This is an optimization exercise on Yosys and OpenROAD, whose aim is small area and a short achievable clock period, not a production implementation.
At most, simulation tests tie the RTL to the original design; equivalence was not proved.
Not every run is shown, and edits may drop behaviour that the tests do not exercise.
For runs 4 to 7 and 16 to 20, only the layout was checked, not whether the RTL still works.

**run.sh**
```bash
#!/bin/bash
# synth_recipe.tcl (not shown) runs the flow's synth.tcl, then flattens the netlist and writes it again
# the make line also repeats each setting of config.mk as NAME=value (left out here)
make -C /OpenROAD-flow-scripts/flow DESIGN_CONFIG=/design/flow/config.mk WORK_HOME=/design/flow/orfs CLKGATE_MAP_FILE= SYNTH_SCRIPT=/design/flow/synth_recipe.tcl finish
```
**config.mk**
```make
export PLATFORM = sky130hd
export DESIGN_NAME = topmodule
export DESIGN_NICKNAME = topmodule
export VERILOG_FILES = /design/flow/design.v
export SDC_FILE = /design/flow/constraint.sdc
export NUM_CORES = 8
export LEC_CHECK = 0
export CAP_MARGIN = 20
export CORE_MARGIN = 2
export CORE_UTILIZATION = 40
export SLEW_MARGIN = 20
```
**constraint.sdc**
```tcl
create_clock -name core_clock -period 10.0 [get_ports {clk}]
set_input_delay 2.0000 -clock core_clock [delete_from_list [all_inputs] [get_ports {clk}]]
set_output_delay 2.0000 -clock core_clock [all_outputs]
set_load 0.01 [all_outputs]
```
**design.v**
```verilog
module Register_simple #(
     parameter WIDTH=8)
    (
	  input  clk, reset,
	  input	[WIDTH-1:0] DATA,
	  output reg [WIDTH-1:0] OUT
    );
always@(posedge clk) begin
	if(reset == 1'b1)
		OUT<={WIDTH{1'b0}};
	else	
		OUT<=DATA;
end
endmodule	 
module Register_sync_rw #(
     parameter WIDTH=8)
    (
	  input  clk, reset,we,
	  input	[WIDTH-1:0] DATA,
	  output reg [WIDTH-1:0] OUT
    );
always@(negedge clk) begin
	if (reset == 1'b1)
		OUT<={WIDTH{1'b0}};
	else if(we==1'b1)	
		OUT<=DATA;
end
endmodule	 
module Register_file #(parameter WIDTH=32)
    (
	  input clk, write_enable, reset,
	  input [3:0] Source_select_0, Source_select_1, Destination_select,
	  input	[WIDTH-1:0] DATA, Reg_15,
	  output wire [WIDTH-1:0] out_0, out_1
    );
wire [WIDTH-1:0] Reg_Out [14:0];
wire [15:0] Reg_enable;
genvar i;
generate
    for (i = 0 ; i < 15 ; i = i + 1) begin : registers
        Register_sync_rw #(WIDTH) Reg (.clk(clk),.reset(reset),.we(Reg_enable[i]& write_enable),.DATA(DATA),.OUT(Reg_Out[i]));
    end
endgenerate
Decoder_4to16 dec (.IN(Destination_select),.OUT(Reg_enable));
Mux_16to1 #(WIDTH) mux_0 (.select(Source_select_0),
	.input_0 (Reg_Out[0]),
	.input_1 (Reg_Out[1]),
	.input_2 (Reg_Out[2]),
	.input_3 (Reg_Out[3]),
	.input_4 (Reg_Out[4]),
	.input_5 (Reg_Out[5]),
	.input_6 (Reg_Out[6]),
	.input_7 (Reg_Out[7]),
	.input_8 (Reg_Out[8]),
	.input_9 (Reg_Out[9]),
	.input_10(Reg_Out[10]),
	.input_11(Reg_Out[11]),
	.input_12(Reg_Out[12]),
	.input_13(Reg_Out[13]),
	.input_14(Reg_Out[14]),
	.input_15(Reg_15),
	.output_value(out_0)
    );
Mux_16to1 #(WIDTH) mux_1 (.select(Source_select_1),
	.input_0 (Reg_Out[0]),
	.input_1 (Reg_Out[1]),
	.input_2 (Reg_Out[2]),
	.input_3 (Reg_Out[3]),
	.input_4 (Reg_Out[4]),
	.input_5 (Reg_Out[5]),
	.input_6 (Reg_Out[6]),
	.input_7 (Reg_Out[7]),
	.input_8 (Reg_Out[8]),
	.input_9 (Reg_Out[9]),
	.input_10(Reg_Out[10]),
	.input_11(Reg_Out[11]),
	.input_12(Reg_Out[12]),
	.input_13(Reg_Out[13]),
	.input_14(Reg_Out[14]),
	.input_15(Reg_15),
	.output_value(out_1)
    );
endmodule
module Decoder_4to16
    (
	  input [3:0] IN,
      output reg [15:0] OUT
    );
always @(*) begin
	case(IN)
		4'h0:OUT=16'h0001;
		4'h1:OUT=16'h0002;
		4'h2:OUT=16'h0004;
		4'h3:OUT=16'h0008;
		4'h4:OUT=16'h0010;
		4'h5:OUT=16'h0020;
		4'h6:OUT=16'h0040;
		4'h7:OUT=16'h0080;
		4'h8:OUT=16'h0100;
		4'h9:OUT=16'h0200;
		4'ha:OUT=16'h0400;
		4'hb:OUT=16'h0800;
		4'hc:OUT=16'h1000;
		4'hd:OUT=16'h2000;
		4'he:OUT=16'h4000;
		4'hf:OUT=16'h8000;
	endcase
end
endmodule
module Mux_16to1 #(parameter WIDTH=4)
    (
	  input [3:0] select,
	  input [WIDTH-1:0] input_0, input_1, input_2, input_3, input_4, input_5, input_6, input_7, input_8, input_9, input_10, input_11, input_12, input_13, input_14, input_15,
      output reg [WIDTH-1:0] output_value
    );
always@(*) begin
	case(select)
		4'b0000:output_value = input_0;
		4'b0001:output_value = input_1;
		4'b0010:output_value = input_2;
		4'b0011:output_value = input_3;
		4'b0100:output_value = input_4;
		4'b0101:output_value = input_5;
		4'b0110:output_value = input_6;
		4'b0111:output_value = input_7;
		4'b1000:output_value = input_8;
		4'b1001:output_value = input_9;
		4'b1010:output_value = input_10;
		4'b1011:output_value = input_11;
		4'b1100:output_value = input_12;
		4'b1101:output_value = input_13;
		4'b1110:output_value = input_14;
		4'b1111:output_value = input_15;
		default: output_value = {WIDTH{1'b0}};
	endcase
end
endmodule
module Mux_2to1 #(parameter WIDTH=4)
    (
	  input select,
	  input [WIDTH-1:0] input_0, input_1,
      output [WIDTH-1:0] output_value
    );
assign output_value = select ? input_1 : input_0;
endmodule
module ConstGen  #(parameter W=8, value=4) (output wire [(W -1) : 0] out);
	assign out = value;
endmodule 
module Adder #(parameter WIDTH=32)
    (
	  input	[WIDTH-1:0] DATA_A,
	  input	[WIDTH-1:0] DATA_B,
	  output [WIDTH-1:0] OUT
    );
assign OUT = DATA_A + DATA_B;
endmodule	 
module Extender(
input [23:0] A,
input [1:0] select,
output reg [31:0] Q
);
always @(*)
begin
	case(select)
	0: Q = {24'b0,A[7:0]};
	1: Q = {20'b0,A[11:0]};
	2: Q = {{6{A[23]}}, A, 2'b0};
	default: Q = 0;
	endcase
end
endmodule
module shifter #(
     parameter WIDTH=8)
    (
	  input [1:0]  control,
	  input [4:0]  shamt,
	  input signed [WIDTH-1:0] DATA,
	  output reg signed [WIDTH-1:0] OUT
    );
parameter LSL=2'b00,
		  LSR=2'b01,
		  ASR=2'b10,
		  RR=2'b11;
always@(*) begin
	case(control)
	LSL: OUT = DATA << shamt;
	LSR: OUT = DATA >> shamt;
	ASR: OUT = DATA >>> shamt;
	RR: OUT = {DATA, DATA} >> shamt;
	endcase
end
endmodule	 
module ALU #(parameter WIDTH=8)
    (
	  input [3:0] control,
	  input CI,
	  input [WIDTH-1:0] DATA_A,
	  input [WIDTH-1:0] DATA_B,
      output reg [WIDTH-1:0] OUT,
	  output reg CO,
	  output reg OVF,
	  output N, Z
    );
parameter AND=4'b0000,
		  EXOR=4'b0001,
		  SubtractionAB=4'b0010,
		  SubtractionBA=4'b0011,
		  Addition=4'b0100,
		  Addition_Carry=4'b0101,
		  SubtractionAB_Carry=4'b0110,
		  SubtractionBA_Carry=4'b0111,
		  ORR=4'b1100,
		  Move=4'b1101,
		  Bit_Clear=4'b1110,
		  Move_Not=4'b1111;
assign N = OUT[WIDTH-1];
assign Z = ~(|OUT);
always@(*) begin
	case(control)
		AND:begin
			OUT = DATA_A & DATA_B;
			CO = 1'b0;
			OVF = 1'b0;
		end
		EXOR:begin
			OUT = DATA_A ^ DATA_B;
			CO = 1'b0;
			OVF = 1'b0;
		end
		SubtractionAB:begin
			OUT = DATA_A - DATA_B;
			CO = ~N;  
			OVF = (DATA_A[WIDTH-1] & ~DATA_B[WIDTH-1] & ~OUT[WIDTH-1]) | (~DATA_A[WIDTH-1] & DATA_B[WIDTH-1] & OUT[WIDTH-1]);
		end
		SubtractionBA:begin
			OUT = DATA_B - DATA_A;
			CO = ~N;  
			OVF = (DATA_B[WIDTH-1] & ~DATA_A[WIDTH-1] & ~OUT[WIDTH-1]) | (~DATA_B[WIDTH-1] & DATA_A[WIDTH-1] & OUT[WIDTH-1]);
		end
		Addition:begin
			{CO,OUT} = DATA_A + DATA_B;
			OVF = (DATA_A[WIDTH-1] & DATA_B[WIDTH-1] & ~OUT[WIDTH-1]) | (~DATA_A[WIDTH-1] & ~DATA_B[WIDTH-1] & OUT[WIDTH-1]);
		end
		Addition_Carry:begin
			{CO,OUT} = DATA_A + DATA_B + CI;
			OVF = (DATA_A[WIDTH-1] & DATA_B[WIDTH-1] & ~OUT[WIDTH-1]) | (~DATA_A[WIDTH-1] & ~DATA_B[WIDTH-1] & OUT[WIDTH-1]);
		end
		SubtractionAB_Carry:begin
			OUT = DATA_A - DATA_B + CI - 1;
			CO = ~N;  
			OVF = (DATA_A[WIDTH-1] & ~DATA_B[WIDTH-1] & ~OUT[WIDTH-1]) | (~DATA_A[WIDTH-1] & DATA_B[WIDTH-1] & OUT[WIDTH-1]);
		end
		SubtractionBA_Carry:begin
			OUT = DATA_B - DATA_A + CI - 1;
			CO = ~N;  
			OVF = (DATA_B[WIDTH-1] & ~DATA_A[WIDTH-1] & ~OUT[WIDTH-1]) | (~DATA_B[WIDTH-1] & DATA_A[WIDTH-1] & OUT[WIDTH-1]);
		end
		ORR:begin
			OUT = DATA_A | DATA_B;
			CO = 1'b0;
			OVF = 1'b0;
		end
		Move:begin
			OUT = DATA_B;
			CO = 1'b0;
			OVF = 1'b0;
		end
		Bit_Clear:begin
			OUT = DATA_A ^ ~DATA_B;
			CO = 1'b0;
			OVF = 1'b0;
		end
		Move_Not:begin
			OUT = ~DATA_B;
			CO = 1'b0;
			OVF = 1'b0;
		end
		default:begin
		OUT = {WIDTH{1'b0}};
		CO = 1'b0;
		OVF = 1'b0;
		end
	endcase
end
endmodule	 
module ConditionCheck(
	input [3:0] Cond,
	input [3:0] Flags,			 
	output reg CondEx);
always @(*)
begin
	case(Cond)
	4'b0000: 
	begin
		CondEx = Flags[2];
	end
	4'b0001: 
	begin
		CondEx = ~Flags[2];
	end
	4'b0010: 
	begin
		CondEx = Flags[1];
	end
	4'b0011: 
	begin
		CondEx = ~Flags[1];
	end
	4'b0100: 
	begin
		CondEx = Flags[3];
	end
	4'b0101: 
	begin
		CondEx = ~Flags[3];
	end
	4'b0110: 
	begin
		CondEx = Flags[0];
	end
	4'b0111: 
	begin
		CondEx = ~Flags[0];
	end
	4'b1000: 
	begin
		CondEx = (~Flags[2]) & Flags[1];
	end
	4'b1001: 
	begin
		CondEx = Flags[2] | (~Flags[1]);
	end
	4'b1010: 
	begin
		CondEx = ~(Flags[3] ^ Flags[0]);
	end
	4'b1011: 
	begin
		CondEx = Flags[3] ^ Flags[0];
	end
	4'b1100: 
	begin
		CondEx = (~Flags[2]) & (~(Flags[3] ^ Flags[0]));
	end
	4'b1101: 
	begin
		CondEx = Flags[2] | (Flags[3] ^ Flags[0]);
	end
	default: CondEx = 1'b1;			 
	endcase
end	
endmodule 
module ConditionalLogic(
	input [3:0] Cond,
	input [3:0] ALUFlags,
	input [1:0] FlagW,
	input PCS, Branch,
	input RegW, MemW,
	input clk, reset,
	output PCWrite, RegWrite, MemWrite,
	output ALU_CI);
wire [1:0] FlagWrite;
reg [3:0] Flags;
wire CondEx;
ConditionCheck conditionCheck(
	.Cond(Cond),
	.Flags(Flags),			
	.CondEx(CondEx));
assign FlagWrite[1] = FlagW[1] & CondEx;
assign FlagWrite[0] = FlagW[0] & CondEx;
assign PCWrite = (PCS & CondEx) | (Branch & CondEx);
assign RegWrite = RegW & CondEx;
assign MemWrite = MemW & CondEx;
assign ALU_CI = Flags[1];			 
always @ (posedge clk)
begin
	if(reset)
	begin
		Flags <= 4'b0000;
	end
	else
	begin
	if(FlagWrite[1])
	begin
		Flags[3:2] <= ALUFlags[3:2];
	end
	if(FlagWrite[0])
	begin
		Flags[1:0] <= ALUFlags[1:0];
	end
	end
end		
endmodule 
module PCLogic( 
	input [3:0] Rd, 
	input Branch, RegW, 
	output PCSrc);
	assign PCSrc = ((Rd == 15) & RegW);
endmodule 
module ALUDecoder(
	input [4:0] Funct,
	input ALUOp, Branch,
	output reg [1:0] FlagW,
	output reg [3:0] ALUControl);
parameter AND=4'b0000,
		  EXOR=4'b0001,
		  SubtractionAB=4'b0010,
		  SubtractionBA=4'b0011,
		  Addition=4'b0100,
		  Addition_Carry=4'b0101,
		  SubtractionAB_Carry=4'b0110,
		  SubtractionBA_Carry=4'b0111,
		  ORR=4'b1100,
		  Move=4'b1101,
		  Bit_Clear=4'b1110,
		  Move_Not=4'b1111;
always @(Funct, ALUOp, Branch)	
begin
	case(ALUOp)
	0:
	begin
		FlagW = 2'b00;
		case(Branch)
		0: ALUControl = Addition;
		1: ALUControl = Move;
		endcase			
	end
	1:
	begin
		case(Funct[4:1])
		4'b0100:
		begin
			FlagW = Funct[0] ? 2'b11 : 2'b00;
			ALUControl = Addition;
		end
		4'b0010:
		begin
			FlagW = Funct[0] ? 2'b11 : 2'b00;
			ALUControl = SubtractionAB;
		end
		4'b0000:
		begin
			FlagW = Funct[0] ? 2'b10 : 2'b00;
			ALUControl = AND;
		end
		4'b1100:
		begin
			FlagW = Funct[0] ? 2'b10 : 2'b00;
			ALUControl = ORR;
		end
		4'b1101:
		begin
			FlagW = Funct[0] ? 2'b10 : 2'b00;
			ALUControl = Move;
		end
		4'b1010:
		begin
			FlagW = 2'b11;
			ALUControl = SubtractionAB;
		end
		default:
		begin
			FlagW = 2'b00;
			ALUControl = Move;
		end
		endcase
	end
	endcase
end
endmodule 
module MainDecoder(
	input [1:0] Op, 
	input [5:0] Funct,			
	input [4:0] shamt5,
	input [1:0] sh,
	input L,
	input [23:0] bx_inst,
	output reg RegW, MemtoReg, ALUSrc, WriteSrc, 
	output wire ALUOp, Branch, MemW,
	output reg [1:0] ImmSrc, 
	output reg [2:0] RegSrc,     
	output reg [4:0] shamt,
	output reg [1:0] shiftControl);
assign ALUOp = (Op == 2'b00) & (~( bx_inst == 24'b000100101111111111110001));
assign Branch = (Op == 2'b10) | (( bx_inst == 24'b000100101111111111110001) & (Op == 2'b00));
assign MemW = (Op == 2'b01) & (Funct[0] == 1'b0);			 
always @(*)
begin
	case(Op)
	2'b00:
	begin
		if( bx_inst == 24'b000100101111111111110001)
		begin
			RegSrc[1] =1'b0;		 
			RegSrc[2] = 1'b0;
			RegSrc[0] = 1'b0;
			RegW = 1'b0;
			WriteSrc = 1'b0;
			MemtoReg = 1'b0;		 
			ALUSrc = 1'b0;
			shamt = 0;				 
			shiftControl = 0;		 
			ImmSrc = 2'b00;
		end
		else
		begin
			RegSrc = 3'b000;		 
			WriteSrc = 1'b0;		 
			shamt = shamt5;
			shiftControl = sh;
			MemtoReg = 1'b0;
			if(Funct[4:1] == 4'b1010)
			begin
				RegW = 1'b0;
			end
			else
			begin
				RegW = 1'b1;
			end
			case(Funct[5])
			0:
			begin
				ImmSrc = 2'b00;
				ALUSrc = 1'b0; 		 
			end
			1:
			begin
				ImmSrc = 2'b00;		 
				ALUSrc = 1'b1;			 
			end
			endcase
		end
	end
	2'b01:
	begin
		ALUSrc = 1'b1; 		 
		ImmSrc = 2'b01;		 
		shamt = 0;				 
		shiftControl = 0;		 
		RegSrc[0] = 1'b0;		 
		WriteSrc = 1'b0;		 
		case(Funct[0])
		0:
		begin
			RegSrc[1] =1'b1;		 
			RegSrc[2] = 1'b0;
			RegW = 1'b0;
			MemtoReg = 1'b0;
		end
		1:
		begin
			RegSrc[2] =1'b0;		 
			RegSrc[1] = 1'b0;
			RegW = 1'b1;
			MemtoReg = 1'b1;
		end
		endcase
	end
	2'b10:
	begin
		ImmSrc = 2'b10;				 
		case(L)
		0:
		begin
			RegSrc = 3'b000;
			RegW = 1'b0;
			WriteSrc = 1'b0;
			ALUSrc = 1'b1;
			shamt = 0;				 
			shiftControl = 0;		 
			MemtoReg = 1'b0;		 
		end
		1:
		begin
			RegSrc[2] =1'b1;		 
			RegSrc[1:0] = 2'b00;
			WriteSrc = 1'b1;		 
			ALUSrc = 1'b1;			 
			shamt = 0;				 
			shiftControl = 0;		 
			RegW = 1'b1;			
			MemtoReg = 1'b0;		 
		end
		endcase
	end
	default:
	begin
		RegSrc =3'b000;
		RegW = 1'b0;
		WriteSrc = 1'b0;
		MemtoReg = 1'b0;		
		ALUSrc = 1'b0;
		shamt = 0;				
		shiftControl = 0;		
		ImmSrc = 2'b00;
	end
	endcase
end	
endmodule 
module Decoder_control(
	input [1:0] Op, 
	input [5:0] Funct, 
	input [3:0] Rd,
	input [4:0] shamt5,
	input [1:0] sh,
	input L, 
	input [23:0] bx_inst, 
	output wire [1:0] FlagW,
	output PCSrc, RegW, MemW,
	output MemtoReg, ALUSrc, WriteSrc,
	output [1:0] ImmSrc,
	output [2:0] RegSrc,	
	output [3:0] ALUControl,
	output [4:0] shamt,
	output [1:0] shiftControl,
	output BranchD);
wire ALUOp, Branch;
assign BranchD = Branch;
ALUDecoder ALUdecoder(
	.Funct(Funct[4:0]),
	.ALUOp(ALUOp), .Branch(Branch),
	.FlagW(FlagW),
	.ALUControl(ALUControl));
PCLogic pclogic( 
	.Rd(Rd), 
	.Branch(Branch), .RegW(RegW), 
	.PCSrc(PCSrc));
MainDecoder mainDecoder(
	.Op(Op), 
	.Funct(Funct),			
	.shamt5(shamt5),
	.sh(sh),
	.L(L),
	.bx_inst(bx_inst),
	.RegW(RegW), .MemtoReg(MemtoReg), .ALUSrc(ALUSrc), .WriteSrc(WriteSrc), 
	.ALUOp(ALUOp), .Branch(Branch), .MemW(MemW),
	.ImmSrc(ImmSrc), 
	.RegSrc(RegSrc),    
	.shamt(shamt),
	.shiftControl(shiftControl));
endmodule 
module datapath(
	clk,
	ALU_CI,
	PCSrcW,
	WriteSrcW,
	RegSrcW,
	RESET,
	MemWriteM,
	RegWriteW,
	ALUSrcE,
	MemtoRegW,
	ALUControlE,
	ImmSrcD,
	RegSrc,
	shamt,
	ShiftCont,
	ALU_CO,
	ALU_OVF,
	ALU_N,
	ALU_Z,
	ALUOutW,
	Instruction,
	PC_out,
	RD1_out,
	RD2_out,
	ReadDataW,
	InstrF,
	ReadDataM,
	DataAdrM,
	WriteDataM
);
input wire	clk;
input wire	ALU_CI;
input wire	PCSrcW;
input wire	WriteSrcW;
input wire	RegSrcW;
input wire	RESET;
input wire	MemWriteM;
input wire	RegWriteW;
input wire	ALUSrcE;
input wire	MemtoRegW;
input wire	[3:0] ALUControlE;
input wire	[1:0] ImmSrcD;
input wire	[1:0] RegSrc;
input wire	[4:0] shamt;
input wire	[1:0] ShiftCont;
output wire	ALU_CO;
output wire	ALU_OVF;
output wire	ALU_N;
output wire	ALU_Z;
output wire	[31:0] ALUOutW;
output wire	[31:0] Instruction;
output wire	[31:0] PC_out;
output wire	[31:0] RD1_out;
output wire	[31:0] RD2_out;
output wire	[31:0] ReadDataW;
input wire	[31:0] InstrF;
input wire	[31:0] ReadDataM;
output wire	[31:0] DataAdrM;
output wire	[31:0] WriteDataM;
wire	[31:0] Instr;
wire	[31:0] SYNTHESIZED_WIRE_0;
wire	[31:0] SYNTHESIZED_WIRE_1;
wire	[31:0] SYNTHESIZED_WIRE_2;
wire	[31:0] SYNTHESIZED_WIRE_3;
wire	[31:0] SYNTHESIZED_WIRE_4;
wire	[31:0] SYNTHESIZED_WIRE_36;
wire	[31:0] SYNTHESIZED_WIRE_37;
wire	SYNTHESIZED_WIRE_7;
wire	[31:0] SYNTHESIZED_WIRE_8;
wire	[3:0] SYNTHESIZED_WIRE_9;
wire	[3:0] SYNTHESIZED_WIRE_11;
wire	[3:0] SYNTHESIZED_WIRE_12;
wire	[31:0] SYNTHESIZED_WIRE_38;
wire	[31:0] SYNTHESIZED_WIRE_39;
wire	[31:0] SYNTHESIZED_WIRE_16;
wire	[31:0] SYNTHESIZED_WIRE_17;
wire	[31:0] SYNTHESIZED_WIRE_18;
wire	[31:0] SYNTHESIZED_WIRE_19;
wire	[31:0] SYNTHESIZED_WIRE_40;
wire	[31:0] SYNTHESIZED_WIRE_21;
wire	[31:0] SYNTHESIZED_WIRE_22;
wire	[31:0] SYNTHESIZED_WIRE_23;
wire	[3:0] SYNTHESIZED_WIRE_24;
wire	[3:0] SYNTHESIZED_WIRE_26;
wire	[3:0] SYNTHESIZED_WIRE_27;
wire	[31:0] SYNTHESIZED_WIRE_28;
wire	[3:0] SYNTHESIZED_WIRE_29;
wire	[31:0] SYNTHESIZED_WIRE_32;
wire	[31:0] SYNTHESIZED_WIRE_34;
wire	[3:0] SYNTHESIZED_WIRE_35;
assign	ALUOutW = SYNTHESIZED_WIRE_22;
assign	PC_out = SYNTHESIZED_WIRE_38;
assign	RD1_out = SYNTHESIZED_WIRE_18;
assign	RD2_out = SYNTHESIZED_WIRE_39;
assign	ReadDataW = SYNTHESIZED_WIRE_23;
Register_simple	b2v_decode_regInst(
	.clk(clk),
	.reset(RESET),
	.DATA(SYNTHESIZED_WIRE_0),
	.OUT(Instr));
	defparam	b2v_decode_regInst.WIDTH = 32;
Register_simple	b2v_execute_regExtImm(
	.clk(clk),
	.reset(RESET),
	.DATA(SYNTHESIZED_WIRE_1),
	.OUT(SYNTHESIZED_WIRE_16));
	defparam	b2v_execute_regExtImm.WIDTH = 32;
Register_simple	b2v_execute_regRD1(
	.clk(clk),
	.reset(RESET),
	.DATA(SYNTHESIZED_WIRE_2),
	.OUT(SYNTHESIZED_WIRE_18));
	defparam	b2v_execute_regRD1.WIDTH = 32;
Register_simple	b2v_execute_regRD2(
	.clk(clk),
	.reset(RESET),
	.DATA(SYNTHESIZED_WIRE_3),
	.OUT(SYNTHESIZED_WIRE_39));
	defparam	b2v_execute_regRD2.WIDTH = 32;
Register_simple	b2v_execute_regWA3E(
	.clk(clk),
	.reset(RESET),
	.DATA(Instr[15:12]),
	.OUT(SYNTHESIZED_WIRE_29));
	defparam	b2v_execute_regWA3E.WIDTH = 4;
Register_simple	b2v_FetchReg(
	.clk(clk),
	.reset(RESET),
	.DATA(SYNTHESIZED_WIRE_4),
	.OUT(SYNTHESIZED_WIRE_38));
	defparam	b2v_FetchReg.WIDTH = 32;
Mux_2to1	b2v_inst(
	.select(PCSrcW),
	.input_0(SYNTHESIZED_WIRE_36),
	.input_1(SYNTHESIZED_WIRE_37),
	.output_value(SYNTHESIZED_WIRE_4));
	defparam	b2v_inst.WIDTH = 32;
Register_file	b2v_inst1(
	.clk(clk),
	.write_enable(RegWriteW),
	.reset(RESET),
	.DATA(SYNTHESIZED_WIRE_8),
	.Destination_select(SYNTHESIZED_WIRE_9),
	.Reg_15(SYNTHESIZED_WIRE_36),
	.Source_select_0(SYNTHESIZED_WIRE_11),
	.Source_select_1(SYNTHESIZED_WIRE_12),
	.out_0(SYNTHESIZED_WIRE_2),
	.out_1(SYNTHESIZED_WIRE_3));
	defparam	b2v_inst1.WIDTH = 32;
ConstGen	b2v_inst10(
	.out(SYNTHESIZED_WIRE_32));
	defparam	b2v_inst10.value = 4;
	defparam	b2v_inst10.W = 32;
Mux_2to1	b2v_inst11(
	.select(WriteSrcW),
	.input_0(SYNTHESIZED_WIRE_37),
	.input_1(SYNTHESIZED_WIRE_38),
	.output_value(SYNTHESIZED_WIRE_8));
	defparam	b2v_inst11.WIDTH = 32;
Mux_2to1	b2v_inst13(
	.select(ALUSrcE),
	.input_0(SYNTHESIZED_WIRE_39),
	.input_1(SYNTHESIZED_WIRE_16),
	.output_value(SYNTHESIZED_WIRE_17));
	defparam	b2v_inst13.WIDTH = 32;
shifter	b2v_inst14(
	.control(ShiftCont),
	.DATA(SYNTHESIZED_WIRE_17),
	.shamt(shamt),
	.OUT(SYNTHESIZED_WIRE_19));
	defparam	b2v_inst14.WIDTH = 32;
ALU	b2v_inst15(
	.CI(ALU_CI),
	.control(ALUControlE),
	.DATA_A(SYNTHESIZED_WIRE_18),
	.DATA_B(SYNTHESIZED_WIRE_19),
	.CO(ALU_CO),
	.OVF(ALU_OVF),
	.N(ALU_N),
	.Z(ALU_Z),
	.OUT(SYNTHESIZED_WIRE_28));
	defparam	b2v_inst15.WIDTH = 32;
assign	DataAdrM = SYNTHESIZED_WIRE_40;
assign	WriteDataM = SYNTHESIZED_WIRE_21;
assign	SYNTHESIZED_WIRE_34 = ReadDataM;
Mux_2to1	b2v_inst18(
	.select(MemtoRegW),
	.input_0(SYNTHESIZED_WIRE_22),
	.input_1(SYNTHESIZED_WIRE_23),
	.output_value(SYNTHESIZED_WIRE_37));
	defparam	b2v_inst18.WIDTH = 32;
Mux_2to1	b2v_inst2(
	.select(RegSrc[0]),
	.input_0(Instr[19:16]),
	.input_1(SYNTHESIZED_WIRE_24),
	.output_value(SYNTHESIZED_WIRE_11));
	defparam	b2v_inst2.WIDTH = 4;
ConstGen	b2v_inst3(
	.out(SYNTHESIZED_WIRE_24));
	defparam	b2v_inst3.value = 15;
	defparam	b2v_inst3.W = 4;
Mux_2to1	b2v_inst4(
	.select(RegSrc[1]),
	.input_0(Instr[3:0]),
	.input_1(Instr[15:12]),
	.output_value(SYNTHESIZED_WIRE_12));
	defparam	b2v_inst4.WIDTH = 4;
assign	SYNTHESIZED_WIRE_0 = InstrF;
Mux_2to1	b2v_inst6(
	.select(RegSrcW),
	.input_0(SYNTHESIZED_WIRE_26),
	.input_1(SYNTHESIZED_WIRE_27),
	.output_value(SYNTHESIZED_WIRE_9));
	defparam	b2v_inst6.WIDTH = 4;
ConstGen	b2v_inst7(
	.out(SYNTHESIZED_WIRE_27));
	defparam	b2v_inst7.value = 14;
	defparam	b2v_inst7.W = 4;
Extender	b2v_inst8(
	.A(Instr[23:0]),
	.select(ImmSrcD),
	.Q(SYNTHESIZED_WIRE_1));
assign	SYNTHESIZED_WIRE_7 =  ~clk;
Register_simple	b2v_memory_regALUResultE(
	.clk(clk),
	.reset(RESET),
	.DATA(SYNTHESIZED_WIRE_28),
	.OUT(SYNTHESIZED_WIRE_40));
	defparam	b2v_memory_regALUResultE.WIDTH = 32;
Register_simple	b2v_memory_regWAEM(
	.clk(clk),
	.reset(RESET),
	.DATA(SYNTHESIZED_WIRE_29),
	.OUT(SYNTHESIZED_WIRE_35));
	defparam	b2v_memory_regWAEM.WIDTH = 4;
Register_simple	b2v_memory_regWriteDataE(
	.clk(clk),
	.reset(RESET),
	.DATA(SYNTHESIZED_WIRE_39),
	.OUT(SYNTHESIZED_WIRE_21));
	defparam	b2v_memory_regWriteDataE.WIDTH = 32;
Adder	b2v_PCPlus4(
	.DATA_A(SYNTHESIZED_WIRE_38),
	.DATA_B(SYNTHESIZED_WIRE_32),
	.OUT(SYNTHESIZED_WIRE_36));
	defparam	b2v_PCPlus4.WIDTH = 32;
Register_simple	b2v_writeback_regALUOutM(
	.clk(clk),
	.reset(RESET),
	.DATA(SYNTHESIZED_WIRE_40),
	.OUT(SYNTHESIZED_WIRE_22));
	defparam	b2v_writeback_regALUOutM.WIDTH = 32;
Register_simple	b2v_writeback_regReadDataW(
	.clk(clk),
	.reset(RESET),
	.DATA(SYNTHESIZED_WIRE_34),
	.OUT(SYNTHESIZED_WIRE_23));
	defparam	b2v_writeback_regReadDataW.WIDTH = 32;
Register_simple	b2v_writeback_regWA3W(
	.clk(clk),
	.reset(RESET),
	.DATA(SYNTHESIZED_WIRE_35),
	.OUT(SYNTHESIZED_WIRE_26));
	defparam	b2v_writeback_regWA3W.WIDTH = 4;
assign	Instruction = Instr;
endmodule
module topmodule (
	input clk, rst,
	output [31:0] PC_out, RD1, RD2,
	output wire [31:0] Inst,
	output REGWr,
	output [3:0] ALUCnt,
	output [31:0] ALUOutW, ReadDataW,
	input [31:0] InstrF,
	output [31:0] DataAdrM, WriteDataM,
	output MemWriteM,
	input [31:0] ReadDataM);
wire [31:0] Instruction;
assign Inst = Instruction;
assign REGWr = RegWriteW;
assign ALUCnt = ALUControlE;
wire ALU_CI;	
wire WriteSrcD, WriteSrcE, WriteSrcM, WriteSrcW;
wire [1:0] ImmSrcD;
wire [2:0] RegSrc;
wire [1:0] RegSrcD;	
wire [3:0] ALUControlD, ALUControlE;
wire [4:0] shamtD, shamtE;
wire [1:0] shiftControlD, shiftControlE;
wire RegSrcD2;
wire ALU_N, ALU_Z, ALU_CO, ALU_OVF;
wire [3:0] ALUFlags;
wire [1:0] FlagWriteD, FlagWriteE; 
wire PCSrcD, BranchD, RegWriteD, MemWriteD, ALUSrcD, MemtoRegD;
wire ALUSrcE, PCSrcE, BranchE, RegWriteE, MemWriteE, MemtoRegE, RegSrcE;
wire RegWriteE_cond, MemWriteE_cond, PCSrcE_cond;
wire [3:0] Cond, CondE;
wire PCSrcM, RegWriteM, MemtoRegM, RegSrcM;
wire PCSrcW, RegWriteW, MemtoRegW, RegSrcW;
assign ALUFlags = {ALU_N, ALU_Z, ALU_CO, ALU_OVF};
assign Cond = Instruction[31:28];
assign RegSrcD = RegSrc[1:0];
assign RegSrcD2 = RegSrc[2];
datapath datapath(
	.clk(clk),
	.RESET(rst),
	.MemWriteM(MemWriteM),
	.PCSrcW(PCSrcW),
	.ALUSrcE(ALUSrcE),
	.MemtoRegW(MemtoRegW),
	.RegWriteW(RegWriteW),
	.WriteSrcW(WriteSrcW),
	.RegSrcW(RegSrcW),
	.ALU_CI(ALU_CI),
	.ALUControlE(ALUControlE),
	.ImmSrcD(ImmSrcD),
	.RegSrc(RegSrcD),
	.shamt(shamtE),
	.ShiftCont(shiftControlE),
	.ALU_CO(ALU_CO),
	.ALU_OVF(ALU_OVF),
	.ALU_N(ALU_N),
	.ALU_Z(ALU_Z),
	.Instruction(Instruction),
	.PC_out(PC_out), 
	.RD1_out(RD1), 
	.RD2_out(RD2),
	.ALUOutW(ALUOutW),
	.ReadDataW(ReadDataW),
	.InstrF(InstrF),
	.ReadDataM(ReadDataM),
	.DataAdrM(DataAdrM),
	.WriteDataM(WriteDataM));
ConditionalLogic conditionalLogic(
	.Cond(CondE),
	.ALUFlags(ALUFlags),
	.FlagW(FlagWriteE),
	.PCS(PCSrcE), .Branch(BranchE), 		
	.RegW(RegWriteE), .MemW(MemWriteE),
	.clk(clk), .reset(rst),
	.RegWrite(RegWriteE_cond), .MemWrite(MemWriteE_cond),
	.PCWrite(PCSrcE_cond),
	.ALU_CI(ALU_CI));
Decoder_control decoder_control(
	.Op(Instruction[27:26]), 
	.Funct(Instruction[25:20]), 
	.Rd(Instruction[15:12]),
	.shamt5(Instruction[11:7]),
	.sh(Instruction[6:5]),
	.L(Instruction[24]), 
	.bx_inst(Instruction[27:4]), 
	.FlagW(FlagWriteD),
	.PCSrc(PCSrcD), .RegW(RegWriteD), .MemW(MemWriteD),
	.MemtoReg(MemtoRegD), .ALUSrc(ALUSrcD), .WriteSrc(WriteSrcD),
	.ImmSrc(ImmSrcD),
	.RegSrc(RegSrc),	
	.ALUControl(ALUControlD),
	.shamt(shamtD),
	.shiftControl(shiftControlD),
	.BranchD(BranchD));
Register_simple #(.WIDTH(1)) execute_PCSrc
    (
	  .clk(clk), .reset(rst),
	  .DATA(PCSrcD),
	  .OUT(PCSrcE)
    );
Register_simple  #(.WIDTH(1)) execute_BranchD
    (
	  .clk(clk), .reset(rst),
	  .DATA(BranchD),
	  .OUT(BranchE)
    );
Register_simple  #(.WIDTH(1)) execute_RegWriteD
    (
	  .clk(clk), .reset(rst),
	  .DATA(RegWriteD),
	  .OUT(RegWriteE)
    );
Register_simple  #(.WIDTH(1)) execute_MemWriteD
    (
	  .clk(clk), .reset(rst),
	  .DATA(MemWriteD),
	  .OUT(MemWriteE)
    );
Register_simple  #(.WIDTH(1)) execute_MemtoRegD
    (
	  .clk(clk), .reset(rst),
	  .DATA(MemtoRegD),
	  .OUT(MemtoRegE)
    );
Register_simple  #(.WIDTH(4)) execute_ALUControlD
    (
	  .clk(clk), .reset(rst),
	  .DATA(ALUControlD),
	  .OUT(ALUControlE)
    );	 
Register_simple  #(.WIDTH(1)) execute_ALUSrcD
    (
	  .clk(clk), .reset(rst),
	  .DATA(ALUSrcD),
	  .OUT(ALUSrcE)
    );	
Register_simple  #(.WIDTH(2)) execute_FlagWriteD
    (
	  .clk(clk), .reset(rst),
	  .DATA(FlagWriteD),
	  .OUT(FlagWriteE)
    );	
Register_simple  #(.WIDTH(4)) execute_Cond   
    (
	  .clk(clk), .reset(rst),
	  .DATA(Cond),
	  .OUT(CondE)
    ); 
Register_simple  #(.WIDTH(1)) execute_RegSrcD2
    (
	  .clk(clk), .reset(rst),
	  .DATA(RegSrcD2),
	  .OUT(RegSrcE)
    );	 
Register_simple  #(.WIDTH(5)) execute_shamtD
    (
	  .clk(clk), .reset(rst),
	  .DATA(shamtD),
	  .OUT(shamtE)
    );	
Register_simple  #(.WIDTH(2)) execute_shiftControlD
    (
	  .clk(clk), .reset(rst),
	  .DATA(shiftControlD),
	  .OUT(shiftControlE)
    );	
Register_simple  #(.WIDTH(1)) execute_WriteSrcD
    (
	  .clk(clk), .reset(rst),
	  .DATA(WriteSrcD),
	  .OUT(WriteSrcE)
    );		 
Register_simple  #(.WIDTH(1)) memory_PCSrcE_cond
    (
	  .clk(clk), .reset(rst),
	  .DATA(PCSrcE_cond),
	  .OUT(PCSrcM)
    );	
Register_simple  #(.WIDTH(1)) memory_RegWriteE_cond
    (
	  .clk(clk), .reset(rst),
	  .DATA(RegWriteE_cond),
	  .OUT(RegWriteM)
    );	
Register_simple  #(.WIDTH(1)) memory_MemWriteE_cond
    (
	  .clk(clk), .reset(rst),
	  .DATA(MemWriteE_cond),
	  .OUT(MemWriteM)
    );		 
Register_simple  #(.WIDTH(1)) memory_MemtoRegE
    (
	  .clk(clk), .reset(rst),
	  .DATA(MemtoRegE),
	  .OUT(MemtoRegM)
    );
Register_simple  #(.WIDTH(1)) memory_WriteSrcE
    (
	  .clk(clk), .reset(rst),
	  .DATA(WriteSrcE),
	  .OUT(WriteSrcM)
    );
Register_simple  #(.WIDTH(1)) memory_RegSrcE
    (
	  .clk(clk), .reset(rst),
	  .DATA(RegSrcE),
	  .OUT(RegSrcM)
    );
Register_simple  #(.WIDTH(1)) writeback_PCSrcM
    (
	  .clk(clk), .reset(rst),
	  .DATA(PCSrcM),
	  .OUT(PCSrcW)
    );
Register_simple  #(.WIDTH(1)) writeback_RegWriteM
    (
	  .clk(clk), .reset(rst),
	  .DATA(RegWriteM),
	  .OUT(RegWriteW)
    );
Register_simple  #(.WIDTH(1)) writeback_MemtoRegM
    (
	  .clk(clk), .reset(rst),
	  .DATA(MemtoRegM),
	  .OUT(MemtoRegW)
    );	
Register_simple  #(.WIDTH(1)) writeback_WriteSrcM
    (
	  .clk(clk), .reset(rst),
	  .DATA(WriteSrcM),
	  .OUT(WriteSrcW)
    );
Register_simple  #(.WIDTH(1)) writeback_RegSrcM   
    (
	  .clk(clk), .reset(rst),
	  .DATA(RegSrcM),
	  .OUT(RegSrcW)
    );
endmodule 
```
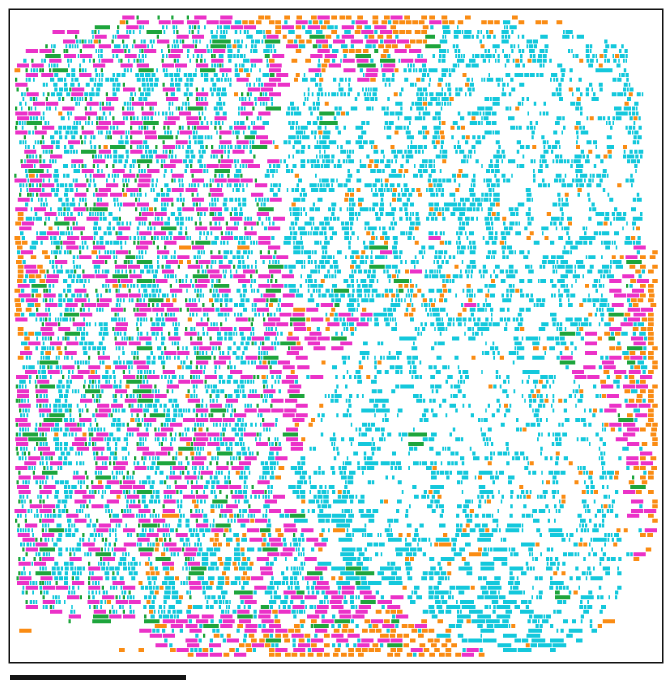
**Above:** run 1 (cells colored by class).
Scale bar: 100 um.
- green: clock drivers and dummy loads (cells 652)
- cyan: remaining logic cells (cells 5581)
- magenta: registers (cells 814)
- orange: remaining buffers and delay cells (cells 659)

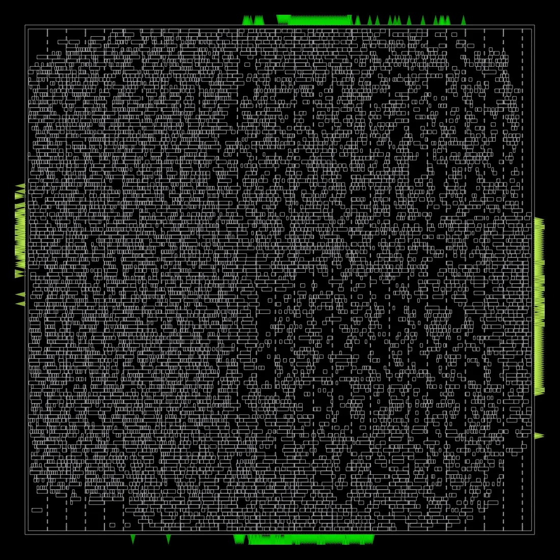
**Above:** run 1 (placed standard cells).
Layout Cells excl Fill: 9479
Core Area: 0.133 mm2
Well Taps: 1768

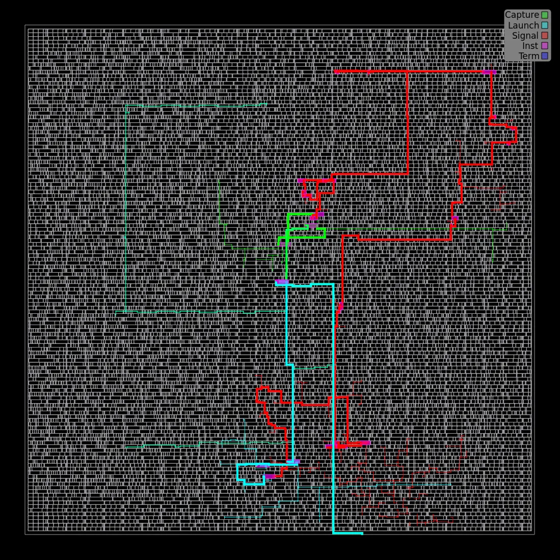
**Above:** run 1 (path with the least slack).
fin crit period: 9.01 ns
Final Util: 48.6%
Fin Setup TNS: 0 ns
worst setup margin: 0.991 ns

==> summary.txt, run 1 <==
Run status
  – Run status: timing/DRC/antenna clean

Synth
  – Syn Nets: 7175
  – Area contributors post-synth: dfxtp_1, nand2_1, a21oi_1
  – Post-synthesis cell area: 0.0536 mm2
  – Synth Area in XOR/XNOR: about 2.6%
  – Post-Synthesis Cells: 6966
  – Count leader, synth: nand2_1
  – Yosys top cell area share: 30.4%
  – Post-synth ARST share: 0%
  – Post-synth top area cell: dfxtp_1
  – Compound-Gate Fraction of Synth Area: 25.6%
  – Number of flops mapped to enable cells by yosys: 0
  – Multiplexer share of the synthesized area: under 10%
  – Post-Synth Simple-Gate Area: 24.5%
  – Sequential share of the synthesized area: between 30 and 40%
  – Adder-Cell Fraction of Synth Area: under 10%
  – Predominant post-synthesis flop cell: dfxtp_1
  – Synth top cells by count: nand2_1, dfxtp_1, a21oi_1
  – Warnings from Yosys: 16
  – Main combinational cell family by area after synthesis: compound AO/OA/AOI/OAI gates
  – Avg Synthesized Cell Area: about 7.7 um2
  – Yosys reg bits: 814
  – Yosys cell types: 121

GRT
  – Pin count of the biggest net entering global routing: 131
  – Most Crowded Layer GR: met2
  – Met1 GRT Util: 56.5%
  – GRT met2 Usage: 64.9%
  – Total GRT Usage: 45.3%
  – Global-route wire length before repair: 448000 um
  – Global-route congestion overflow total: 0
  – Vias in the first global route: 59400
  – Met3 Usage GRT: approximately 16%
  – Initial antenna violation count: 28

Final layout
  – Largest cell class by area: multi-input combinational cells
  – Fraction of layout instances using a drive strength above 1: between 10% and 20%
  – Buffering overhead: 9.11%
  – Fin area: between 0.06 and 0.07 mm2
  – Max reg flops: 480
  – Seq_cells: 814
  – Commonest non-fill, non-tap cell in the layout: nand2_1
  – Register fraction of the total cell area: 25.2%
  – Most frequent cells in the layout: nand2_1, dfxtp_1, a21oi_1
  – Fillers: 13200
  – Layout clock area frac: under 10%
  – Seq. cell area: 0.0163 mm2
  – Multi-input combinational area share: between 50% and 60%
  – # diodes: 5
  – Multi-input gate area: 0.0348 mm2
  – Largest register by flop count: datapath.b2v_inst1.registers.Reg.OUT
  – Clkbuf count: 112
  – Area Overhead vs Synth: 20.8%
  – Multi-input gates: 5458
  – Invs w/o clock: 123
  – Fin nets: 7837
  – Buffers, non-clock: 659

Worst setup path
  – Reg2Reg Depth: 22
  – Worst Setup EP: conditionalLogic.Flags[2]$_SDFFE_PP0P_
  – Critical path type: flop to flop
  – R2R setup slack: 0.99 ns
  – Critical path capture point type: flop
  – CP cell instances: buf_12 > mux2_2 > mux4_2 > o221ai_1 > nor2_1 > o211ai_1 > and3_1 > inv_1 > ha_1 > nor2b_1 > nor4_1 > nand3_1 > a2111oi_4 > nor2_1 > o22ai_1 > xnor2_1 > nor4b_2 > nand2_1 > xnor2_1 > a2111oi_2 > nand4_1 > o41ai_2
  – Crit start category: flop
  – Crit path DAT: about 9.6 ns
  – Reg2reg start: execute_shamtD.OUT[2]$_SDFF_PP0_
  – Reg2reg end: conditionalLogic.Flags[2]$_SDFFE_PP0P_
  – Worst path slowest cell: ha_1
  – Total stage count of the critical path: 22
  – Crit path required time: 10.63 ns
  – Worst-path maximum fanout: 81
  – Delay-heaviest family, CP: compound AO/OA/AOI/OAI gates
  – WP buf/inv: 2
  – Critical Path Start: execute_shamtD.OUT[2]$_SDFF_PP0_
  – Crit-path max cell delay: 0.85 ns

Route
  – Vias post-DR: 63900
  – Post-Route WL: between 300000 and 400000 um
  – Routed met2 length: 131000 um
  – Vias per cell: 6.74
  – Final ANT Viol Nets: 0
  – Wire length on met1: 120000 um
  – WL met3: approximately 45000 um
  – DRC viols: 0
  – Wire per inst: about 34 um
  – Drt pass-1 iters: 10
  – Starting DRT DRC Count: around 11000
  – Top sig layer: met5

Clocking
  – Max Buffers Root-to-Sink: 3
  – CTS H-Tree Depth: 3
  – Clock Sinks: 814
  – Clock Latency Late Sink: 0.76 ns
  – Clock root cell: clkbuf_16
  – Post-CTS Resized: 0
  – Inserted Clock Buffers: 92
  – Post-CTS Setup Inserts: 0
  – Hold buffers post-CTS: 0
  – Clk slew on worst S/H paths: 0.06 ns
  – CTS tree: built

Timing
  – Rel. slew slack: 14.4%
  – Min Hold Slack: 0.433 ns
  – Peak Freq: 0.111 GHz
  – Hold Vio Cnt, Final: 0
  – Max-slew violations: 0
  – # setup viols final: 0
  – Setup Skew: 0.0568 ns
  – RSZ-0062 raised after global routing: false
  – Final Cycle Share: about nine tenths
  – Slew @ Worst Pin: 1.28 ns

Die
  – Die width: approximately 370 um
  – Initial Util: approximately two fifths
  – Io pins: between 300 and 400
  – Die ar.: 0.137 mm2
  – Chip Height: 370 um
  – Std cell rows: 134

Worst hold path
  – HP Start: execute_RegWriteD.OUT$_SDFF_PP0_
  – Hold EP: memory_RegWriteE_cond.OUT$_SDFF_PP0_
  – Hold Crit Depth: 1
  – Hold Crit Class: flop to flop

Flow run
  – Max Cap Viol: 0

Placement
  – Global placer's final weighted congestion: 1.08
  – Post-place setup slack: 1.08 ns
  – Area after DPL: 0.0597 mm2
  – Dpl cells: 8822
  – Port-buffer cells: 327
  – Dpl hpwl: between 200000 and 250000 um
**Run 1: PDN straps and rails**

Pins as bars on the die edge.
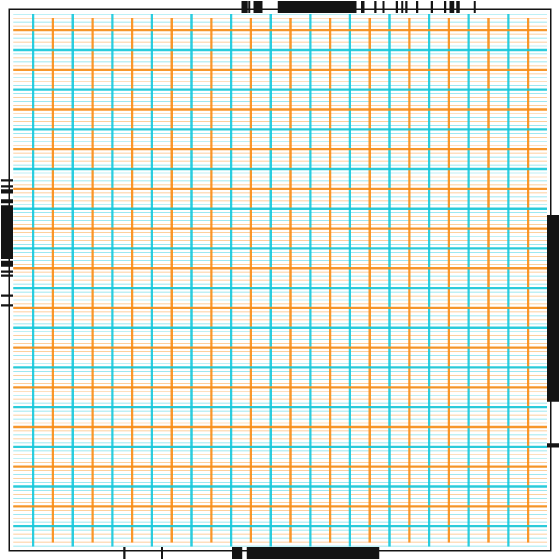

==> run 2: a larger rewrite; changed files in full <==
==> design.v <==
module topmodule (
	input clk, rst,
	output [31:0] PC_out, RD1, RD2,
	output wire [31:0] Inst,
	output REGWr,
	output [3:0] ALUCnt,
	output [31:0] ALUOutW, ReadDataW,
	input [31:0] InstrF,
	output [31:0] DataAdrM, WriteDataM,
	output MemWriteM,
	input [31:0] ReadDataM);
reg [31:0] pcF;                        
reg [31:0] instD;                      
reg [31:0] rd1E, rd2E, srcbE;          
reg [3:0]  alucE, condE, waE;          
reg [1:0]  flagwE;
reg        regwE, memwE, memtoregE, pcsE, blE;
reg [31:0] aluM, wdataM;               
reg [3:0]  waM;
reg        regwM, memwM, memtoregM, pcsM, blM;
reg [31:0] aluW, rdataW;               
reg        regwW, memtoregW, pcsW;
reg [3:0]  flags;                      
wire [479:0] rf;                       
assign PC_out     = pcF;
assign Inst       = instD;
assign RD1        = rd1E;
assign RD2        = rd2E;
assign ALUCnt     = alucE;
assign DataAdrM   = aluM;
assign WriteDataM = wdataM;
assign MemWriteM  = memwM;
assign ALUOutW    = aluW;
assign ReadDataW  = rdataW;
assign REGWr      = regwW;
wire [31:0] pc4     = {pcF[31:2] + 30'd1, pcF[1:0]};
wire [31:0] resultW = memtoregW ? rdataW : aluW;
wire [31:0] pcnext  = pcsW ? resultW : pc4;
always @(posedge clk) begin
	pcF   <= rst ? 32'd0 : pcnext;
	instD <= rst ? 32'd0 : InstrF;
end
wire [1:0] op    = instD[27:26];
wire [3:0] cmd   = instD[24:21];
wire       sbit  = instD[20];
wire [3:0] rn    = instD[19:16];
wire [3:0] rd    = instD[15:12];
wire [3:0] rm    = instD[3:0];
wire isBX  = (instD[27:4] == 24'h12FFF1);
wire isDP  = (op == 2'b00) & ~isBX;
wire isMem = (op == 2'b01);
wire isSTR = isMem & ~instD[20];
wire isLDR = isMem &  instD[20];
wire isBr  = (op == 2'b10);
wire isBL  = isBr & instD[24];
wire isCMP = (cmd == 4'b1010);
wire regwD = (isDP & ~isCMP) | isLDR | isBL;
wire pcsD  = ((rd == 4'd15) & regwD) | isBr | isBX;
reg [3:0] alucD;
reg [1:0] flagwD;
always @* begin
	if (isDP) begin
		case (cmd)
		4'b0100: begin alucD = 4'b0100; flagwD = sbit ? 2'b11 : 2'b00; end
		4'b0010: begin alucD = 4'b0010; flagwD = sbit ? 2'b11 : 2'b00; end
		4'b0000: begin alucD = 4'b0000; flagwD = sbit ? 2'b10 : 2'b00; end
		4'b1100: begin alucD = 4'b1100; flagwD = sbit ? 2'b10 : 2'b00; end
		4'b1101: begin alucD = 4'b1101; flagwD = sbit ? 2'b10 : 2'b00; end
		4'b1010: begin alucD = 4'b0010; flagwD = 2'b11; end
		default: begin alucD = 4'b1101; flagwD = 2'b00; end
		endcase
	end else begin
		alucD  = (isBr | isBX) ? 4'b1101 : 4'b0100;
		flagwD = 2'b00;
	end
end
wire [3:0] ra2 = isSTR ? rd : rm;
wire [15:0] sel1, sel2;
genvar gi;
generate
	for (gi = 0; gi < 16; gi = gi + 1) begin : g_sel
		assign sel1[gi] = ~rst & (rn  == gi);
		assign sel2[gi] = ~rst & (ra2 == gi);
	end
endgenerate
reg [31:0] rv1, rv2;
integer i;
always @* begin
	rv1 = {32{sel1[15]}} & pc4;
	rv2 = {32{sel2[15]}} & pc4;
	for (i = 0; i < 15; i = i + 1) begin
		rv1 = rv1 | ({32{sel1[i]}} & rf[i*32 +: 32]);
		rv2 = rv2 | ({32{sel2[i]}} & rf[i*32 +: 32]);
	end
end
reg [31:0] extimm;
always @* begin
	if (isMem)     extimm = {20'd0, instD[11:0]};
	else if (isBr) extimm = {{6{instD[23]}}, instD[23:0], 2'b00};
	else           extimm = {24'd0, instD[7:0]};
end
wire        alusrcD = isDP ? instD[25] : (isMem | isBr);
wire [4:0]  shamt   = isDP ? instD[11:7] : 5'd0;
wire [1:0]  sh      = isDP ? instD[6:5]  : 2'd0;
wire [31:0] srcb    = alusrcD ? extimm : rv2;
wire signed [31:0] srcb_s = srcb;
reg [31:0] shifted;
always @* begin
	case (sh)
	2'b00: shifted = srcb << shamt;
	2'b01: shifted = srcb >> shamt;
	2'b10: shifted = srcb_s >>> shamt;
	default: shifted = ({srcb, srcb} >> shamt);
	endcase
end
always @(posedge clk) begin
	rd1E  <= rv1;
	rd2E  <= rv2;
	srcbE <= shifted;
	waE   <= isBL ? 4'd14 : rd;
	blE   <= isBL;
	memtoregE <= isLDR;
	if (rst) begin
		alucE <= 4'd0; condE <= 4'd0; flagwE <= 2'd0;
		regwE <= 1'b0; memwE <= 1'b0; pcsE <= 1'b0;
	end else begin
		alucE <= alucD; condE <= instD[31:28]; flagwE <= flagwD;
		regwE <= regwD; memwE <= isSTR; pcsE <= pcsD;
	end
end
wire        isSub = alucE[1];
wire [31:0] bx    = isSub ? ~srcbE : srcbE;
wire [32:0] sum   = {1'b0, rd1E} + {1'b0, bx} + {32'd0, isSub};
reg  [31:0] aluout;
always @* begin
	case (alucE)
	4'b0100, 4'b0010: aluout = sum[31:0];
	4'b1100:          aluout = rd1E | srcbE;
	4'b1101:          aluout = srcbE;
	default:          aluout = rd1E & srcbE;
	endcase
end
wire fN = aluout[31];
wire fZ = (aluout == 32'd0);
wire fC = isSub ? ~sum[31] : sum[32];
wire fV = (rd1E[31] == bx[31]) & (sum[31] != rd1E[31]);
reg condex;
always @* begin
	case (condE)
	4'b0000: condex = flags[2];
	4'b0001: condex = ~flags[2];
	4'b0010: condex = flags[1];
	4'b0011: condex = ~flags[1];
	4'b0100: condex = flags[3];
	4'b0101: condex = ~flags[3];
	4'b0110: condex = flags[0];
	4'b0111: condex = ~flags[0];
	4'b1000: condex = ~flags[2] & flags[1];
	4'b1001: condex = flags[2] | ~flags[1];
	4'b1010: condex = ~(flags[3] ^ flags[0]);
	4'b1011: condex = flags[3] ^ flags[0];
	4'b1100: condex = ~flags[2] & ~(flags[3] ^ flags[0]);
	4'b1101: condex = flags[2] | (flags[3] ^ flags[0]);
	default: condex = 1'b1;
	endcase
end
always @(posedge clk) begin
	if (rst) flags <= 4'd0;
	else begin
		if (flagwE[1] & condex) flags[3:2] <= {fN, fZ};
		if (flagwE[0] & condex) flags[1:0] <= {fC, fV};
	end
end
always @(posedge clk) begin
	wdataM    <= rd2E;
	waM       <= waE;
	blM       <= blE;
	memtoregM <= memtoregE;
	if (rst) begin
		aluM <= 32'd0; regwM <= 1'b0; memwM <= 1'b0; pcsM <= 1'b0;
	end else begin
		aluM  <= aluout;
		regwM <= regwE & condex;
		memwM <= memwE & condex;
		pcsM  <= pcsE & condex;
	end
end
wire [31:0] wd   = blM ? pcnext : (memtoregM ? ReadDataM : aluM);
wire [31:0] wdr  = wd & {32{~rst}};
generate
	for (gi = 0; gi < 15; gi = gi + 1) begin : g_rf
		wire wen = rst | (regwM & (waM == gi));
		reg [31:0] r;
		always @(posedge clk)
			if (wen) r <= wdr;
		assign rf[gi*32 +: 32] = r;
	end
endgenerate
always @(posedge clk) begin
	memtoregW <= memtoregM;
	if (rst) begin
		aluW <= 32'd0; rdataW <= 32'd0; regwW <= 1'b0; pcsW <= 1'b0;
	end else begin
		aluW <= aluM; rdataW <= ReadDataM; regwW <= regwM; pcsW <= pcsM;
	end
end
endmodule
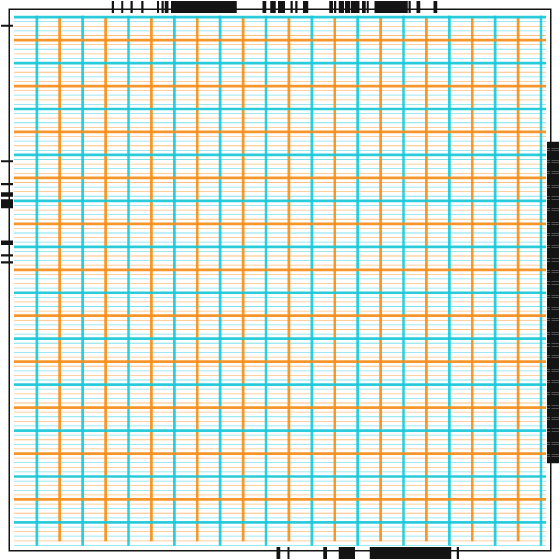
**Above:** run 2 (PDN straps and rails).
Pins as bars on the die edge.
- orange: VDD
- cyan: VSS
- met5 straps: 23
- signal pins: 328
- met1 rails: 116
- rows: 115

==> run 2 against run 1 <==
- critical endpoint is now srcbE[3]$_DFF_P_
- register-to-register slack better by 2.2 ns
- cell area down 25%
- via count down 42%
- clock-buffer cell count up 6
- setup slack better by 2.2 ns
- fmax up 33%
- non-clock buffer count down 171
- clock skew down 0.012 ns
- die area down 25%
- sequential share of layout area up 18 points
==> summary.txt, run 2 <==
Final layout
  – Seq. cell area: 0.0209 mm2 (+28%)
  – Fin nets: 4156 (-47%)
  – Buffering overhead: 9.39% (+0.28 points)
  – Most frequent cells in the layout: edfxtp_1, clkdlybuf4s50_1, dfxtp_1
  – Fillers: 8921 (-32%)
  – Seq_cells: 803 (-1.4%)
  – Max reg flops: 480 (unchanged)
  – Multi-input combinational area share: 37.3% (-16 points)
  – Clkbuf count: 118 (+5.4%)
  – Area Overhead vs Synth: 21.5%

GRT
  – Initial antenna violation count: 18 (-36%)
  – Total GRT Usage: 37.2% (-8.1 points)
  – Pin count of the biggest net entering global routing: 71 (-46%)
  – Met1 GRT Util: 48.6% (-7.9 points)

Synth
  – Predominant post-synthesis flop cell: edfxtp_1
  – Warnings from Yosys: 1 (-15)
  – Count leader, synth: edfxtp_1
  – Post-synthesis cell area: 0.0399 mm2 (-26%)
  – Post-Synth Simple-Gate Area: 13.6% (-11 points)
  – Post-synth top area cell: edfxtp_1
  – Number of flops mapped to enable cells by yosys: 480 (+480)
  – Area contributors post-synth: edfxtp_1, dfxtp_1, mux2i_1
  – Adder-Cell Fraction of Synth Area: 1.15% (-2.2 points)
  – Multiplexer share of the synthesized area: 5.14% (-2.9 points)
  – Yosys top cell area share: 36.1% (+5.8 points)
  – Yosys reg bits: 803 (-1.4%)

Worst setup path
  – Worst path slowest cell: a221oi_1
  – Critical path capture point type: flop
  – Crit path required time: 10.60 ns (-0.03 ns)
  – Reg2reg end: srcbE[3]$_DFF_P_
  – WP buf/inv: 3 (+1)
  – Reg2Reg Depth: 16 (-27%)
  – Total stage count of the critical path: 16 (-27%)
  – Critical path type: flop to flop

Die
  – Well Taps: 1287 (-27%)
  – Die width: 320 um (-14%)
  – Io pins: 328 (unchanged)
  – Initial Util: 40.5% (+0.23 points)
  – Std cell rows: 115 (-14%)
  – Die ar.: 0.102 mm2 (-25%)

Clocking
  – Hold buffers post-CTS: 0 (unchanged)
  – Clock Sinks: 803 (-1.4%)
  – Clk slew on worst S/H paths: 0.07 ns (about the same)
  – Max Buffers Root-to-Sink: 3 (unchanged)
  – Post-CTS Resized: 0 (unchanged)

Timing
  – Setup Skew: 0.0448 ns (-0.0120 ns)
  – Min Hold Slack: 0.324 ns (-0.109 ns)
  – Final Cycle Share: 67.8% (-22 points)
  – Fin Setup TNS: 0 ns (unchanged)
  – # setup viols final: 0 (unchanged)

Route
  – Wire length on met1: 72800 um (-39%)
  – Vias post-DR: 37200 (-42%)
  – Top sig layer: met5
  – Starting DRT DRC Count: 6539 (-42%)
  – WL met3: 27900 um (-38%)
  – Drt pass-1 iters: 9 (-1)

Flow run
  – Max Cap Viol: 0 (unchanged)

Run status
  – Run status: timing/DRC/antenna clean

Placement
  – Dpl cells: 5247 (-41%)
  – Post-place setup slack: 3.12 ns (+2.04 ns)

Worst hold path
  – HP Start: waE[2]$_SDFF_PP1_
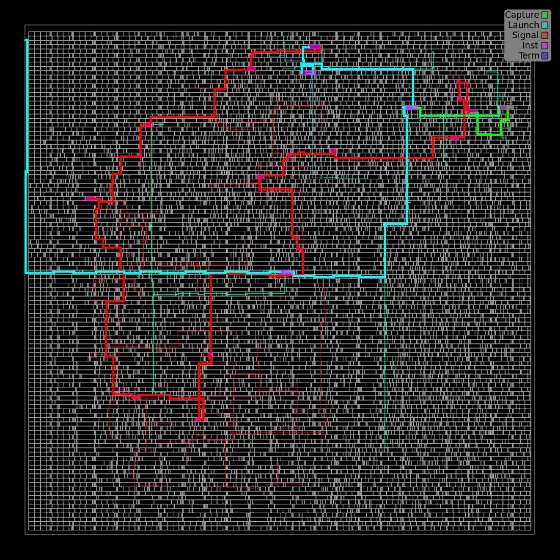
**Above:** run 2 (path with the least slack).
worst setup margin: 3.23 ns
Layout Cells excl Fill: 5417
fin crit period: 6.78 ns
Final Util: 49.1%

**Run 2: cells colored by class**

Scale bar: 100 um.
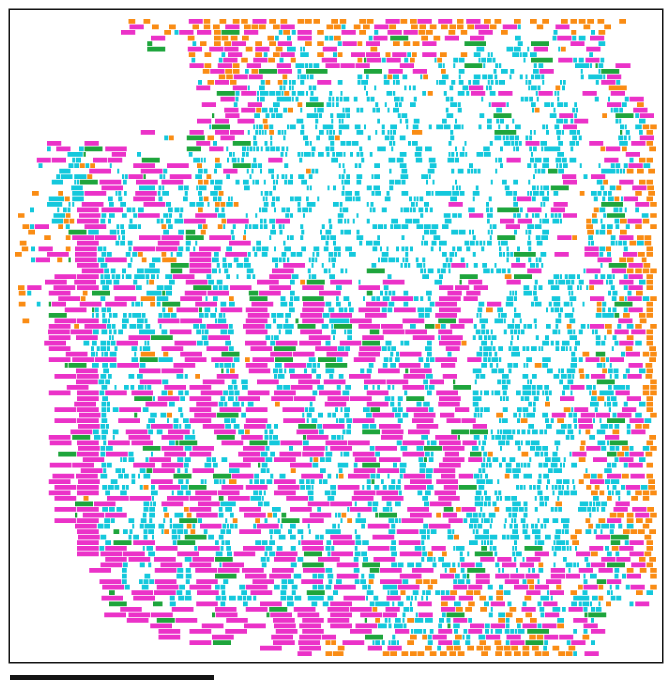

==> run 3: changes to the inputs <==
--- a/design.v
+++ b/design.v
@@ -22,4 +22,5 @@
 reg        regwW, memtoregW, pcsW;
 reg [3:0]  flags;                      
+reg [15:0] sel1, sel2;                 
 wire [479:0] rf;                       
 assign PC_out     = pcF;
@@ -37,7 +38,12 @@
 wire [31:0] resultW = memtoregW ? rdataW : aluW;
 wire [31:0] pcnext  = pcsW ? resultW : pc4;
+wire        strF = (InstrF[27:26] == 2'b01) & ~InstrF[20];
+wire [3:0]  ra1F = InstrF[19:16];
+wire [3:0]  ra2F = strF ? InstrF[15:12] : InstrF[3:0];
 always @(posedge clk) begin
 	pcF   <= rst ? 32'd0 : pcnext;
 	instD <= rst ? 32'd0 : InstrF;
+	sel1  <= rst ? 16'd1 : (16'd1 << ra1F);
+	sel2  <= rst ? 16'd1 : (16'd1 << ra2F);
 end
 wire [1:0] op    = instD[27:26];
@@ -75,13 +81,5 @@
 	end
 end
-wire [3:0] ra2 = isSTR ? rd : rm;
-wire [15:0] sel1, sel2;
 genvar gi;
-generate
-	for (gi = 0; gi < 16; gi = gi + 1) begin : g_sel
-		assign sel1[gi] = ~rst & (rn  == gi);
-		assign sel2[gi] = ~rst & (ra2 == gi);
-	end
-endgenerate
 reg [31:0] rv1, rv2;
 integer i;
@@ -104,17 +102,19 @@
 wire [1:0]  sh      = isDP ? instD[6:5]  : 2'd0;
 wire [31:0] srcb    = alusrcD ? extimm : rv2;
-wire signed [31:0] srcb_s = srcb;
-reg [31:0] shifted;
-always @* begin
-	case (sh)
-	2'b00: shifted = srcb << shamt;
-	2'b01: shifted = srcb >> shamt;
-	2'b10: shifted = srcb_s >>> shamt;
-	default: shifted = ({srcb, srcb} >> shamt);
-	endcase
-end
-always @(posedge clk) begin
-	rd1E  <= rv1;
-	rd2E  <= rv2;
+wire        lsl  = (sh == 2'b00);
+wire [4:0]  amt  = lsl ? (5'd0 - shamt) : shamt;
+wire [31:0] r0   = amt[0] ? {srcb[0],    srcb[31:1]} : srcb;
+wire [31:0] r1   = amt[1] ? {r0[1:0],   r0[31:2]}   : r0;
+wire [31:0] r2   = amt[2] ? {r1[3:0],   r1[31:4]}   : r1;
+wire [31:0] r3   = amt[3] ? {r2[7:0],   r2[31:8]}   : r2;
+wire [31:0] r4   = amt[4] ? {r3[15:0],  r3[31:16]}  : r3;
+wire [31:0] mr   = {32{1'b1}} >> shamt;    
+wire [31:0] ml   = {32{1'b1}} << shamt;    
+wire [31:0] keep = (sh == 2'b11) ? {32{1'b1}} : (lsl ? ml : mr);
+wire        fill = (sh == 2'b10) & srcb[31];
+wire [31:0] shifted = (r4 & keep) | ({32{fill}} & ~keep);
+always @(posedge clk) begin
+	rd1E  <= rst ? 32'd0 : rv1;
+	rd2E  <= rst ? 32'd0 : rv2;
 	srcbE <= shifted;
 	waE   <= isBL ? 4'd14 : rd;
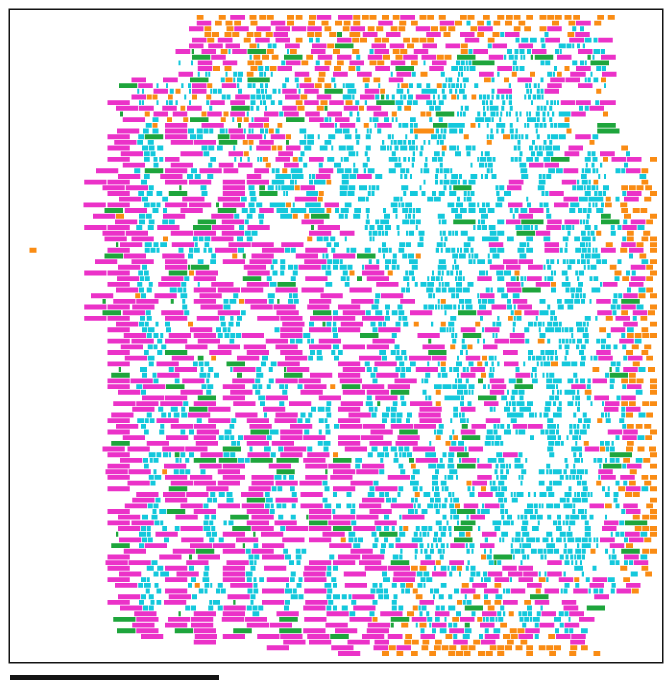
**Above:** run 3 (cells colored by class).
Scale bar: 100 um.
std cell rows: 113
Core Area: 0.0946 mm2
Final Util: 48.7%
register fraction of the total cell area: 46.7%
fin area: 0.0461 mm2

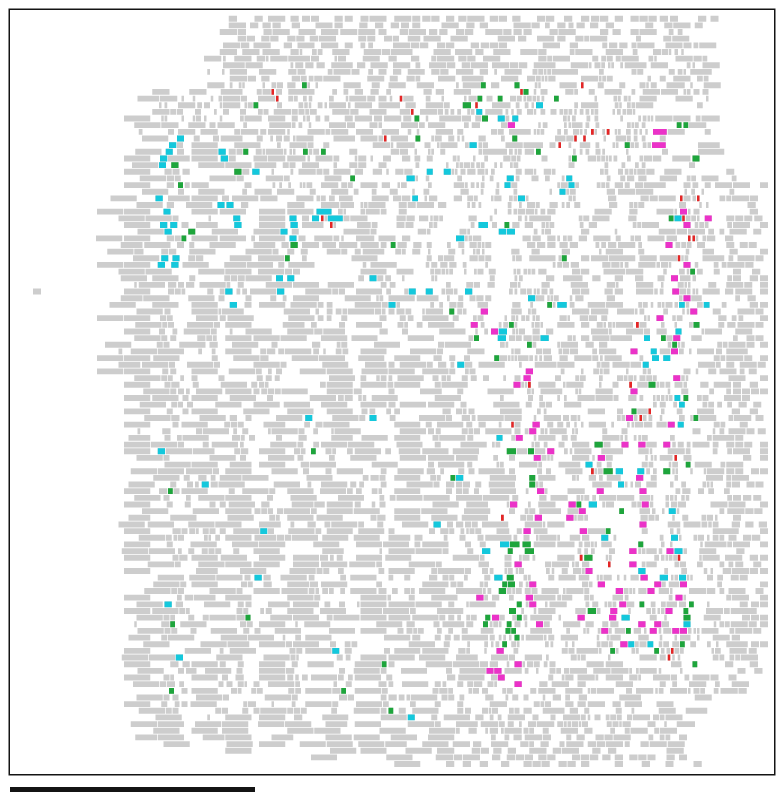
**Above:** run 3 (selected gate families).
Scale bar: 100 um.
- cyan: non-inverting ao/oa cells (cells 107)
- red: inv cells (cells 35)
- green: and/or cells (cells 98)
- magenta: xor and xnor cells (cells 84)

==> run 3 against run 2 <==
- critical path type unchanged
- fmax grew 30%
- non-clock buffer count is 36 lower
- cell area fell by 4.9%
- first-iteration DRC count down 28%
- critical endpoint is now srcbE[11]$_DFF_P_
- setup slack better by 1.6 ns
- highest routed layer unchanged
==> summary.txt, run 3 <==
Run status
  – Run status: timing/DRC/antenna clean

GRT
  – Met1 GRT Util: 40.8% (-7.8 points)
  – Global-route congestion overflow total: 0
  – Initial antenna violation count: 4 (-14)
  – Total GRT Usage: 32.3% (-4.9 points)
  – Pin count of the biggest net entering global routing: 80 (+13%)
  – Most Crowded Layer GR: met2
  – Met3 Usage GRT: 8.94%
  – Vias in the first global route: between 30000 and 40000
  – Global-route wire length before repair: 228000 um
  – GRT met2 Usage: between 40% and 50%

Timing
  – Max-slew violations: 0
  – Fin Setup TNS: 0 ns (unchanged)
  – Final Cycle Share: 52.1% (-16 points)
  – Rel. slew slack: between 20% and 30%
  – # setup viols final: 0 (unchanged)
  – Min Hold Slack: 0.329 ns (+0.00458 ns)
  – Peak Freq: 0.192 GHz
  – Slew @ Worst Pin: 1.14 ns
  – Hold Vio Cnt, Final: 0
  – RSZ-0062 raised after global routing: false
  – Setup Skew: 0.0261 ns (-0.0188 ns)
  – Worst setup margin: 4.79 ns (+1.56 ns)
  – Fin crit period: 5.21 ns (-1.56 ns)

Die
  – Die ar.: 0.0975 mm2 (-4.6%)
  – Initial Util: 40.2% (-0.27 points)
  – Chip Height: 312 um
  – Die width: 312 um (-2.3%)
  – Well Taps: 1265 (-1.7%)
  – Io pins: 328 (unchanged)

Clocking
  – CTS tree: built
  – Clock Sinks: 835 (+4.0%)
  – CTS H-Tree Depth: 3
  – Clk slew on worst S/H paths: 0.06 ns (about the same)
  – Hold buffers post-CTS: 0 (unchanged)
  – Max Buffers Root-to-Sink: 3 (unchanged)
  – Inserted Clock Buffers: 84
  – Post-CTS Resized: 0 (unchanged)
  – Clock root cell: clkbuf_16
  – Clock Latency Late Sink: 0.67 ns
  – Post-CTS Setup Inserts: 0

Worst setup path
  – Critical Path Start: instD[26]$_SDFF_PP0_
  – Worst Setup EP: srcbE[11]$_DFF_P_
  – Worst path slowest cell: mux2_2
  – Crit path required time: 10.61 ns (about the same)
  – Total stage count of the critical path: 17 (+1)
  – Reg2reg start: instD[26]$_SDFF_PP0_
  – Crit-path most repeated cell: mux2i_1
  – Critical path capture point type: flop
  – Crit path DAT: slightly below 6 ns
  – Crit-path max cell delay: 0.87 ns
  – Reg2Reg Depth: 17 (+1)
  – Delay-heaviest family, CP: simple AND/OR/NAND/NOR gates
  – Critical path type: flop to flop
  – Worst-path maximum fanout: 44
  – WP buf/inv: 1 (-2)
  – CP cell instances: inv_1 > ha_1 > and4b_1 > nand3_1 > nor2_1 > nor2b_1 > nand2_1 > ha_1 > mux2_2 > mux2i_1 > nor3_1 > nor2_1 > a22oi_1 > mux2i_1 > a21oi_1 > mux2i_1 > mux2i_1
  – R2R setup slack: around 4.8 ns
  – Crit start category: flop
  – Reg2reg end: srcbE[11]$_DFF_P_

Synth
  – Post-Synth Simple-Gate Area: 12.9% (-0.63 points)
  – Area contributors post-synth: edfxtp_1, dfxtp_1, a22oi_1
  – Yosys top cell area share: 37.9% (+1.8 points)
  – Yosys cell types: 97
  – Number of flops mapped to enable cells by yosys: 480 (unchanged)
  – Warnings from Yosys: 1 (unchanged)
  – Main combinational cell family by area after synthesis: compound AO/OA/AOI/OAI gates
  – Sequential share of the synthesized area: 56.6%
  – Synth top cells by count: edfxtp_1, dfxtp_1, a22oi_1
  – Count leader, synth: edfxtp_1
  – Compound-Gate Fraction of Synth Area: 20.3%
  – Multiplexer share of the synthesized area: 3.98% (-1.2 points)
  – Post-synth top area cell: edfxtp_1
  – Predominant post-synthesis flop cell: edfxtp_1
  – Post-Synthesis Cells: 3421
  – Syn Nets: around 3500
  – Yosys reg bits: 835 (+4.0%)
  – Adder-Cell Fraction of Synth Area: 1.34% (+0.19 points)
  – Post-synth ARST share: 0%
  – Synth Area in XOR/XNOR: just under 2%
  – Post-synthesis cell area: 0.0380 mm2 (-4.7%)
  – Avg Synthesized Cell Area: 11.1 um2

Final layout
  – Fraction of layout instances using a drive strength above 1: 8.63%
  – Most frequent cells in the layout: edfxtp_1, dfxtp_1, a22oi_1
  – Buffering overhead: 9.20% (-0.19 points)
  – Multi-input gates: 2301
  – Seq. cell area: 0.0215 mm2 (+3.1%)
  – Largest register by flop count: g_rf.r
  – Fin nets: 3815 (-8.2%)
  – Commonest non-fill, non-tap cell in the layout: edfxtp_1
  – Clkbuf count: 103 (-13%)
  – Layout clock area frac: 6.49%
  – Invs w/o clock: 35
  – Seq_cells: 835 (+4.0%)
  – Buffers, non-clock: ~450
  – # diodes: 4
  – Layout Cells excl Fill: 5046 (-6.8%)
  – Fillers: 8494 (-4.8%)
  – Area Overhead vs Synth: 21.2%
  – Max reg flops: 480 (unchanged)
  – Multi-input gate area: 0.0156 mm2
  – Multi-input combinational area share: 33.9% (-3.5 points)
  – Largest cell class by area: sequential cells

Route
  – Post-Route WL: 163000 um
  – Drt pass-1 iters: 10 (+1)
  – Starting DRT DRC Count: 4700 (-28%)
  – Wire per inst: around 32 um
  – Top sig layer: met5
  – Final ANT Viol Nets: 0
  – WL met3: 20300 um (-27%)
  – Vias per cell: 6.50
  – Routed met2 length: 71600 um
  – Wire length on met1: 60200 um (-17%)
  – Vias post-DR: 32800 (-12%)
  – DRC viols: 0

Placement
  – Dpl cells: 4887 (-6.9%)
  – Global placer's final weighted congestion: ~1
  – Area after DPL: 0.0430 mm2
  – Post-place setup slack: 4.95 ns (+1.84 ns)
  – Port-buffer cells: 327
  – Dpl hpwl: 106000 um

Worst hold path
  – HP Start: blE$_DFF_P_
  – Hold Crit Depth: 0
  – Hold EP: blM$_DFF_P_
  – Hold Crit Class: flop to flop

Flow run
  – Max Cap Viol: 0 (unchanged)
**Run 3: placed standard cells**

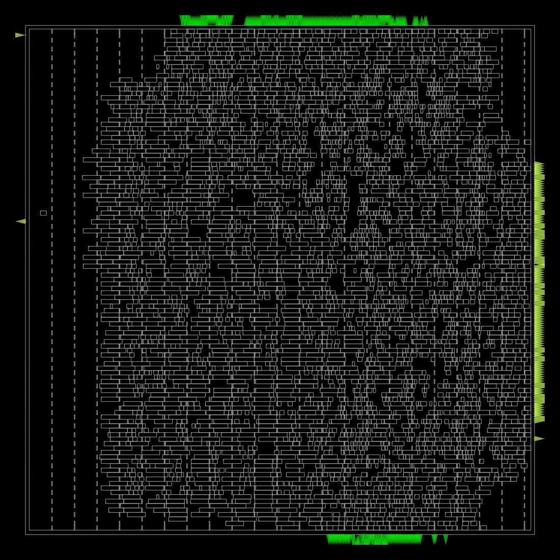

==> run 4: changes to the inputs <==
--- a/design.v
+++ b/design.v
@@ -23,4 +23,7 @@
 reg [3:0]  flags;                      
 reg [15:0] sel1, sel2;                 
+reg [4:0]  amtD, shamtD;               
+reg [1:0]  shD;                        
+reg        alusrcD, subD;              
 wire [479:0] rf;                       
 assign PC_out     = pcF;
@@ -38,12 +41,23 @@
 wire [31:0] resultW = memtoregW ? rdataW : aluW;
 wire [31:0] pcnext  = pcsW ? resultW : pc4;
-wire        strF = (InstrF[27:26] == 2'b01) & ~InstrF[20];
-wire [3:0]  ra1F = InstrF[19:16];
-wire [3:0]  ra2F = strF ? InstrF[15:12] : InstrF[3:0];
-always @(posedge clk) begin
-	pcF   <= rst ? 32'd0 : pcnext;
-	instD <= rst ? 32'd0 : InstrF;
-	sel1  <= rst ? 16'd1 : (16'd1 << ra1F);
-	sel2  <= rst ? 16'd1 : (16'd1 << ra2F);
+wire [31:0] instF = rst ? 32'd0 : InstrF;
+wire        strF  = (instF[27:26] == 2'b01) & ~instF[20];
+wire [3:0]  ra1F  = instF[19:16];
+wire [3:0]  ra2F  = strF ? instF[15:12] : instF[3:0];
+wire        bxF   = (instF[27:4] == 24'h12FFF1);
+wire        dpF   = (instF[27:26] == 2'b00) & ~bxF;
+wire [4:0]  shamtF = dpF ? instF[11:7] : 5'd0;
+wire [1:0]  shF    = dpF ? instF[6:5]  : 2'd0;
+wire        subF   = dpF & (instF[23:21] == 3'b010);    
+always @(posedge clk) begin
+	pcF     <= rst ? 32'd0 : pcnext;
+	instD   <= instF;
+	sel1    <= 16'd1 << ra1F;
+	sel2    <= 16'd1 << ra2F;
+	shamtD  <= shamtF;
+	shD     <= shF;
+	amtD    <= (shF == 2'b00) ? (5'd0 - shamtF) : shamtF;
+	alusrcD <= dpF ? instF[25] : (instF[27:26] == 2'b01) | (instF[27:26] == 2'b10);
+	subD    <= subF;
 end
 wire [1:0] op    = instD[27:26];
@@ -98,11 +112,11 @@
 	else           extimm = {24'd0, instD[7:0]};
 end
-wire        alusrcD = isDP ? instD[25] : (isMem | isBr);
-wire [4:0]  shamt   = isDP ? instD[11:7] : 5'd0;
-wire [1:0]  sh      = isDP ? instD[6:5]  : 2'd0;
 wire [31:0] srcb    = alusrcD ? extimm : rv2;
+wire [31:0] srcx = srcb ^ {32{subD}};
+wire [4:0]  amt  = amtD;
+wire [4:0]  shamt = shamtD;
+wire [1:0]  sh   = shD;
 wire        lsl  = (sh == 2'b00);
-wire [4:0]  amt  = lsl ? (5'd0 - shamt) : shamt;
-wire [31:0] r0   = amt[0] ? {srcb[0],    srcb[31:1]} : srcb;
+wire [31:0] r0   = amt[0] ? {srcx[0],    srcx[31:1]} : srcx;
 wire [31:0] r1   = amt[1] ? {r0[1:0],   r0[31:2]}   : r0;
 wire [31:0] r2   = amt[2] ? {r1[3:0],   r1[31:4]}   : r1;
@@ -112,5 +126,5 @@
 wire [31:0] ml   = {32{1'b1}} << shamt;    
 wire [31:0] keep = (sh == 2'b11) ? {32{1'b1}} : (lsl ? ml : mr);
-wire        fill = (sh == 2'b10) & srcb[31];
+wire        fill = ((sh == 2'b10) & srcb[31]) ^ subD;
 wire [31:0] shifted = (r4 & keep) | ({32{fill}} & ~keep);
 always @(posedge clk) begin
@@ -130,5 +144,5 @@
 end
 wire        isSub = alucE[1];
-wire [31:0] bx    = isSub ? ~srcbE : srcbE;
+wire [31:0] bx    = srcbE;                  
 wire [32:0] sum   = {1'b0, rd1E} + {1'b0, bx} + {32'd0, isSub};
 reg  [31:0] aluout;
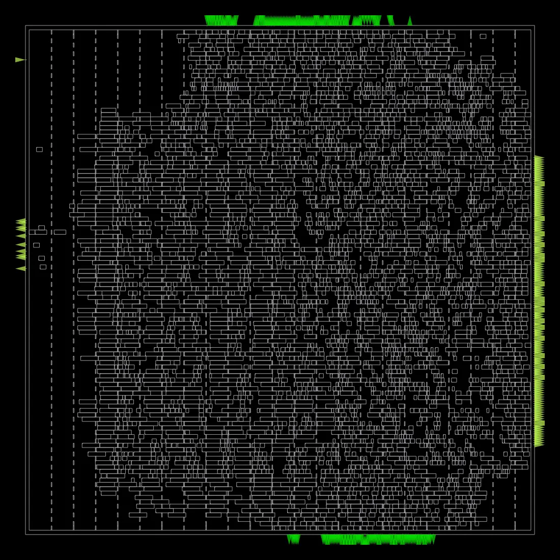
**Above:** run 4 (placed standard cells).
seq_cells: 848
Layout Cells excl Fill: 5231

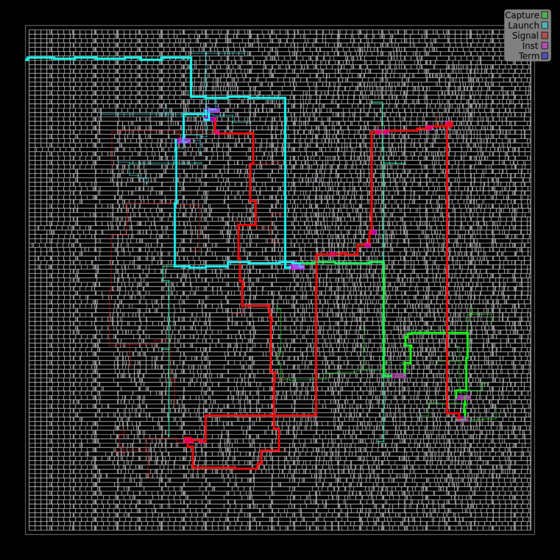
**Above:** run 4 (path with the least slack).
Final Util: 48.4%
fin crit period: 5.06 ns
worst setup margin: 4.94 ns

==> run 4 against run 3 <==
- synthesized cell count grew 4.6%
- via count rose by 3.1%
- first-iteration DRC count is 14% higher
- routed wire length is 5.0% higher
- critical path type unchanged
- highest routed layer unchanged
==> summary.txt, run 4 <==
GRT
  – Vias in the first global route: 32000 (+2.9%)
  – Met1 GRT Util: 41.3% (+0.52 points)
  – Total GRT Usage: 32.6% (+0.34 points)
  – Pin count of the biggest net entering global routing: 196 (+150%)
  – Global-route congestion overflow total: 0 (unchanged)
  – Most Crowded Layer GR: met2
  – Initial antenna violation count: 9 (+5)
  – Global-route wire length before repair: 239000 um (+4.6%)
  – Met3 Usage GRT: 9.65% (+0.71 points)

Die
  – Core Area: 0.0981 mm2 (+3.7%)
  – Io pins: 328 (unchanged)
  – Die width: 318 um (+1.9%)
  – Well Taps: 1287 (+1.7%)
  – Initial Util: 40.3% (+0.071 points)

Final layout
  – Seq. cell area: 0.0218 mm2 (+1.2%)
  – Commonest non-fill, non-tap cell in the layout: edfxtp_1
  – Most frequent cells in the layout: edfxtp_1, dfxtp_1, a22oi_1
  – Multi-input gates: 2374 (+3.2%)
  – Fin nets: 4003 (+4.9%)
  – Layout clock area frac: 6.59% (+0.10 points)
  – Buffering overhead: 8.82% (-0.38 points)
  – Multi-input gate area: 0.0164 mm2 (+5.2%)
  – # diodes: 3 (-1)
  – Buffers, non-clock: 447 (-1.1%)
  – Largest register by flop count: g_rf.r
  – Multi-input combinational area share: 34.5% (+0.67 points)

Run status
  – Run status: timing/DRC/antenna clean

Clocking
  – Clk slew on worst S/H paths: 0.07 ns (about the same)
  – CTS tree: built
  – Clock root cell: clkbuf_16
  – Clock Sinks: 848 (+1.6%)
  – Hold buffers post-CTS: 0 (unchanged)
  – Inserted Clock Buffers: 92 (+9.5%)
  – Post-CTS Setup Inserts: 0 (unchanged)
  – Max Buffers Root-to-Sink: 3 (unchanged)

Placement
  – Global placer's final weighted congestion: 0.985 (-1.7%)
  – Port-buffer cells: 327 (unchanged)
  – Post-place setup slack: 5.27 ns (+0.316 ns)
  – Area after DPL: 0.0444 mm2 (+3.1%)
  – Dpl cells: 5060 (+3.5%)
  – Dpl hpwl: 112000 um (+6.1%)

Route
  – Wire per inst: 32.7 um (+1.3%)
  – Wire length on met1: 64200 um (+6.5%)
  – WL met3: 21000 um (+3.4%)
  – Drt pass-1 iters: 10 (unchanged)
  – DRC viols: 0 (unchanged)
  – Starting DRT DRC Count: 5340 (+14%)
  – Routed met2 length: 75600 um (+5.6%)
  – Vias per cell: 6.46 (-0.58%)
  – Final ANT Viol Nets: 0 (unchanged)

Worst setup path
  – Critical path type: flop to flop
  – Crit-path most repeated cell: mux2i_1
  – Total stage count of the critical path: 12 (-5)
  – WP buf/inv: 1 (unchanged)
  – Critical path capture point type: flop
  – Reg2reg end: srcbE[14]$_DFF_P_
  – Reg2Reg Depth: 12 (-5)
  – Crit path DAT: 5.54 ns (-0.28 ns)
  – Crit start category: flop
  – R2R setup slack: 4.94 ns (+0.15 ns)
  – Critical Path Start: sel2[11]$_SDFF_PN0_
  – Delay-heaviest family, CP: compound AO/OA/AOI/OAI gates
  – Worst-path maximum fanout: 32 (-27%)
  – Crit path required time: 10.48 ns (-0.13 ns)
  – Reg2reg start: sel2[11]$_SDFF_PN0_

Timing
  – Final Cycle Share: 50.6% (-1.5 points)
  – Hold Vio Cnt, Final: 0 (unchanged)
  – Setup Skew: 0.0330 ns (+0.00693 ns)
  – Min Hold Slack: 0.326 ns (-0.00264 ns)
  – Max-slew violations: 0 (unchanged)

Synth
  – Multiplexer share of the synthesized area: 5.16% (+1.2 points)
  – Compound-Gate Fraction of Synth Area: 19.3% (-1.0 points)
  – Synth top cells by count: edfxtp_1, dfxtp_1, a22oi_1
  – Count leader, synth: edfxtp_1
  – Post-Synthesis Cells: 3578 (+4.6%)
  – Post-synth top area cell: edfxtp_1
  – Area contributors post-synth: edfxtp_1, dfxtp_1, a22oi_1
  – Yosys cell types: 92 (-5.2%)
  – Post-synth ARST share: 0% (unchanged)
  – Syn Nets: 3714 (+5.3%)

Worst hold path
  – HP Start: waE[3]$_SDFF_PP1_
  – Hold Crit Depth: 0 (unchanged)
  – Hold EP: waM[3]$_DFF_P_

Flow run
  – Max Cap Viol: 0 (unchanged)
==> run 5: changes to the inputs <==
--- a/config.mk
+++ b/config.mk
@@ -9,3 +9,4 @@
 export CORE_MARGIN = 2
 export CORE_UTILIZATION = 40
+export SETUP_SLACK_MARGIN = 5
 export SLEW_MARGIN = 20
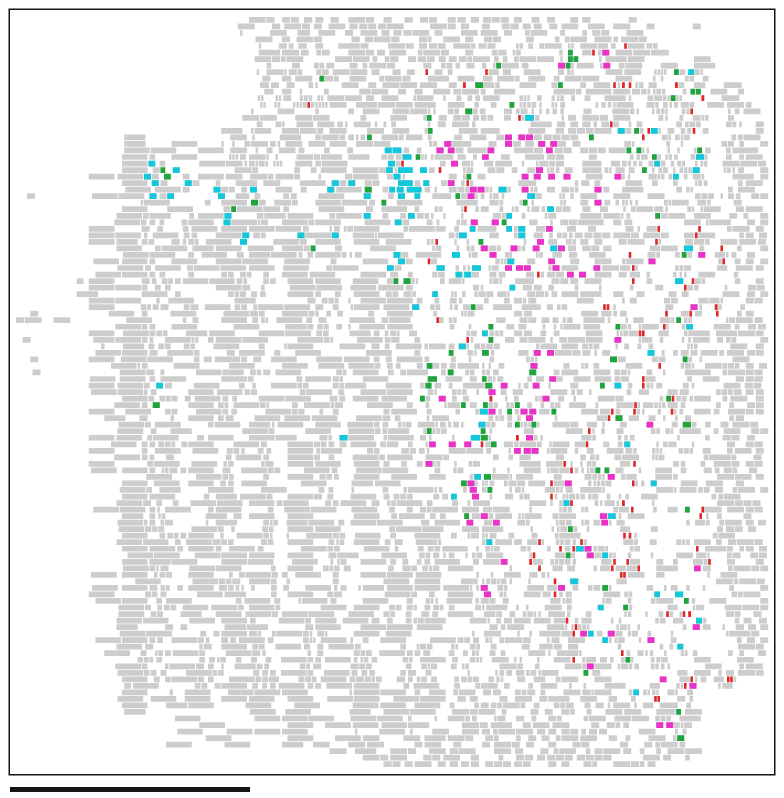
**Above:** run 5 (selected gate families).
Scale bar: 100 um.
- green: and/or cells (cells 90)
- red: inv cells (cells 104)
- cyan: non-inverting ao/oa cells (cells 98)
- magenta: xor and xnor cells (cells 98)

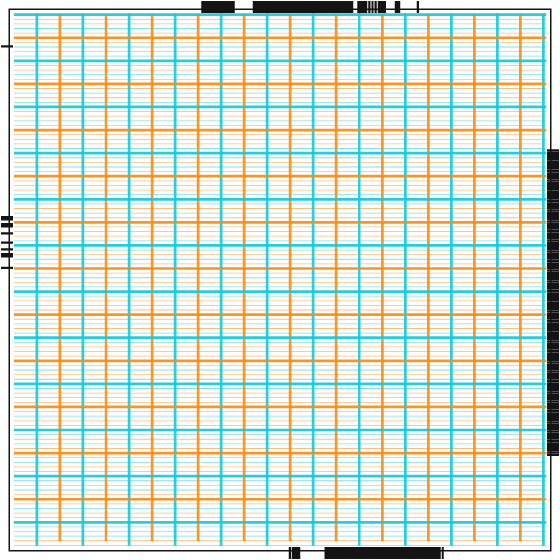
**Above:** run 5 (PDN straps and rails).
Pins as bars on the die edge.
die width: 318 um
Core Area: 0.0981 mm2

==> run 5 against run 4 <==
- clock-buffer cell count stayed put
- utilization did not move
- fmax unchanged
- routed wire length stayed put
==> summary.txt, run 5 <==
Route
  – Final ANT Viol Nets: 0 (unchanged)
  – Vias per cell: 6.46 (unchanged)
  – Wire length on met1: 64200 um (unchanged)
  – Top sig layer: met5
  – DRC viols: 0 (unchanged)
  – Vias post-DR: ~34000
  – Routed met2 length: 75600 um (unchanged)
  – Wire per inst: 32.7 um (unchanged)
  – Starting DRT DRC Count: 5340 (unchanged)
  – WL met3: 21000 um (unchanged)
  – Post-Route WL: 171000 um
  – Drt pass-1 iters: 10 (unchanged)

Final layout
  – Layout clock area frac: 6.59% (unchanged)
  – Multi-input gate area: 0.0164 mm2 (unchanged)
  – Area Overhead vs Synth: 20.3%
  – Final Util: 48.4% (unchanged)
  – Commonest non-fill, non-tap cell in the layout: edfxtp_1
  – Buffers, non-clock: 447 (unchanged)
  – Largest register by flop count: g_rf.r
  – Register fraction of the total cell area: 45.8%
  – # diodes: 3 (unchanged)
  – Most frequent cells in the layout: edfxtp_1, dfxtp_1, a22oi_1
  – Invs w/o clock: 104
  – Fraction of layout instances using a drive strength above 1: 9.06%
  – Layout Cells excl Fill: 5231 (unchanged)
  – Buffering overhead: 8.82% (unchanged)
  – Fillers: approximately 9000
  – Seq_cells: 848 (unchanged)
  – Multi-input gates: 2374 (unchanged)
  – Fin area: approximately 0.048 mm2
  – Max reg flops: 480
  – Fin nets: 4003 (unchanged)
  – Multi-input combinational area share: 34.5% (unchanged)
  – Largest cell class by area: sequential cells
  – Seq. cell area: 0.0218 mm2 (unchanged)

Worst setup path
  – Crit path DAT: 5.54 ns (about the same)
  – Crit-path max cell delay: 1.02 ns
  – Worst-path maximum fanout: 32 (unchanged)
  – Crit start category: flop
  – Worst path slowest cell: a221oi_1
  – Critical path type: flop to flop
  – WP buf/inv: 1 (unchanged)
  – Critical path capture point type: flop
  – Reg2Reg Depth: 12 (unchanged)
  – Delay-heaviest family, CP: compound AO/OA/AOI/OAI gates
  – Reg2reg end: srcbE[14]$_DFF_P_
  – Worst Setup EP: srcbE[14]$_DFF_P_
  – Crit-path most repeated cell: mux2i_1
  – Total stage count of the critical path: 12 (unchanged)
  – R2R setup slack: 4.94 ns (about the same)
  – Crit path required time: 10.48 ns (about the same)
  – Reg2reg start: sel2[11]$_SDFF_PN0_
  – Critical Path Start: sel2[11]$_SDFF_PN0_

Synth
  – Multiplexer share of the synthesized area: 5.16% (unchanged)
  – Post-synthesis cell area: between 0.03 and 0.04 mm2
  – Main combinational cell family by area after synthesis: compound AO/OA/AOI/OAI gates
  – Post-Synthesis Cells: 3578 (unchanged)
  – Number of flops mapped to enable cells by yosys: 480
  – Yosys top cell area share: 36.5%
  – Count leader, synth: edfxtp_1
  – Compound-Gate Fraction of Synth Area: 19.3% (unchanged)
  – Sequential share of the synthesized area: between 50% and 60%
  – Post-synth top area cell: edfxtp_1
  – Syn Nets: 3714 (unchanged)
  – Adder-Cell Fraction of Synth Area: 2.43%
  – Avg Synthesized Cell Area: 11.0 um2
  – Warnings from Yosys: 1
  – Area contributors post-synth: edfxtp_1, dfxtp_1, a22oi_1
  – Synth top cells by count: edfxtp_1, dfxtp_1, a22oi_1
  – Post-synth ARST share: 0% (unchanged)
  – Yosys cell types: 92 (unchanged)
  – Yosys reg bits: about 850

Timing
  – Fin crit period: 5.06 ns (unchanged)
  – Fin Setup TNS: 0 ns
  – RSZ-0062 raised after global routing: false
  – Max-slew violations: 0 (unchanged)
  – Peak Freq: 0.198 GHz
  – # setup viols final: 0
  – Hold Vio Cnt, Final: 0 (unchanged)
  – Final Cycle Share: 50.6% (unchanged)
  – Setup Skew: 0.0330 ns (unchanged)
  – Min Hold Slack: 0.326 ns (unchanged)
  – Rel. slew slack: 14.7%
  – Worst setup margin: 4.94 ns (unchanged)

Placement
  – Global placer's final weighted congestion: 0.985 (unchanged)
  – Post-place setup slack: 5.27 ns (unchanged)
  – Dpl hpwl: 112000 um (unchanged)
  – Dpl cells: 5060 (unchanged)
  – Port-buffer cells: 327 (unchanged)
  – Area after DPL: 0.0444 mm2 (unchanged)

Clocking
  – CTS tree: built
  – Clock Latency Late Sink: 0.70 ns
  – Clock Sinks: 848 (unchanged)
  – CTS H-Tree Depth: 3
  – Max Buffers Root-to-Sink: 3 (unchanged)
  – Clk slew on worst S/H paths: 0.07 ns (about the same)
  – Hold buffers post-CTS: 0 (unchanged)
  – Post-CTS Setup Inserts: 0 (unchanged)
  – Clock root cell: clkbuf_16
  – Inserted Clock Buffers: 92 (unchanged)
  – Post-CTS Resized: 0

GRT
  – Most Crowded Layer GR: met2
  – Global-route congestion overflow total: 0 (unchanged)
  – Total GRT Usage: 32.6% (unchanged)
  – Met1 GRT Util: 41.3% (unchanged)
  – Initial antenna violation count: 9 (unchanged)
  – Met3 Usage GRT: 9.65% (unchanged)
  – GRT met2 Usage: 50.6%
  – Global-route wire length before repair: 239000 um (unchanged)
  – Pin count of the biggest net entering global routing: 196 (unchanged)
  – Vias in the first global route: 32000 (unchanged)

Die
  – Well Taps: 1287 (unchanged)
  – Std cell rows: around 120
  – Initial Util: 40.3% (unchanged)
  – Io pins: 328 (unchanged)
  – Die ar.: 0.101 mm2

Flow run
  – Max Cap Viol: 0 (unchanged)

Run status
  – Run status: timing/DRC/antenna clean

Worst hold path
  – HP Start: waE[3]$_SDFF_PP1_
  – Hold Crit Class: flop to flop
  – Hold Crit Depth: 0 (unchanged)
  – Hold EP: waM[3]$_DFF_P_
**Run 5: cells colored by class**

Scale bar: 100 um.
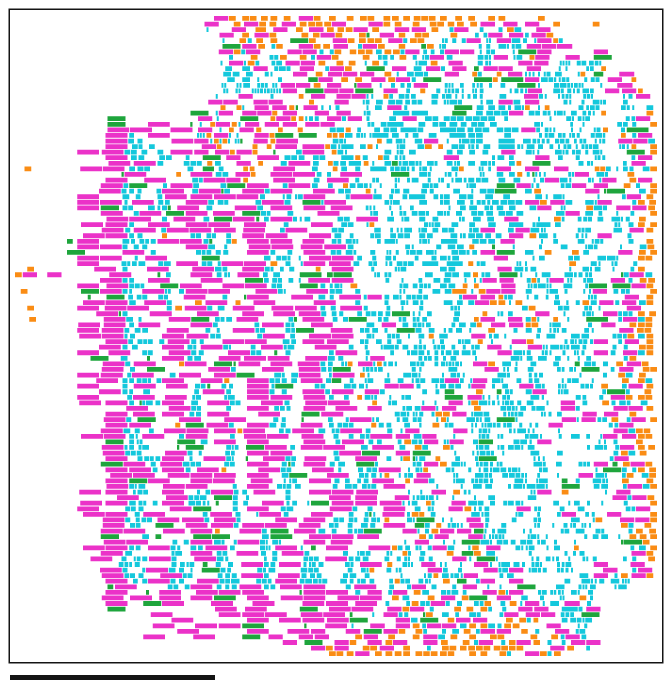

==> run 6: changes to the inputs <==
--- a/config.mk
+++ b/config.mk
@@ -8,5 +8,5 @@
 export CAP_MARGIN = 20
 export CORE_MARGIN = 2
-export CORE_UTILIZATION = 40
-export SETUP_SLACK_MARGIN = 5
+export CORE_UTILIZATION = 50
+export CTS_BUF_LIST = sky130_fd_sc_hd__clkbuf_4 sky130_fd_sc_hd__clkbuf_8
 export SLEW_MARGIN = 20
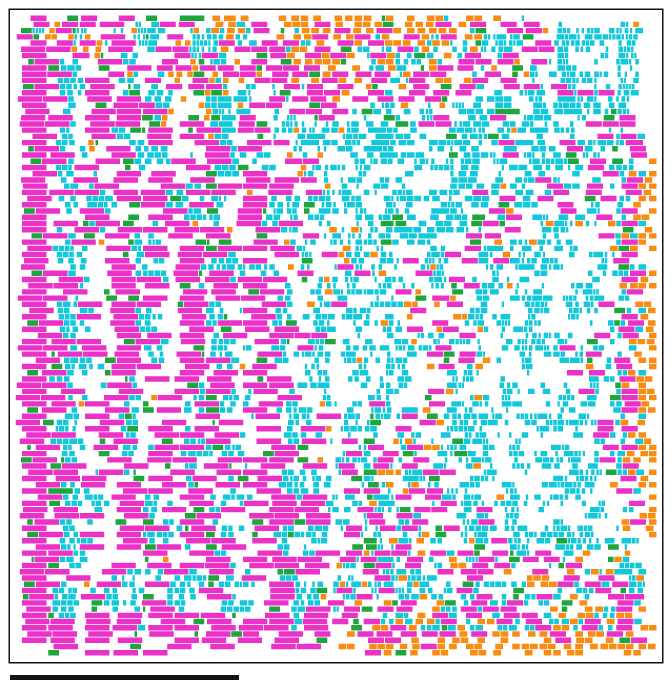
**Above:** run 6 (cells colored by class).
Scale bar: 100 um.
std cell rows: 103
Core Area: 0.0786 mm2

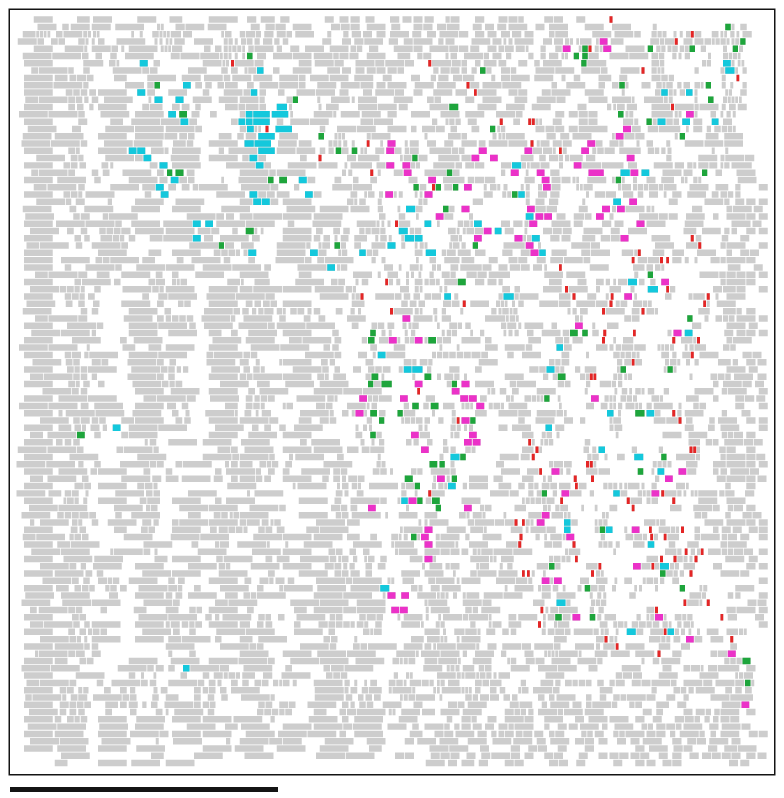
**Above:** run 6 (selected gate families).
Scale bar: 100 um.
commonest non-fill, non-tap cell in the layout: edfxtp_1
multi-input combinational area share: 35.3%
Layout Cells excl Fill: 5060

==> run 6 against run 5 <==
- die area shrank 20%
- clock skew grew 0.021 ns
- global-route usage grew 9.3 points
- non-clock buffer count shrank 20
- synthesized area is the same
- utilization grew 11 points
- first-iteration DRC count grew 15%
- final cell count shrank 3.3%
- critical path depth shrank 1
==> summary.txt, run 6 <==
Placement
  – Area after DPL: 0.0440 mm2 (-0.76%)
  – Port-buffer cells: 327 (unchanged)
  – Dpl cells: 4803 (-5.1%)
  – Post-place setup slack: 5.24 ns (-0.0348 ns)
  – Dpl hpwl: 117000 um (+4.3%)
  – Global placer's final weighted congestion: 1.01 (+2.3%)

Timing
  – Final Cycle Share: 47.9% (-2.7 points)
  – Peak Freq: 0.209 GHz (+5.6%)
  – Worst setup margin: 5.21 ns (+0.268 ns)
  – RSZ-0062 raised after global routing: false
  – Setup Skew: 0.0541 ns (+0.0211 ns)
  – Min Hold Slack: 0.331 ns (+0.00497 ns)
  – # setup viols final: 0 (unchanged)
  – Fin Setup TNS: 0 ns (unchanged)
  – Fin crit period: 4.79 ns (-0.268 ns)

Synth
  – Main combinational cell family by area after synthesis: compound AO/OA/AOI/OAI gates
  – Post-Synthesis Cells: 3578 (unchanged)
  – Syn Nets: 3714 (unchanged)
  – Yosys reg bits: 848 (unchanged)
  – Adder-Cell Fraction of Synth Area: 2.43% (unchanged)
  – Multiplexer share of the synthesized area: 5.16% (unchanged)
  – Warnings from Yosys: 1 (unchanged)
  – Synth top cells by count: edfxtp_1, dfxtp_1, a22oi_1
  – Yosys cell types: 92 (unchanged)
  – Yosys top cell area share: 36.5% (unchanged)
  – Avg Synthesized Cell Area: 11.0 um2 (unchanged)
  – Post-synth ARST share: 0% (unchanged)
  – Area contributors post-synth: edfxtp_1, dfxtp_1, a22oi_1
  – Post-synthesis cell area: 0.0395 mm2 (unchanged)

Clocking
  – Clock Sinks: 848 (unchanged)
  – Clk slew on worst S/H paths: 0.06 ns (about the same)
  – Hold buffers post-CTS: 0 (unchanged)
  – Clock root cell: clkbuf_8
  – Post-CTS Resized: 0 (unchanged)
  – CTS tree: built
  – Post-CTS Setup Inserts: 0 (unchanged)
  – Clock Latency Late Sink: 0.84 ns (+0.14 ns)
  – Max Buffers Root-to-Sink: 3 (unchanged)
  – CTS H-Tree Depth: 4 (+1)

Final layout
  – Max reg flops: 480 (unchanged)
  – Fin nets: 4033 (+0.75%)
  – Fillers: 6504 (-27%)
  – Final Util: 59.8% (+11 points)
  – Buffering overhead: 8.59% (-0.23 points)
  – Largest cell class by area: sequential cells
  – Buffers, non-clock: 427 (-4.5%)
  – Largest register by flop count: g_rf.r
  – Multi-input gate area: 0.0166 mm2 (+0.92%)
  – Area Overhead vs Synth: 18.9%
  – Seq_cells: 848 (unchanged)
  – Layout clock area frac: 6.12% (-0.47 points)
  – Seq. cell area: 0.0218 mm2 (about the same)
  – Fin area: 0.0470 mm2 (-1.2%)
  – Multi-input gates: 2374 (unchanged)
  – Register fraction of the total cell area: 46.4% (+0.54 points)

Worst setup path
  – R2R setup slack: 5.21 ns (+0.27 ns)
  – Crit path required time: 10.72 ns (+0.24 ns)
  – Crit-path max cell delay: 0.94 ns (-0.08 ns)
  – Crit start category: flop
  – Critical path capture point type: flop
  – Reg2Reg Depth: 11 (-1)
  – Total stage count of the critical path: 11 (-1)
  – Critical path type: flop to flop
  – Critical Path Start: pcF[2]$_SDFF_PP0_
  – Reg2reg end: srcbE[30]$_DFF_P_
  – WP buf/inv: 0 (-1)
  – Worst Setup EP: srcbE[30]$_DFF_P_
  – Crit path DAT: 5.51 ns (-0.03 ns)
  – Reg2reg start: pcF[2]$_SDFF_PP0_
  – Worst path slowest cell: xnor2_1

Worst hold path
  – Hold Crit Class: flop to flop
  – HP Start: blE$_DFF_P_

Flow run
  – Max Cap Viol: 0 (unchanged)

GRT
  – GRT met2 Usage: 61.7% (+11 points)
  – Total GRT Usage: 41.9% (+9.3 points)
  – Initial antenna violation count: 12 (+3)
  – Most Crowded Layer GR: met2
  – Global-route congestion overflow total: 0 (unchanged)
  – Met1 GRT Util: 54.6% (+13 points)
  – Met3 Usage GRT: 14.0% (+4.4 points)
  – Pin count of the biggest net entering global routing: 96 (-51%)

Route
  – Wire per inst: 34.8 um (+6.4%)
  – Vias post-DR: 35000 (+3.5%)
  – Routed met2 length: 74800 um (-1.1%)
  – Wire length on met1: 64300 um (+0.22%)
  – Drt pass-1 iters: 9 (-1)
  – Final ANT Viol Nets: 0 (unchanged)
  – Post-Route WL: 176000 um (+2.9%)
  – WL met3: 25600 um (+22%)
  – Vias per cell: 6.91 (+7.0%)
  – Starting DRT DRC Count: 6116 (+15%)

Die
  – Initial Util: 50.3% (+10 points)
  – Io pins: 328 (unchanged)
  – Well Taps: 1050 (-18%)
  – Die width: 285 um (-10%)
  – Die ar.: 0.0813 mm2 (-20%)

Run status
  – Run status: timing/DRC/antenna clean
**Run 6: PDN straps and rails**

Pins as bars on the die edge.
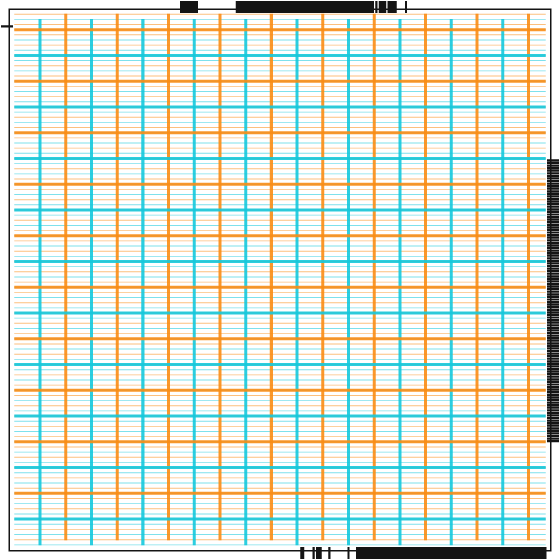

==> run 7: changes to the inputs <==
==> flow/run.sh (new file) <==
#!/bin/bash
set -euo pipefail
cd "$(dirname "$0")/.."
bash standard.sh \
  "BUFFER_PORTS_ARGS=-buffer_cell sky130_fd_sc_hd__buf_2" \
  MATCH_CELL_FOOTPRINT=0 \
  SETUP_SLACK_MARGIN=${MARGIN:-6} \
  finish > flow_make.log 2>&1
==> standard.sh (new file) <==
#!/bin/bash
# synth_recipe.tcl (not shown) runs the flow's synth.tcl, then flattens the netlist and writes it again
# the make line also repeats each setting of config.mk as NAME=value (left out here)
make -C /OpenROAD-flow-scripts/flow DESIGN_CONFIG=/design/flow/config.mk WORK_HOME=/design/flow/orfs CLKGATE_MAP_FILE= SYNTH_SCRIPT=/design/flow/synth_recipe.tcl "${@:-finish}"
--- a/config.mk
+++ b/config.mk
@@ -9,4 +9,3 @@
 export CORE_MARGIN = 2
 export CORE_UTILIZATION = 50
-export CTS_BUF_LIST = sky130_fd_sc_hd__clkbuf_4 sky130_fd_sc_hd__clkbuf_8
 export SLEW_MARGIN = 20
removed: run.sh
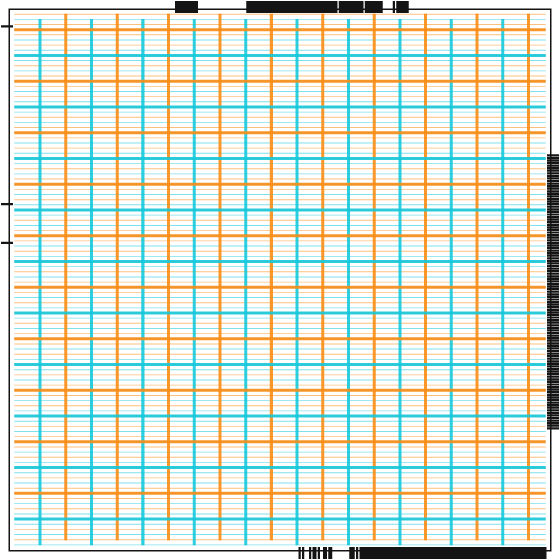
**Above:** run 7 (PDN straps and rails).
Pins as bars on the die edge.
Chip Height: 285 um
die width: 285 um

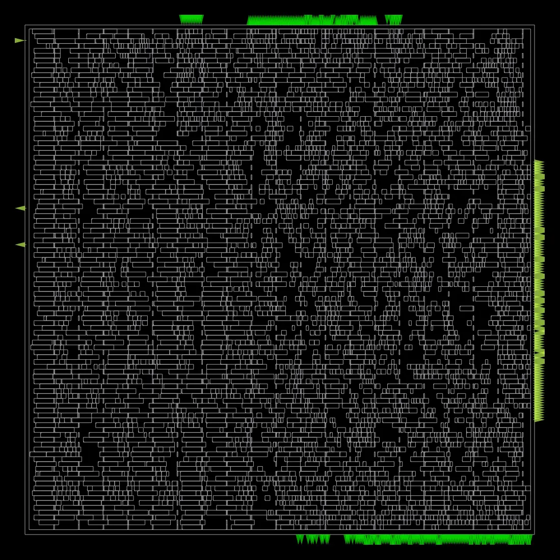
**Above:** run 7 (placed standard cells).
register fraction of the total cell area: 47.2%
Final Util: 58.8%
Fillers: 6661
Layout Cells excl Fill: 4997
Well Taps: 1050

==> run 7 against run 6 <==
- still clean
- critical path depth grew 1
- routed wire length shrank 0.60%
- cell area shrank 1.6%
- utilization shrank 0.96 points
- sequential cell count is the same
- via count shrank 0.72%
- setup slack gained 0.68 ns
- first-iteration DRC count shrank 7.8%
- die area is the same
- critical endpoint is now srcbE[16]$_DFF_P_
- largest cell class unchanged
- highest routed layer unchanged
==> summary.txt, run 7 <==
Worst hold path
  – HP Start: waE[1]$_SDFF_PP1_
  – Hold EP: waM[1]$_DFF_P_
  – Hold Crit Depth: 0
  – Hold Crit Class: flop to flop

Route
  – Vias post-DR: 34700 (-0.72%)
  – DRC viols: 0
  – Routed met2 length: 74900 um (+0.17%)
  – Vias per cell: 6.95 (+0.53%)
  – Wire length on met1: 66100 um (+2.7%)
  – WL met3: 23400 um (-8.8%)
  – Starting DRT DRC Count: 5641 (-7.8%)
  – Wire per inst: 35.0 um (+0.65%)
  – Final ANT Viol Nets: 0 (unchanged)
  – Post-Route WL: 175000 um (-0.60%)
  – Drt pass-1 iters: 9 (unchanged)

Final layout
  – Clkbuf count: 126
  – Max reg flops: 480 (unchanged)
  – Multi-input combinational area share: 36.7% (+1.5 points)
  – Largest cell class by area: sequential cells
  – Multi-input gate area: 0.0170 mm2 (+2.5%)
  – Buffers, non-clock: 448 (+4.9%)
  – Multi-input gates: 2374 (unchanged)
  – Largest register by flop count: g_rf.r
  – Seq_cells: 848 (unchanged)
  – Buffering overhead: 5.61% (-3.0 points)
  – Fin area: 0.0462 mm2 (-1.6%)
  – Commonest non-fill, non-tap cell in the layout: edfxtp_1
  – Seq. cell area: 0.0218 mm2 (+0.16%)
  – Layout clock area frac: 6.71% (+0.59 points)
  – Area Overhead vs Synth: 17.0%
  – Fin nets: 4001 (-0.79%)

Synth
  – Main combinational cell family by area after synthesis: compound AO/OA/AOI/OAI gates
  – Yosys reg bits: 848 (unchanged)
  – Post-synth ARST share: 0% (unchanged)
  – Multiplexer share of the synthesized area: 5.16% (unchanged)
  – Adder-Cell Fraction of Synth Area: 2.43% (unchanged)
  – Area contributors post-synth: edfxtp_1, dfxtp_1, a22oi_1
  – Count leader, synth: edfxtp_1
  – Synth top cells by count: edfxtp_1, dfxtp_1, a22oi_1
  – Warnings from Yosys: 1 (unchanged)
  – Predominant post-synthesis flop cell: edfxtp_1
  – Avg Synthesized Cell Area: 11.0 um2 (unchanged)
  – Yosys top cell area share: 36.5% (unchanged)
  – Post-synthesis cell area: 0.0395 mm2 (unchanged)
  – Compound-Gate Fraction of Synth Area: 19.3%
  – Syn Nets: 3714 (unchanged)
  – Post-Synthesis Cells: 3578 (unchanged)
  – Yosys cell types: 92 (unchanged)

GRT
  – Global-route wire length before repair: 243000 um
  – Most Crowded Layer GR: met2
  – Total GRT Usage: 41.7% (-0.22 points)
  – Met1 GRT Util: 56.5% (+1.9 points)
  – Met3 Usage GRT: 11.2% (-2.9 points)
  – Global-route congestion overflow total: 0 (unchanged)
  – GRT met2 Usage: 61.9% (+0.16 points)
  – Pin count of the biggest net entering global routing: 86 (-10%)
  – Initial antenna violation count: 8 (-4)
  – Vias in the first global route: 32600

Worst setup path
  – Crit path DAT: 4.65 ns (-0.86 ns)
  – Total stage count of the critical path: 12 (+1)
  – Critical path type: flop to flop
  – Worst path slowest cell: nor2_1
  – WP buf/inv: 1 (+1)
  – CP cell instances: buf_4 > a222oi_1 > nand3_1 > nor2_1 > a2bb2oi_1 > nand3_1 > o21ai_0 > xnor2_1 > a211o_1 > a21oi_2 > mux2i_1 > mux2i_2
  – R2R setup slack: 5.89 ns (+0.68 ns)
  – Crit start category: flop
  – Critical path capture point type: flop
  – Critical Path Start: sel2[7]$_SDFF_PP0_
  – Reg2reg start: sel2[7]$_SDFF_PP0_
  – Reg2reg end: srcbE[16]$_DFF_P_
  – Crit-path most repeated cell: nand3_1
  – Worst Setup EP: srcbE[16]$_DFF_P_
  – Reg2Reg Depth: 12 (+1)
  – Crit path required time: 10.53 ns (-0.19 ns)
  – Crit-path max cell delay: 0.73 ns (-0.21 ns)

Clocking
  – CTS H-Tree Depth: 3 (-1)
  – CTS tree: built
  – Clock Sinks: 848 (unchanged)
  – Clock root cell: clkbuf_16
  – Post-CTS Resized: 67 (+67)
  – Clk slew on worst S/H paths: 0.06 ns (about the same)
  – Post-CTS Setup Inserts: 10 (+10)
  – Max Buffers Root-to-Sink: 3 (unchanged)
  – Inserted Clock Buffers: 89
  – Clock Latency Late Sink: 0.69 ns (-0.15 ns)
  – Hold buffers post-CTS: 0 (unchanged)

Placement
  – Post-place setup slack: 4.87 ns (-0.363 ns)
  – Dpl hpwl: 116000 um (-1.2%)
  – Port-buffer cells: 327 (unchanged)
  – Global placer's final weighted congestion: 0.981 (-2.6%)
  – Area after DPL: 0.0424 mm2 (-3.9%)
  – Dpl cells: 4803 (unchanged)

Timing
  – Max-slew violations: 0
  – Fin Setup TNS: 0 ns (unchanged)
  – Worst setup margin: 5.89 ns (+0.676 ns)
  – # setup viols final: 0 (unchanged)
  – Setup Skew: 0.0388 ns (-0.0153 ns)
  – Min Hold Slack: 0.328 ns (-0.00278 ns)
  – RSZ-0062 raised after global routing: true
  – Slew @ Worst Pin: 1.19 ns
  – Fin crit period: 4.11 ns (-0.676 ns)
  – Rel. slew slack: about a fifth
  – Peak Freq: 0.243 GHz (+16%)
  – Final Cycle Share: 41.1% (-6.8 points)

Die
  – Io pins: 328 (unchanged)
  – Std cell rows: 103 (unchanged)
  – Die ar.: 0.0813 mm2 (unchanged)
  – Core Area: 0.0786 mm2 (unchanged)
  – Initial Util: 50.3% (unchanged)

Flow run
  – Max Cap Viol: 0 (unchanged)

Run status
  – Run status: timing/DRC/antenna clean
**Run 7: cells colored by class**

Scale bar: 100 um.
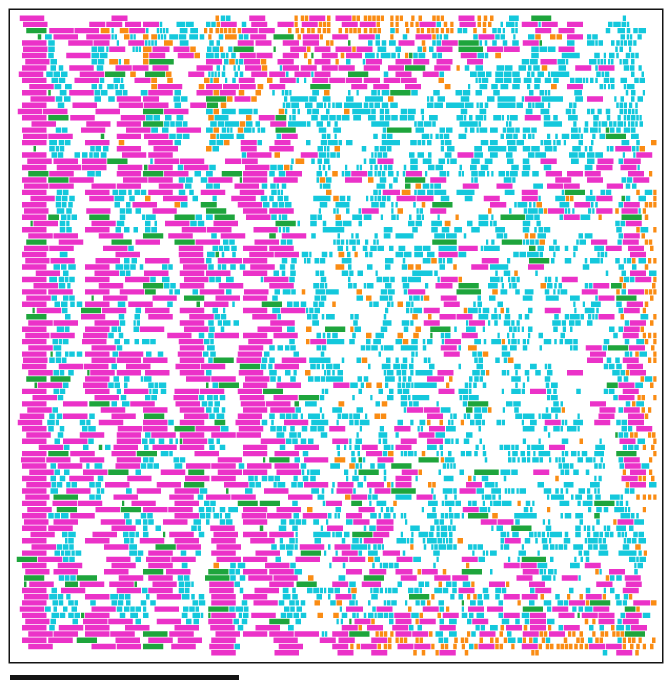

==> run 8: changes to the inputs <==
--- a/design.v
+++ b/design.v
@@ -21,5 +21,7 @@
 reg [31:0] aluW, rdataW;               
 reg        regwW, memtoregW, pcsW;
-reg [3:0]  flags;                      
+reg [3:0]  flagr;                      
+reg        nzp, cvp;                   
+reg        cM, vM;                     
 reg [15:0] sel1, sel2;                 
 reg [4:0]  amtD, shamtD;               
@@ -41,5 +43,5 @@
 wire [31:0] resultW = memtoregW ? rdataW : aluW;
 wire [31:0] pcnext  = pcsW ? resultW : pc4;
-wire [31:0] instF = rst ? 32'd0 : InstrF;
+wire [31:0] instF = InstrF;
 wire        strF  = (instF[27:26] == 2'b01) & ~instF[20];
 wire [3:0]  ra1F  = instF[19:16];
@@ -52,12 +54,12 @@
 always @(posedge clk) begin
 	pcF     <= rst ? 32'd0 : pcnext;
-	instD   <= instF;
-	sel1    <= 16'd1 << ra1F;
-	sel2    <= 16'd1 << ra2F;
-	shamtD  <= shamtF;
-	shD     <= shF;
-	amtD    <= (shF == 2'b00) ? (5'd0 - shamtF) : shamtF;
-	alusrcD <= dpF ? instF[25] : (instF[27:26] == 2'b01) | (instF[27:26] == 2'b10);
-	subD    <= subF;
+	instD   <= rst ? 32'd0 : instF;
+	sel1    <= rst ? 16'd1 : (16'd1 << ra1F);
+	sel2    <= rst ? 16'd1 : (16'd1 << ra2F);
+	shamtD  <= rst ? 5'd0 : shamtF;
+	shD     <= rst ? 2'd0 : shF;
+	amtD    <= rst ? 5'd0 : ((shF == 2'b00) ? (5'd0 - shamtF) : shamtF);
+	alusrcD <= ~rst & (dpF ? instF[25] : (instF[27:26] == 2'b01) | (instF[27:26] == 2'b10));
+	subD    <= ~rst & subF;
 end
 wire [1:0] op    = instD[27:26];
@@ -155,8 +157,10 @@
 	endcase
 end
-wire fN = aluout[31];
-wire fZ = (aluout == 32'd0);
 wire fC = isSub ? ~sum[31] : sum[32];
 wire fV = (rd1E[31] == bx[31]) & (sum[31] != rd1E[31]);
+wire [3:0] flags = {nzp ? aluM[31] : flagr[3],
+                    nzp ? (aluM == 32'd0) : flagr[2],
+                    cvp ? cM : flagr[1],
+                    cvp ? vM : flagr[0]};
 reg condex;
 always @* begin
@@ -180,8 +184,12 @@
 end
 always @(posedge clk) begin
-	if (rst) flags <= 4'd0;
-	else begin
-		if (flagwE[1] & condex) flags[3:2] <= {fN, fZ};
-		if (flagwE[0] & condex) flags[1:0] <= {fC, fV};
+	cM <= fC;
+	vM <= fV;
+	if (rst) begin
+		flagr <= 4'd0; nzp <= 1'b0; cvp <= 1'b0;
+	end else begin
+		flagr <= flags;
+		nzp   <= flagwE[1] & condex;
+		cvp   <= flagwE[0] & condex;
 	end
 end
==> flow/run.sh (replaced) <==
#!/bin/bash
set -euo pipefail
cd "$(dirname "$0")/.."
bash standard.sh \
  "BUFFER_PORTS_ARGS=-buffer_cell sky130_fd_sc_hd__buf_2" \
  MATCH_CELL_FOOTPRINT=0 \
  SETUP_SLACK_MARGIN=7 \
  "CTS_ARGS=-sink_clustering_enable -repair_clock_nets -dont_use_dummy_load -sink_clustering_size 30 -sink_clustering_max_diameter 100" \
  finish > flow_make.log 2>&1
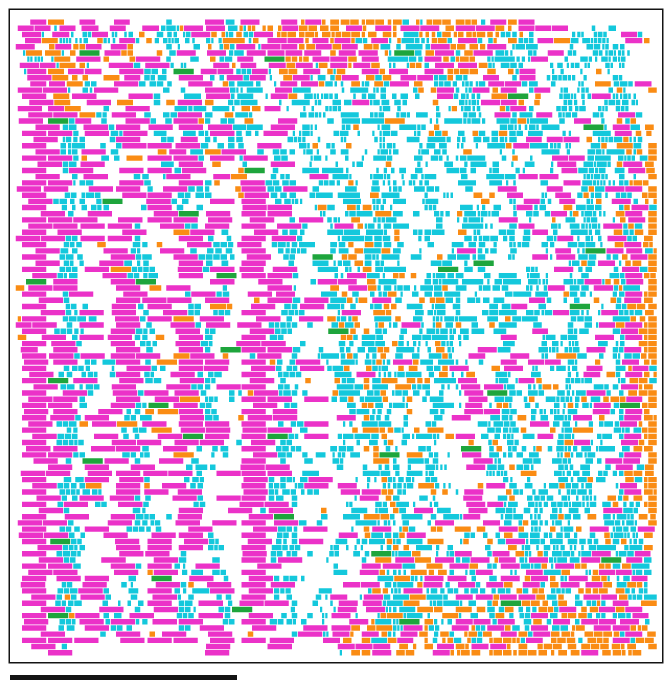
**Above:** run 8 (cells colored by class).
Scale bar: 100 um.
register fraction of the total cell area: 43.9%
fin area: 0.0513 mm2
Core Area: 0.0791 mm2
Final Util: 64.8%

==> run 8 against run 7 <==
- register-to-register slack better by 0.49 ns
- sequential share of layout area shrank 3.3 points
- synthesized cell count up 2.2%
- synthesized area increased by 1.2%
- cell area up 11%
- die area rose by 1.2%
- critical path type unchanged
==> summary.txt, run 8 <==
Timing
  – Fin Setup TNS: 0 ns (unchanged)
  – Min Hold Slack: 0.334 ns (+0.00581 ns)
  – Worst setup margin: 6.37 ns (+0.489 ns)
  – Slew @ Worst Pin: 1.20 ns (+0.00649 ns)
  – Final Cycle Share: 36.3% (-4.9 points)
  – Peak Freq: 0.276 GHz (+13%)
  – Fin crit period: 3.63 ns (-0.489 ns)
  – RSZ-0062 raised after global routing: true
  – # setup viols final: 0 (unchanged)
  – Rel. slew slack: 19.8% (-0.77 points)
  – Max-slew violations: 0 (unchanged)
  – Setup Skew: 0.126 ns (+0.0870 ns)

Synth
  – Yosys cell types: 89 (-3.3%)
  – Multiplexer share of the synthesized area: 4.64% (-0.52 points)
  – Adder-Cell Fraction of Synth Area: 2.33% (-0.10 points)
  – Area contributors post-synth: edfxtp_1, dfxtp_1, a22oi_1
  – Post-synth ARST share: 0% (unchanged)
  – Post-synth top area cell: edfxtp_1
  – Warnings from Yosys: 1 (unchanged)
  – Avg Synthesized Cell Area: 10.9 um2 (-0.89%)
  – Sequential share of the synthesized area: between 50% and 60%
  – Count leader, synth: edfxtp_1
  – Synth top cells by count: edfxtp_1, dfxtp_1, a22oi_1
  – Post-Synthesis Cells: 3655 (+2.2%)
  – Main combinational cell family by area after synthesis: compound AO/OA/AOI/OAI gates
  – Yosys top cell area share: 36.0% (-0.45 points)
  – Post-synthesis cell area: 0.0400 mm2 (+1.2%)
  – Predominant post-synthesis flop cell: edfxtp_1
  – Syn Nets: 3791 (+2.1%)
  – Compound-Gate Fraction of Synth Area: 20.0% (+0.77 points)
  – Yosys reg bits: 852 (+0.47%)

Placement
  – Area after DPL: 0.0435 mm2 (+2.8%)
  – Post-place setup slack: 5.45 ns (+0.576 ns)
  – Port-buffer cells: 327 (unchanged)
  – Dpl cells: 4861 (+1.2%)
  – Dpl hpwl: 119000 um (+3.1%)
  – Global placer's final weighted congestion: 1.08 (+10%)

Route
  – Starting DRT DRC Count: 6200 (+9.9%)
  – Final ANT Viol Nets: 0 (unchanged)
  – Wire length on met1: 66500 um (+0.73%)
  – Vias post-DR: 37300 (+7.6%)
  – Routed met2 length: 82200 um (+9.8%)
  – Vias per cell: 7.17 (+3.2%)
  – DRC viols: 0 (unchanged)
  – Post-Route WL: 189000 um (+8.2%)
  – WL met3: 27400 um (+17%)
  – Wire per inst: 36.3 um (+3.8%)
  – Drt pass-1 iters: 9 (unchanged)

Worst setup path
  – CP cell instances: clkbuf_16 > a22oi_1 > nand4_1 > a311oi_2 > o211ai_1 > o21ai_2 > o22ai_2 > xnor2_2 > mux2_4 > mux4_2 > mux2_2
  – Crit-path max cell delay: 0.45 ns (-0.28 ns)
  – Critical path capture point type: flop
  – Crit path DAT: 4.09 ns (-0.56 ns)
  – WP buf/inv: 1 (unchanged)
  – Reg2reg start: sel2[7]$_SDFF_PP0_
  – Worst Setup EP: srcbE[12]$_DFF_P_
  – Worst path slowest cell: a311oi_2
  – Reg2reg end: srcbE[12]$_DFF_P_
  – R2R setup slack: 6.37 ns (+0.49 ns)
  – Crit path required time: 10.46 ns (-0.07 ns)
  – Critical Path Start: sel2[7]$_SDFF_PP0_
  – Total stage count of the critical path: 11 (-1)
  – Reg2Reg Depth: 11 (-1)
  – Critical path type: flop to flop
  – Crit start category: flop

Die
  – Die ar.: 0.0823 mm2 (+1.2%)
  – Chip Height: 287 um (+0.61%)
  – Std cell rows: 103 (unchanged)
  – Well Taps: 1050 (unchanged)
  – Io pins: 328 (unchanged)
  – Die width: 287 um (+0.61%)
  – Initial Util: 50.5% (+0.29 points)

GRT
  – Global-route congestion overflow total: 0 (unchanged)
  – Met1 GRT Util: 57.2% (+0.72 points)
  – Total GRT Usage: 43.9% (+2.2 points)
  – GRT met2 Usage: 66.3% (+4.4 points)
  – Global-route wire length before repair: 258000 um (+6.0%)
  – Pin count of the biggest net entering global routing: 87 (+1.2%)
  – Most Crowded Layer GR: met2
  – Vias in the first global route: 34700 (+6.5%)
  – Met3 Usage GRT: 13.1% (+1.9 points)

Final layout
  – Layout clock area frac: 1.85% (-4.9 points)
  – Largest register by flop count: g_rf.r
  – Seq. cell area: 0.0225 mm2 (+3.1%)
  – Clkbuf count: 38 (-70%)
  – Commonest non-fill, non-tap cell in the layout: edfxtp_1
  – Max reg flops: 480 (unchanged)
  – Multi-input gate area: 0.0191 mm2 (+12%)
  – Area Overhead vs Synth: 28.2%
  – Buffering overhead: 13.7% (+8.1 points)
  – Multi-input gates: 2445 (+3.0%)
  – Fin nets: 4292 (+7.3%)
  – Multi-input combinational area share: 37.2% (+0.45 points)
  – Largest cell class by area: sequential cells
  – Buffers, non-clock: 719 (+60%)

Clocking
  – Hold buffers post-CTS: 0 (unchanged)
  – Inserted Clock Buffers: 38 (-57%)
  – CTS tree: built
  – Post-CTS Resized: 908 (+1300%)
  – Clk slew on worst S/H paths: 0.11 ns (+0.05 ns)
  – Max Buffers Root-to-Sink: 3 (unchanged)
  – Post-CTS Setup Inserts: 219 (+209)
  – Clock root cell: clkbuf_16
  – Clock Latency Late Sink: 0.66 ns (-0.03 ns)
  – Clock Sinks: 852 (+0.47%)
  – CTS H-Tree Depth: 2 (-1)

Run status
  – Run status: timing/DRC/antenna clean

Worst hold path
  – Hold Crit Class: flop to flop
  – Hold EP: wdataM[30]$_DFF_P_
  – Hold Crit Depth: 0 (unchanged)
  – HP Start: rd2E[30]$_SDFF_PP0_

Flow run
  – Max Cap Viol: 0 (unchanged)
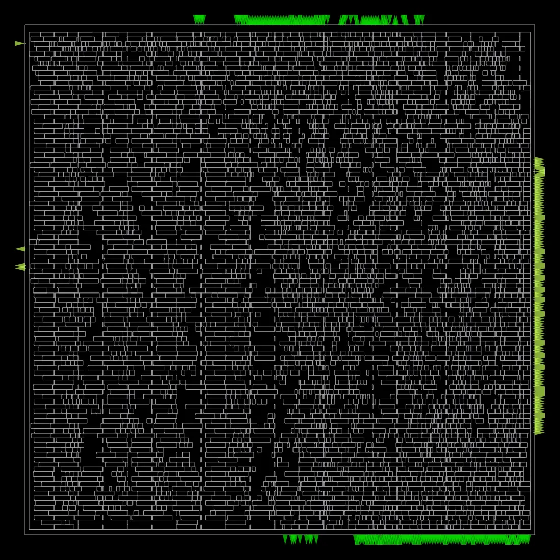
**Above:** run 8 (placed standard cells).
Layout Cells excl Fill: 5208
Fillers: 6014
seq_cells: 852

**Run 8: routed metal, one color a layer**

Two of the layers only.
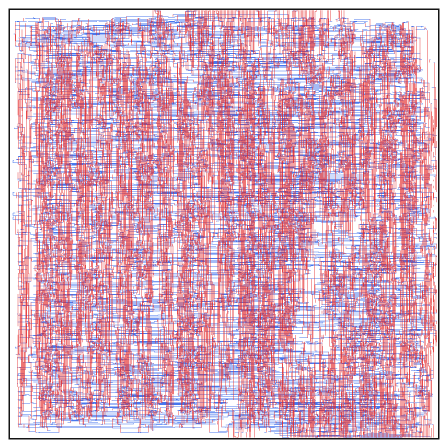

==> run 9: changes to the inputs <==
==> flow/run.sh (replaced) <==
#!/bin/bash
set -euo pipefail
cd "$(dirname "$0")/.."
bash standard.sh \
  "BUFFER_PORTS_ARGS=-buffer_cell sky130_fd_sc_hd__buf_2" \
  MATCH_CELL_FOOTPRINT=0 \
  SETUP_SLACK_MARGIN=6 \
  finish > flow_make.log 2>&1
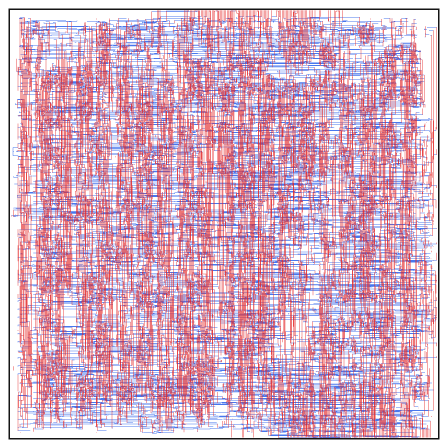
**Above:** run 9 (routed metal, one color a layer).
Two of the layers only.
- red: M2 (wire length 75.9 mm)
- blue: M1 (wire length 66.8 mm)

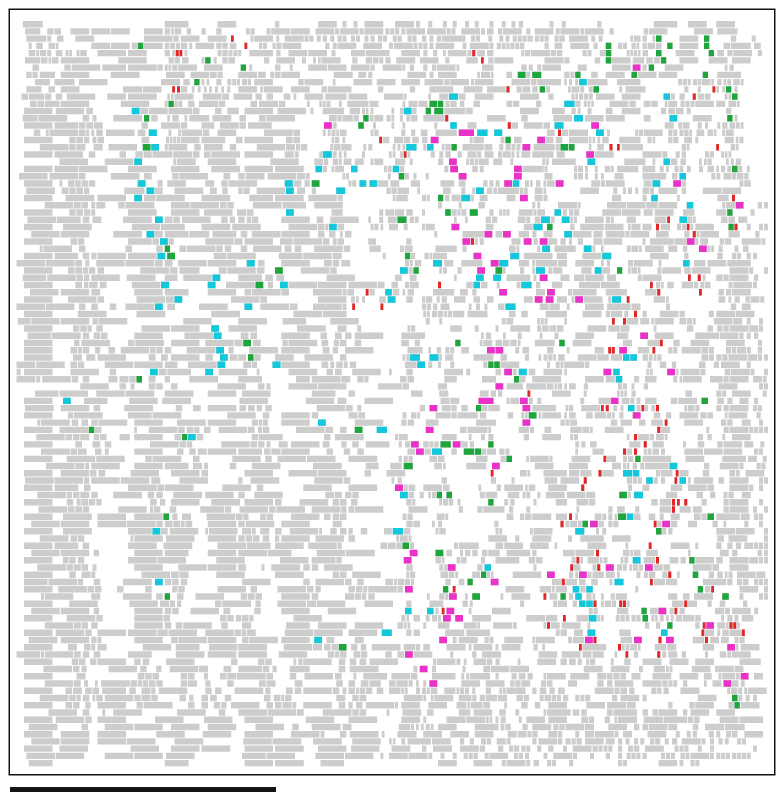
**Above:** run 9 (selected gate families).
Scale bar: 100 um.
- magenta: xor and xnor cells (cells 83)
- cyan: non-inverting ao/oa cells (cells 126)
- red: inv cells (cells 100)
- green: and/or cells (cells 104; where spread over the die)

==> run 9 against run 8 <==
- sequential share of layout area rose by 3.1 points
- setup slack got worse by 0.35 ns
- via count is 4.0% lower
- global-route usage is 1.8 points lower
- non-clock buffer count down 262
- utilization decreased by 6.0 points
- die area did not move
- register-to-register slack lost 0.35 ns
- clock-buffer cell count is 84 higher
==> summary.txt, run 9 <==
Worst setup path
  – Reg2Reg Depth: 12 (+1)
  – CP cell instances: buf_4 > buf_4 > a222oi_1 > nand3_1 > a311oi_1 > o211ai_1 > o21ai_2 > a211oi_2 > xnor2_1 > mux2_2 > mux4_2 > mux2_2
  – Reg2reg end: srcbE[28]$_DFF_P_
  – Critical path type: flop to flop
  – R2R setup slack: 6.03 ns (-0.35 ns)
  – Crit-path max cell delay: 0.49 ns (+0.04 ns)
  – Worst path slowest cell: mux4_2
  – Crit path required time: 10.55 ns (+0.09 ns)
  – Reg2reg start: sel2[1]$_SDFF_PP0_
  – Crit path DAT: 4.52 ns (+0.43 ns)
  – Delay-heaviest family, CP: compound AO/OA/AOI/OAI gates
  – Worst-path maximum fanout: 18
  – Crit start category: flop
  – Total stage count of the critical path: 12 (+1)
  – WP buf/inv: 2 (+1)
  – Worst Setup EP: srcbE[28]$_DFF_P_

Clocking
  – Clock Sinks: 852 (unchanged)
  – CTS H-Tree Depth: 3 (+1)
  – Post-CTS Resized: 29 (-97%)
  – Clk slew on worst S/H paths: 0.07 ns (-0.04 ns)
  – Clock Latency Late Sink: 0.68 ns (+0.02 ns)
  – Hold buffers post-CTS: 0 (unchanged)
  – Post-CTS Setup Inserts: 5 (-98%)
  – Clock root cell: clkbuf_16
  – Inserted Clock Buffers: 88 (+130%)
  – Max Buffers Root-to-Sink: 3 (unchanged)
  – CTS tree: built

Timing
  – Final Cycle Share: 39.7% (+3.5 points)
  – Rel. slew slack: 19.8% (+0.064 points)
  – RSZ-0062 raised after global routing: true
  – Fin Setup TNS: 0 ns (unchanged)
  – Setup Skew: 0.0463 ns (-0.0795 ns)
  – Worst setup margin: 6.03 ns (-0.348 ns)
  – Max-slew violations: 0 (unchanged)
  – Hold Vio Cnt, Final: 0
  – Peak Freq: 0.252 GHz (-8.8%)
  – Min Hold Slack: 0.336 ns (+0.00161 ns)
  – Fin crit period: 3.97 ns (+0.348 ns)
  – Slew @ Worst Pin: 1.20 ns (+0.00405 ns)
  – # setup viols final: 0 (unchanged)

Synth
  – Synth top cells by count: edfxtp_1, dfxtp_1, a22oi_1
  – Post-Synthesis Cells: 3655 (unchanged)
  – Compound-Gate Fraction of Synth Area: 20.0% (unchanged)
  – Adder-Cell Fraction of Synth Area: 2.33% (unchanged)
  – Avg Synthesized Cell Area: 10.9 um2 (unchanged)
  – Predominant post-synthesis flop cell: edfxtp_1
  – Multiplexer share of the synthesized area: 4.64% (unchanged)
  – Post-synth ARST share: 0% (unchanged)
  – Main combinational cell family by area after synthesis: compound AO/OA/AOI/OAI gates
  – Sequential share of the synthesized area: 54.7% (unchanged)
  – Area contributors post-synth: edfxtp_1, dfxtp_1, a22oi_1
  – Yosys reg bits: 852 (unchanged)
  – Count leader, synth: edfxtp_1
  – Syn Nets: 3791 (unchanged)
  – Warnings from Yosys: 1 (unchanged)
  – Post-synth top area cell: edfxtp_1
  – Post-synthesis cell area: 0.0400 mm2 (unchanged)

Final layout
  – Seq_cells: 852 (unchanged)
  – Largest cell class by area: sequential cells
  – Largest register by flop count: g_rf.r
  – Layout Cells excl Fill: 5067 (-2.7%)
  – Fin nets: 4080 (-4.9%)
  – Register fraction of the total cell area: 47.0% (+3.1 points)
  – Final Util: 58.9% (-6.0 points)
  – Fin area: 0.0466 mm2 (-9.2%)
  – Buffers, non-clock: 457 (-36%)
  – Layout clock area frac: 6.38% (+4.5 points)
  – Clkbuf count: 122 (+220%)
  – Area Overhead vs Synth: 16.4%
  – Buffering overhead: 5.73% (-8.0 points)
  – Seq. cell area: 0.0219 mm2 (-2.8%)
  – Multi-input combinational area share: 37.3% (+0.11 points)
  – Multi-input gates: 2445 (unchanged)
  – Multi-input gate area: 0.0174 mm2 (-9.0%)
  – Max reg flops: 480 (unchanged)

GRT
  – Met1 GRT Util: 56.3% (-0.89 points)
  – Global-route congestion overflow total: 0 (unchanged)
  – Vias in the first global route: 33200 (-4.4%)
  – Global-route wire length before repair: 247000 um (-4.3%)
  – Pin count of the biggest net entering global routing: 198 (+130%)
  – Met3 Usage GRT: 12.7% (-0.36 points)
  – GRT met2 Usage: 61.4% (-4.9 points)
  – Most Crowded Layer GR: met2
  – Total GRT Usage: 42.0% (-1.8 points)

Placement
  – Dpl hpwl: 119000 um (about the same)
  – Global placer's final weighted congestion: 1.06 (-1.8%)
  – Port-buffer cells: 327 (unchanged)
  – Dpl cells: 4889 (+0.58%)
  – Post-place setup slack: 5.58 ns (+0.128 ns)

Route
  – Final ANT Viol Nets: 0 (unchanged)
  – Post-Route WL: 179000 um (-5.3%)
  – Wire length on met1: 66800 um (+0.46%)
  – Vias per cell: 7.07 (-1.4%)
  – Starting DRT DRC Count: 5723 (-7.7%)
  – Routed met2 length: 75900 um (-7.7%)
  – WL met3: 25200 um (-8.1%)
  – Vias post-DR: 35800 (-4.0%)
  – Drt pass-1 iters: 9 (unchanged)
  – DRC viols: 0 (unchanged)

Die
  – Io pins: 328 (unchanged)
  – Std cell rows: 103 (unchanged)
  – Die ar.: 0.0823 mm2 (unchanged)
  – Initial Util: 50.5% (unchanged)
  – Core Area: 0.0791 mm2 (unchanged)
  – Chip Height: 287 um (unchanged)
  – Well Taps: 1050 (unchanged)
  – Die width: 287 um (unchanged)

Worst hold path
  – HP Start: memtoregE$_DFF_P_
  – Hold Crit Class: flop to flop
  – Hold Crit Depth: 0 (unchanged)
  – Hold EP: memtoregM$_DFF_P_

Run status
  – Run status: timing/DRC/antenna clean

Flow run
  – Max Cap Viol: 0 (unchanged)
**Run 9: cells colored by class**

Scale bar: 100 um.
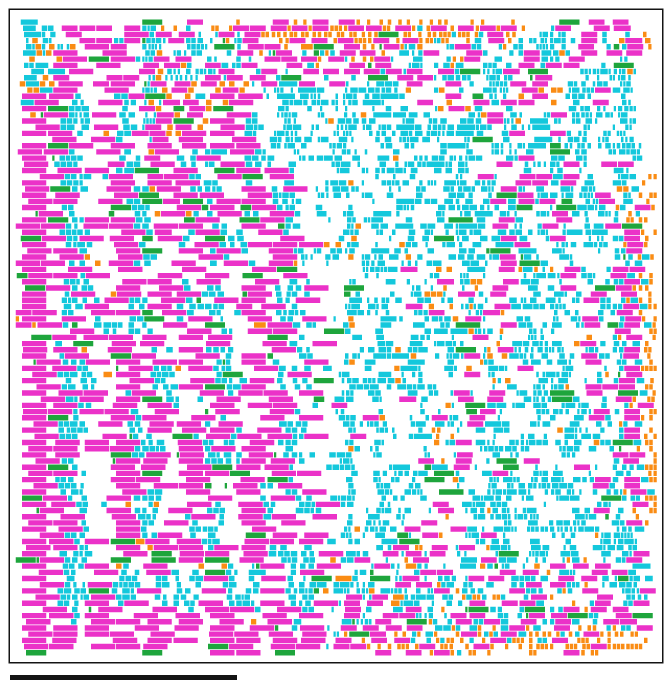

==> run 10: changes to the inputs <==
==> flow/run.sh (replaced) <==
#!/bin/bash
set -euo pipefail
cd "$(dirname "$0")/.."
bash standard.sh \
  "BUFFER_PORTS_ARGS=-buffer_cell sky130_fd_sc_hd__buf_2" \
  MATCH_CELL_FOOTPRINT=0 \
  SETUP_SLACK_MARGIN=6.2 \
  "CTS_ARGS=-sink_clustering_enable -repair_clock_nets -dont_use_dummy_load -sink_clustering_size 20 -sink_clustering_max_diameter 60" \
  finish > flow_make.log 2>&1
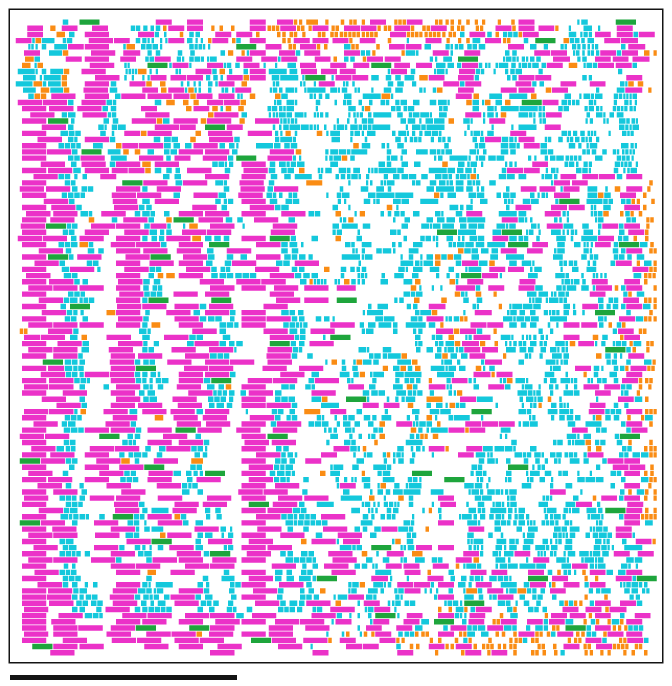
**Above:** run 10 (cells colored by class).
Scale bar: 100 um.
- cyan: remaining logic cells (cells 2545)
- magenta: registers (cells 852)
- orange: remaining buffers and delay cells (cells 491)
- green: clock-net drivers (cells 67)

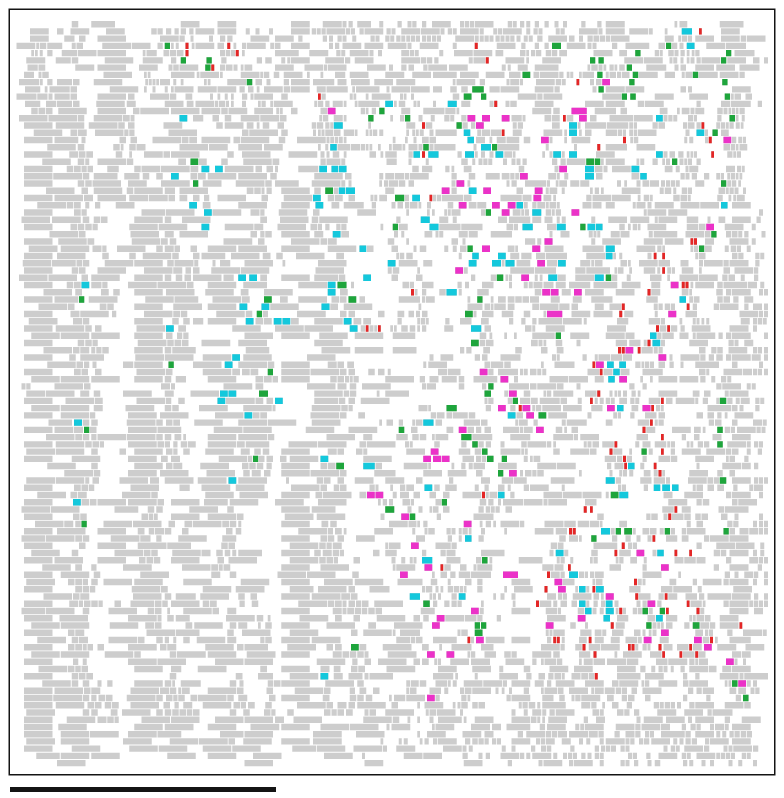
**Above:** run 10 (selected gate families).
Scale bar: 100 um.
multi-input combinational area share: 38.4%
Layout Cells excl Fill: 5008

==> run 10 against run 9 <==
- still clean on timing, DRC and antenna
- cell area fell by 1.4%
- hold slack got worse by 0.0031 ns
- clock skew rose by 0.049 ns
- global-route usage rose by 0.051 points
- synthesized cell count did not move
- setup slack improved by 0.11 ns
- critical path depth rose by 1
- critical endpoint is now srcbE[5]$_DFF_P_
- sequential cell count did not move
- highest routed layer unchanged
- fmax rose by 2.9%
==> summary.txt, run 10 <==
Timing
  – Max-slew violations: 0 (unchanged)
  – Fin crit period: 3.86 ns (-0.112 ns)
  – Hold Vio Cnt, Final: 0 (unchanged)
  – Worst setup margin: 6.14 ns (+0.112 ns)
  – RSZ-0062 raised after global routing: true
  – Final Cycle Share: 38.6% (-1.1 points)
  – Slew @ Worst Pin: 1.26 ns (+0.0623 ns)
  – Min Hold Slack: 0.332 ns (-0.00313 ns)

GRT
  – Most Crowded Layer GR: met2
  – Global-route congestion overflow total: 0 (unchanged)
  – Met1 GRT Util: 55.1% (-1.2 points)
  – GRT met2 Usage: 61.8% (+0.45 points)
  – Vias in the first global route: 33500 (+0.97%)
  – Met3 Usage GRT: 13.8% (+1.1 points)
  – Total GRT Usage: 42.1% (+0.051 points)
  – Global-route wire length before repair: 247000 um (+0.36%)
  – Pin count of the biggest net entering global routing: 186 (-6.1%)

Final layout
  – Largest cell class by area: sequential cells
  – Largest register by flop count: g_rf.r
  – Multi-input gate area: 0.0177 mm2 (+1.7%)
  – Seq_cells: 852 (unchanged)
  – Final Util: 58.1% (-0.80 points)
  – Area Overhead vs Synth: 14.8%
  – Max reg flops: 480 (unchanged)
  – Fin nets: 4093 (+0.32%)
  – Register fraction of the total cell area: 47.7% (+0.67 points)
  – Layout clock area frac: 3.65% (-2.7 points)
  – Seq. cell area: 0.0219 mm2 (about the same)
  – Fin area: 0.0459 mm2 (-1.4%)
  – Clkbuf count: 67 (-45%)

Placement
  – Post-place setup slack: 5.48 ns (-0.0924 ns)
  – Global placer's final weighted congestion: 1.04 (-1.9%)
  – Port-buffer cells: 327 (unchanged)
  – Dpl cells: 4894 (+0.10%)

Worst setup path
  – R2R setup slack: 6.14 ns (+0.11 ns)
  – Crit path required time: 10.39 ns (-0.16 ns)
  – Crit start category: flop
  – Worst path slowest cell: mux4_2
  – Critical path type: flop to flop
  – Reg2reg start: sel2[14]$_SDFF_PP0_
  – WP buf/inv: 3 (+1)
  – Crit path DAT: 4.25 ns (-0.27 ns)
  – Crit-path max cell delay: 0.50 ns (about the same)
  – CP cell instances: buf_4 > buf_6 > a222oi_1 > nand3_1 > o21ai_2 > nand3_1 > mux2i_1 > a211oi_4 > buf_4 > xnor2_1 > mux4_2 > nand2_1 > a31oi_1
  – Reg2Reg Depth: 13 (+1)
  – Worst Setup EP: srcbE[5]$_DFF_P_

Clocking
  – Hold buffers post-CTS: 0 (unchanged)
  – CTS tree: built
  – Max Buffers Root-to-Sink: 3 (unchanged)
  – Inserted Clock Buffers: 67 (-24%)
  – Clock root cell: clkbuf_16
  – Post-CTS Setup Inserts: 28 (+23)
  – Post-CTS Resized: 73 (+150%)
  – CTS H-Tree Depth: 3 (unchanged)
  – Clock Sinks: 852 (unchanged)
  – Clock Latency Late Sink: 0.65 ns (-0.03 ns)

Synth
  – Compound-Gate Fraction of Synth Area: 20.0% (unchanged)
  – Post-synth top area cell: edfxtp_1
  – Predominant post-synthesis flop cell: edfxtp_1
  – Avg Synthesized Cell Area: 10.9 um2 (unchanged)
  – Post-synthesis cell area: 0.0400 mm2 (unchanged)
  – Syn Nets: 3791 (unchanged)
  – Count leader, synth: edfxtp_1
  – Yosys reg bits: 852 (unchanged)
  – Sequential share of the synthesized area: 54.7% (unchanged)

Route
  – Wire length on met1: 65800 um (-1.6%)
  – Final ANT Viol Nets: 0 (unchanged)
  – Routed met2 length: 76100 um (+0.22%)
  – Vias per cell: 7.12 (+0.69%)
  – DRC viols: 0 (unchanged)
  – Drt pass-1 iters: 9 (unchanged)
  – WL met3: 25500 um (+0.90%)
  – Vias post-DR: 35700 (-0.48%)
  – Starting DRT DRC Count: 5836 (+2.0%)

Die
  – Std cell rows: 103 (unchanged)
  – Die ar.: 0.0823 mm2 (unchanged)
  – Chip Height: 287 um (unchanged)
  – Io pins: 328 (unchanged)
  – Die width: 287 um (unchanged)

Run status
  – Run status: timing/DRC/antenna clean

Worst hold path
  – Hold Crit Class: flop to flop
  – Hold EP: blM$_DFF_P_
**Run 10: routed metal, one color a layer**

Two of the layers only.
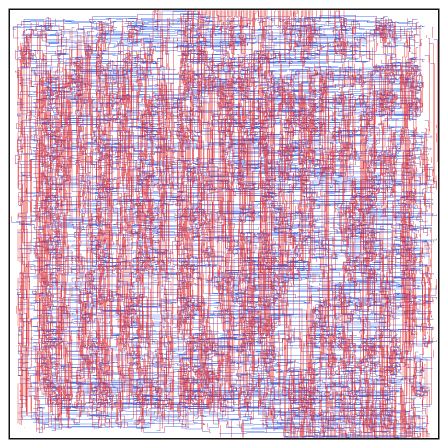

==> run 11: changes to the inputs <==
==> flow/run.sh (replaced) <==
#!/bin/bash
set -euo pipefail
cd "$(dirname "$0")/.."
bash standard.sh \
  "BUFFER_PORTS_ARGS=-buffer_cell sky130_fd_sc_hd__buf_2" \
  MATCH_CELL_FOOTPRINT=0 \
  SETUP_SLACK_MARGIN=6.3 \
  "CTS_ARGS=-sink_clustering_enable -repair_clock_nets -dont_use_dummy_load -sink_clustering_size 25 -sink_clustering_max_diameter 70" \
  finish > flow_make.log 2>&1
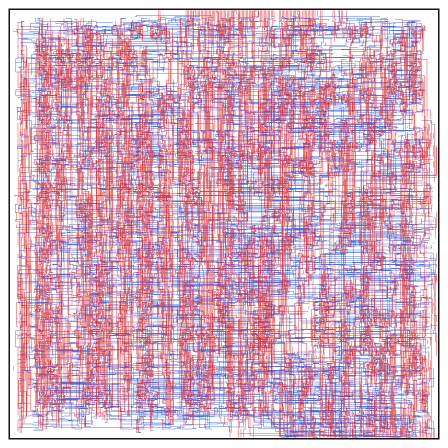
**Above:** run 11 (routed metal, one color a layer).
Two of the layers only.
wire per inst: 36.4 um
Post-Route WL: 183000 um
Total GRT Usage: 42.9%
vias post-DR: 35800

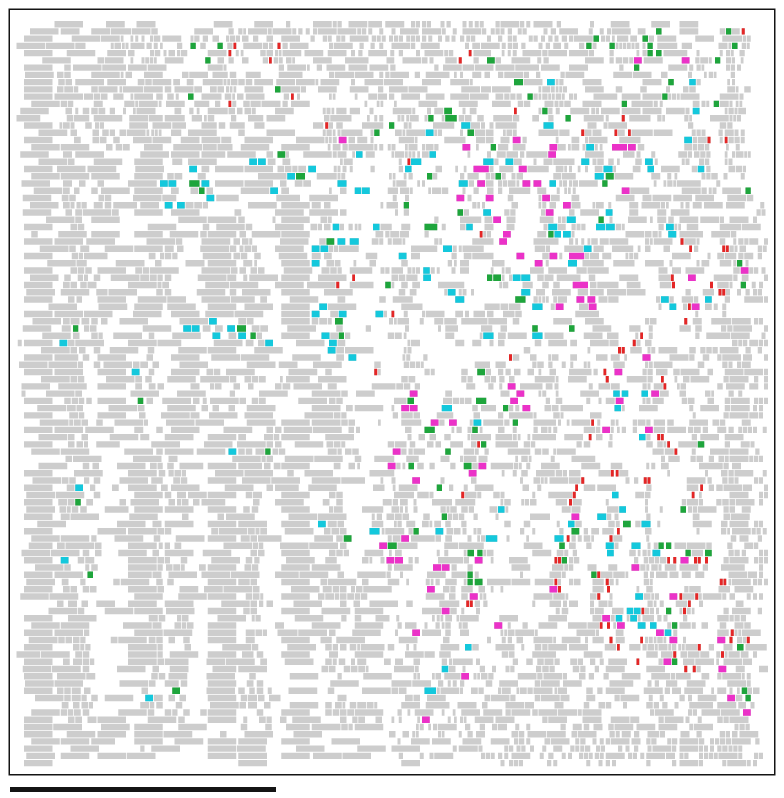
**Above:** run 11 (selected gate families).
Scale bar: 100 um.
- cyan: non-inverting ao/oa cells (cells 126)
- magenta: xor and xnor cells (cells 83)
- green: and/or cells (cells 104; where spread over the die)
- red: inv cells (cells 100)

==> run 11 against run 10 <==
- fmax rose by 1.4%
- via count rose by 0.28%
==> summary.txt, run 11 <==
Run status
  – Run status: timing/DRC/antenna clean

Synth
  – Compound-Gate Fraction of Synth Area: 20.0% (unchanged)
  – Count leader, synth: edfxtp_1
  – Area contributors post-synth: edfxtp_1, dfxtp_1, a22oi_1
  – Synth top cells by count: edfxtp_1, dfxtp_1, a22oi_1
  – Multiplexer share of the synthesized area: 4.64%
  – Post-synth top area cell: edfxtp_1
  – Post-Synth Simple-Gate Area: 13.1%
  – Warnings from Yosys: 1
  – Post-synthesis cell area: 0.0400 mm2 (unchanged)
  – Sequential share of the synthesized area: 54.7% (unchanged)
  – Synth Area in XOR/XNOR: 1.82%
  – Avg Synthesized Cell Area: 10.9 um2 (unchanged)
  – Yosys reg bits: 852 (unchanged)
  – Syn Nets: 3791 (unchanged)
  – Predominant post-synthesis flop cell: edfxtp_1
  – Number of flops mapped to enable cells by yosys: 480
  – Post-Synthesis Cells: 3655

Final layout
  – Seq. cell area: 0.0219 mm2 (+0.11%)
  – Largest register by flop count: g_rf.r
  – Most frequent cells in the layout: edfxtp_1, dfxtp_1, a22oi_1
  – Max reg flops: 480 (unchanged)
  – Fin nets: 4092 (-0.024%)
  – Seq_cells: 852 (unchanged)
  – Buffering overhead: under 10%
  – Multi-input combinational area share: 38.8% (+0.36 points)
  – Multi-input gate area: 0.0178 mm2 (+1.1%)
  – Commonest non-fill, non-tap cell in the layout: edfxtp_1
  – Clkbuf count: 49 (-27%)
  – Area Overhead vs Synth: 15.0%
  – Layout clock area frac: 2.67% (-0.98 points)
  – Register fraction of the total cell area: 47.6% (about the same)
  – Largest cell class by area: sequential cells
  – Fraction of layout instances using a drive strength above 1: 20.3%
  – # diodes: 6
  – Final Util: 58.1% (+0.084 points)
  – Fin area: 0.0460 mm2 (+0.14%)
  – Layout Cells excl Fill: 5010 (+0.040%)

GRT
  – Global-route congestion overflow total: 0 (unchanged)
  – Initial antenna violation count: 10
  – Vias in the first global route: 33400 (-0.54%)
  – GRT met2 Usage: 63.6% (+1.8 points)
  – Most Crowded Layer GR: met2
  – Pin count of the biggest net entering global routing: 92 (-51%)
  – Global-route wire length before repair: 251000 um (+1.6%)
  – Met1 GRT Util: 55.9% (+0.86 points)
  – Met3 Usage GRT: 13.4% (-0.49 points)

Clocking
  – Clock Latency Late Sink: 0.68 ns (+0.03 ns)
  – Post-CTS Setup Inserts: 44 (+57%)
  – Max Buffers Root-to-Sink: 3 (unchanged)
  – Post-CTS Resized: 153 (+110%)
  – CTS H-Tree Depth: 2 (-1)
  – CTS tree: built
  – Hold buffers post-CTS: 0 (unchanged)
  – Clock root cell: clkbuf_16
  – Clock Sinks: 852 (unchanged)
  – Inserted Clock Buffers: 49 (-27%)

Route
  – Top sig layer: met5
  – Routed met2 length: 77900 um (+2.3%)
  – Starting DRT DRC Count: 6014 (+3.1%)
  – Vias per cell: 7.14 (+0.24%)
  – Drt pass-1 iters: 9 (unchanged)
  – DRC viols: 0 (unchanged)
  – WL met3: 25000 um (-2.0%)
  – Wire length on met1: 67100 um (+2.0%)
  – Final ANT Viol Nets: 0 (unchanged)

Die
  – Std cell rows: 103 (unchanged)
  – Die width: 287 um (unchanged)
  – Core Area: 0.0791 mm2
  – Io pins: 328 (unchanged)
  – Die ar.: 0.0823 mm2 (unchanged)
  – Chip Height: 287 um (unchanged)

Worst setup path
  – Crit-path max cell delay: 0.93 ns (+0.43 ns)
  – Crit-path most repeated cell: mux2_2
  – WP buf/inv: 1 (-2)
  – Reg2reg start: sel2[1]$_SDFF_PP0_
  – Worst path slowest cell: a222oi_1
  – Crit path DAT: 4.27 ns (+0.02 ns)
  – Crit start category: flop
  – Crit path required time: 10.46 ns (+0.07 ns)
  – Total stage count of the critical path: 10
  – Critical path type: flop to flop
  – R2R setup slack: 6.19 ns (+0.05 ns)
  – Reg2Reg Depth: 10 (-3)
  – CP cell instances: buf_12 > a222oi_1 > o2111a_2 > nand3_4 > o32ai_4 > a211oi_4 > xnor2_1 > mux2_2 > mux4_2 > mux2_2
  – Worst Setup EP: srcbE[12]$_DFF_P_

Timing
  – Slew @ Worst Pin: 1.19 ns (-0.0705 ns)
  – Final Cycle Share: 38.1% (-0.52 points)
  – Setup Skew: 0.119 ns
  – Min Hold Slack: 0.329 ns (-0.00386 ns)
  – Rel. slew slack: 20.0%
  – Hold Vio Cnt, Final: 0 (unchanged)
  – Fin crit period: 3.81 ns (-0.0517 ns)
  – Worst setup margin: 6.19 ns (+0.0517 ns)
  – Max-slew violations: 0 (unchanged)
  – RSZ-0062 raised after global routing: true
  – # setup viols final: 0

Placement
  – Global placer's final weighted congestion: 1.03 (-1.3%)
  – Port-buffer cells: 327 (unchanged)
  – Post-place setup slack: 5.09 ns (-0.396 ns)
  – Dpl cells: 4883 (-0.22%)

Worst hold path
  – Hold Crit Depth: 0
  – Hold EP: memtoregM$_DFF_P_
  – Hold Crit Class: flop to flop
**Run 11: placed standard cells**

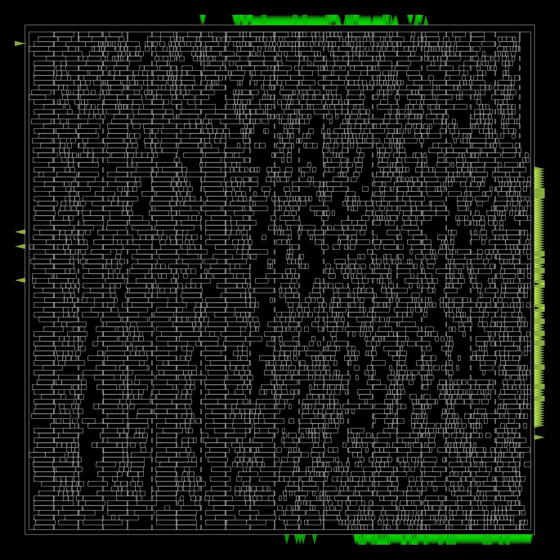

==> run 12: changes to the inputs <==
--- a/design.v
+++ b/design.v
@@ -25,4 +25,5 @@
 reg        cM, vM;                     
 reg [15:0] sel1, sel2;                 
+reg [14:0] valid;                      
 reg [4:0]  amtD, shamtD;               
 reg [1:0]  shD;                        
@@ -44,4 +45,6 @@
 wire [31:0] pcnext  = pcsW ? resultW : pc4;
 wire [31:0] instF = InstrF;
+wire [14:0] wevec;
+wire [14:0] vnext = valid | wevec;
 wire        strF  = (instF[27:26] == 2'b01) & ~instF[20];
 wire [3:0]  ra1F  = instF[19:16];
@@ -55,6 +58,7 @@
 	pcF     <= rst ? 32'd0 : pcnext;
 	instD   <= rst ? 32'd0 : instF;
-	sel1    <= rst ? 16'd1 : (16'd1 << ra1F);
-	sel2    <= rst ? 16'd1 : (16'd1 << ra2F);
+	sel1    <= rst ? 16'd0 : ((16'd1 << ra1F) & {1'b1, vnext});
+	sel2    <= rst ? 16'd0 : ((16'd1 << ra2F) & {1'b1, vnext});
+	valid   <= rst ? 15'd0 : vnext;
 	shamtD  <= rst ? 5'd0 : shamtF;
 	shD     <= rst ? 2'd0 : shF;
@@ -209,11 +213,11 @@
 end
 wire [31:0] wd   = blM ? pcnext : (memtoregM ? ReadDataM : aluM);
-wire [31:0] wdr  = wd & {32{~rst}};
 generate
 	for (gi = 0; gi < 15; gi = gi + 1) begin : g_rf
-		wire wen = rst | (regwM & (waM == gi));
+		wire wen = regwM & (waM == gi);
+		assign wevec[gi] = wen;
 		reg [31:0] r;
 		always @(posedge clk)
-			if (wen) r <= wdr;
+			if (wen) r <= wd;
 		assign rf[gi*32 +: 32] = r;
 	end
==> flow/run.sh (replaced) <==
#!/bin/bash
set -euo pipefail
cd "$(dirname "$0")/.."
bash standard.sh \
  "BUFFER_PORTS_ARGS=-buffer_cell sky130_fd_sc_hd__buf_2" \
  MATCH_CELL_FOOTPRINT=0 \
  SETUP_SLACK_MARGIN=6.6 \
  "CTS_ARGS=-sink_clustering_enable -repair_clock_nets -dont_use_dummy_load -sink_clustering_size 25 -sink_clustering_max_diameter 70" \
  finish > flow_make.log 2>&1
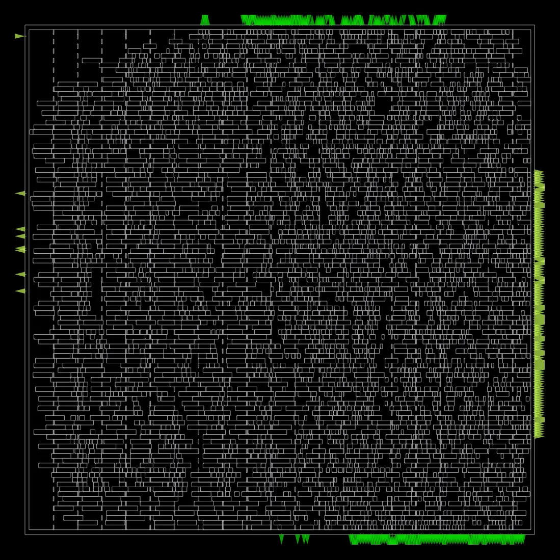
**Above:** run 12 (placed standard cells).
Well Taps: 1070
register fraction of the total cell area: 46.3%

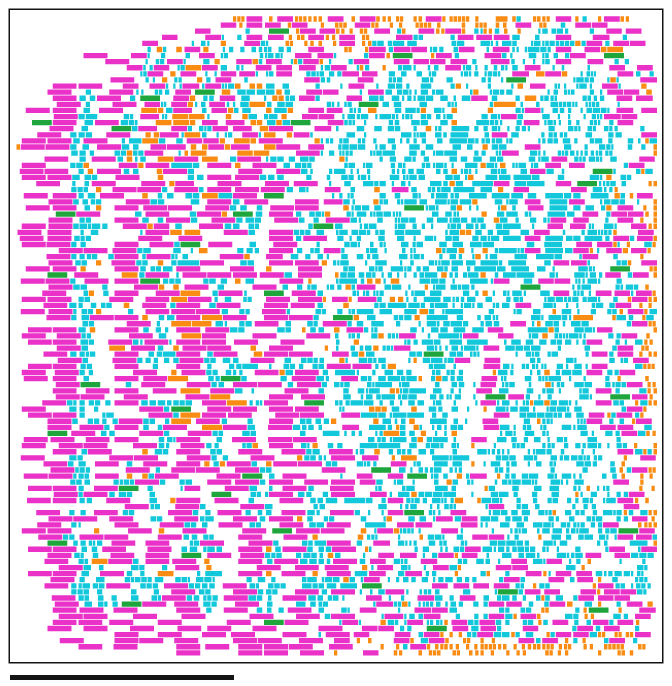
**Above:** run 12 (cells colored by class).
Scale bar: 100 um.
- orange: remaining buffers and delay cells (cells 560)
- green: clock-net drivers (cells 48)
- magenta: registers (cells 867)
- cyan: remaining logic cells (cells 2658)

==> run 12 against run 11 <==
- largest cell class unchanged
- critical path type unchanged
- cell area increased by 4.7%
- critical path depth increased by 2
- highest routed layer unchanged
- synthesized cell count increased by 3.6%
==> summary.txt, run 12 <==
Run status
  – Run status: timing/DRC/antenna clean

Timing
  – Min Hold Slack: 0.258 ns (-0.0702 ns)
  – Max-slew violations: 0 (unchanged)
  – Rel. slew slack: 17.4% (-2.6 points)
  – Fin Setup TNS: 0 ns
  – Hold Vio Cnt, Final: 0 (unchanged)
  – Peak Freq: 0.283 GHz
  – Final Cycle Share: 35.4% (-2.7 points)
  – Slew @ Worst Pin: 1.23 ns (+0.0410 ns)
  – RSZ-0062 raised after global routing: true
  – Worst setup margin: 6.46 ns (+0.270 ns)
  – # setup viols final: 0 (unchanged)
  – Setup Skew: 0.0987 ns (-0.0208 ns)
  – Fin crit period: 3.54 ns (-0.270 ns)

Worst setup path
  – Crit path required time: 10.47 ns (about the same)
  – Reg2reg end: srcbE[7]$_DFF_P_
  – Reg2Reg Depth: 12 (+2)
  – Crit-path max cell delay: 0.48 ns (-0.45 ns)
  – Total stage count of the critical path: 12 (+2)
  – WP buf/inv: 2 (+1)
  – CP cell instances: buf_6 > a22oi_1 > nand4_1 > o21ai_1 > o41a_1 > buf_12 > a31oi_1 > xnor2_1 > mux2i_2 > mux2_4 > mux4_2 > mux2_2
  – Crit path DAT: 4.01 ns (-0.26 ns)
  – Critical path type: flop to flop
  – Worst path slowest cell: mux4_2
  – Delay-heaviest family, CP: multiplexers
  – Worst Setup EP: srcbE[7]$_DFF_P_
  – Worst-path maximum fanout: 32
  – Critical Path Start: sel2[3]$_SDFF_PP0_
  – Critical path capture point type: flop
  – R2R setup slack: 6.46 ns (+0.27 ns)
  – Crit start category: flop
  – Reg2reg start: sel2[3]$_SDFF_PP0_

Route
  – Drt pass-1 iters: 8 (-1)
  – Wire per inst: 35.3 um (-3.2%)
  – DRC viols: 0 (unchanged)
  – Top sig layer: met5
  – Post-Route WL: 184000 um (+0.55%)
  – Vias per cell: 7.06 (-1.1%)
  – Routed met2 length: 79700 um (+2.3%)
  – WL met3: 25400 um (+1.7%)
  – Starting DRT DRC Count: 6618 (+10%)
  – Vias post-DR: 36700 (+2.7%)
  – Wire length on met1: 66800 um (-0.41%)
  – Final ANT Viol Nets: 0 (unchanged)

Placement
  – Dpl hpwl: 115000 um
  – Area after DPL: 0.0440 mm2
  – Dpl cells: 5016 (+2.7%)
  – Port-buffer cells: 327 (unchanged)
  – Global placer's final weighted congestion: 1.02 (-0.77%)
  – Post-place setup slack: 5.69 ns (+0.602 ns)

Synth
  – Yosys cell types: 109
  – Post-synthesis cell area: 0.0412 mm2 (+3.0%)
  – Yosys top cell area share: 35.0%
  – Main combinational cell family by area after synthesis: compound AO/OA/AOI/OAI gates
  – Multiplexer share of the synthesized area: 4.96% (+0.32 points)
  – Post-synth ARST share: 0%
  – Syn Nets: 3923 (+3.5%)
  – Sequential share of the synthesized area: 53.8% (-0.84 points)
  – Yosys reg bits: 867 (+1.8%)
  – Compound-Gate Fraction of Synth Area: 19.3% (-0.76 points)
  – Synth Area in XOR/XNOR: 1.59% (-0.23 points)
  – Adder-Cell Fraction of Synth Area: 2.31%
  – Area contributors post-synth: edfxtp_1, dfxtp_1, a22oi_1
  – Post-Synthesis Cells: 3787 (+3.6%)
  – Post-synth top area cell: edfxtp_1
  – Post-Synth Simple-Gate Area: 14.5% (+1.4 points)
  – Avg Synthesized Cell Area: 10.9 um2 (-0.64%)
  – Number of flops mapped to enable cells by yosys: 480 (unchanged)
  – Warnings from Yosys: 1 (unchanged)
  – Predominant post-synthesis flop cell: edfxtp_1
  – Count leader, synth: edfxtp_1
  – Synth top cells by count: edfxtp_1, dfxtp_1, a22oi_1

Final layout
  – Fin area: 0.0482 mm2 (+4.7%)
  – Invs w/o clock: between 90 and 100
  – Seq_cells: 867 (+1.8%)
  – # diodes: 2 (-4)
  – Fraction of layout instances using a drive strength above 1: 23.5% (+3.2 points)
  – Seq. cell area: 0.0223 mm2 (+1.7%)
  – Multi-input gate area: 0.0190 mm2 (+6.2%)
  – Buffers, non-clock: 560
  – Layout clock area frac: 2.49% (-0.17 points)
  – Layout Cells excl Fill: 5205 (+3.9%)
  – Largest register by flop count: g_rf.r
  – Buffering overhead: 8.35% (+1.1 points)
  – Most frequent cells in the layout: edfxtp_1, a22oi_1, buf_2
  – Final Util: 58.9% (+0.72 points)
  – Max reg flops: 480 (unchanged)
  – Largest cell class by area: sequential cells
  – Clkbuf count: 48 (-2.0%)
  – Multi-input combinational area share: 39.3% (+0.55 points)
  – Fillers: roughly 6900
  – Area Overhead vs Synth: 17.0%
  – Multi-input gates: between 2000 and 3000
  – Commonest non-fill, non-tap cell in the layout: edfxtp_1
  – Fin nets: 4271 (+4.4%)

Die
  – Io pins: 328 (unchanged)
  – Std cell rows: 105 (+1.9%)
  – Core Area: 0.0818 mm2 (+3.4%)
  – Die width: 291 um (+1.4%)
  – Die ar.: 0.0847 mm2 (+2.9%)
  – Chip Height: 291 um (+1.4%)
  – Initial Util: 50.3%

Clocking
  – CTS tree: built
  – Clock root cell: clkbuf_16
  – Max Buffers Root-to-Sink: 3 (unchanged)
  – Clock Latency Late Sink: 0.66 ns (-0.02 ns)
  – Post-CTS Resized: 231 (+51%)
  – Inserted Clock Buffers: 48 (-2.0%)
  – CTS H-Tree Depth: 2 (unchanged)
  – Post-CTS Setup Inserts: 47 (+6.8%)
  – Hold buffers post-CTS: 0 (unchanged)
  – Clock Sinks: 867 (+1.8%)
  – Clk slew on worst S/H paths: 0.09 ns

GRT
  – Initial antenna violation count: 9 (-1)
  – Total GRT Usage: 40.4% (-2.5 points)
  – Met3 Usage GRT: 11.3% (-2.0 points)
  – GRT met2 Usage: 61.5% (-2.2 points)
  – Met1 GRT Util: 53.2% (-2.7 points)
  – Global-route wire length before repair: 246000 um (-1.9%)
  – Vias in the first global route: 33400 (+0.13%)
  – Pin count of the biggest net entering global routing: 182 (+98%)
  – Global-route congestion overflow total: 0 (unchanged)
  – Most Crowded Layer GR: met2

Worst hold path
  – Hold Crit Class: flop to flop
  – Hold Crit Depth: 0 (unchanged)
  – Hold EP: waM[0]$_DFF_P_
  – HP Start: waE[0]$_SDFF_PP0_

Flow run
  – Max Cap Viol: 0
**Run 12: routed metal, one color a layer**

Two of the layers only.
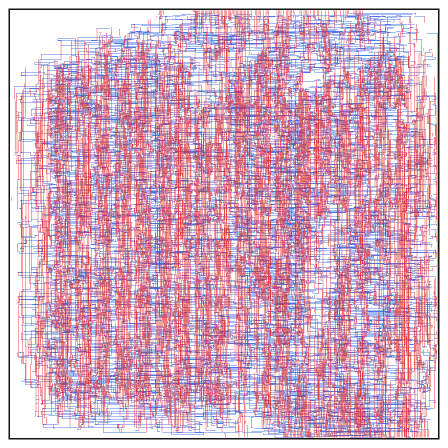

==> run 13: changes to the inputs <==
==> flow/run.sh (replaced) <==
#!/bin/bash
set -euo pipefail
cd "$(dirname "$0")/.."
bash standard.sh \
  "BUFFER_PORTS_ARGS=-buffer_cell sky130_fd_sc_hd__buf_2" \
  MATCH_CELL_FOOTPRINT=0 \
  SETUP_SLACK_MARGIN=6.4 \
  "CTS_ARGS=-sink_clustering_enable -repair_clock_nets -dont_use_dummy_load -sink_clustering_size 25 -sink_clustering_max_diameter 70" \
  finish > flow_make.log 2>&1
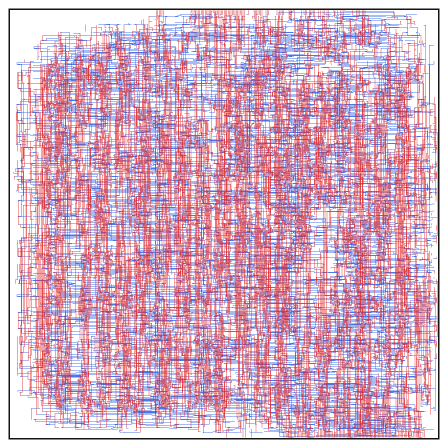
**Above:** run 13 (routed metal, one color a layer).
Two of the layers only.
vias post-DR: 35900
wire per inst: 34.8 um
Total GRT Usage: 40.2%
Post-Route WL: 179000 um

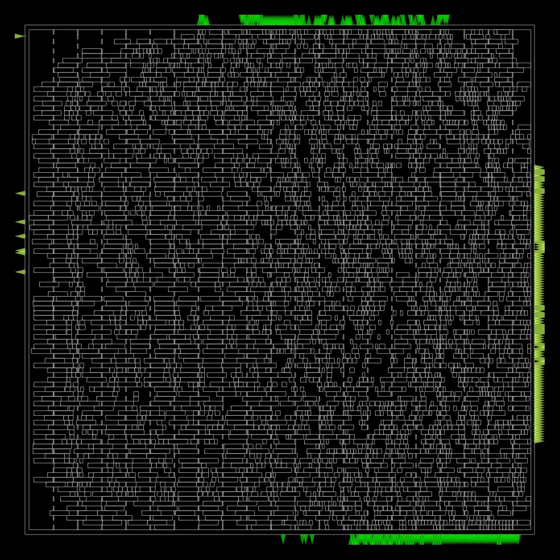
**Above:** run 13 (placed standard cells).
Layout Cells excl Fill: 5138
seq_cells: 867

==> run 13 against run 12 <==
- register-to-register slack worse by 0.07 ns
- cell area down 2.7%
- routed wire length down 2.6%
- largest cell class unchanged
==> summary.txt, run 13 <==
Die
  – Initial Util: 50.3% (unchanged)
  – Die ar.: 0.0847 mm2 (unchanged)
  – Chip Height: 291 um (unchanged)
  – Die width: 291 um (unchanged)
  – Core Area: 0.0818 mm2 (unchanged)
  – Io pins: 328 (unchanged)
  – Well Taps: 1070 (unchanged)

Clocking
  – Inserted Clock Buffers: 50 (+4.2%)
  – CTS tree: built
  – Clk slew on worst S/H paths: 0.08 ns (about the same)
  – Post-CTS Setup Inserts: 29 (-38%)
  – Clock Latency Late Sink: 0.68 ns (+0.02 ns)
  – CTS H-Tree Depth: 2 (unchanged)
  – Post-CTS Resized: 110 (-52%)
  – Clock Sinks: 867 (unchanged)
  – Max Buffers Root-to-Sink: 3 (unchanged)

Timing
  – Fin crit period: 3.61 ns (+0.0748 ns)
  – Hold Vio Cnt, Final: 0 (unchanged)
  – Setup Skew: 0.0994 ns (+0.000691 ns)
  – Final Cycle Share: 36.1% (+0.75 points)
  – Max-slew violations: 0 (unchanged)
  – Min Hold Slack: 0.321 ns (+0.0628 ns)
  – RSZ-0062 raised after global routing: true
  – Slew @ Worst Pin: 1.15 ns (-0.0876 ns)
  – Worst setup margin: 6.39 ns (-0.0748 ns)
  – Peak Freq: 0.277 GHz (-2.1%)
  – Rel. slew slack: 23.2% (+5.8 points)
  – # setup viols final: 0 (unchanged)

Route
  – Starting DRT DRC Count: 5532 (-16%)
  – WL met3: 22800 um (-10%)
  – Final ANT Viol Nets: 0 (unchanged)
  – Routed met2 length: 77500 um (-2.8%)
  – DRC viols: 0 (unchanged)
  – Drt pass-1 iters: 9 (+1)
  – Top sig layer: met5

Worst setup path
  – Delay-heaviest family, CP: compound AO/OA/AOI/OAI gates
  – R2R setup slack: 6.39 ns (-0.07 ns)
  – Reg2Reg Depth: 11 (-1)
  – Worst path slowest cell: nor2_2
  – Reg2reg start: sel2[3]$_SDFF_PP0_
  – Total stage count of the critical path: 11 (-1)
  – Critical Path Start: sel2[3]$_SDFF_PP0_
  – WP buf/inv: 1 (-1)
  – Crit path DAT: 4.17 ns (+0.16 ns)
  – Worst-path maximum fanout: 32 (unchanged)
  – Worst Setup EP: srcbE[0]$_DFF_P_

GRT
  – Global-route wire length before repair: 245000 um (-0.68%)
  – Met3 Usage GRT: 11.0% (-0.28 points)
  – GRT met2 Usage: 60.4% (-1.1 points)
  – Global-route congestion overflow total: 0 (unchanged)
  – Pin count of the biggest net entering global routing: 73 (-60%)
  – Vias in the first global route: 32900 (-1.5%)
  – Most Crowded Layer GR: met2

Synth
  – Yosys reg bits: 867 (unchanged)
  – Post-Synth Simple-Gate Area: 14.5% (unchanged)
  – Compound-Gate Fraction of Synth Area: 19.3% (unchanged)
  – Warnings from Yosys: 1 (unchanged)
  – Synth Area in XOR/XNOR: 1.59% (unchanged)
  – Post-Synthesis Cells: 3787 (unchanged)
  – Post-synth ARST share: 0% (unchanged)
  – Synth top cells by count: edfxtp_1, dfxtp_1, a22oi_1
  – Count leader, synth: edfxtp_1
  – Avg Synthesized Cell Area: 10.9 um2 (unchanged)
  – Yosys top cell area share: 35.0% (unchanged)
  – Predominant post-synthesis flop cell: edfxtp_1
  – Area contributors post-synth: edfxtp_1, dfxtp_1, a22oi_1
  – Post-synthesis cell area: 0.0412 mm2 (unchanged)
  – Post-synth top area cell: edfxtp_1
  – Yosys cell types: 109 (unchanged)
  – Syn Nets: 3923 (unchanged)
  – Number of flops mapped to enable cells by yosys: 480 (unchanged)

Final layout
  – Most frequent cells in the layout: edfxtp_1, dfxtp_1, a22oi_1
  – Clkbuf count: 50 (+4.2%)
  – Largest cell class by area: sequential cells
  – Invs w/o clock: 96 (unchanged)
  – Fillers: 7131 (+3.0%)
  – Max reg flops: 480 (unchanged)
  – Fin area: 0.0469 mm2 (-2.7%)
  – Multi-input gate area: 0.0186 mm2 (-2.0%)
  – Seq. cell area: 0.0222 mm2 (-0.30%)
  – Multi-input combinational area share: 39.6% (+0.27 points)
  – Area Overhead vs Synth: 13.9%
  – Fraction of layout instances using a drive strength above 1: 20.1% (-3.4 points)
  – Final Util: 57.3% (-1.6 points)
  – Layout clock area frac: 2.67% (+0.18 points)
  – Fin nets: 4204 (-1.6%)
  – Commonest non-fill, non-tap cell in the layout: edfxtp_1
  – Buffering overhead: 6.66% (-1.7 points)
  – # diodes: 2 (unchanged)
  – Register fraction of the total cell area: 47.4% (+1.1 points)

Worst hold path
  – Hold Crit Class: flop to flop
  – HP Start: rd2E[10]$_SDFF_PP0_

Placement
  – Port-buffer cells: 327 (unchanged)
  – Dpl hpwl: 118000 um (+1.8%)
  – Dpl cells: 5016 (unchanged)
  – Area after DPL: 0.0439 mm2 (about the same)
  – Post-place setup slack: 5.61 ns (-0.0850 ns)

Flow run
  – Max Cap Viol: 0 (unchanged)

Run status
  – Run status: timing/DRC/antenna clean
**Run 13: path with the least slack**

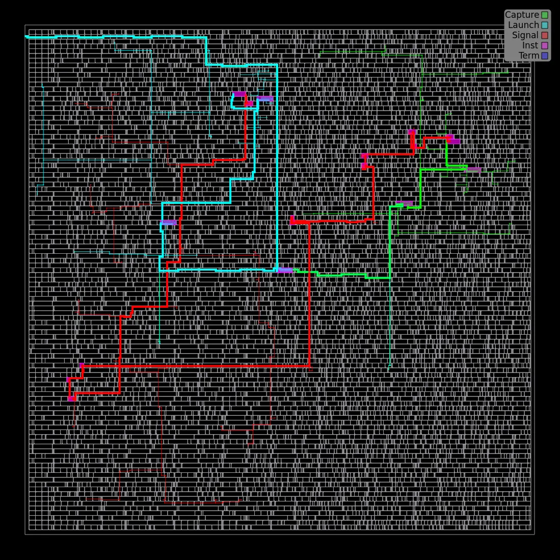

==> run 14: changes to the inputs <==
--- a/flow/run.sh
+++ b/flow/run.sh
@@ -3,5 +3,5 @@
 cd "$(dirname "$0")/.."
 bash standard.sh \
-  "BUFFER_PORTS_ARGS=-buffer_cell sky130_fd_sc_hd__buf_2" \
+  "BUFFER_PORTS_ARGS=-buffer_cell sky130_fd_sc_hd__buf_1" \
   MATCH_CELL_FOOTPRINT=0 \
   SETUP_SLACK_MARGIN=6.4 \
--- a/config.mk
+++ b/config.mk
@@ -6,6 +6,6 @@
 export NUM_CORES = 8
 export LEC_CHECK = 0
-export CAP_MARGIN = 20
+export CAP_MARGIN = 25
 export CORE_MARGIN = 2
 export CORE_UTILIZATION = 50
-export SLEW_MARGIN = 20
+export SLEW_MARGIN = 25
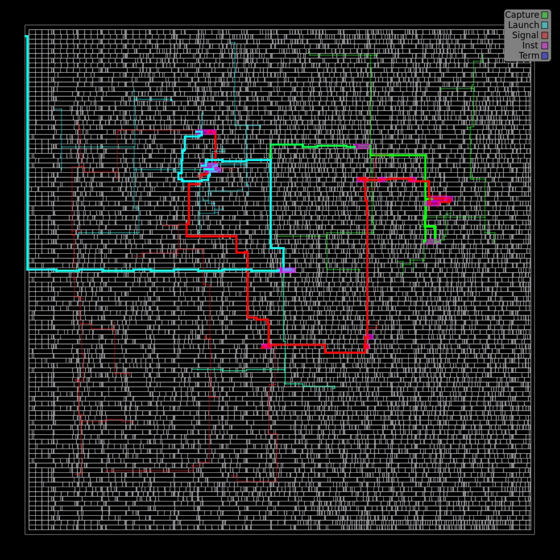
**Above:** run 14 (path with the least slack).
fin crit period: 3.67 ns
worst setup margin: 6.33 ns

==> run 14 against run 13 <==
- global-route usage decreased by 0.15 points
- still clean
- critical path depth unchanged
- critical path type unchanged
- via count about the same
==> summary.txt, run 14 <==
Worst setup path
  – Worst-path maximum fanout: 32 (unchanged)
  – Critical path type: flop to flop
  – R2R setup slack: 6.33 ns (-0.06 ns)
  – Crit-path most repeated cell: mux2_2
  – Critical Path Start: sel2[4]$_SDFF_PP0_
  – Crit path DAT: 4.19 ns (+0.02 ns)
  – Worst path slowest cell: mux4_2
  – Reg2Reg Depth: 11 (unchanged)
  – CP cell instances: buf_6 > a222oi_1 > nand3_1 > o21ai_0 > o41a_1 > a31oi_1 > xnor2_1 > mux2i_1 > mux2_2 > mux4_2 > mux2_2
  – Crit start category: flop
  – WP buf/inv: 1 (unchanged)
  – Delay-heaviest family, CP: multiplexers
  – Reg2reg start: sel2[4]$_SDFF_PP0_
  – Crit path required time: between 10 and 15 ns
  – Worst Setup EP: srcbE[23]$_DFF_P_
  – Reg2reg end: srcbE[23]$_DFF_P_
  – Crit-path max cell delay: 0.48 ns
  – Critical path capture point type: flop
  – Total stage count of the critical path: 11 (unchanged)

Synth
  – Post-Synth Simple-Gate Area: 14.5% (unchanged)
  – Predominant post-synthesis flop cell: edfxtp_1
  – Post-synth ARST share: 0% (unchanged)
  – Sequential share of the synthesized area: between 50% and 60%
  – Post-synth top area cell: edfxtp_1
  – Synth top cells by count: edfxtp_1, dfxtp_1, a22oi_1
  – Adder-Cell Fraction of Synth Area: about 2.3%
  – Warnings from Yosys: 1 (unchanged)
  – Compound-Gate Fraction of Synth Area: 19.3% (unchanged)
  – Main combinational cell family by area after synthesis: compound AO/OA/AOI/OAI gates
  – Syn Nets: 3923 (unchanged)
  – Multiplexer share of the synthesized area: 4.96%
  – Synth Area in XOR/XNOR: 1.59% (unchanged)
  – Avg Synthesized Cell Area: 10.9 um2 (unchanged)
  – Yosys cell types: 109 (unchanged)
  – Yosys top cell area share: 35.0% (unchanged)
  – Yosys reg bits: 867 (unchanged)
  – Post-Synthesis Cells: 3787 (unchanged)
  – Number of flops mapped to enable cells by yosys: 480 (unchanged)
  – Area contributors post-synth: edfxtp_1, dfxtp_1, a22oi_1
  – Count leader, synth: edfxtp_1
  – Post-synthesis cell area: 0.0412 mm2 (unchanged)

Timing
  – # setup viols final: 0 (unchanged)
  – Max-slew violations: 0 (unchanged)
  – Min Hold Slack: 0.330 ns (+0.00863 ns)
  – Rel. slew slack: 23.1% (-0.053 points)
  – Slew @ Worst Pin: 1.15 ns (+0.000786 ns)
  – Setup Skew: 0.0965 ns (-0.00287 ns)
  – Fin Setup TNS: 0 ns
  – Peak Freq: 0.272 GHz (-1.6%)
  – Final Cycle Share: 36.7% (+0.57 points)
  – RSZ-0062 raised after global routing: true
  – Hold Vio Cnt, Final: 0 (unchanged)

Route
  – Final ANT Viol Nets: 0 (unchanged)
  – Drt pass-1 iters: 9 (unchanged)
  – Top sig layer: met5
  – DRC viols: 0 (unchanged)
  – Starting DRT DRC Count: 6242 (+13%)
  – Vias post-DR: 35900 (-0.011%)
  – Wire per inst: 34.5 um (-0.79%)
  – Post-Route WL: 176000 um (-1.5%)
  – Wire length on met1: approximately 66000 um
  – WL met3: 22900 um (+0.42%)
  – Vias per cell: roughly 7.0
  – Routed met2 length: 75800 um (-2.1%)

Clocking
  – Post-CTS Resized: 84 (-24%)
  – Clock Sinks: 867 (unchanged)
  – Clock root cell: clkbuf_16
  – Post-CTS Setup Inserts: 21 (-28%)
  – Clock Latency Late Sink: 0.68 ns (about the same)
  – CTS tree: built
  – Inserted Clock Buffers: 50 (unchanged)
  – CTS H-Tree Depth: 2 (unchanged)
  – Clk slew on worst S/H paths: 0.10 ns (+0.02 ns)
  – Hold buffers post-CTS: 0
  – Max Buffers Root-to-Sink: 3 (unchanged)

Final layout
  – Fillers: 7223 (+1.3%)
  – Fin nets: 4169 (-0.83%)
  – Area Overhead vs Synth: 11.8%
  – Most frequent cells in the layout: edfxtp_1, dfxtp_1, a22oi_1
  – Buffering overhead: 5.14% (-1.5 points)
  – Multi-input gate area: 0.0185 mm2 (-0.42%)
  – Layout Cells excl Fill: 5103 (-0.68%)
  – Seq. cell area: 0.0222 mm2 (about the same)
  – Invs w/o clock: 96 (unchanged)
  – Fraction of layout instances using a drive strength above 1: 11.2% (-8.9 points)
  – # diodes: 2 (unchanged)
  – Max reg flops: 480 (unchanged)
  – Multi-input gates: between 2000 and 3000
  – Largest register by flop count: g_rf.r
  – Fin area: 0.0460 mm2 (-1.8%)
  – Final Util: 56.2% (-1.1 points)
  – Layout clock area frac: 2.72% (+0.050 points)
  – Register fraction of the total cell area: 48.3% (+0.85 points)
  – Seq_cells: 867 (unchanged)
  – Multi-input combinational area share: 40.2% (+0.57 points)
  – Largest cell class by area: sequential cells
  – Clkbuf count: 50 (unchanged)
  – Buffers, non-clock: 456
  – Commonest non-fill, non-tap cell in the layout: edfxtp_1

Die
  – Initial Util: 50.3% (unchanged)
  – Core Area: 0.0818 mm2 (unchanged)
  – Well Taps: 1070 (unchanged)
  – Die ar.: 0.0847 mm2 (unchanged)
  – Chip Height: 291 um (unchanged)
  – Std cell rows: 105
  – Die width: 291 um (unchanged)
  – Io pins: 328 (unchanged)

GRT
  – Global-route congestion overflow total: 0 (unchanged)
  – Global-route wire length before repair: 244000 um (-0.45%)
  – Pin count of the biggest net entering global routing: 153 (+110%)
  – GRT met2 Usage: 60.2% (-0.21 points)
  – Vias in the first global route: 32700 (-0.62%)
  – Most Crowded Layer GR: met2
  – Met3 Usage GRT: 10.3% (-0.76 points)
  – Met1 GRT Util: between 50% and 60%
  – Total GRT Usage: 40.0% (-0.15 points)
  – Initial antenna violation count: 5

Worst hold path
  – Hold Crit Class: flop to flop
  – Hold Crit Depth: 0
  – Hold EP: waM[1]$_DFF_P_
  – HP Start: waE[1]$_SDFF_PP1_

Run status
  – Run status: timing/DRC/antenna clean

Placement
  – Area after DPL: 0.0436 mm2 (-0.82%)
  – Post-place setup slack: 5.74 ns (+0.136 ns)
  – Port-buffer cells: 327 (unchanged)
  – Dpl hpwl: 115000 um (-2.3%)
  – Dpl cells: 5016 (unchanged)
  – Global placer's final weighted congestion: 1.04

Flow run
  – Max Cap Viol: 0 (unchanged)
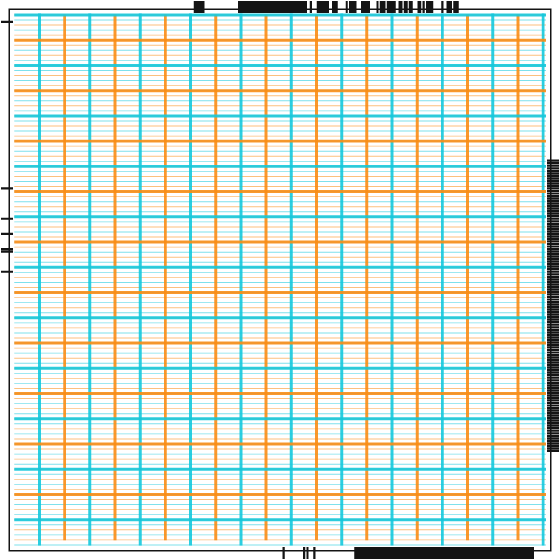
**Above:** run 14 (PDN straps and rails).
Pins as bars on the die edge.
- orange: VDD
- cyan: VSS
- rows: 105
- met5 straps: 21
- signal pins: 328
- met4 straps: 21

**Run 14: cells colored by class**

Scale bar: 100 um.
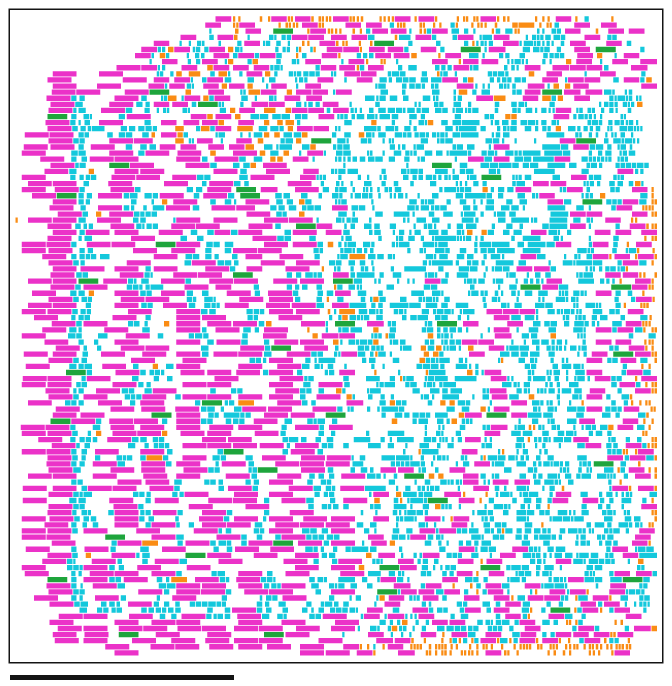

==> run 15: changes to the inputs <==
==> flow/run.sh (replaced) <==
#!/bin/bash
set -euo pipefail
cd "$(dirname "$0")/.."
bash standard.sh \
  "BUFFER_PORTS_ARGS=-buffer_cell sky130_fd_sc_hd__buf_2" \
  MATCH_CELL_FOOTPRINT=0 \
  SETUP_SLACK_MARGIN=6.2 \
  "CTS_ARGS=-sink_clustering_enable -repair_clock_nets -dont_use_dummy_load -sink_clustering_size 20 -sink_clustering_max_diameter 60" \
  finish > flow_make.log 2>&1
--- a/config.mk
+++ b/config.mk
@@ -6,6 +6,6 @@
 export NUM_CORES = 8
 export LEC_CHECK = 0
-export CAP_MARGIN = 25
+export CAP_MARGIN = 20
 export CORE_MARGIN = 2
 export CORE_UTILIZATION = 50
-export SLEW_MARGIN = 25
+export SLEW_MARGIN = 20
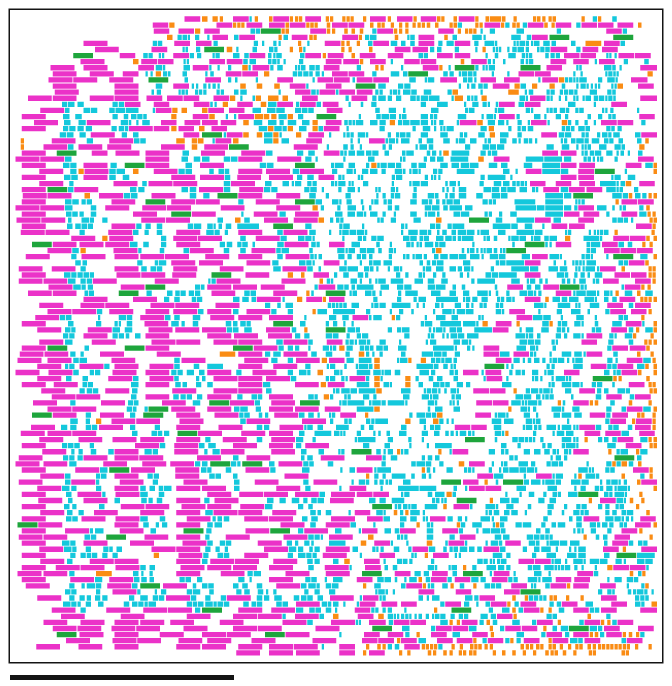
**Above:** run 15 (cells colored by class).
Scale bar: 100 um.
- orange: remaining buffers and delay cells (cells 440)
- magenta: registers (cells 867)
- cyan: remaining logic cells (cells 2658)
- green: clock-net drivers (cells 73)

==> run 15 against run 14 <==
- synthesized area stayed put
- critical endpoint is now srcbE[16]$_DFF_P_
- critical path depth unchanged
- critical path type unchanged
- fmax is 4.0% lower
- highest routed layer unchanged
- clock skew up 0.00057 ns
- still clean
- sequential share of layout area fell by 0.52 points
==> summary.txt, run 15 <==
Run status
  – Run status: timing/DRC/antenna clean

Timing
  – Setup Skew: 0.0971 ns (+0.000571 ns)
  – Hold Vio Cnt, Final: 0 (unchanged)
  – Rel. slew slack: 17.1% (-6.0 points)
  – # setup viols final: 0 (unchanged)
  – Slew @ Worst Pin: 1.24 ns (+0.0969 ns)
  – Min Hold Slack: 0.281 ns (-0.0490 ns)
  – RSZ-0062 raised after global routing: true
  – Final Cycle Share: 38.2% (+1.5 points)

Final layout
  – Multi-input combinational area share: 39.1% (-1.0 points)
  – Seq_cells: 867 (unchanged)
  – Layout clock area frac: 3.93% (+1.2 points)
  – Multi-input gates: 2562 (unchanged)
  – Fillers: 7184 (-0.54%)
  – Clkbuf count: 73 (+46%)
  – Fraction of layout instances using a drive strength above 1: 17.5% (+6.3 points)
  – Fin nets: 4176 (+0.17%)
  – Max reg flops: 480 (unchanged)
  – Largest cell class by area: sequential cells
  – # diodes: 6 (+4)
  – Seq. cell area: 0.0222 mm2 (-0.14%)
  – Commonest non-fill, non-tap cell in the layout: edfxtp_1
  – Buffers, non-clock: 440 (-3.5%)
  – Buffering overhead: 5.50% (+0.37 points)
  – Fin area: 0.0465 mm2 (+0.95%)
  – Invs w/o clock: 96 (unchanged)
  – Register fraction of the total cell area: 47.7% (-0.52 points)

Synth
  – Yosys cell types: 109 (unchanged)
  – Compound-Gate Fraction of Synth Area: 19.3% (unchanged)
  – Main combinational cell family by area after synthesis: compound AO/OA/AOI/OAI gates
  – Predominant post-synthesis flop cell: edfxtp_1
  – Area contributors post-synth: edfxtp_1, dfxtp_1, a22oi_1
  – Synth Area in XOR/XNOR: 1.59% (unchanged)
  – Yosys top cell area share: 35.0% (unchanged)
  – Sequential share of the synthesized area: 53.8% (unchanged)
  – Yosys reg bits: 867 (unchanged)
  – Post-Synthesis Cells: 3787 (unchanged)
  – Number of flops mapped to enable cells by yosys: 480 (unchanged)
  – Avg Synthesized Cell Area: 10.9 um2 (unchanged)
  – Post-Synth Simple-Gate Area: 14.5% (unchanged)
  – Warnings from Yosys: 1 (unchanged)
  – Post-synthesis cell area: 0.0412 mm2 (unchanged)

Route
  – Vias post-DR: 35900 (-0.047%)
  – Top sig layer: met5
  – WL met3: 22300 um (-2.4%)
  – Routed met2 length: 76500 um (+0.85%)
  – Final ANT Viol Nets: 0 (unchanged)
  – Starting DRT DRC Count: 5655 (-9.4%)
  – DRC viols: 0 (unchanged)
  – Vias per cell: 7.02 (-0.26%)

Clocking
  – Hold buffers post-CTS: 0 (unchanged)
  – Clock root cell: clkbuf_16
  – Max Buffers Root-to-Sink: 3 (unchanged)
  – Clock Sinks: 867 (unchanged)
  – Post-CTS Setup Inserts: 2 (-90%)
  – Clock Latency Late Sink: 0.66 ns (-0.02 ns)
  – CTS tree: built
  – CTS H-Tree Depth: 3 (+1)

Worst hold path
  – Hold EP: waM[2]$_DFF_P_
  – Hold Crit Class: flop to flop
  – HP Start: waE[2]$_SDFF_PP1_

Worst setup path
  – Reg2Reg Depth: 11 (unchanged)
  – Crit-path most repeated cell: mux2i_4
  – CP cell instances: buf_4 > a222oi_1 > nand3_1 > a311oi_1 > nand3_2 > a221oi_4 > mux2i_4 > mux2i_4 > mux2_1 > a221oi_1 > mux2_2
  – Total stage count of the critical path: 11 (unchanged)
  – Worst Setup EP: srcbE[16]$_DFF_P_
  – Reg2reg start: sel2[8]$_SDFF_PP0_
  – Reg2reg end: srcbE[16]$_DFF_P_
  – WP buf/inv: 1 (unchanged)
  – Crit-path max cell delay: 0.47 ns (about the same)
  – Critical path type: flop to flop
  – Crit path required time: 10.51 ns (about the same)
  – R2R setup slack: 6.18 ns (-0.15 ns)
  – Critical Path Start: sel2[8]$_SDFF_PP0_
  – Worst-path maximum fanout: 32 (unchanged)
  – Critical path capture point type: flop
  – Delay-heaviest family, CP: compound AO/OA/AOI/OAI gates
  – Crit start category: flop
  – Worst path slowest cell: a222oi_1

GRT
  – Pin count of the biggest net entering global routing: 181 (+18%)
  – GRT met2 Usage: 60.6% (+0.43 points)
  – Initial antenna violation count: 11 (+6)
  – Global-route congestion overflow total: 0 (unchanged)
  – Met3 Usage GRT: 10.7% (+0.44 points)
  – Most Crowded Layer GR: met2
  – Total GRT Usage: 40.4% (+0.38 points)
  – Met1 GRT Util: 54.3% (+0.88 points)
  – Global-route wire length before repair: 246000 um (+0.84%)

Die
  – Die ar.: 0.0847 mm2 (unchanged)
  – Well Taps: 1070 (unchanged)
  – Chip Height: 291 um (unchanged)
  – Initial Util: 50.3% (unchanged)
  – Die width: 291 um (unchanged)
  – Std cell rows: 105 (unchanged)
  – Io pins: 328 (unchanged)

Placement
  – Global placer's final weighted congestion: 0.985 (-5.5%)
  – Post-place setup slack: 5.45 ns (-0.289 ns)
  – Area after DPL: 0.0439 mm2 (+0.78%)
  – Port-buffer cells: 327 (unchanged)

Flow run
  – Max Cap Viol: 0 (unchanged)
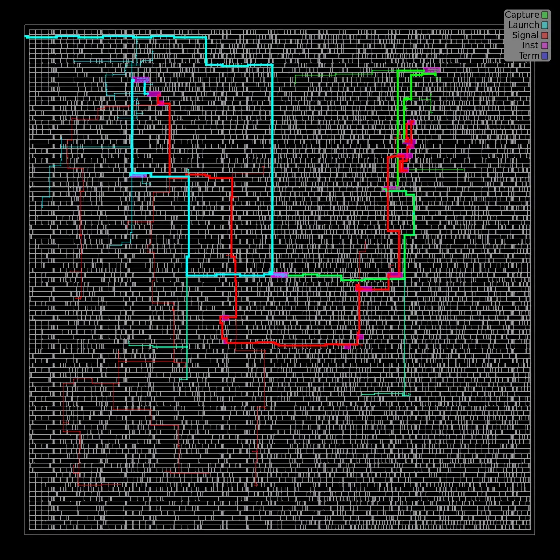
**Above:** run 15 (path with the least slack).
Layout Cells excl Fill: 5114
Final Util: 56.8%
worst setup margin: 6.18 ns
fin crit period: 3.82 ns

**Run 15: routed metal, one color a layer**

Two of the layers only.
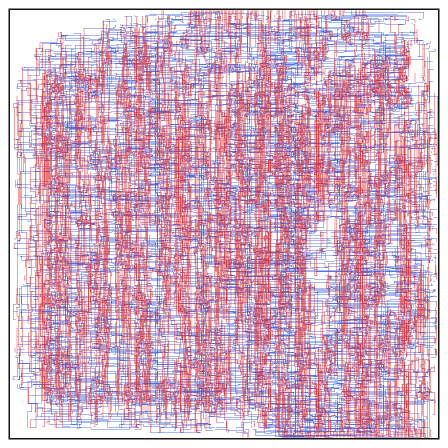

==> run 16: changes to the inputs <==
--- a/design.v
+++ b/design.v
@@ -20,9 +20,11 @@
 reg        regwM, memwM, memtoregM, pcsM, blM;
 reg [31:0] aluW, rdataW;               
-reg        regwW, memtoregW, pcsW;
+reg        regwW, memtoregW, pcsW, blW;
 reg [3:0]  flagr;                      
 reg        nzp, cvp;                   
 reg        cM, vM;                     
-reg [15:0] sel1, sel2;                 
+reg [15:0] sel1;                       
+reg [31:0] pre2;                       
+reg        hit2, r15s2;                
 reg [14:0] valid;                      
 reg [4:0]  amtD, shamtD;               
@@ -44,4 +46,5 @@
 wire [31:0] resultW = memtoregW ? rdataW : aluW;
 wire [31:0] pcnext  = pcsW ? resultW : pc4;
+wire [31:0] wdW     = blW ? pcF : resultW;    
 wire [31:0] instF = InstrF;
 wire [14:0] wevec;
@@ -59,5 +62,7 @@
 	instD   <= rst ? 32'd0 : instF;
 	sel1    <= rst ? 16'd0 : ((16'd1 << ra1F) & {1'b1, vnext});
-	sel2    <= rst ? 16'd0 : ((16'd1 << ra2F) & {1'b1, vnext});
+	pre2    <= rst ? 32'd0 : pre2F;
+	hit2    <= ~rst & (|(oh2F[14:0] & wevec));
+	r15s2   <= ~rst & oh2F[15];
 	valid   <= rst ? 15'd0 : vnext;
 	shamtD  <= rst ? 5'd0 : shamtF;
@@ -66,4 +71,12 @@
 	alusrcD <= ~rst & (dpF ? instF[25] : (instF[27:26] == 2'b01) | (instF[27:26] == 2'b10));
 	subD    <= ~rst & subF;
+end
+wire [15:0] oh2F = 16'd1 << ra2F;
+reg  [31:0] pre2F;
+integer k;
+always @* begin
+	pre2F = 32'd0;
+	for (k = 0; k < 15; k = k + 1)
+		pre2F = pre2F | ({32{oh2F[k] & valid[k] & ~wevec[k]}} & rf[k*32 +: 32]);
 end
 wire [1:0] op    = instD[27:26];
@@ -106,8 +119,7 @@
 always @* begin
 	rv1 = {32{sel1[15]}} & pc4;
-	rv2 = {32{sel2[15]}} & pc4;
+	rv2 = ({32{r15s2}} & pc4) | ({32{hit2}} & wdW) | pre2;
 	for (i = 0; i < 15; i = i + 1) begin
 		rv1 = rv1 | ({32{sel1[i]}} & rf[i*32 +: 32]);
-		rv2 = rv2 | ({32{sel2[i]}} & rf[i*32 +: 32]);
 	end
 end
@@ -227,6 +239,8 @@
 	if (rst) begin
 		aluW <= 32'd0; rdataW <= 32'd0; regwW <= 1'b0; pcsW <= 1'b0;
+		blW  <= 1'b0;
 	end else begin
 		aluW <= aluM; rdataW <= ReadDataM; regwW <= regwM; pcsW <= pcsM;
+		blW  <= blM;
 	end
 end
==> flow/run.sh (replaced) <==
#!/bin/bash
set -euo pipefail
cd "$(dirname "$0")/.."
bash standard.sh \
  "BUFFER_PORTS_ARGS=-buffer_cell sky130_fd_sc_hd__buf_2" \
  MATCH_CELL_FOOTPRINT=0 \
  SETUP_SLACK_MARGIN=6.4 \
  "CTS_ARGS=-sink_clustering_enable -repair_clock_nets -dont_use_dummy_load -sink_clustering_size 25 -sink_clustering_max_diameter 70" \
  finish > flow_make.log 2>&1
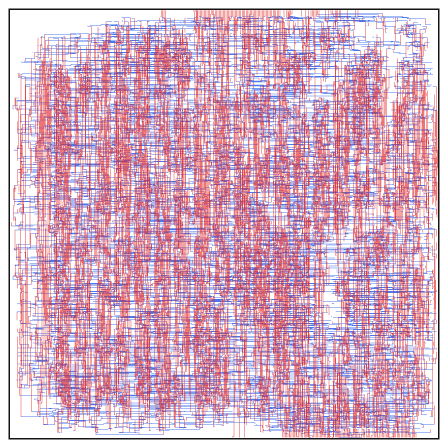
**Above:** run 16 (routed metal, one color a layer).
Two of the layers only.
- red: M2 (wire length 78.1 mm)
- blue: M1 (wire length 68.1 mm)

==> run 16 against run 15 <==
- critical endpoint is now pre2[26]$_SDFF_PP0_
- hold slack better by 0.050 ns
- setup slack better by 0.050 ns
- highest routed layer unchanged
- cell area is 6.5% higher
- fmax is 1.3% higher
- clock skew is 0.014 ns lower
- largest cell class unchanged
- sequential share of layout area is 2.0 points lower
==> summary.txt, run 16 <==
Final layout
  – Clkbuf count: 50 (-32%)
  – Buffers, non-clock: 601 (+37%)
  – Seq. cell area: 0.0227 mm2 (+2.1%)
  – Max reg flops: 480 (unchanged)
  – Commonest non-fill, non-tap cell in the layout: edfxtp_1
  – # diodes: 3 (-3)
  – Multi-input combinational area share: 39.0% (-0.12 points)
  – Multi-input gate area: between 0.015 and 0.02 mm2
  – Fraction of layout instances using a drive strength above 1: 24.0% (+6.5 points)
  – Fillers: 6848 (-4.7%)
  – Layout clock area frac: 2.53% (-1.4 points)
  – Final Util: 60.3% (+3.5 points)
  – Fin area: 0.0495 mm2 (+6.5%)
  – Buffering overhead: 9.10% (+3.6 points)
  – Multi-input gates: 2501 (-2.4%)
  – Seq_cells: 886 (+2.2%)
  – Fin nets: 4286 (+2.6%)

Die
  – Chip Height: 292 um (+0.40%)
  – Std cell rows: 105 (unchanged)
  – Well Taps: 1070 (unchanged)
  – Io pins: 328 (unchanged)
  – Die ar.: 0.0854 mm2 (+0.81%)
  – Initial Util: 50.6% (+0.25 points)

Worst setup path
  – Delay-heaviest family, CP: buffers and inverters
  – WP buf/inv: 6 (+5)
  – Worst-path maximum fanout: 8 (-75%)
  – Critical Path Start: InstrF[27]
  – Reg2Reg Depth: 12 (+1)
  – Worst path slowest cell: mux2i_4
  – R2R setup slack: 6.29 ns (+0.11 ns)
  – Reg2reg end: srcbE[24]$_DFF_P_
  – Worst Setup EP: pre2[26]$_SDFF_PP0_
  – Crit-path max cell delay: 0.35 ns (-0.12 ns)
  – Total stage count of the critical path: 14 (+3)

Worst hold path
  – HP Start: blE$_DFF_P_
  – Hold Crit Class: flop to flop

Timing
  – # setup viols final: 0 (unchanged)
  – Min Hold Slack: 0.331 ns (+0.0499 ns)
  – Worst setup margin: 6.23 ns (+0.0503 ns)
  – Rel. slew slack: 20.6% (+3.5 points)
  – Setup Skew: 0.0832 ns (-0.0138 ns)
  – Hold Vio Cnt, Final: 0 (unchanged)
  – Slew @ Worst Pin: 1.18 ns (-0.0595 ns)

GRT
  – Pin count of the biggest net entering global routing: 146 (-19%)
  – GRT met2 Usage: 60.4% (-0.17 points)
  – Initial antenna violation count: 7 (-4)
  – Met3 Usage GRT: 10.3% (-0.44 points)
  – Global-route wire length before repair: 248000 um (+1.0%)
  – Most Crowded Layer GR: met2

Synth
  – Post-Synthesis Cells: 3778 (-0.24%)
  – Synth Area in XOR/XNOR: 2.04% (+0.45 points)
  – Number of flops mapped to enable cells by yosys: 480 (unchanged)
  – Main combinational cell family by area after synthesis: compound AO/OA/AOI/OAI gates
  – Yosys reg bits: 886 (+2.2%)
  – Avg Synthesized Cell Area: 11.0 um2 (+1.1%)
  – Warnings from Yosys: 1 (unchanged)
  – Yosys top cell area share: 34.7% (-0.28 points)
  – Sequential share of the synthesized area: 54.3% (+0.48 points)

Clocking
  – CTS tree: built
  – Clock root cell: clkbuf_16
  – Post-CTS Setup Inserts: 49 (+47)
  – Clock Sinks: 886 (+2.2%)
  – Clock Latency Late Sink: 0.66 ns (about the same)
  – Max Buffers Root-to-Sink: 3 (unchanged)

Placement
  – Port-buffer cells: 327 (unchanged)
  – Global placer's final weighted congestion: 1.03 (+4.2%)
  – Area after DPL: 0.0445 mm2 (+1.4%)

Flow run
  – Max Cap Viol: 0 (unchanged)

Route
  – Routed met2 length: 78100 um (+2.2%)
  – DRC viols: 0 (unchanged)
  – WL met3: 25000 um (+12%)
  – Starting DRT DRC Count: 6089 (+7.7%)
  – Top sig layer: met5

Run status
  – Run status: timing/DRC/antenna clean
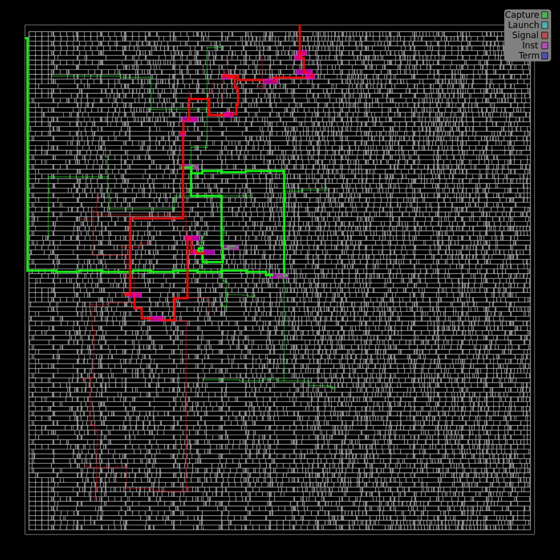
**Above:** run 16 (path with the least slack).
fin crit period: 3.77 ns
Layout Cells excl Fill: 5221

**Run 16: cells colored by class**

Scale bar: 100 um.
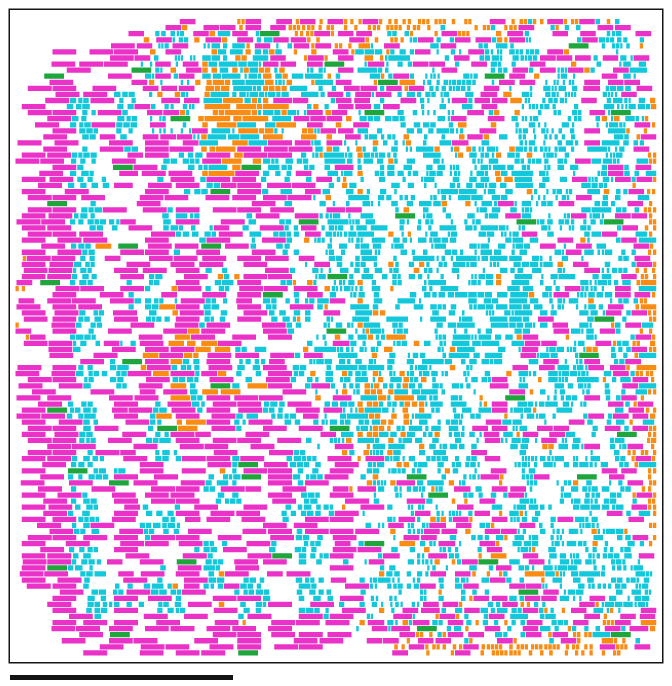

==> run 17: changes to the inputs <==
--- a/design.v
+++ b/design.v
@@ -20,15 +20,13 @@
 reg        regwM, memwM, memtoregM, pcsM, blM;
 reg [31:0] aluW, rdataW;               
-reg        regwW, memtoregW, pcsW, blW;
+reg        regwW, memtoregW, pcsW;
 reg [3:0]  flagr;                      
 reg        nzp, cvp;                   
 reg        cM, vM;                     
-reg [15:0] sel1;                       
-reg [31:0] pre2;                       
-reg        hit2, r15s2;                
+reg [15:0] sel1, sel2;                 
 reg [14:0] valid;                      
 reg [4:0]  amtD, shamtD;               
 reg [1:0]  shD;                        
-reg        alusrcD, subD;              
+reg        immD, subD;                 
 wire [479:0] rf;                       
 assign PC_out     = pcF;
@@ -46,5 +44,4 @@
 wire [31:0] resultW = memtoregW ? rdataW : aluW;
 wire [31:0] pcnext  = pcsW ? resultW : pc4;
-wire [31:0] wdW     = blW ? pcF : resultW;    
 wire [31:0] instF = InstrF;
 wire [14:0] wevec;
@@ -62,21 +59,11 @@
 	instD   <= rst ? 32'd0 : instF;
 	sel1    <= rst ? 16'd0 : ((16'd1 << ra1F) & {1'b1, vnext});
-	pre2    <= rst ? 32'd0 : pre2F;
-	hit2    <= ~rst & (|(oh2F[14:0] & wevec));
-	r15s2   <= ~rst & oh2F[15];
+	sel2    <= rst ? 16'd0 : ((16'd1 << ra2F) & {1'b1, vnext});
 	valid   <= rst ? 15'd0 : vnext;
 	shamtD  <= rst ? 5'd0 : shamtF;
 	shD     <= rst ? 2'd0 : shF;
 	amtD    <= rst ? 5'd0 : ((shF == 2'b00) ? (5'd0 - shamtF) : shamtF);
-	alusrcD <= ~rst & (dpF ? instF[25] : (instF[27:26] == 2'b01) | (instF[27:26] == 2'b10));
+	immD    <= ~rst & dpF & instF[25];
 	subD    <= ~rst & subF;
-end
-wire [15:0] oh2F = 16'd1 << ra2F;
-reg  [31:0] pre2F;
-integer k;
-always @* begin
-	pre2F = 32'd0;
-	for (k = 0; k < 15; k = k + 1)
-		pre2F = pre2F | ({32{oh2F[k] & valid[k] & ~wevec[k]}} & rf[k*32 +: 32]);
 end
 wire [1:0] op    = instD[27:26];
@@ -119,16 +106,13 @@
 always @* begin
 	rv1 = {32{sel1[15]}} & pc4;
-	rv2 = ({32{r15s2}} & pc4) | ({32{hit2}} & wdW) | pre2;
+	rv2 = {32{sel2[15]}} & pc4;
 	for (i = 0; i < 15; i = i + 1) begin
 		rv1 = rv1 | ({32{sel1[i]}} & rf[i*32 +: 32]);
-	end
-end
-reg [31:0] extimm;
-always @* begin
-	if (isMem)     extimm = {20'd0, instD[11:0]};
-	else if (isBr) extimm = {{6{instD[23]}}, instD[23:0], 2'b00};
-	else           extimm = {24'd0, instD[7:0]};
-end
-wire [31:0] srcb    = alusrcD ? extimm : rv2;
+		rv2 = rv2 | ({32{sel2[i]}} & rf[i*32 +: 32]);
+	end
+end
+wire        memBr  = isMem | isBr;
+wire [31:0] extMB  = isMem ? {20'd0, instD[11:0]} : {{6{instD[23]}}, instD[23:0], 2'b00};
+wire [31:0] srcb = immD ? {24'd0, instD[7:0]} : rv2;
 wire [31:0] srcx = srcb ^ {32{subD}};
 wire [4:0]  amt  = amtD;
@@ -141,9 +125,15 @@
 wire [31:0] r3   = amt[3] ? {r2[7:0],   r2[31:8]}   : r2;
 wire [31:0] r4   = amt[4] ? {r3[15:0],  r3[31:16]}  : r3;
-wire [31:0] mr   = {32{1'b1}} >> shamt;    
-wire [31:0] ml   = {32{1'b1}} << shamt;    
-wire [31:0] keep = (sh == 2'b11) ? {32{1'b1}} : (lsl ? ml : mr);
-wire        fill = ((sh == 2'b10) & srcb[31]) ^ subD;
-wire [31:0] shifted = (r4 & keep) | ({32{fill}} & ~keep);
+wire [31:0] ml   = {32{1'b1}} << shamt;
+wire [31:0] mr;
+generate
+	for (gi = 0; gi < 32; gi = gi + 1) begin : g_mr
+		assign mr[gi] = ml[31 - gi];
+	end
+endgenerate
+wire [31:0] keep = memBr ? 32'd0 : ((sh == 2'b11) ? {32{1'b1}} : (lsl ? ml : mr));
+wire        fill = (sh == 2'b10) ? srcx[31] : subD;    
+wire [31:0] fillv = memBr ? extMB : {32{fill}};
+wire [31:0] shifted = (r4 & keep) | (fillv & ~keep);
 always @(posedge clk) begin
 	rd1E  <= rst ? 32'd0 : rv1;
@@ -163,15 +153,25 @@
 wire        isSub = alucE[1];
 wire [31:0] bx    = srcbE;                  
-wire [32:0] sum   = {1'b0, rd1E} + {1'b0, bx} + {32'd0, isSub};
-reg  [31:0] aluout;
-always @* begin
-	case (alucE)
-	4'b0100, 4'b0010: aluout = sum[31:0];
-	4'b1100:          aluout = rd1E | srcbE;
-	4'b1101:          aluout = srcbE;
-	default:          aluout = rd1E & srcbE;
-	endcase
-end
-wire fC = isSub ? ~sum[31] : sum[32];
+wire [31:0] ag = rd1E & bx, ap = rd1E ^ bx;
+reg  [31:0] G, P;
+integer d, j, b;
+always @* begin
+	G = {ag[31:1], ag[0] | (ap[0] & isSub)};
+	P = ap;
+	for (d = 1; d < 32; d = d * 2)
+		for (b = 0; b < 32; b = b + 1)
+			if (b & d) begin
+				j = (b & ~(d - 1)) - 1;        
+				G[b] = G[b] | (P[b] & G[j]);
+				P[b] = P[b] & P[j];
+			end
+end
+wire [32:0] carry = {G, isSub};
+wire [31:0] sum   = ap ^ carry[31:0];
+wire opArith = ~alucE[3] & (alucE[2] | alucE[1]);
+wire opOrr   = alucE[3] & ~alucE[0];
+wire opMov   = alucE[3] &  alucE[0];
+wire [31:0] aluout = opArith ? sum : ((ag & {32{~opMov}}) | (ap & {32{opOrr}}) | (bx & {32{opMov}}));
+wire fC = isSub ? ~sum[31] : carry[32];
 wire fV = (rd1E[31] == bx[31]) & (sum[31] != rd1E[31]);
 wire [3:0] flags = {nzp ? aluM[31] : flagr[3],
@@ -239,8 +239,6 @@
 	if (rst) begin
 		aluW <= 32'd0; rdataW <= 32'd0; regwW <= 1'b0; pcsW <= 1'b0;
-		blW  <= 1'b0;
 	end else begin
 		aluW <= aluM; rdataW <= ReadDataM; regwW <= regwM; pcsW <= pcsM;
-		blW  <= blM;
 	end
 end
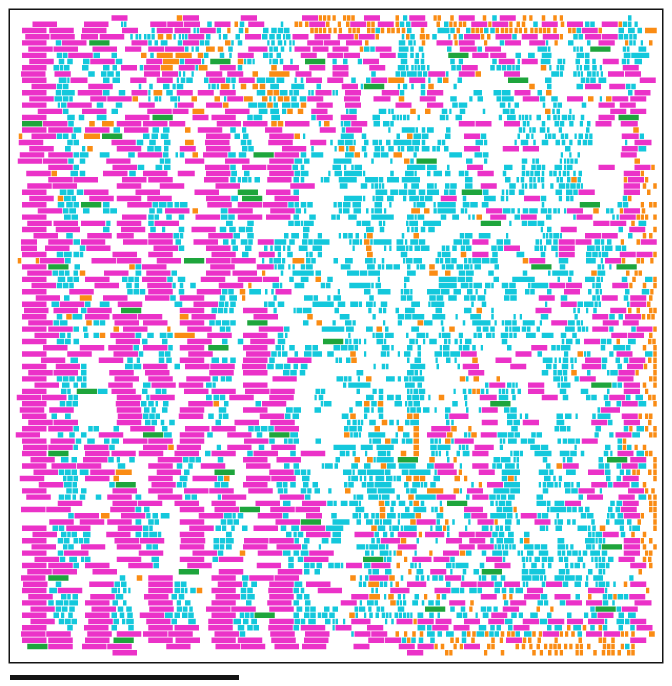
**Above:** run 17 (cells colored by class).
Scale bar: 100 um.
fin area: 0.0454 mm2
register fraction of the total cell area: 49.1%
Core Area: 0.0786 mm2

==> run 17 against run 16 <==
- utilization is 2.5 points lower
- hold slack improved by 0.0049 ns
- highest routed layer unchanged
- clock skew up 0.047 ns
- synthesized area decreased by 4.9%
- clock-buffer cell count did not move
==> summary.txt, run 17 <==
Synth
  – Number of flops mapped to enable cells by yosys: 480 (unchanged)
  – Synth Area in XOR/XNOR: 1.82% (-0.22 points)
  – Post-synth ARST share: 0%
  – Main combinational cell family by area after synthesis: compound AO/OA/AOI/OAI gates
  – Warnings from Yosys: 1 (unchanged)
  – Predominant post-synthesis flop cell: edfxtp_1
  – Multiplexer share of the synthesized area: 4.07%
  – Yosys reg bits: 867 (-2.1%)
  – Yosys top cell area share: 36.5% (+1.8 points)
  – Avg Synthesized Cell Area: 11.1 um2 (+0.60%)
  – Post-Synthesis Cells: 3572 (-5.5%)
  – Sequential share of the synthesized area: 56.1% (+1.8 points)

GRT
  – Pin count of the biggest net entering global routing: 119 (-18%)
  – Most Crowded Layer GR: met2
  – Initial antenna violation count: 13 (+6)
  – Global-route wire length before repair: 244000 um (-1.6%)
  – Met3 Usage GRT: 14.5% (+4.2 points)
  – GRT met2 Usage: 62.3% (+1.9 points)

Run status
  – Run status: timing/DRC/antenna clean

Die
  – Die ar.: 0.0812 mm2 (-4.8%)
  – Io pins: 328 (unchanged)
  – Chip Height: 285 um (-2.4%)
  – Well Taps: 1050 (-1.9%)
  – Initial Util: 50.2% (-0.33 points)
  – Std cell rows: 103 (-1.9%)

Clocking
  – CTS tree: built
  – Clock root cell: clkbuf_16
  – Clock Latency Late Sink: 0.68 ns (+0.02 ns)
  – Post-CTS Setup Inserts: 37 (-24%)
  – Clock Sinks: 867 (-2.1%)
  – Hold buffers post-CTS: 0
  – Max Buffers Root-to-Sink: 3 (unchanged)

Worst setup path
  – R2R setup slack: 6.27 ns (-0.02 ns)
  – Worst-path maximum fanout: 25 (+17)
  – Critical path capture point type: flop
  – Critical Path Start: sel2[2]$_SDFF_PP0_
  – Reg2Reg Depth: 11 (-1)
  – Delay-heaviest family, CP: multiplexers
  – WP buf/inv: 1 (-5)
  – Total stage count of the critical path: 11 (-3)
  – Crit-path max cell delay: 0.49 ns (+0.14 ns)
  – Worst Setup EP: srcbE[28]$_DFF_P_
  – Reg2reg end: srcbE[28]$_DFF_P_

Final layout
  – Final Util: 57.8% (-2.5 points)
  – Multi-input gates: 2400 (-4.0%)
  – Max reg flops: 480 (unchanged)
  – Multi-input gate area: 0.0172 mm2 (-11%)
  – Buffers, non-clock: 506 (-16%)
  – # diodes: 2 (-1)
  – Clkbuf count: 50 (unchanged)
  – Fillers: 6641 (-3.0%)
  – Fraction of layout instances using a drive strength above 1: 21.5% (-2.5 points)
  – Fin nets: 3976 (-7.2%)
  – Multi-input combinational area share: 37.9% (-1.1 points)
  – Buffering overhead: 7.06% (-2.0 points)
  – Seq. cell area: 0.0223 mm2 (-1.7%)
  – Area Overhead vs Synth: 15.0%
  – Seq_cells: 867 (-2.1%)
  – Layout clock area frac: 2.76% (+0.23 points)
  – Commonest non-fill, non-tap cell in the layout: edfxtp_1

Route
  – WL met3: 27200 um (+8.9%)
  – DRC viols: 0 (unchanged)
  – Routed met2 length: 75100 um (-3.9%)
  – Starting DRT DRC Count: 5802 (-4.7%)

Worst hold path
  – Hold Crit Class: flop to flop
  – HP Start: memtoregE$_DFF_P_

Timing
  – Fin crit period: 3.73 ns (-0.0444 ns)
  – Slew @ Worst Pin: 1.20 ns (+0.0196 ns)
  – Hold Vio Cnt, Final: 0 (unchanged)
  – Min Hold Slack: 0.336 ns (+0.00492 ns)
  – Rel. slew slack: 19.8% (-0.83 points)
  – Setup Skew: 0.130 ns (+0.0472 ns)

Placement
  – Global placer's final weighted congestion: 1.03 (about the same)
  – Area after DPL: 0.0424 mm2 (-4.8%)
  – Port-buffer cells: 327 (unchanged)

Flow run
  – Max Cap Viol: 0 (unchanged)
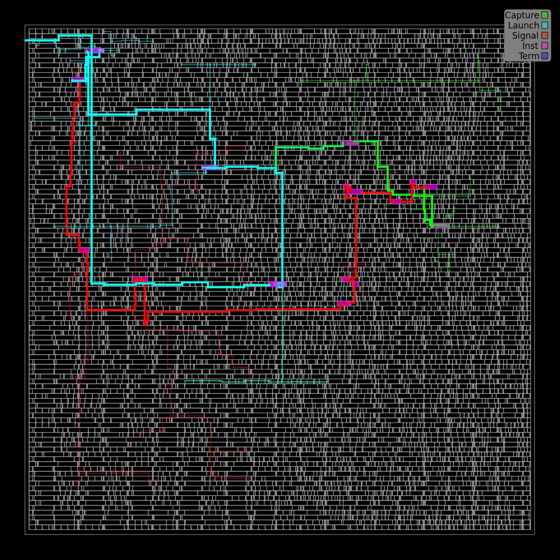
**Above:** run 17 (path with the least slack).
worst setup margin: 6.27 ns
Layout Cells excl Fill: 4917

**Run 17: routed metal, one color a layer**

Two of the layers only.
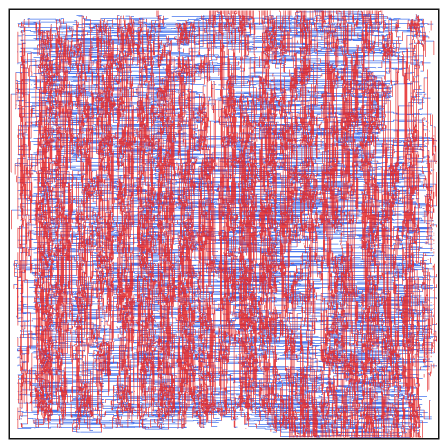

==> run 18: changes to the inputs <==
--- a/flow/run.sh
+++ b/flow/run.sh
@@ -3,5 +3,5 @@
 cd "$(dirname "$0")/.."
 bash standard.sh \
-  "BUFFER_PORTS_ARGS=-buffer_cell sky130_fd_sc_hd__buf_2" \
+  "BUFFER_PORTS_ARGS=-buffer_cell sky130_fd_sc_hd__buf_1" \
   MATCH_CELL_FOOTPRINT=0 \
   SETUP_SLACK_MARGIN=6.4 \
--- a/config.mk
+++ b/config.mk
@@ -6,6 +6,6 @@
 export NUM_CORES = 8
 export LEC_CHECK = 0
-export CAP_MARGIN = 20
+export CAP_MARGIN = 25
 export CORE_MARGIN = 2
 export CORE_UTILIZATION = 50
-export SLEW_MARGIN = 20
+export SLEW_MARGIN = 25
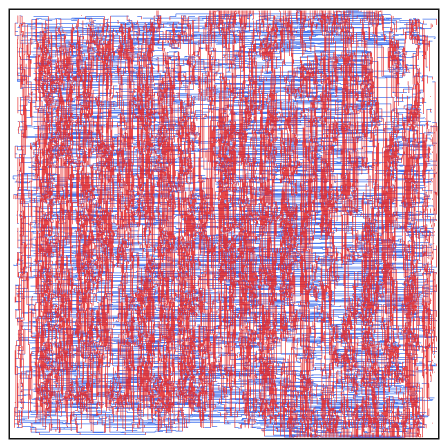
**Above:** run 18 (routed metal, one color a layer).
Two of the layers only.
vias post-DR: 35500
Post-Route WL: 181000 um

==> run 18 against run 17 <==
- die area unchanged
- global-route usage increased by 0.73 points
- non-clock buffer count decreased by 3
- still clean on timing, DRC and antenna
- fmax decreased by 0.72%
- routed wire length increased by 1.8%
- cell area decreased by 0.92%
- sequential share of layout area increased by 0.45 points
- critical path depth decreased by 1
==> summary.txt, run 18 <==
Die
  – Core Area: 0.0786 mm2 (unchanged)
  – Die width: around 290 um
  – Chip Height: 285 um (unchanged)
  – Initial Util: 50.2% (unchanged)
  – Die ar.: 0.0812 mm2 (unchanged)
  – Well Taps: 1050 (unchanged)
  – Std cell rows: 103 (unchanged)
  – Io pins: 328 (unchanged)

Timing
  – Final Cycle Share: 37.6%
  – Fin Setup TNS: 0 ns
  – Fin crit period: 3.76 ns (+0.0271 ns)
  – Min Hold Slack: 0.333 ns (-0.00257 ns)
  – Hold Vio Cnt, Final: 0 (unchanged)
  – # setup viols final: 0
  – Worst setup margin: 6.24 ns (-0.0271 ns)
  – Rel. slew slack: 23.8% (+4.0 points)
  – Setup Skew: 0.0987 ns (-0.0317 ns)
  – RSZ-0062 raised after global routing: true
  – Peak Freq: 0.266 GHz
  – Slew @ Worst Pin: 1.14 ns (-0.0673 ns)
  – Max-slew violations: 0

Worst setup path
  – Crit-path max cell delay: 0.66 ns (+0.17 ns)
  – Reg2reg end: srcbE[28]$_DFF_P_
  – Critical Path Start: sel2[2]$_SDFF_PP0_
  – Delay-heaviest family, CP: simple AND/OR/NAND/NOR gates
  – Worst Setup EP: srcbE[28]$_DFF_P_
  – R2R setup slack: 6.24 ns (-0.03 ns)
  – WP buf/inv: 1 (unchanged)
  – Critical path capture point type: flop
  – Total stage count of the critical path: 10 (-1)
  – CP cell instances: buf_4 > a222oi_1 > nand3_1 > nor2_1 > nand4_1 > a32oi_1 > xnor2_1 > mux4_2 > mux2_4 > mux2i_1
  – Reg2Reg Depth: 10 (-1)
  – Reg2reg start: sel2[2]$_SDFF_PP0_
  – Worst-path maximum fanout: 32 (+28%)
  – Worst path slowest cell: nor2_1
  – Crit start category: flop
  – Critical path type: flop to flop
  – Crit path required time: 10.50 ns
  – Crit path DAT: 4.26 ns

Final layout
  – Final Util: 57.2% (-0.53 points)
  – Seq_cells: 867 (unchanged)
  – Largest cell class by area: sequential cells
  – Fillers: 6714 (+1.1%)
  – Max reg flops: 480 (unchanged)
  – Commonest non-fill, non-tap cell in the layout: edfxtp_1
  – Multi-input gates: 2400 (unchanged)
  – Buffering overhead: 6.35% (-0.70 points)
  – Layout clock area frac: 2.73% (-0.030 points)
  – Most frequent cells in the layout: edfxtp_1, dfxtp_1, a22oi_1
  – Layout Cells excl Fill: 4917 (unchanged)
  – Seq. cell area: 0.0223 mm2 (about the same)
  – Multi-input combinational area share: 38.1% (+0.21 points)
  – Largest register by flop count: g_rf.r
  – Area Overhead vs Synth: 13.9%
  – Clkbuf count: 49 (-2.0%)
  – Invs w/o clock: between 40 and 50
  – Multi-input gate area: 0.0171 mm2 (-0.36%)
  – Fraction of layout instances using a drive strength above 1: 12.8% (-8.7 points)
  – Fin nets: 3973 (-0.075%)
  – # diodes: 5 (+3)
  – Buffers, non-clock: 503 (-0.59%)
  – Register fraction of the total cell area: 49.5% (+0.45 points)
  – Fin area: 0.0450 mm2 (-0.92%)

GRT
  – Met1 GRT Util: 56.0%
  – Met3 Usage GRT: 15.0% (+0.54 points)
  – Global-route congestion overflow total: 0
  – GRT met2 Usage: 63.3% (+0.99 points)
  – Vias in the first global route: 32800
  – Pin count of the biggest net entering global routing: 173 (+45%)
  – Initial antenna violation count: 16 (+3)
  – Total GRT Usage: 42.8%
  – Most Crowded Layer GR: met2
  – Global-route wire length before repair: 249000 um (+1.9%)

Synth
  – Post-synthesis cell area: 0.0395 mm2
  – Warnings from Yosys: 1 (unchanged)
  – Predominant post-synthesis flop cell: edfxtp_1
  – Multiplexer share of the synthesized area: 4.07% (unchanged)
  – Avg Synthesized Cell Area: 11.1 um2 (unchanged)
  – Syn Nets: about 3700
  – Yosys cell types: 87
  – Count leader, synth: edfxtp_1
  – Main combinational cell family by area after synthesis: compound AO/OA/AOI/OAI gates
  – Synth top cells by count: edfxtp_1, dfxtp_1, a22oi_1
  – Adder-Cell Fraction of Synth Area: under 10%
  – Number of flops mapped to enable cells by yosys: 480 (unchanged)
  – Synth Area in XOR/XNOR: 1.82% (unchanged)
  – Post-Synth Simple-Gate Area: 13.9%
  – Post-synth top area cell: edfxtp_1
  – Post-Synthesis Cells: 3572 (unchanged)
  – Yosys top cell area share: 36.5% (unchanged)
  – Sequential share of the synthesized area: 56.1% (unchanged)
  – Yosys reg bits: 867 (unchanged)
  – Compound-Gate Fraction of Synth Area: between 10% and 20%
  – Area contributors post-synth: edfxtp_1, dfxtp_1, a22oi_1
  – Post-synth ARST share: 0% (unchanged)

Clocking
  – Post-CTS Setup Inserts: 54 (+46%)
  – Clock root cell: clkbuf_16
  – Clock Sinks: 867 (unchanged)
  – Inserted Clock Buffers: between 40 and 50
  – Clk slew on worst S/H paths: 0.10 ns
  – CTS tree: built
  – Post-CTS Resized: 149
  – Max Buffers Root-to-Sink: 3 (unchanged)
  – Clock Latency Late Sink: 0.67 ns (about the same)
  – Hold buffers post-CTS: 0 (unchanged)
  – CTS H-Tree Depth: 2

Route
  – Top sig layer: met5
  – Wire per inst: 36.9 um
  – Routed met2 length: 77000 um (+2.5%)
  – DRC viols: 0 (unchanged)
  – Wire length on met1: 66400 um
  – Vias per cell: approximately 7.2
  – Starting DRT DRC Count: 5603 (-3.4%)
  – WL met3: 26400 um (-3.2%)
  – Final ANT Viol Nets: 0
  – Drt pass-1 iters: 10

Worst hold path
  – Hold Crit Depth: 0
  – HP Start: blE$_DFF_P_
  – Hold EP: blM$_DFF_P_
  – Hold Crit Class: flop to flop

Run status
  – Run status: timing/DRC/antenna clean

Flow run
  – Max Cap Viol: 0 (unchanged)

Placement
  – Dpl cells: 4782
  – Post-place setup slack: 5.44 ns
  – Port-buffer cells: 327 (unchanged)
  – Dpl hpwl: 119000 um
  – Global placer's final weighted congestion: 1.03 (about the same)
  – Area after DPL: 0.0420 mm2 (-1.1%)
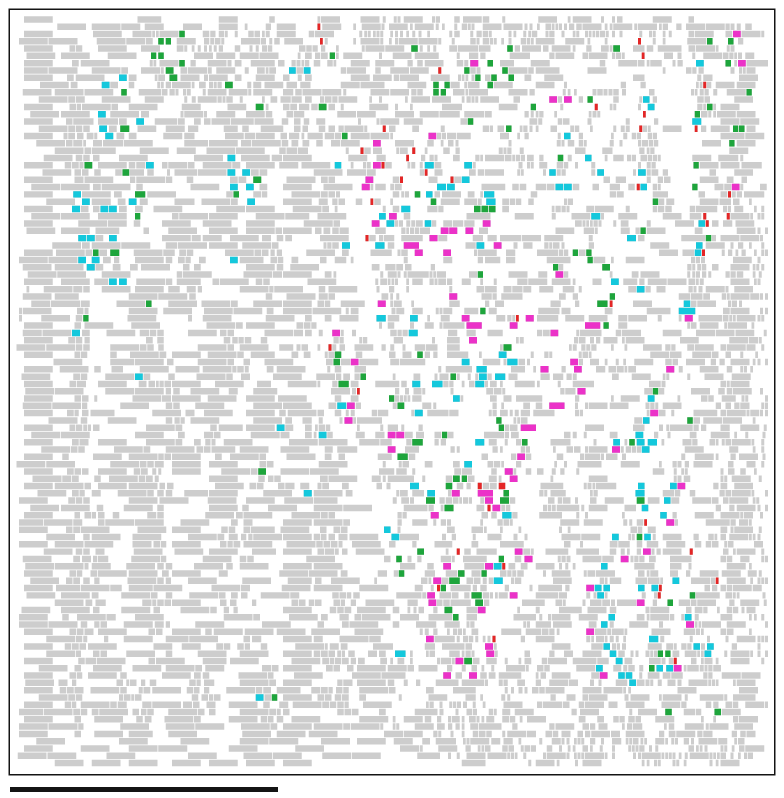
**Above:** run 18 (selected gate families).
Scale bar: 100 um.
- red: inv cells (cells 43)
- cyan: non-inverting ao/oa cells (cells 136; where spread over the die)
- green: and/or cells (cells 122; where spread over the die)
- magenta: xor and xnor cells (cells 82)

**Run 18: cells colored by class**

Scale bar: 100 um.
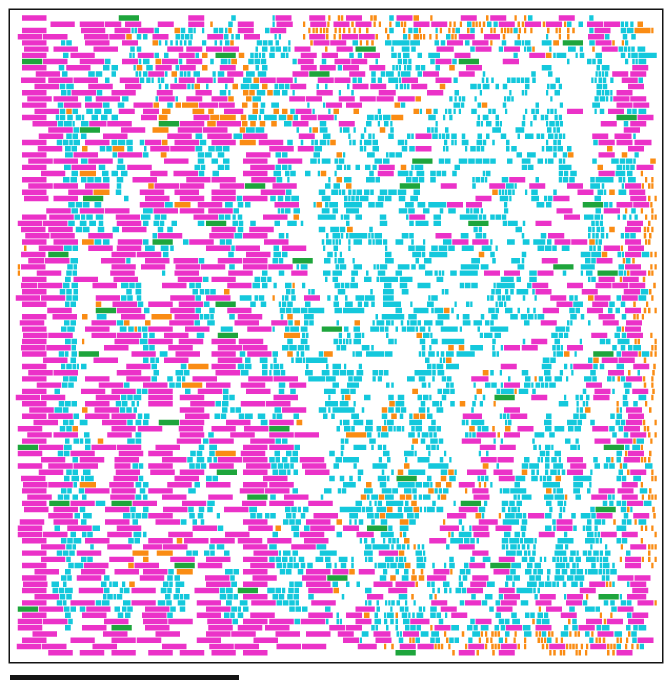

==> run 19: changes to the inputs <==
--- a/config.mk
+++ b/config.mk
@@ -9,3 +9,4 @@
 export CORE_MARGIN = 2
 export CORE_UTILIZATION = 50
+export PLACE_DENSITY = 0.7
 export SLEW_MARGIN = 25
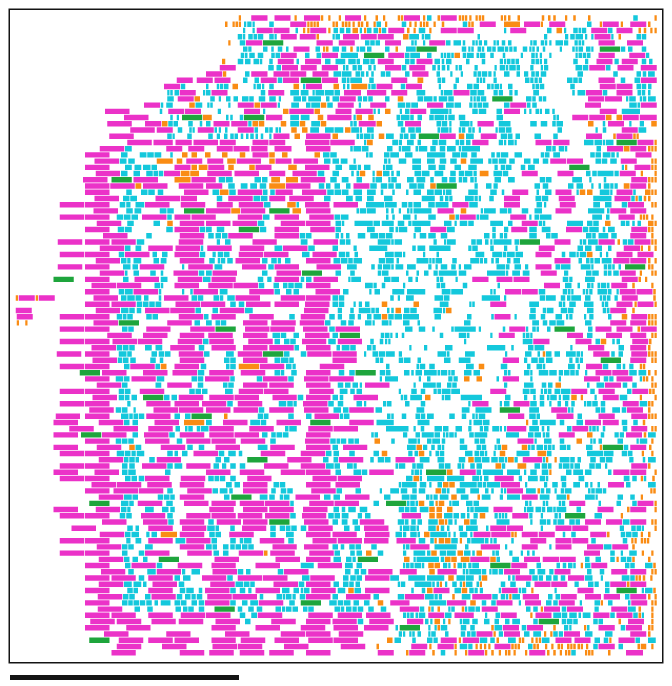
**Above:** run 19 (cells colored by class).
Scale bar: 100 um.
- green: clock-net drivers (cells 50)
- cyan: remaining logic cells (cells 2442)
- magenta: registers (cells 867)
- orange: remaining buffers and delay cells (cells 486)

==> run 19 against run 18 <==
- still clean on timing, DRC and antenna
- synthesized area unchanged
- clock skew decreased by 0.016 ns
- cell area decreased by 0.69%
- utilization decreased by 0.39 points
- non-clock buffer count decreased by 17
- first-iteration DRC count increased by 11%
- synthesized cell count unchanged
- register-to-register slack improved by 0.06 ns
- largest cell class unchanged
- highest routed layer unchanged
==> summary.txt, run 19 <==
Run status
  – Run status: timing/DRC/antenna clean

Synth
  – Yosys cell types: 87 (unchanged)
  – Area contributors post-synth: edfxtp_1, dfxtp_1, a22oi_1
  – Warnings from Yosys: 1 (unchanged)
  – Predominant post-synthesis flop cell: edfxtp_1
  – Avg Synthesized Cell Area: 11.1 um2 (unchanged)
  – Yosys top cell area share: 36.5% (unchanged)
  – Post-Synthesis Cells: 3572 (unchanged)
  – Multiplexer share of the synthesized area: 4.07% (unchanged)
  – Yosys reg bits: 867 (unchanged)
  – Main combinational cell family by area after synthesis: compound AO/OA/AOI/OAI gates
  – Post-synthesis cell area: 0.0395 mm2 (unchanged)
  – Post-synth ARST share: 0% (unchanged)
  – Sequential share of the synthesized area: 56.1% (unchanged)
  – Syn Nets: 3681 (unchanged)
  – Number of flops mapped to enable cells by yosys: 480 (unchanged)
  – Synth top cells by count: edfxtp_1, dfxtp_1, a22oi_1
  – Compound-Gate Fraction of Synth Area: 19.6% (unchanged)
  – Adder-Cell Fraction of Synth Area: 1.50% (unchanged)

Final layout
  – Max reg flops: 480 (unchanged)
  – Largest cell class by area: sequential cells
  – Multi-input gate area: 0.0171 mm2 (-0.26%)
  – Fin nets: 3956 (-0.43%)
  – Most frequent cells in the layout: edfxtp_1, dfxtp_1, a22oi_1
  – Layout clock area frac: 2.80% (+0.075 points)
  – Multi-input combinational area share: 38.3% (+0.16 points)
  – Layout Cells excl Fill: 4901 (-0.33%)
  – Fin area: 0.0447 mm2 (-0.69%)
  – Commonest non-fill, non-tap cell in the layout: edfxtp_1
  – Fillers: 6755 (+0.61%)
  – Fraction of layout instances using a drive strength above 1: 11.9% (-0.91 points)
  – # diodes: 6 (+1)
  – Invs w/o clock: 42 (-2.3%)
  – Buffering overhead: 5.81% (-0.54 points)
  – Register fraction of the total cell area: 49.8% (+0.30 points)
  – Clkbuf count: 50 (+2.0%)
  – Largest register by flop count: g_rf.r
  – Final Util: 56.8% (-0.39 points)
  – Seq_cells: 867 (unchanged)

GRT
  – Global-route wire length before repair: 231000 um (-7.2%)
  – Most Crowded Layer GR: met2
  – Global-route congestion overflow total: 0 (unchanged)
  – GRT met2 Usage: 58.9% (-4.4 points)
  – Pin count of the biggest net entering global routing: 184 (+6.4%)
  – Met3 Usage GRT: 13.0% (-2.0 points)

Placement
  – Post-place setup slack: 5.56 ns (+0.120 ns)
  – Port-buffer cells: 327 (unchanged)
  – Global placer's final weighted congestion: 1.03 (+0.54%)
  – Area after DPL: 0.0420 mm2 (about the same)

Route
  – Drt pass-1 iters: 11 (+1)
  – Wire length on met1: 58500 um (-12%)
  – Starting DRT DRC Count: 6207 (+11%)
  – WL met3: 25400 um (-3.8%)
  – Post-Route WL: 167000 um (-8.0%)
  – DRC viols: 0 (unchanged)
  – Wire per inst: 34.1 um (-7.7%)
  – Final ANT Viol Nets: 0 (unchanged)

Timing
  – Slew @ Worst Pin: 1.18 ns (+0.0404 ns)
  – # setup viols final: 0 (unchanged)
  – Worst setup margin: 6.31 ns (+0.0637 ns)
  – Setup Skew: 0.0826 ns (-0.0161 ns)
  – Rel. slew slack: 21.6% (-2.2 points)
  – Min Hold Slack: 0.312 ns (-0.0212 ns)
  – Peak Freq: 0.271 GHz (+1.7%)
  – Max-slew violations: 0 (unchanged)
  – Fin crit period: 3.69 ns (-0.0637 ns)

Worst setup path
  – R2R setup slack: 6.31 ns (+0.06 ns)
  – Critical Path Start: pcF[3]$_SDFF_PP0_
  – Reg2Reg Depth: 12 (+2)
  – CP cell instances: ha_4 > nand4_4 > buf_4 > nor4_4 > xor2_4 > a211o_1 > a222oi_1 > xnor2_2 > and2_1 > a211oi_2 > o211ai_1 > and3_1
  – Crit start category: flop
  – Worst-path maximum fanout: 7 (-78%)
  – Crit path required time: 10.48 ns (-0.02 ns)
  – WP buf/inv: 1 (unchanged)
  – Total stage count of the critical path: 12 (+2)
  – Worst path slowest cell: a222oi_1
  – Delay-heaviest family, CP: compound AO/OA/AOI/OAI gates
  – Worst Setup EP: srcbE[7]$_DFF_P_
  – Critical path type: flop to flop
  – Crit path DAT: 4.17 ns (-0.09 ns)
  – Reg2reg end: srcbE[7]$_DFF_P_
  – Critical path capture point type: flop

Clocking
  – CTS H-Tree Depth: 2 (unchanged)
  – Hold buffers post-CTS: 0 (unchanged)
  – Inserted Clock Buffers: 50 (+2.0%)
  – Max Buffers Root-to-Sink: 3 (unchanged)
  – CTS tree: built
  – Clock Latency Late Sink: 0.67 ns (about the same)
  – Post-CTS Resized: 128 (-14%)
  – Clock root cell: clkbuf_16
  – Post-CTS Setup Inserts: 33 (-39%)

Die
  – Io pins: 328 (unchanged)
  – Initial Util: 50.2% (unchanged)
  – Chip Height: 285 um (unchanged)
  – Die ar.: 0.0812 mm2 (unchanged)
  – Core Area: 0.0786 mm2 (unchanged)
  – Std cell rows: 103 (unchanged)
  – Well Taps: 1050 (unchanged)

Worst hold path
  – HP Start: waE[1]$_SDFF_PP1_
  – Hold Crit Depth: 0 (unchanged)
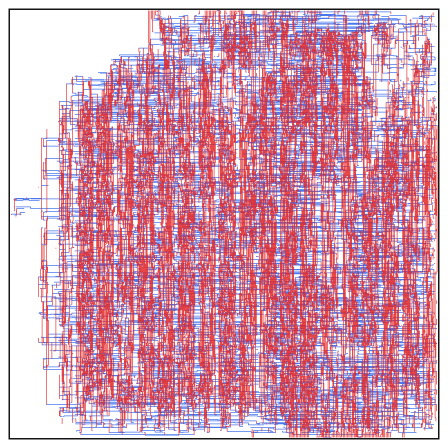
**Above:** run 19 (routed metal, one color a layer).
Two of the layers only.
vias post-DR: 34800
Total GRT Usage: 39.4%

**Run 19: placed standard cells**

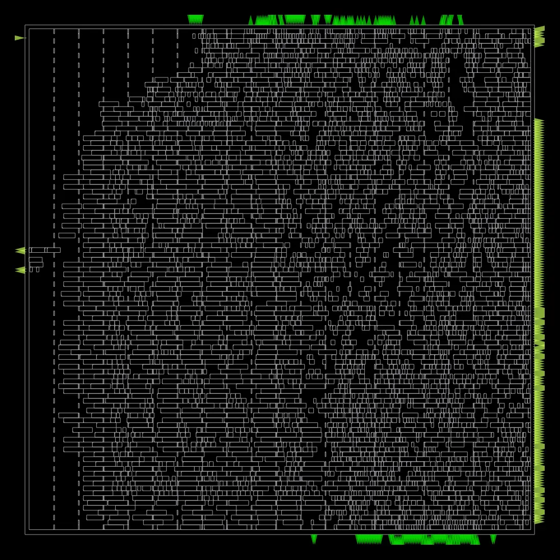

==> run 20: changes to the inputs <==
--- a/design.v
+++ b/design.v
@@ -28,5 +28,5 @@
 reg [4:0]  amtD, shamtD;               
 reg [1:0]  shD;                        
-reg        immD, subD;                 
+reg        alusrcD;                    
 wire [479:0] rf;                       
 assign PC_out     = pcF;
@@ -54,5 +54,4 @@
 wire [4:0]  shamtF = dpF ? instF[11:7] : 5'd0;
 wire [1:0]  shF    = dpF ? instF[6:5]  : 2'd0;
-wire        subF   = dpF & (instF[23:21] == 3'b010);    
 always @(posedge clk) begin
 	pcF     <= rst ? 32'd0 : pcnext;
@@ -64,6 +63,5 @@
 	shD     <= rst ? 2'd0 : shF;
 	amtD    <= rst ? 5'd0 : ((shF == 2'b00) ? (5'd0 - shamtF) : shamtF);
-	immD    <= ~rst & dpF & instF[25];
-	subD    <= ~rst & subF;
+	alusrcD <= ~rst & (dpF ? instF[25] : (instF[27:26] == 2'b01) | (instF[27:26] == 2'b10));
 end
 wire [1:0] op    = instD[27:26];
@@ -112,8 +110,12 @@
 	end
 end
-wire        memBr  = isMem | isBr;
-wire [31:0] extMB  = isMem ? {20'd0, instD[11:0]} : {{6{instD[23]}}, instD[23:0], 2'b00};
-wire [31:0] srcb = immD ? {24'd0, instD[7:0]} : rv2;
-wire [31:0] srcx = srcb ^ {32{subD}};
+reg [31:0] extimm;
+always @* begin
+	if (isMem)     extimm = {20'd0, instD[11:0]};
+	else if (isBr) extimm = {{6{instD[23]}}, instD[23:0], 2'b00};
+	else           extimm = {24'd0, instD[7:0]};
+end
+wire [31:0] srcb    = alusrcD ? extimm : rv2;
+wire [31:0] srcx = srcb;
 wire [4:0]  amt  = amtD;
 wire [4:0]  shamt = shamtD;
@@ -125,15 +127,9 @@
 wire [31:0] r3   = amt[3] ? {r2[7:0],   r2[31:8]}   : r2;
 wire [31:0] r4   = amt[4] ? {r3[15:0],  r3[31:16]}  : r3;
-wire [31:0] ml   = {32{1'b1}} << shamt;
-wire [31:0] mr;
-generate
-	for (gi = 0; gi < 32; gi = gi + 1) begin : g_mr
-		assign mr[gi] = ml[31 - gi];
-	end
-endgenerate
-wire [31:0] keep = memBr ? 32'd0 : ((sh == 2'b11) ? {32{1'b1}} : (lsl ? ml : mr));
-wire        fill = (sh == 2'b10) ? srcx[31] : subD;    
-wire [31:0] fillv = memBr ? extMB : {32{fill}};
-wire [31:0] shifted = (r4 & keep) | (fillv & ~keep);
+wire [31:0] mr   = {32{1'b1}} >> shamt;    
+wire [31:0] ml   = {32{1'b1}} << shamt;    
+wire [31:0] keep = (sh == 2'b11) ? {32{1'b1}} : (lsl ? ml : mr);
+wire        fill = (sh == 2'b10) & srcb[31];
+wire [31:0] shifted = (r4 & keep) | ({32{fill}} & ~keep);
 always @(posedge clk) begin
 	rd1E  <= rst ? 32'd0 : rv1;
@@ -152,5 +148,5 @@
 end
 wire        isSub = alucE[1];
-wire [31:0] bx    = srcbE;                  
+wire [31:0] bx    = srcbE ^ {32{isSub}};
 wire [31:0] ag = rd1E & bx, ap = rd1E ^ bx;
 reg  [31:0] G, P;
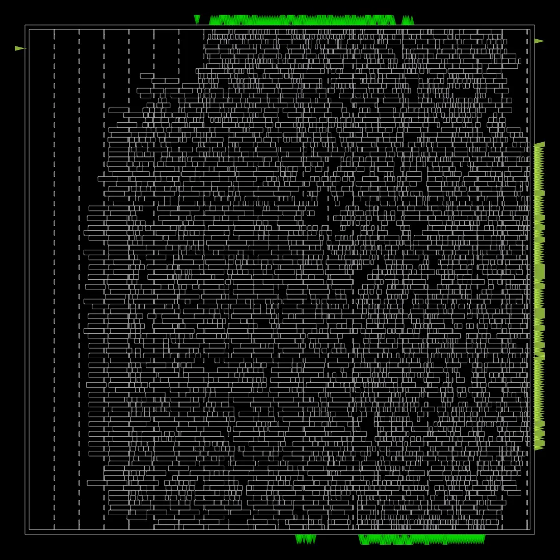
**Above:** run 20 (placed standard cells).
Well Taps: 1040
register fraction of the total cell area: 51.1%
Core Area: 0.0771 mm2

==> run 20 against run 19 <==
- hold slack worse by 0.0056 ns
- clock-buffer cell count decreased by 3
- sequential share of layout area rose by 1.3 points
- die area down 1.7%
- fmax fell by 1.5%
- clock skew grew 0.016 ns
- via count decreased by 4.8%
==> summary.txt, run 20 <==
Route
  – Wire length on met1: 53500 um (-8.5%)
  – DRC viols: 0 (unchanged)
  – WL met3: 23000 um (-9.4%)
  – Vias post-DR: 33100 (-4.8%)
  – Wire per inst: 33.4 um (-1.9%)

Final layout
  – Layout clock area frac: 2.71% (-0.091 points)
  – Multi-input gate area: 0.0162 mm2 (-4.9%)
  – Largest register by flop count: g_rf.r
  – Fillers: 6575 (-2.7%)
  – Seq_cells: 866 (-0.12%)
  – Fraction of layout instances using a drive strength above 1: 10.8% (-1.1 points)
  – Fin nets: 3763 (-4.9%)
  – Most frequent cells in the layout: edfxtp_1, dfxtp_1, a22oi_1
  – Clkbuf count: 47 (-6.0%)
  – Buffering overhead: 5.34% (-0.47 points)

Worst setup path
  – Worst Setup EP: srcbE[5]$_DFF_P_
  – Crit path DAT: 4.28 ns (+0.11 ns)
  – R2R setup slack: 6.25 ns (-0.05 ns)
  – WP buf/inv: 0 (-1)
  – Worst-path maximum fanout: 5 (-2)
  – Crit start category: flop
  – Critical Path Start: pcF[3]$_SDFF_PP0_
  – Reg2reg end: srcbE[5]$_DFF_P_
  – Delay-heaviest family, CP: compound AO/OA/AOI/OAI gates
  – Worst path slowest cell: a2111o_1
  – Critical path type: flop to flop

Die
  – Std cell rows: 102 (-0.97%)
  – Die ar.: 0.0799 mm2 (-1.7%)
  – Chip Height: 283 um (-0.85%)
  – Initial Util: 50.3% (+0.11 points)

GRT
  – Met3 Usage GRT: 12.5% (-0.46 points)
  – GRT met2 Usage: 56.6% (-2.2 points)
  – Total GRT Usage: 37.9% (-1.5 points)

Synth
  – Syn Nets: 3504 (-4.8%)
  – Post-synthesis cell area: 0.0388 mm2 (-1.7%)
  – Warnings from Yosys: 1 (unchanged)
  – Number of flops mapped to enable cells by yosys: 480 (unchanged)
  – Yosys cell types: 85 (-2.3%)
  – Post-synth ARST share: 0% (unchanged)
  – Post-Synthesis Cells: 3397 (-4.9%)
  – Yosys reg bits: 866 (-0.12%)
  – Predominant post-synthesis flop cell: edfxtp_1
  – Area contributors post-synth: edfxtp_1, dfxtp_1, a22oi_1
  – Main combinational cell family by area after synthesis: compound AO/OA/AOI/OAI gates
  – Synth top cells by count: edfxtp_1, dfxtp_1, a22oi_1

Timing
  – Min Hold Slack: 0.306 ns (-0.00564 ns)
  – Fin crit period: 3.75 ns (+0.0545 ns)
  – Worst setup margin: 6.25 ns (-0.0545 ns)
  – Rel. slew slack: 28.6% (+7.1 points)
  – Max-slew violations: 0 (unchanged)
  – Setup Skew: 0.0986 ns (+0.0161 ns)

Clocking
  – Post-CTS Setup Inserts: 8 (-76%)
  – CTS H-Tree Depth: 2 (unchanged)
  – CTS tree: built
  – Clock Latency Late Sink: 0.65 ns (-0.02 ns)
  – Inserted Clock Buffers: 47 (-6.0%)
  – Clock root cell: clkbuf_16
  – Post-CTS Resized: 45 (-65%)
  – Max Buffers Root-to-Sink: 3 (unchanged)
  – Hold buffers post-CTS: 0 (unchanged)

Worst hold path
  – Hold Crit Depth: 0 (unchanged)
  – HP Start: waE[0]$_SDFF_PP0_

Placement
  – Port-buffer cells: 327 (unchanged)
  – Area after DPL: 0.0412 mm2 (-1.7%)
  – Global placer's final weighted congestion: 1.02 (-1.3%)

Run status
  – Run status: timing/DRC/antenna clean
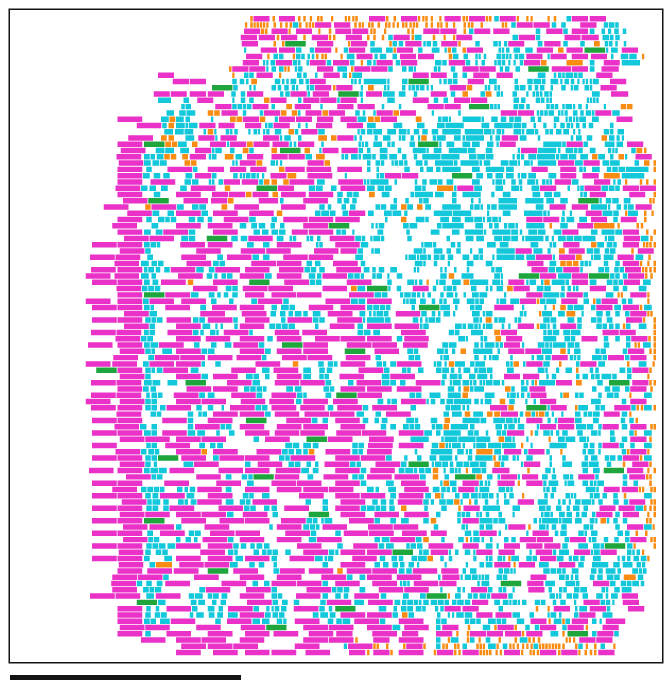
**Above:** run 20 (cells colored by class).
Scale bar: 100 um.
Final Util: 56.3%
fin area: 0.0434 mm2


==> notes/layouts.md <==
Pictures saved along the way, in no particular order.

Routed metal, one color a layer.
Two of the layers only.
picture 1
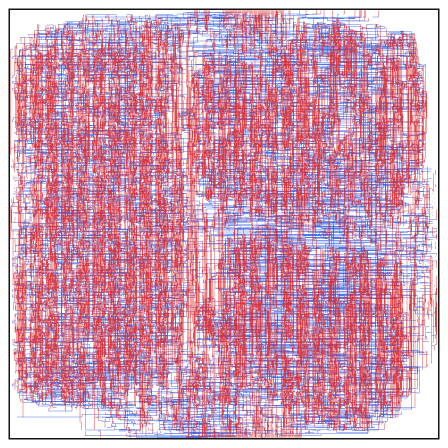
picture 2
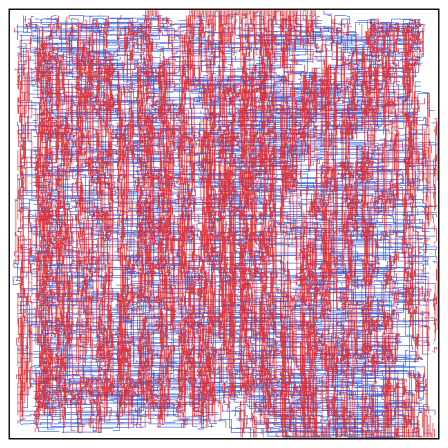
picture 3
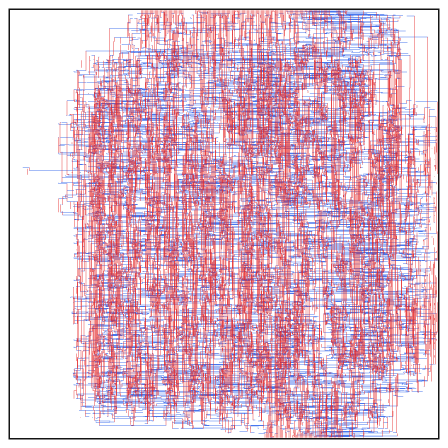
picture 4
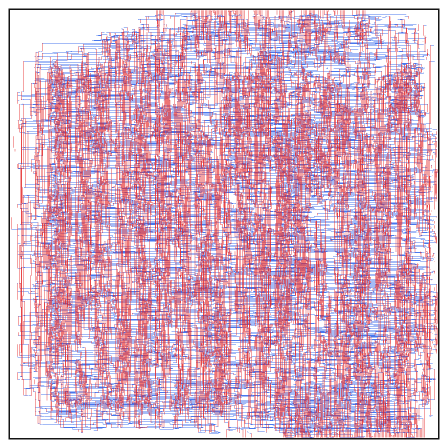
run 1: picture 1
run 14: picture 4
run 3: picture 3
run 6: picture 2
- most wire: picture 1

## re-timing with driven ports
In the flow no input, the clock included, has a driving cell. The finished layouts below were timed again as built, in two steps. Step 1 sets driving cells, clkbuf_16 on the clock port and buf_2 on the other inputs (assumed; they add their load-dependent delay and slew). Step 2 adds t to the input delays and takes it off the output delays; t is the mean of the earliest and latest rising clock arrival at the registers after step 1. Input paths then give back, and output paths get back, about the clock's delay inside the block. Three values: ideal ports, drivers, drivers and shift; two values: the first two.
| run | shift t [ns] | setup slack, ns | worst slew at a driven data input, ns | cell pins on the clock port's net |
|---|---|---|---|---|
| run 2 | 0.736 | 3.225 / 3.225 / 2.745 | 0.09 | 1 |
| run 3 | 0.738 | 4.790 / 4.790 / 4.790 | 0.09 | 1 |
| run 4 | 0.748 | 4.942 / 4.942 / 4.942 | 0.07 | 1 |
| run 5 | 0.748 | 4.942 / 4.942 / 4.942 | 0.07 | 1 |
| run 6 | 0.887 | 5.209 / 5.209 / 5.142 | 0.08 | 1 |
| run 7 | 0.736 | 5.885 / 5.885 / 5.467 | 0.06 | 1 |
| run 8 | 0.668 | 6.375 / 6.375 / 6.184 | 0.22 | 1 |
| run 9 | 0.731 | 6.027 / 6.027 / 5.667 | 0.07 | 1 |
| run 10 | 0.679 | 6.138 / 6.138 / 5.570 | 0.07 | 1 |
| run 11 | 0.691 | 6.190 / 6.190 / 5.605 | 0.08 | 1 |
| run 12 | 0.682 | 6.460 / 6.460 / 6.047 | 0.07 | 1 |
| run 13 | 0.700 | 6.386 / 6.386 / 5.869 | 0.07 | 1 |
| run 14 | 0.694 | 6.328 / 6.328 / 5.904 | 0.06 | 1 |
| run 15 | 0.685 | 6.177 / 6.177 / 5.854 | 0.07 | 1 |
| run 16 | 0.681 | 6.227 / 6.236 / 5.555 | 0.09 | 1 |
| run 17 | 0.695 | 6.272 / 6.272 / 5.885 | 0.06 | 1 |
| run 18 | 0.696 | 6.245 / 6.245 / 5.903 | 0.06 | 1 |
| run 19 | 0.690 | 6.308 / 6.308 / 5.939 | 0.04 | 1 |
| run 20 | 0.674 | 6.254 / 6.254 / 5.924 | 0.05 | 1 |
After both steps every run listed still meets setup and hold. For run 16, which loses most, drivers alone change the setup slack by +0.009 ns; drivers and shift together by -0.672 ns.
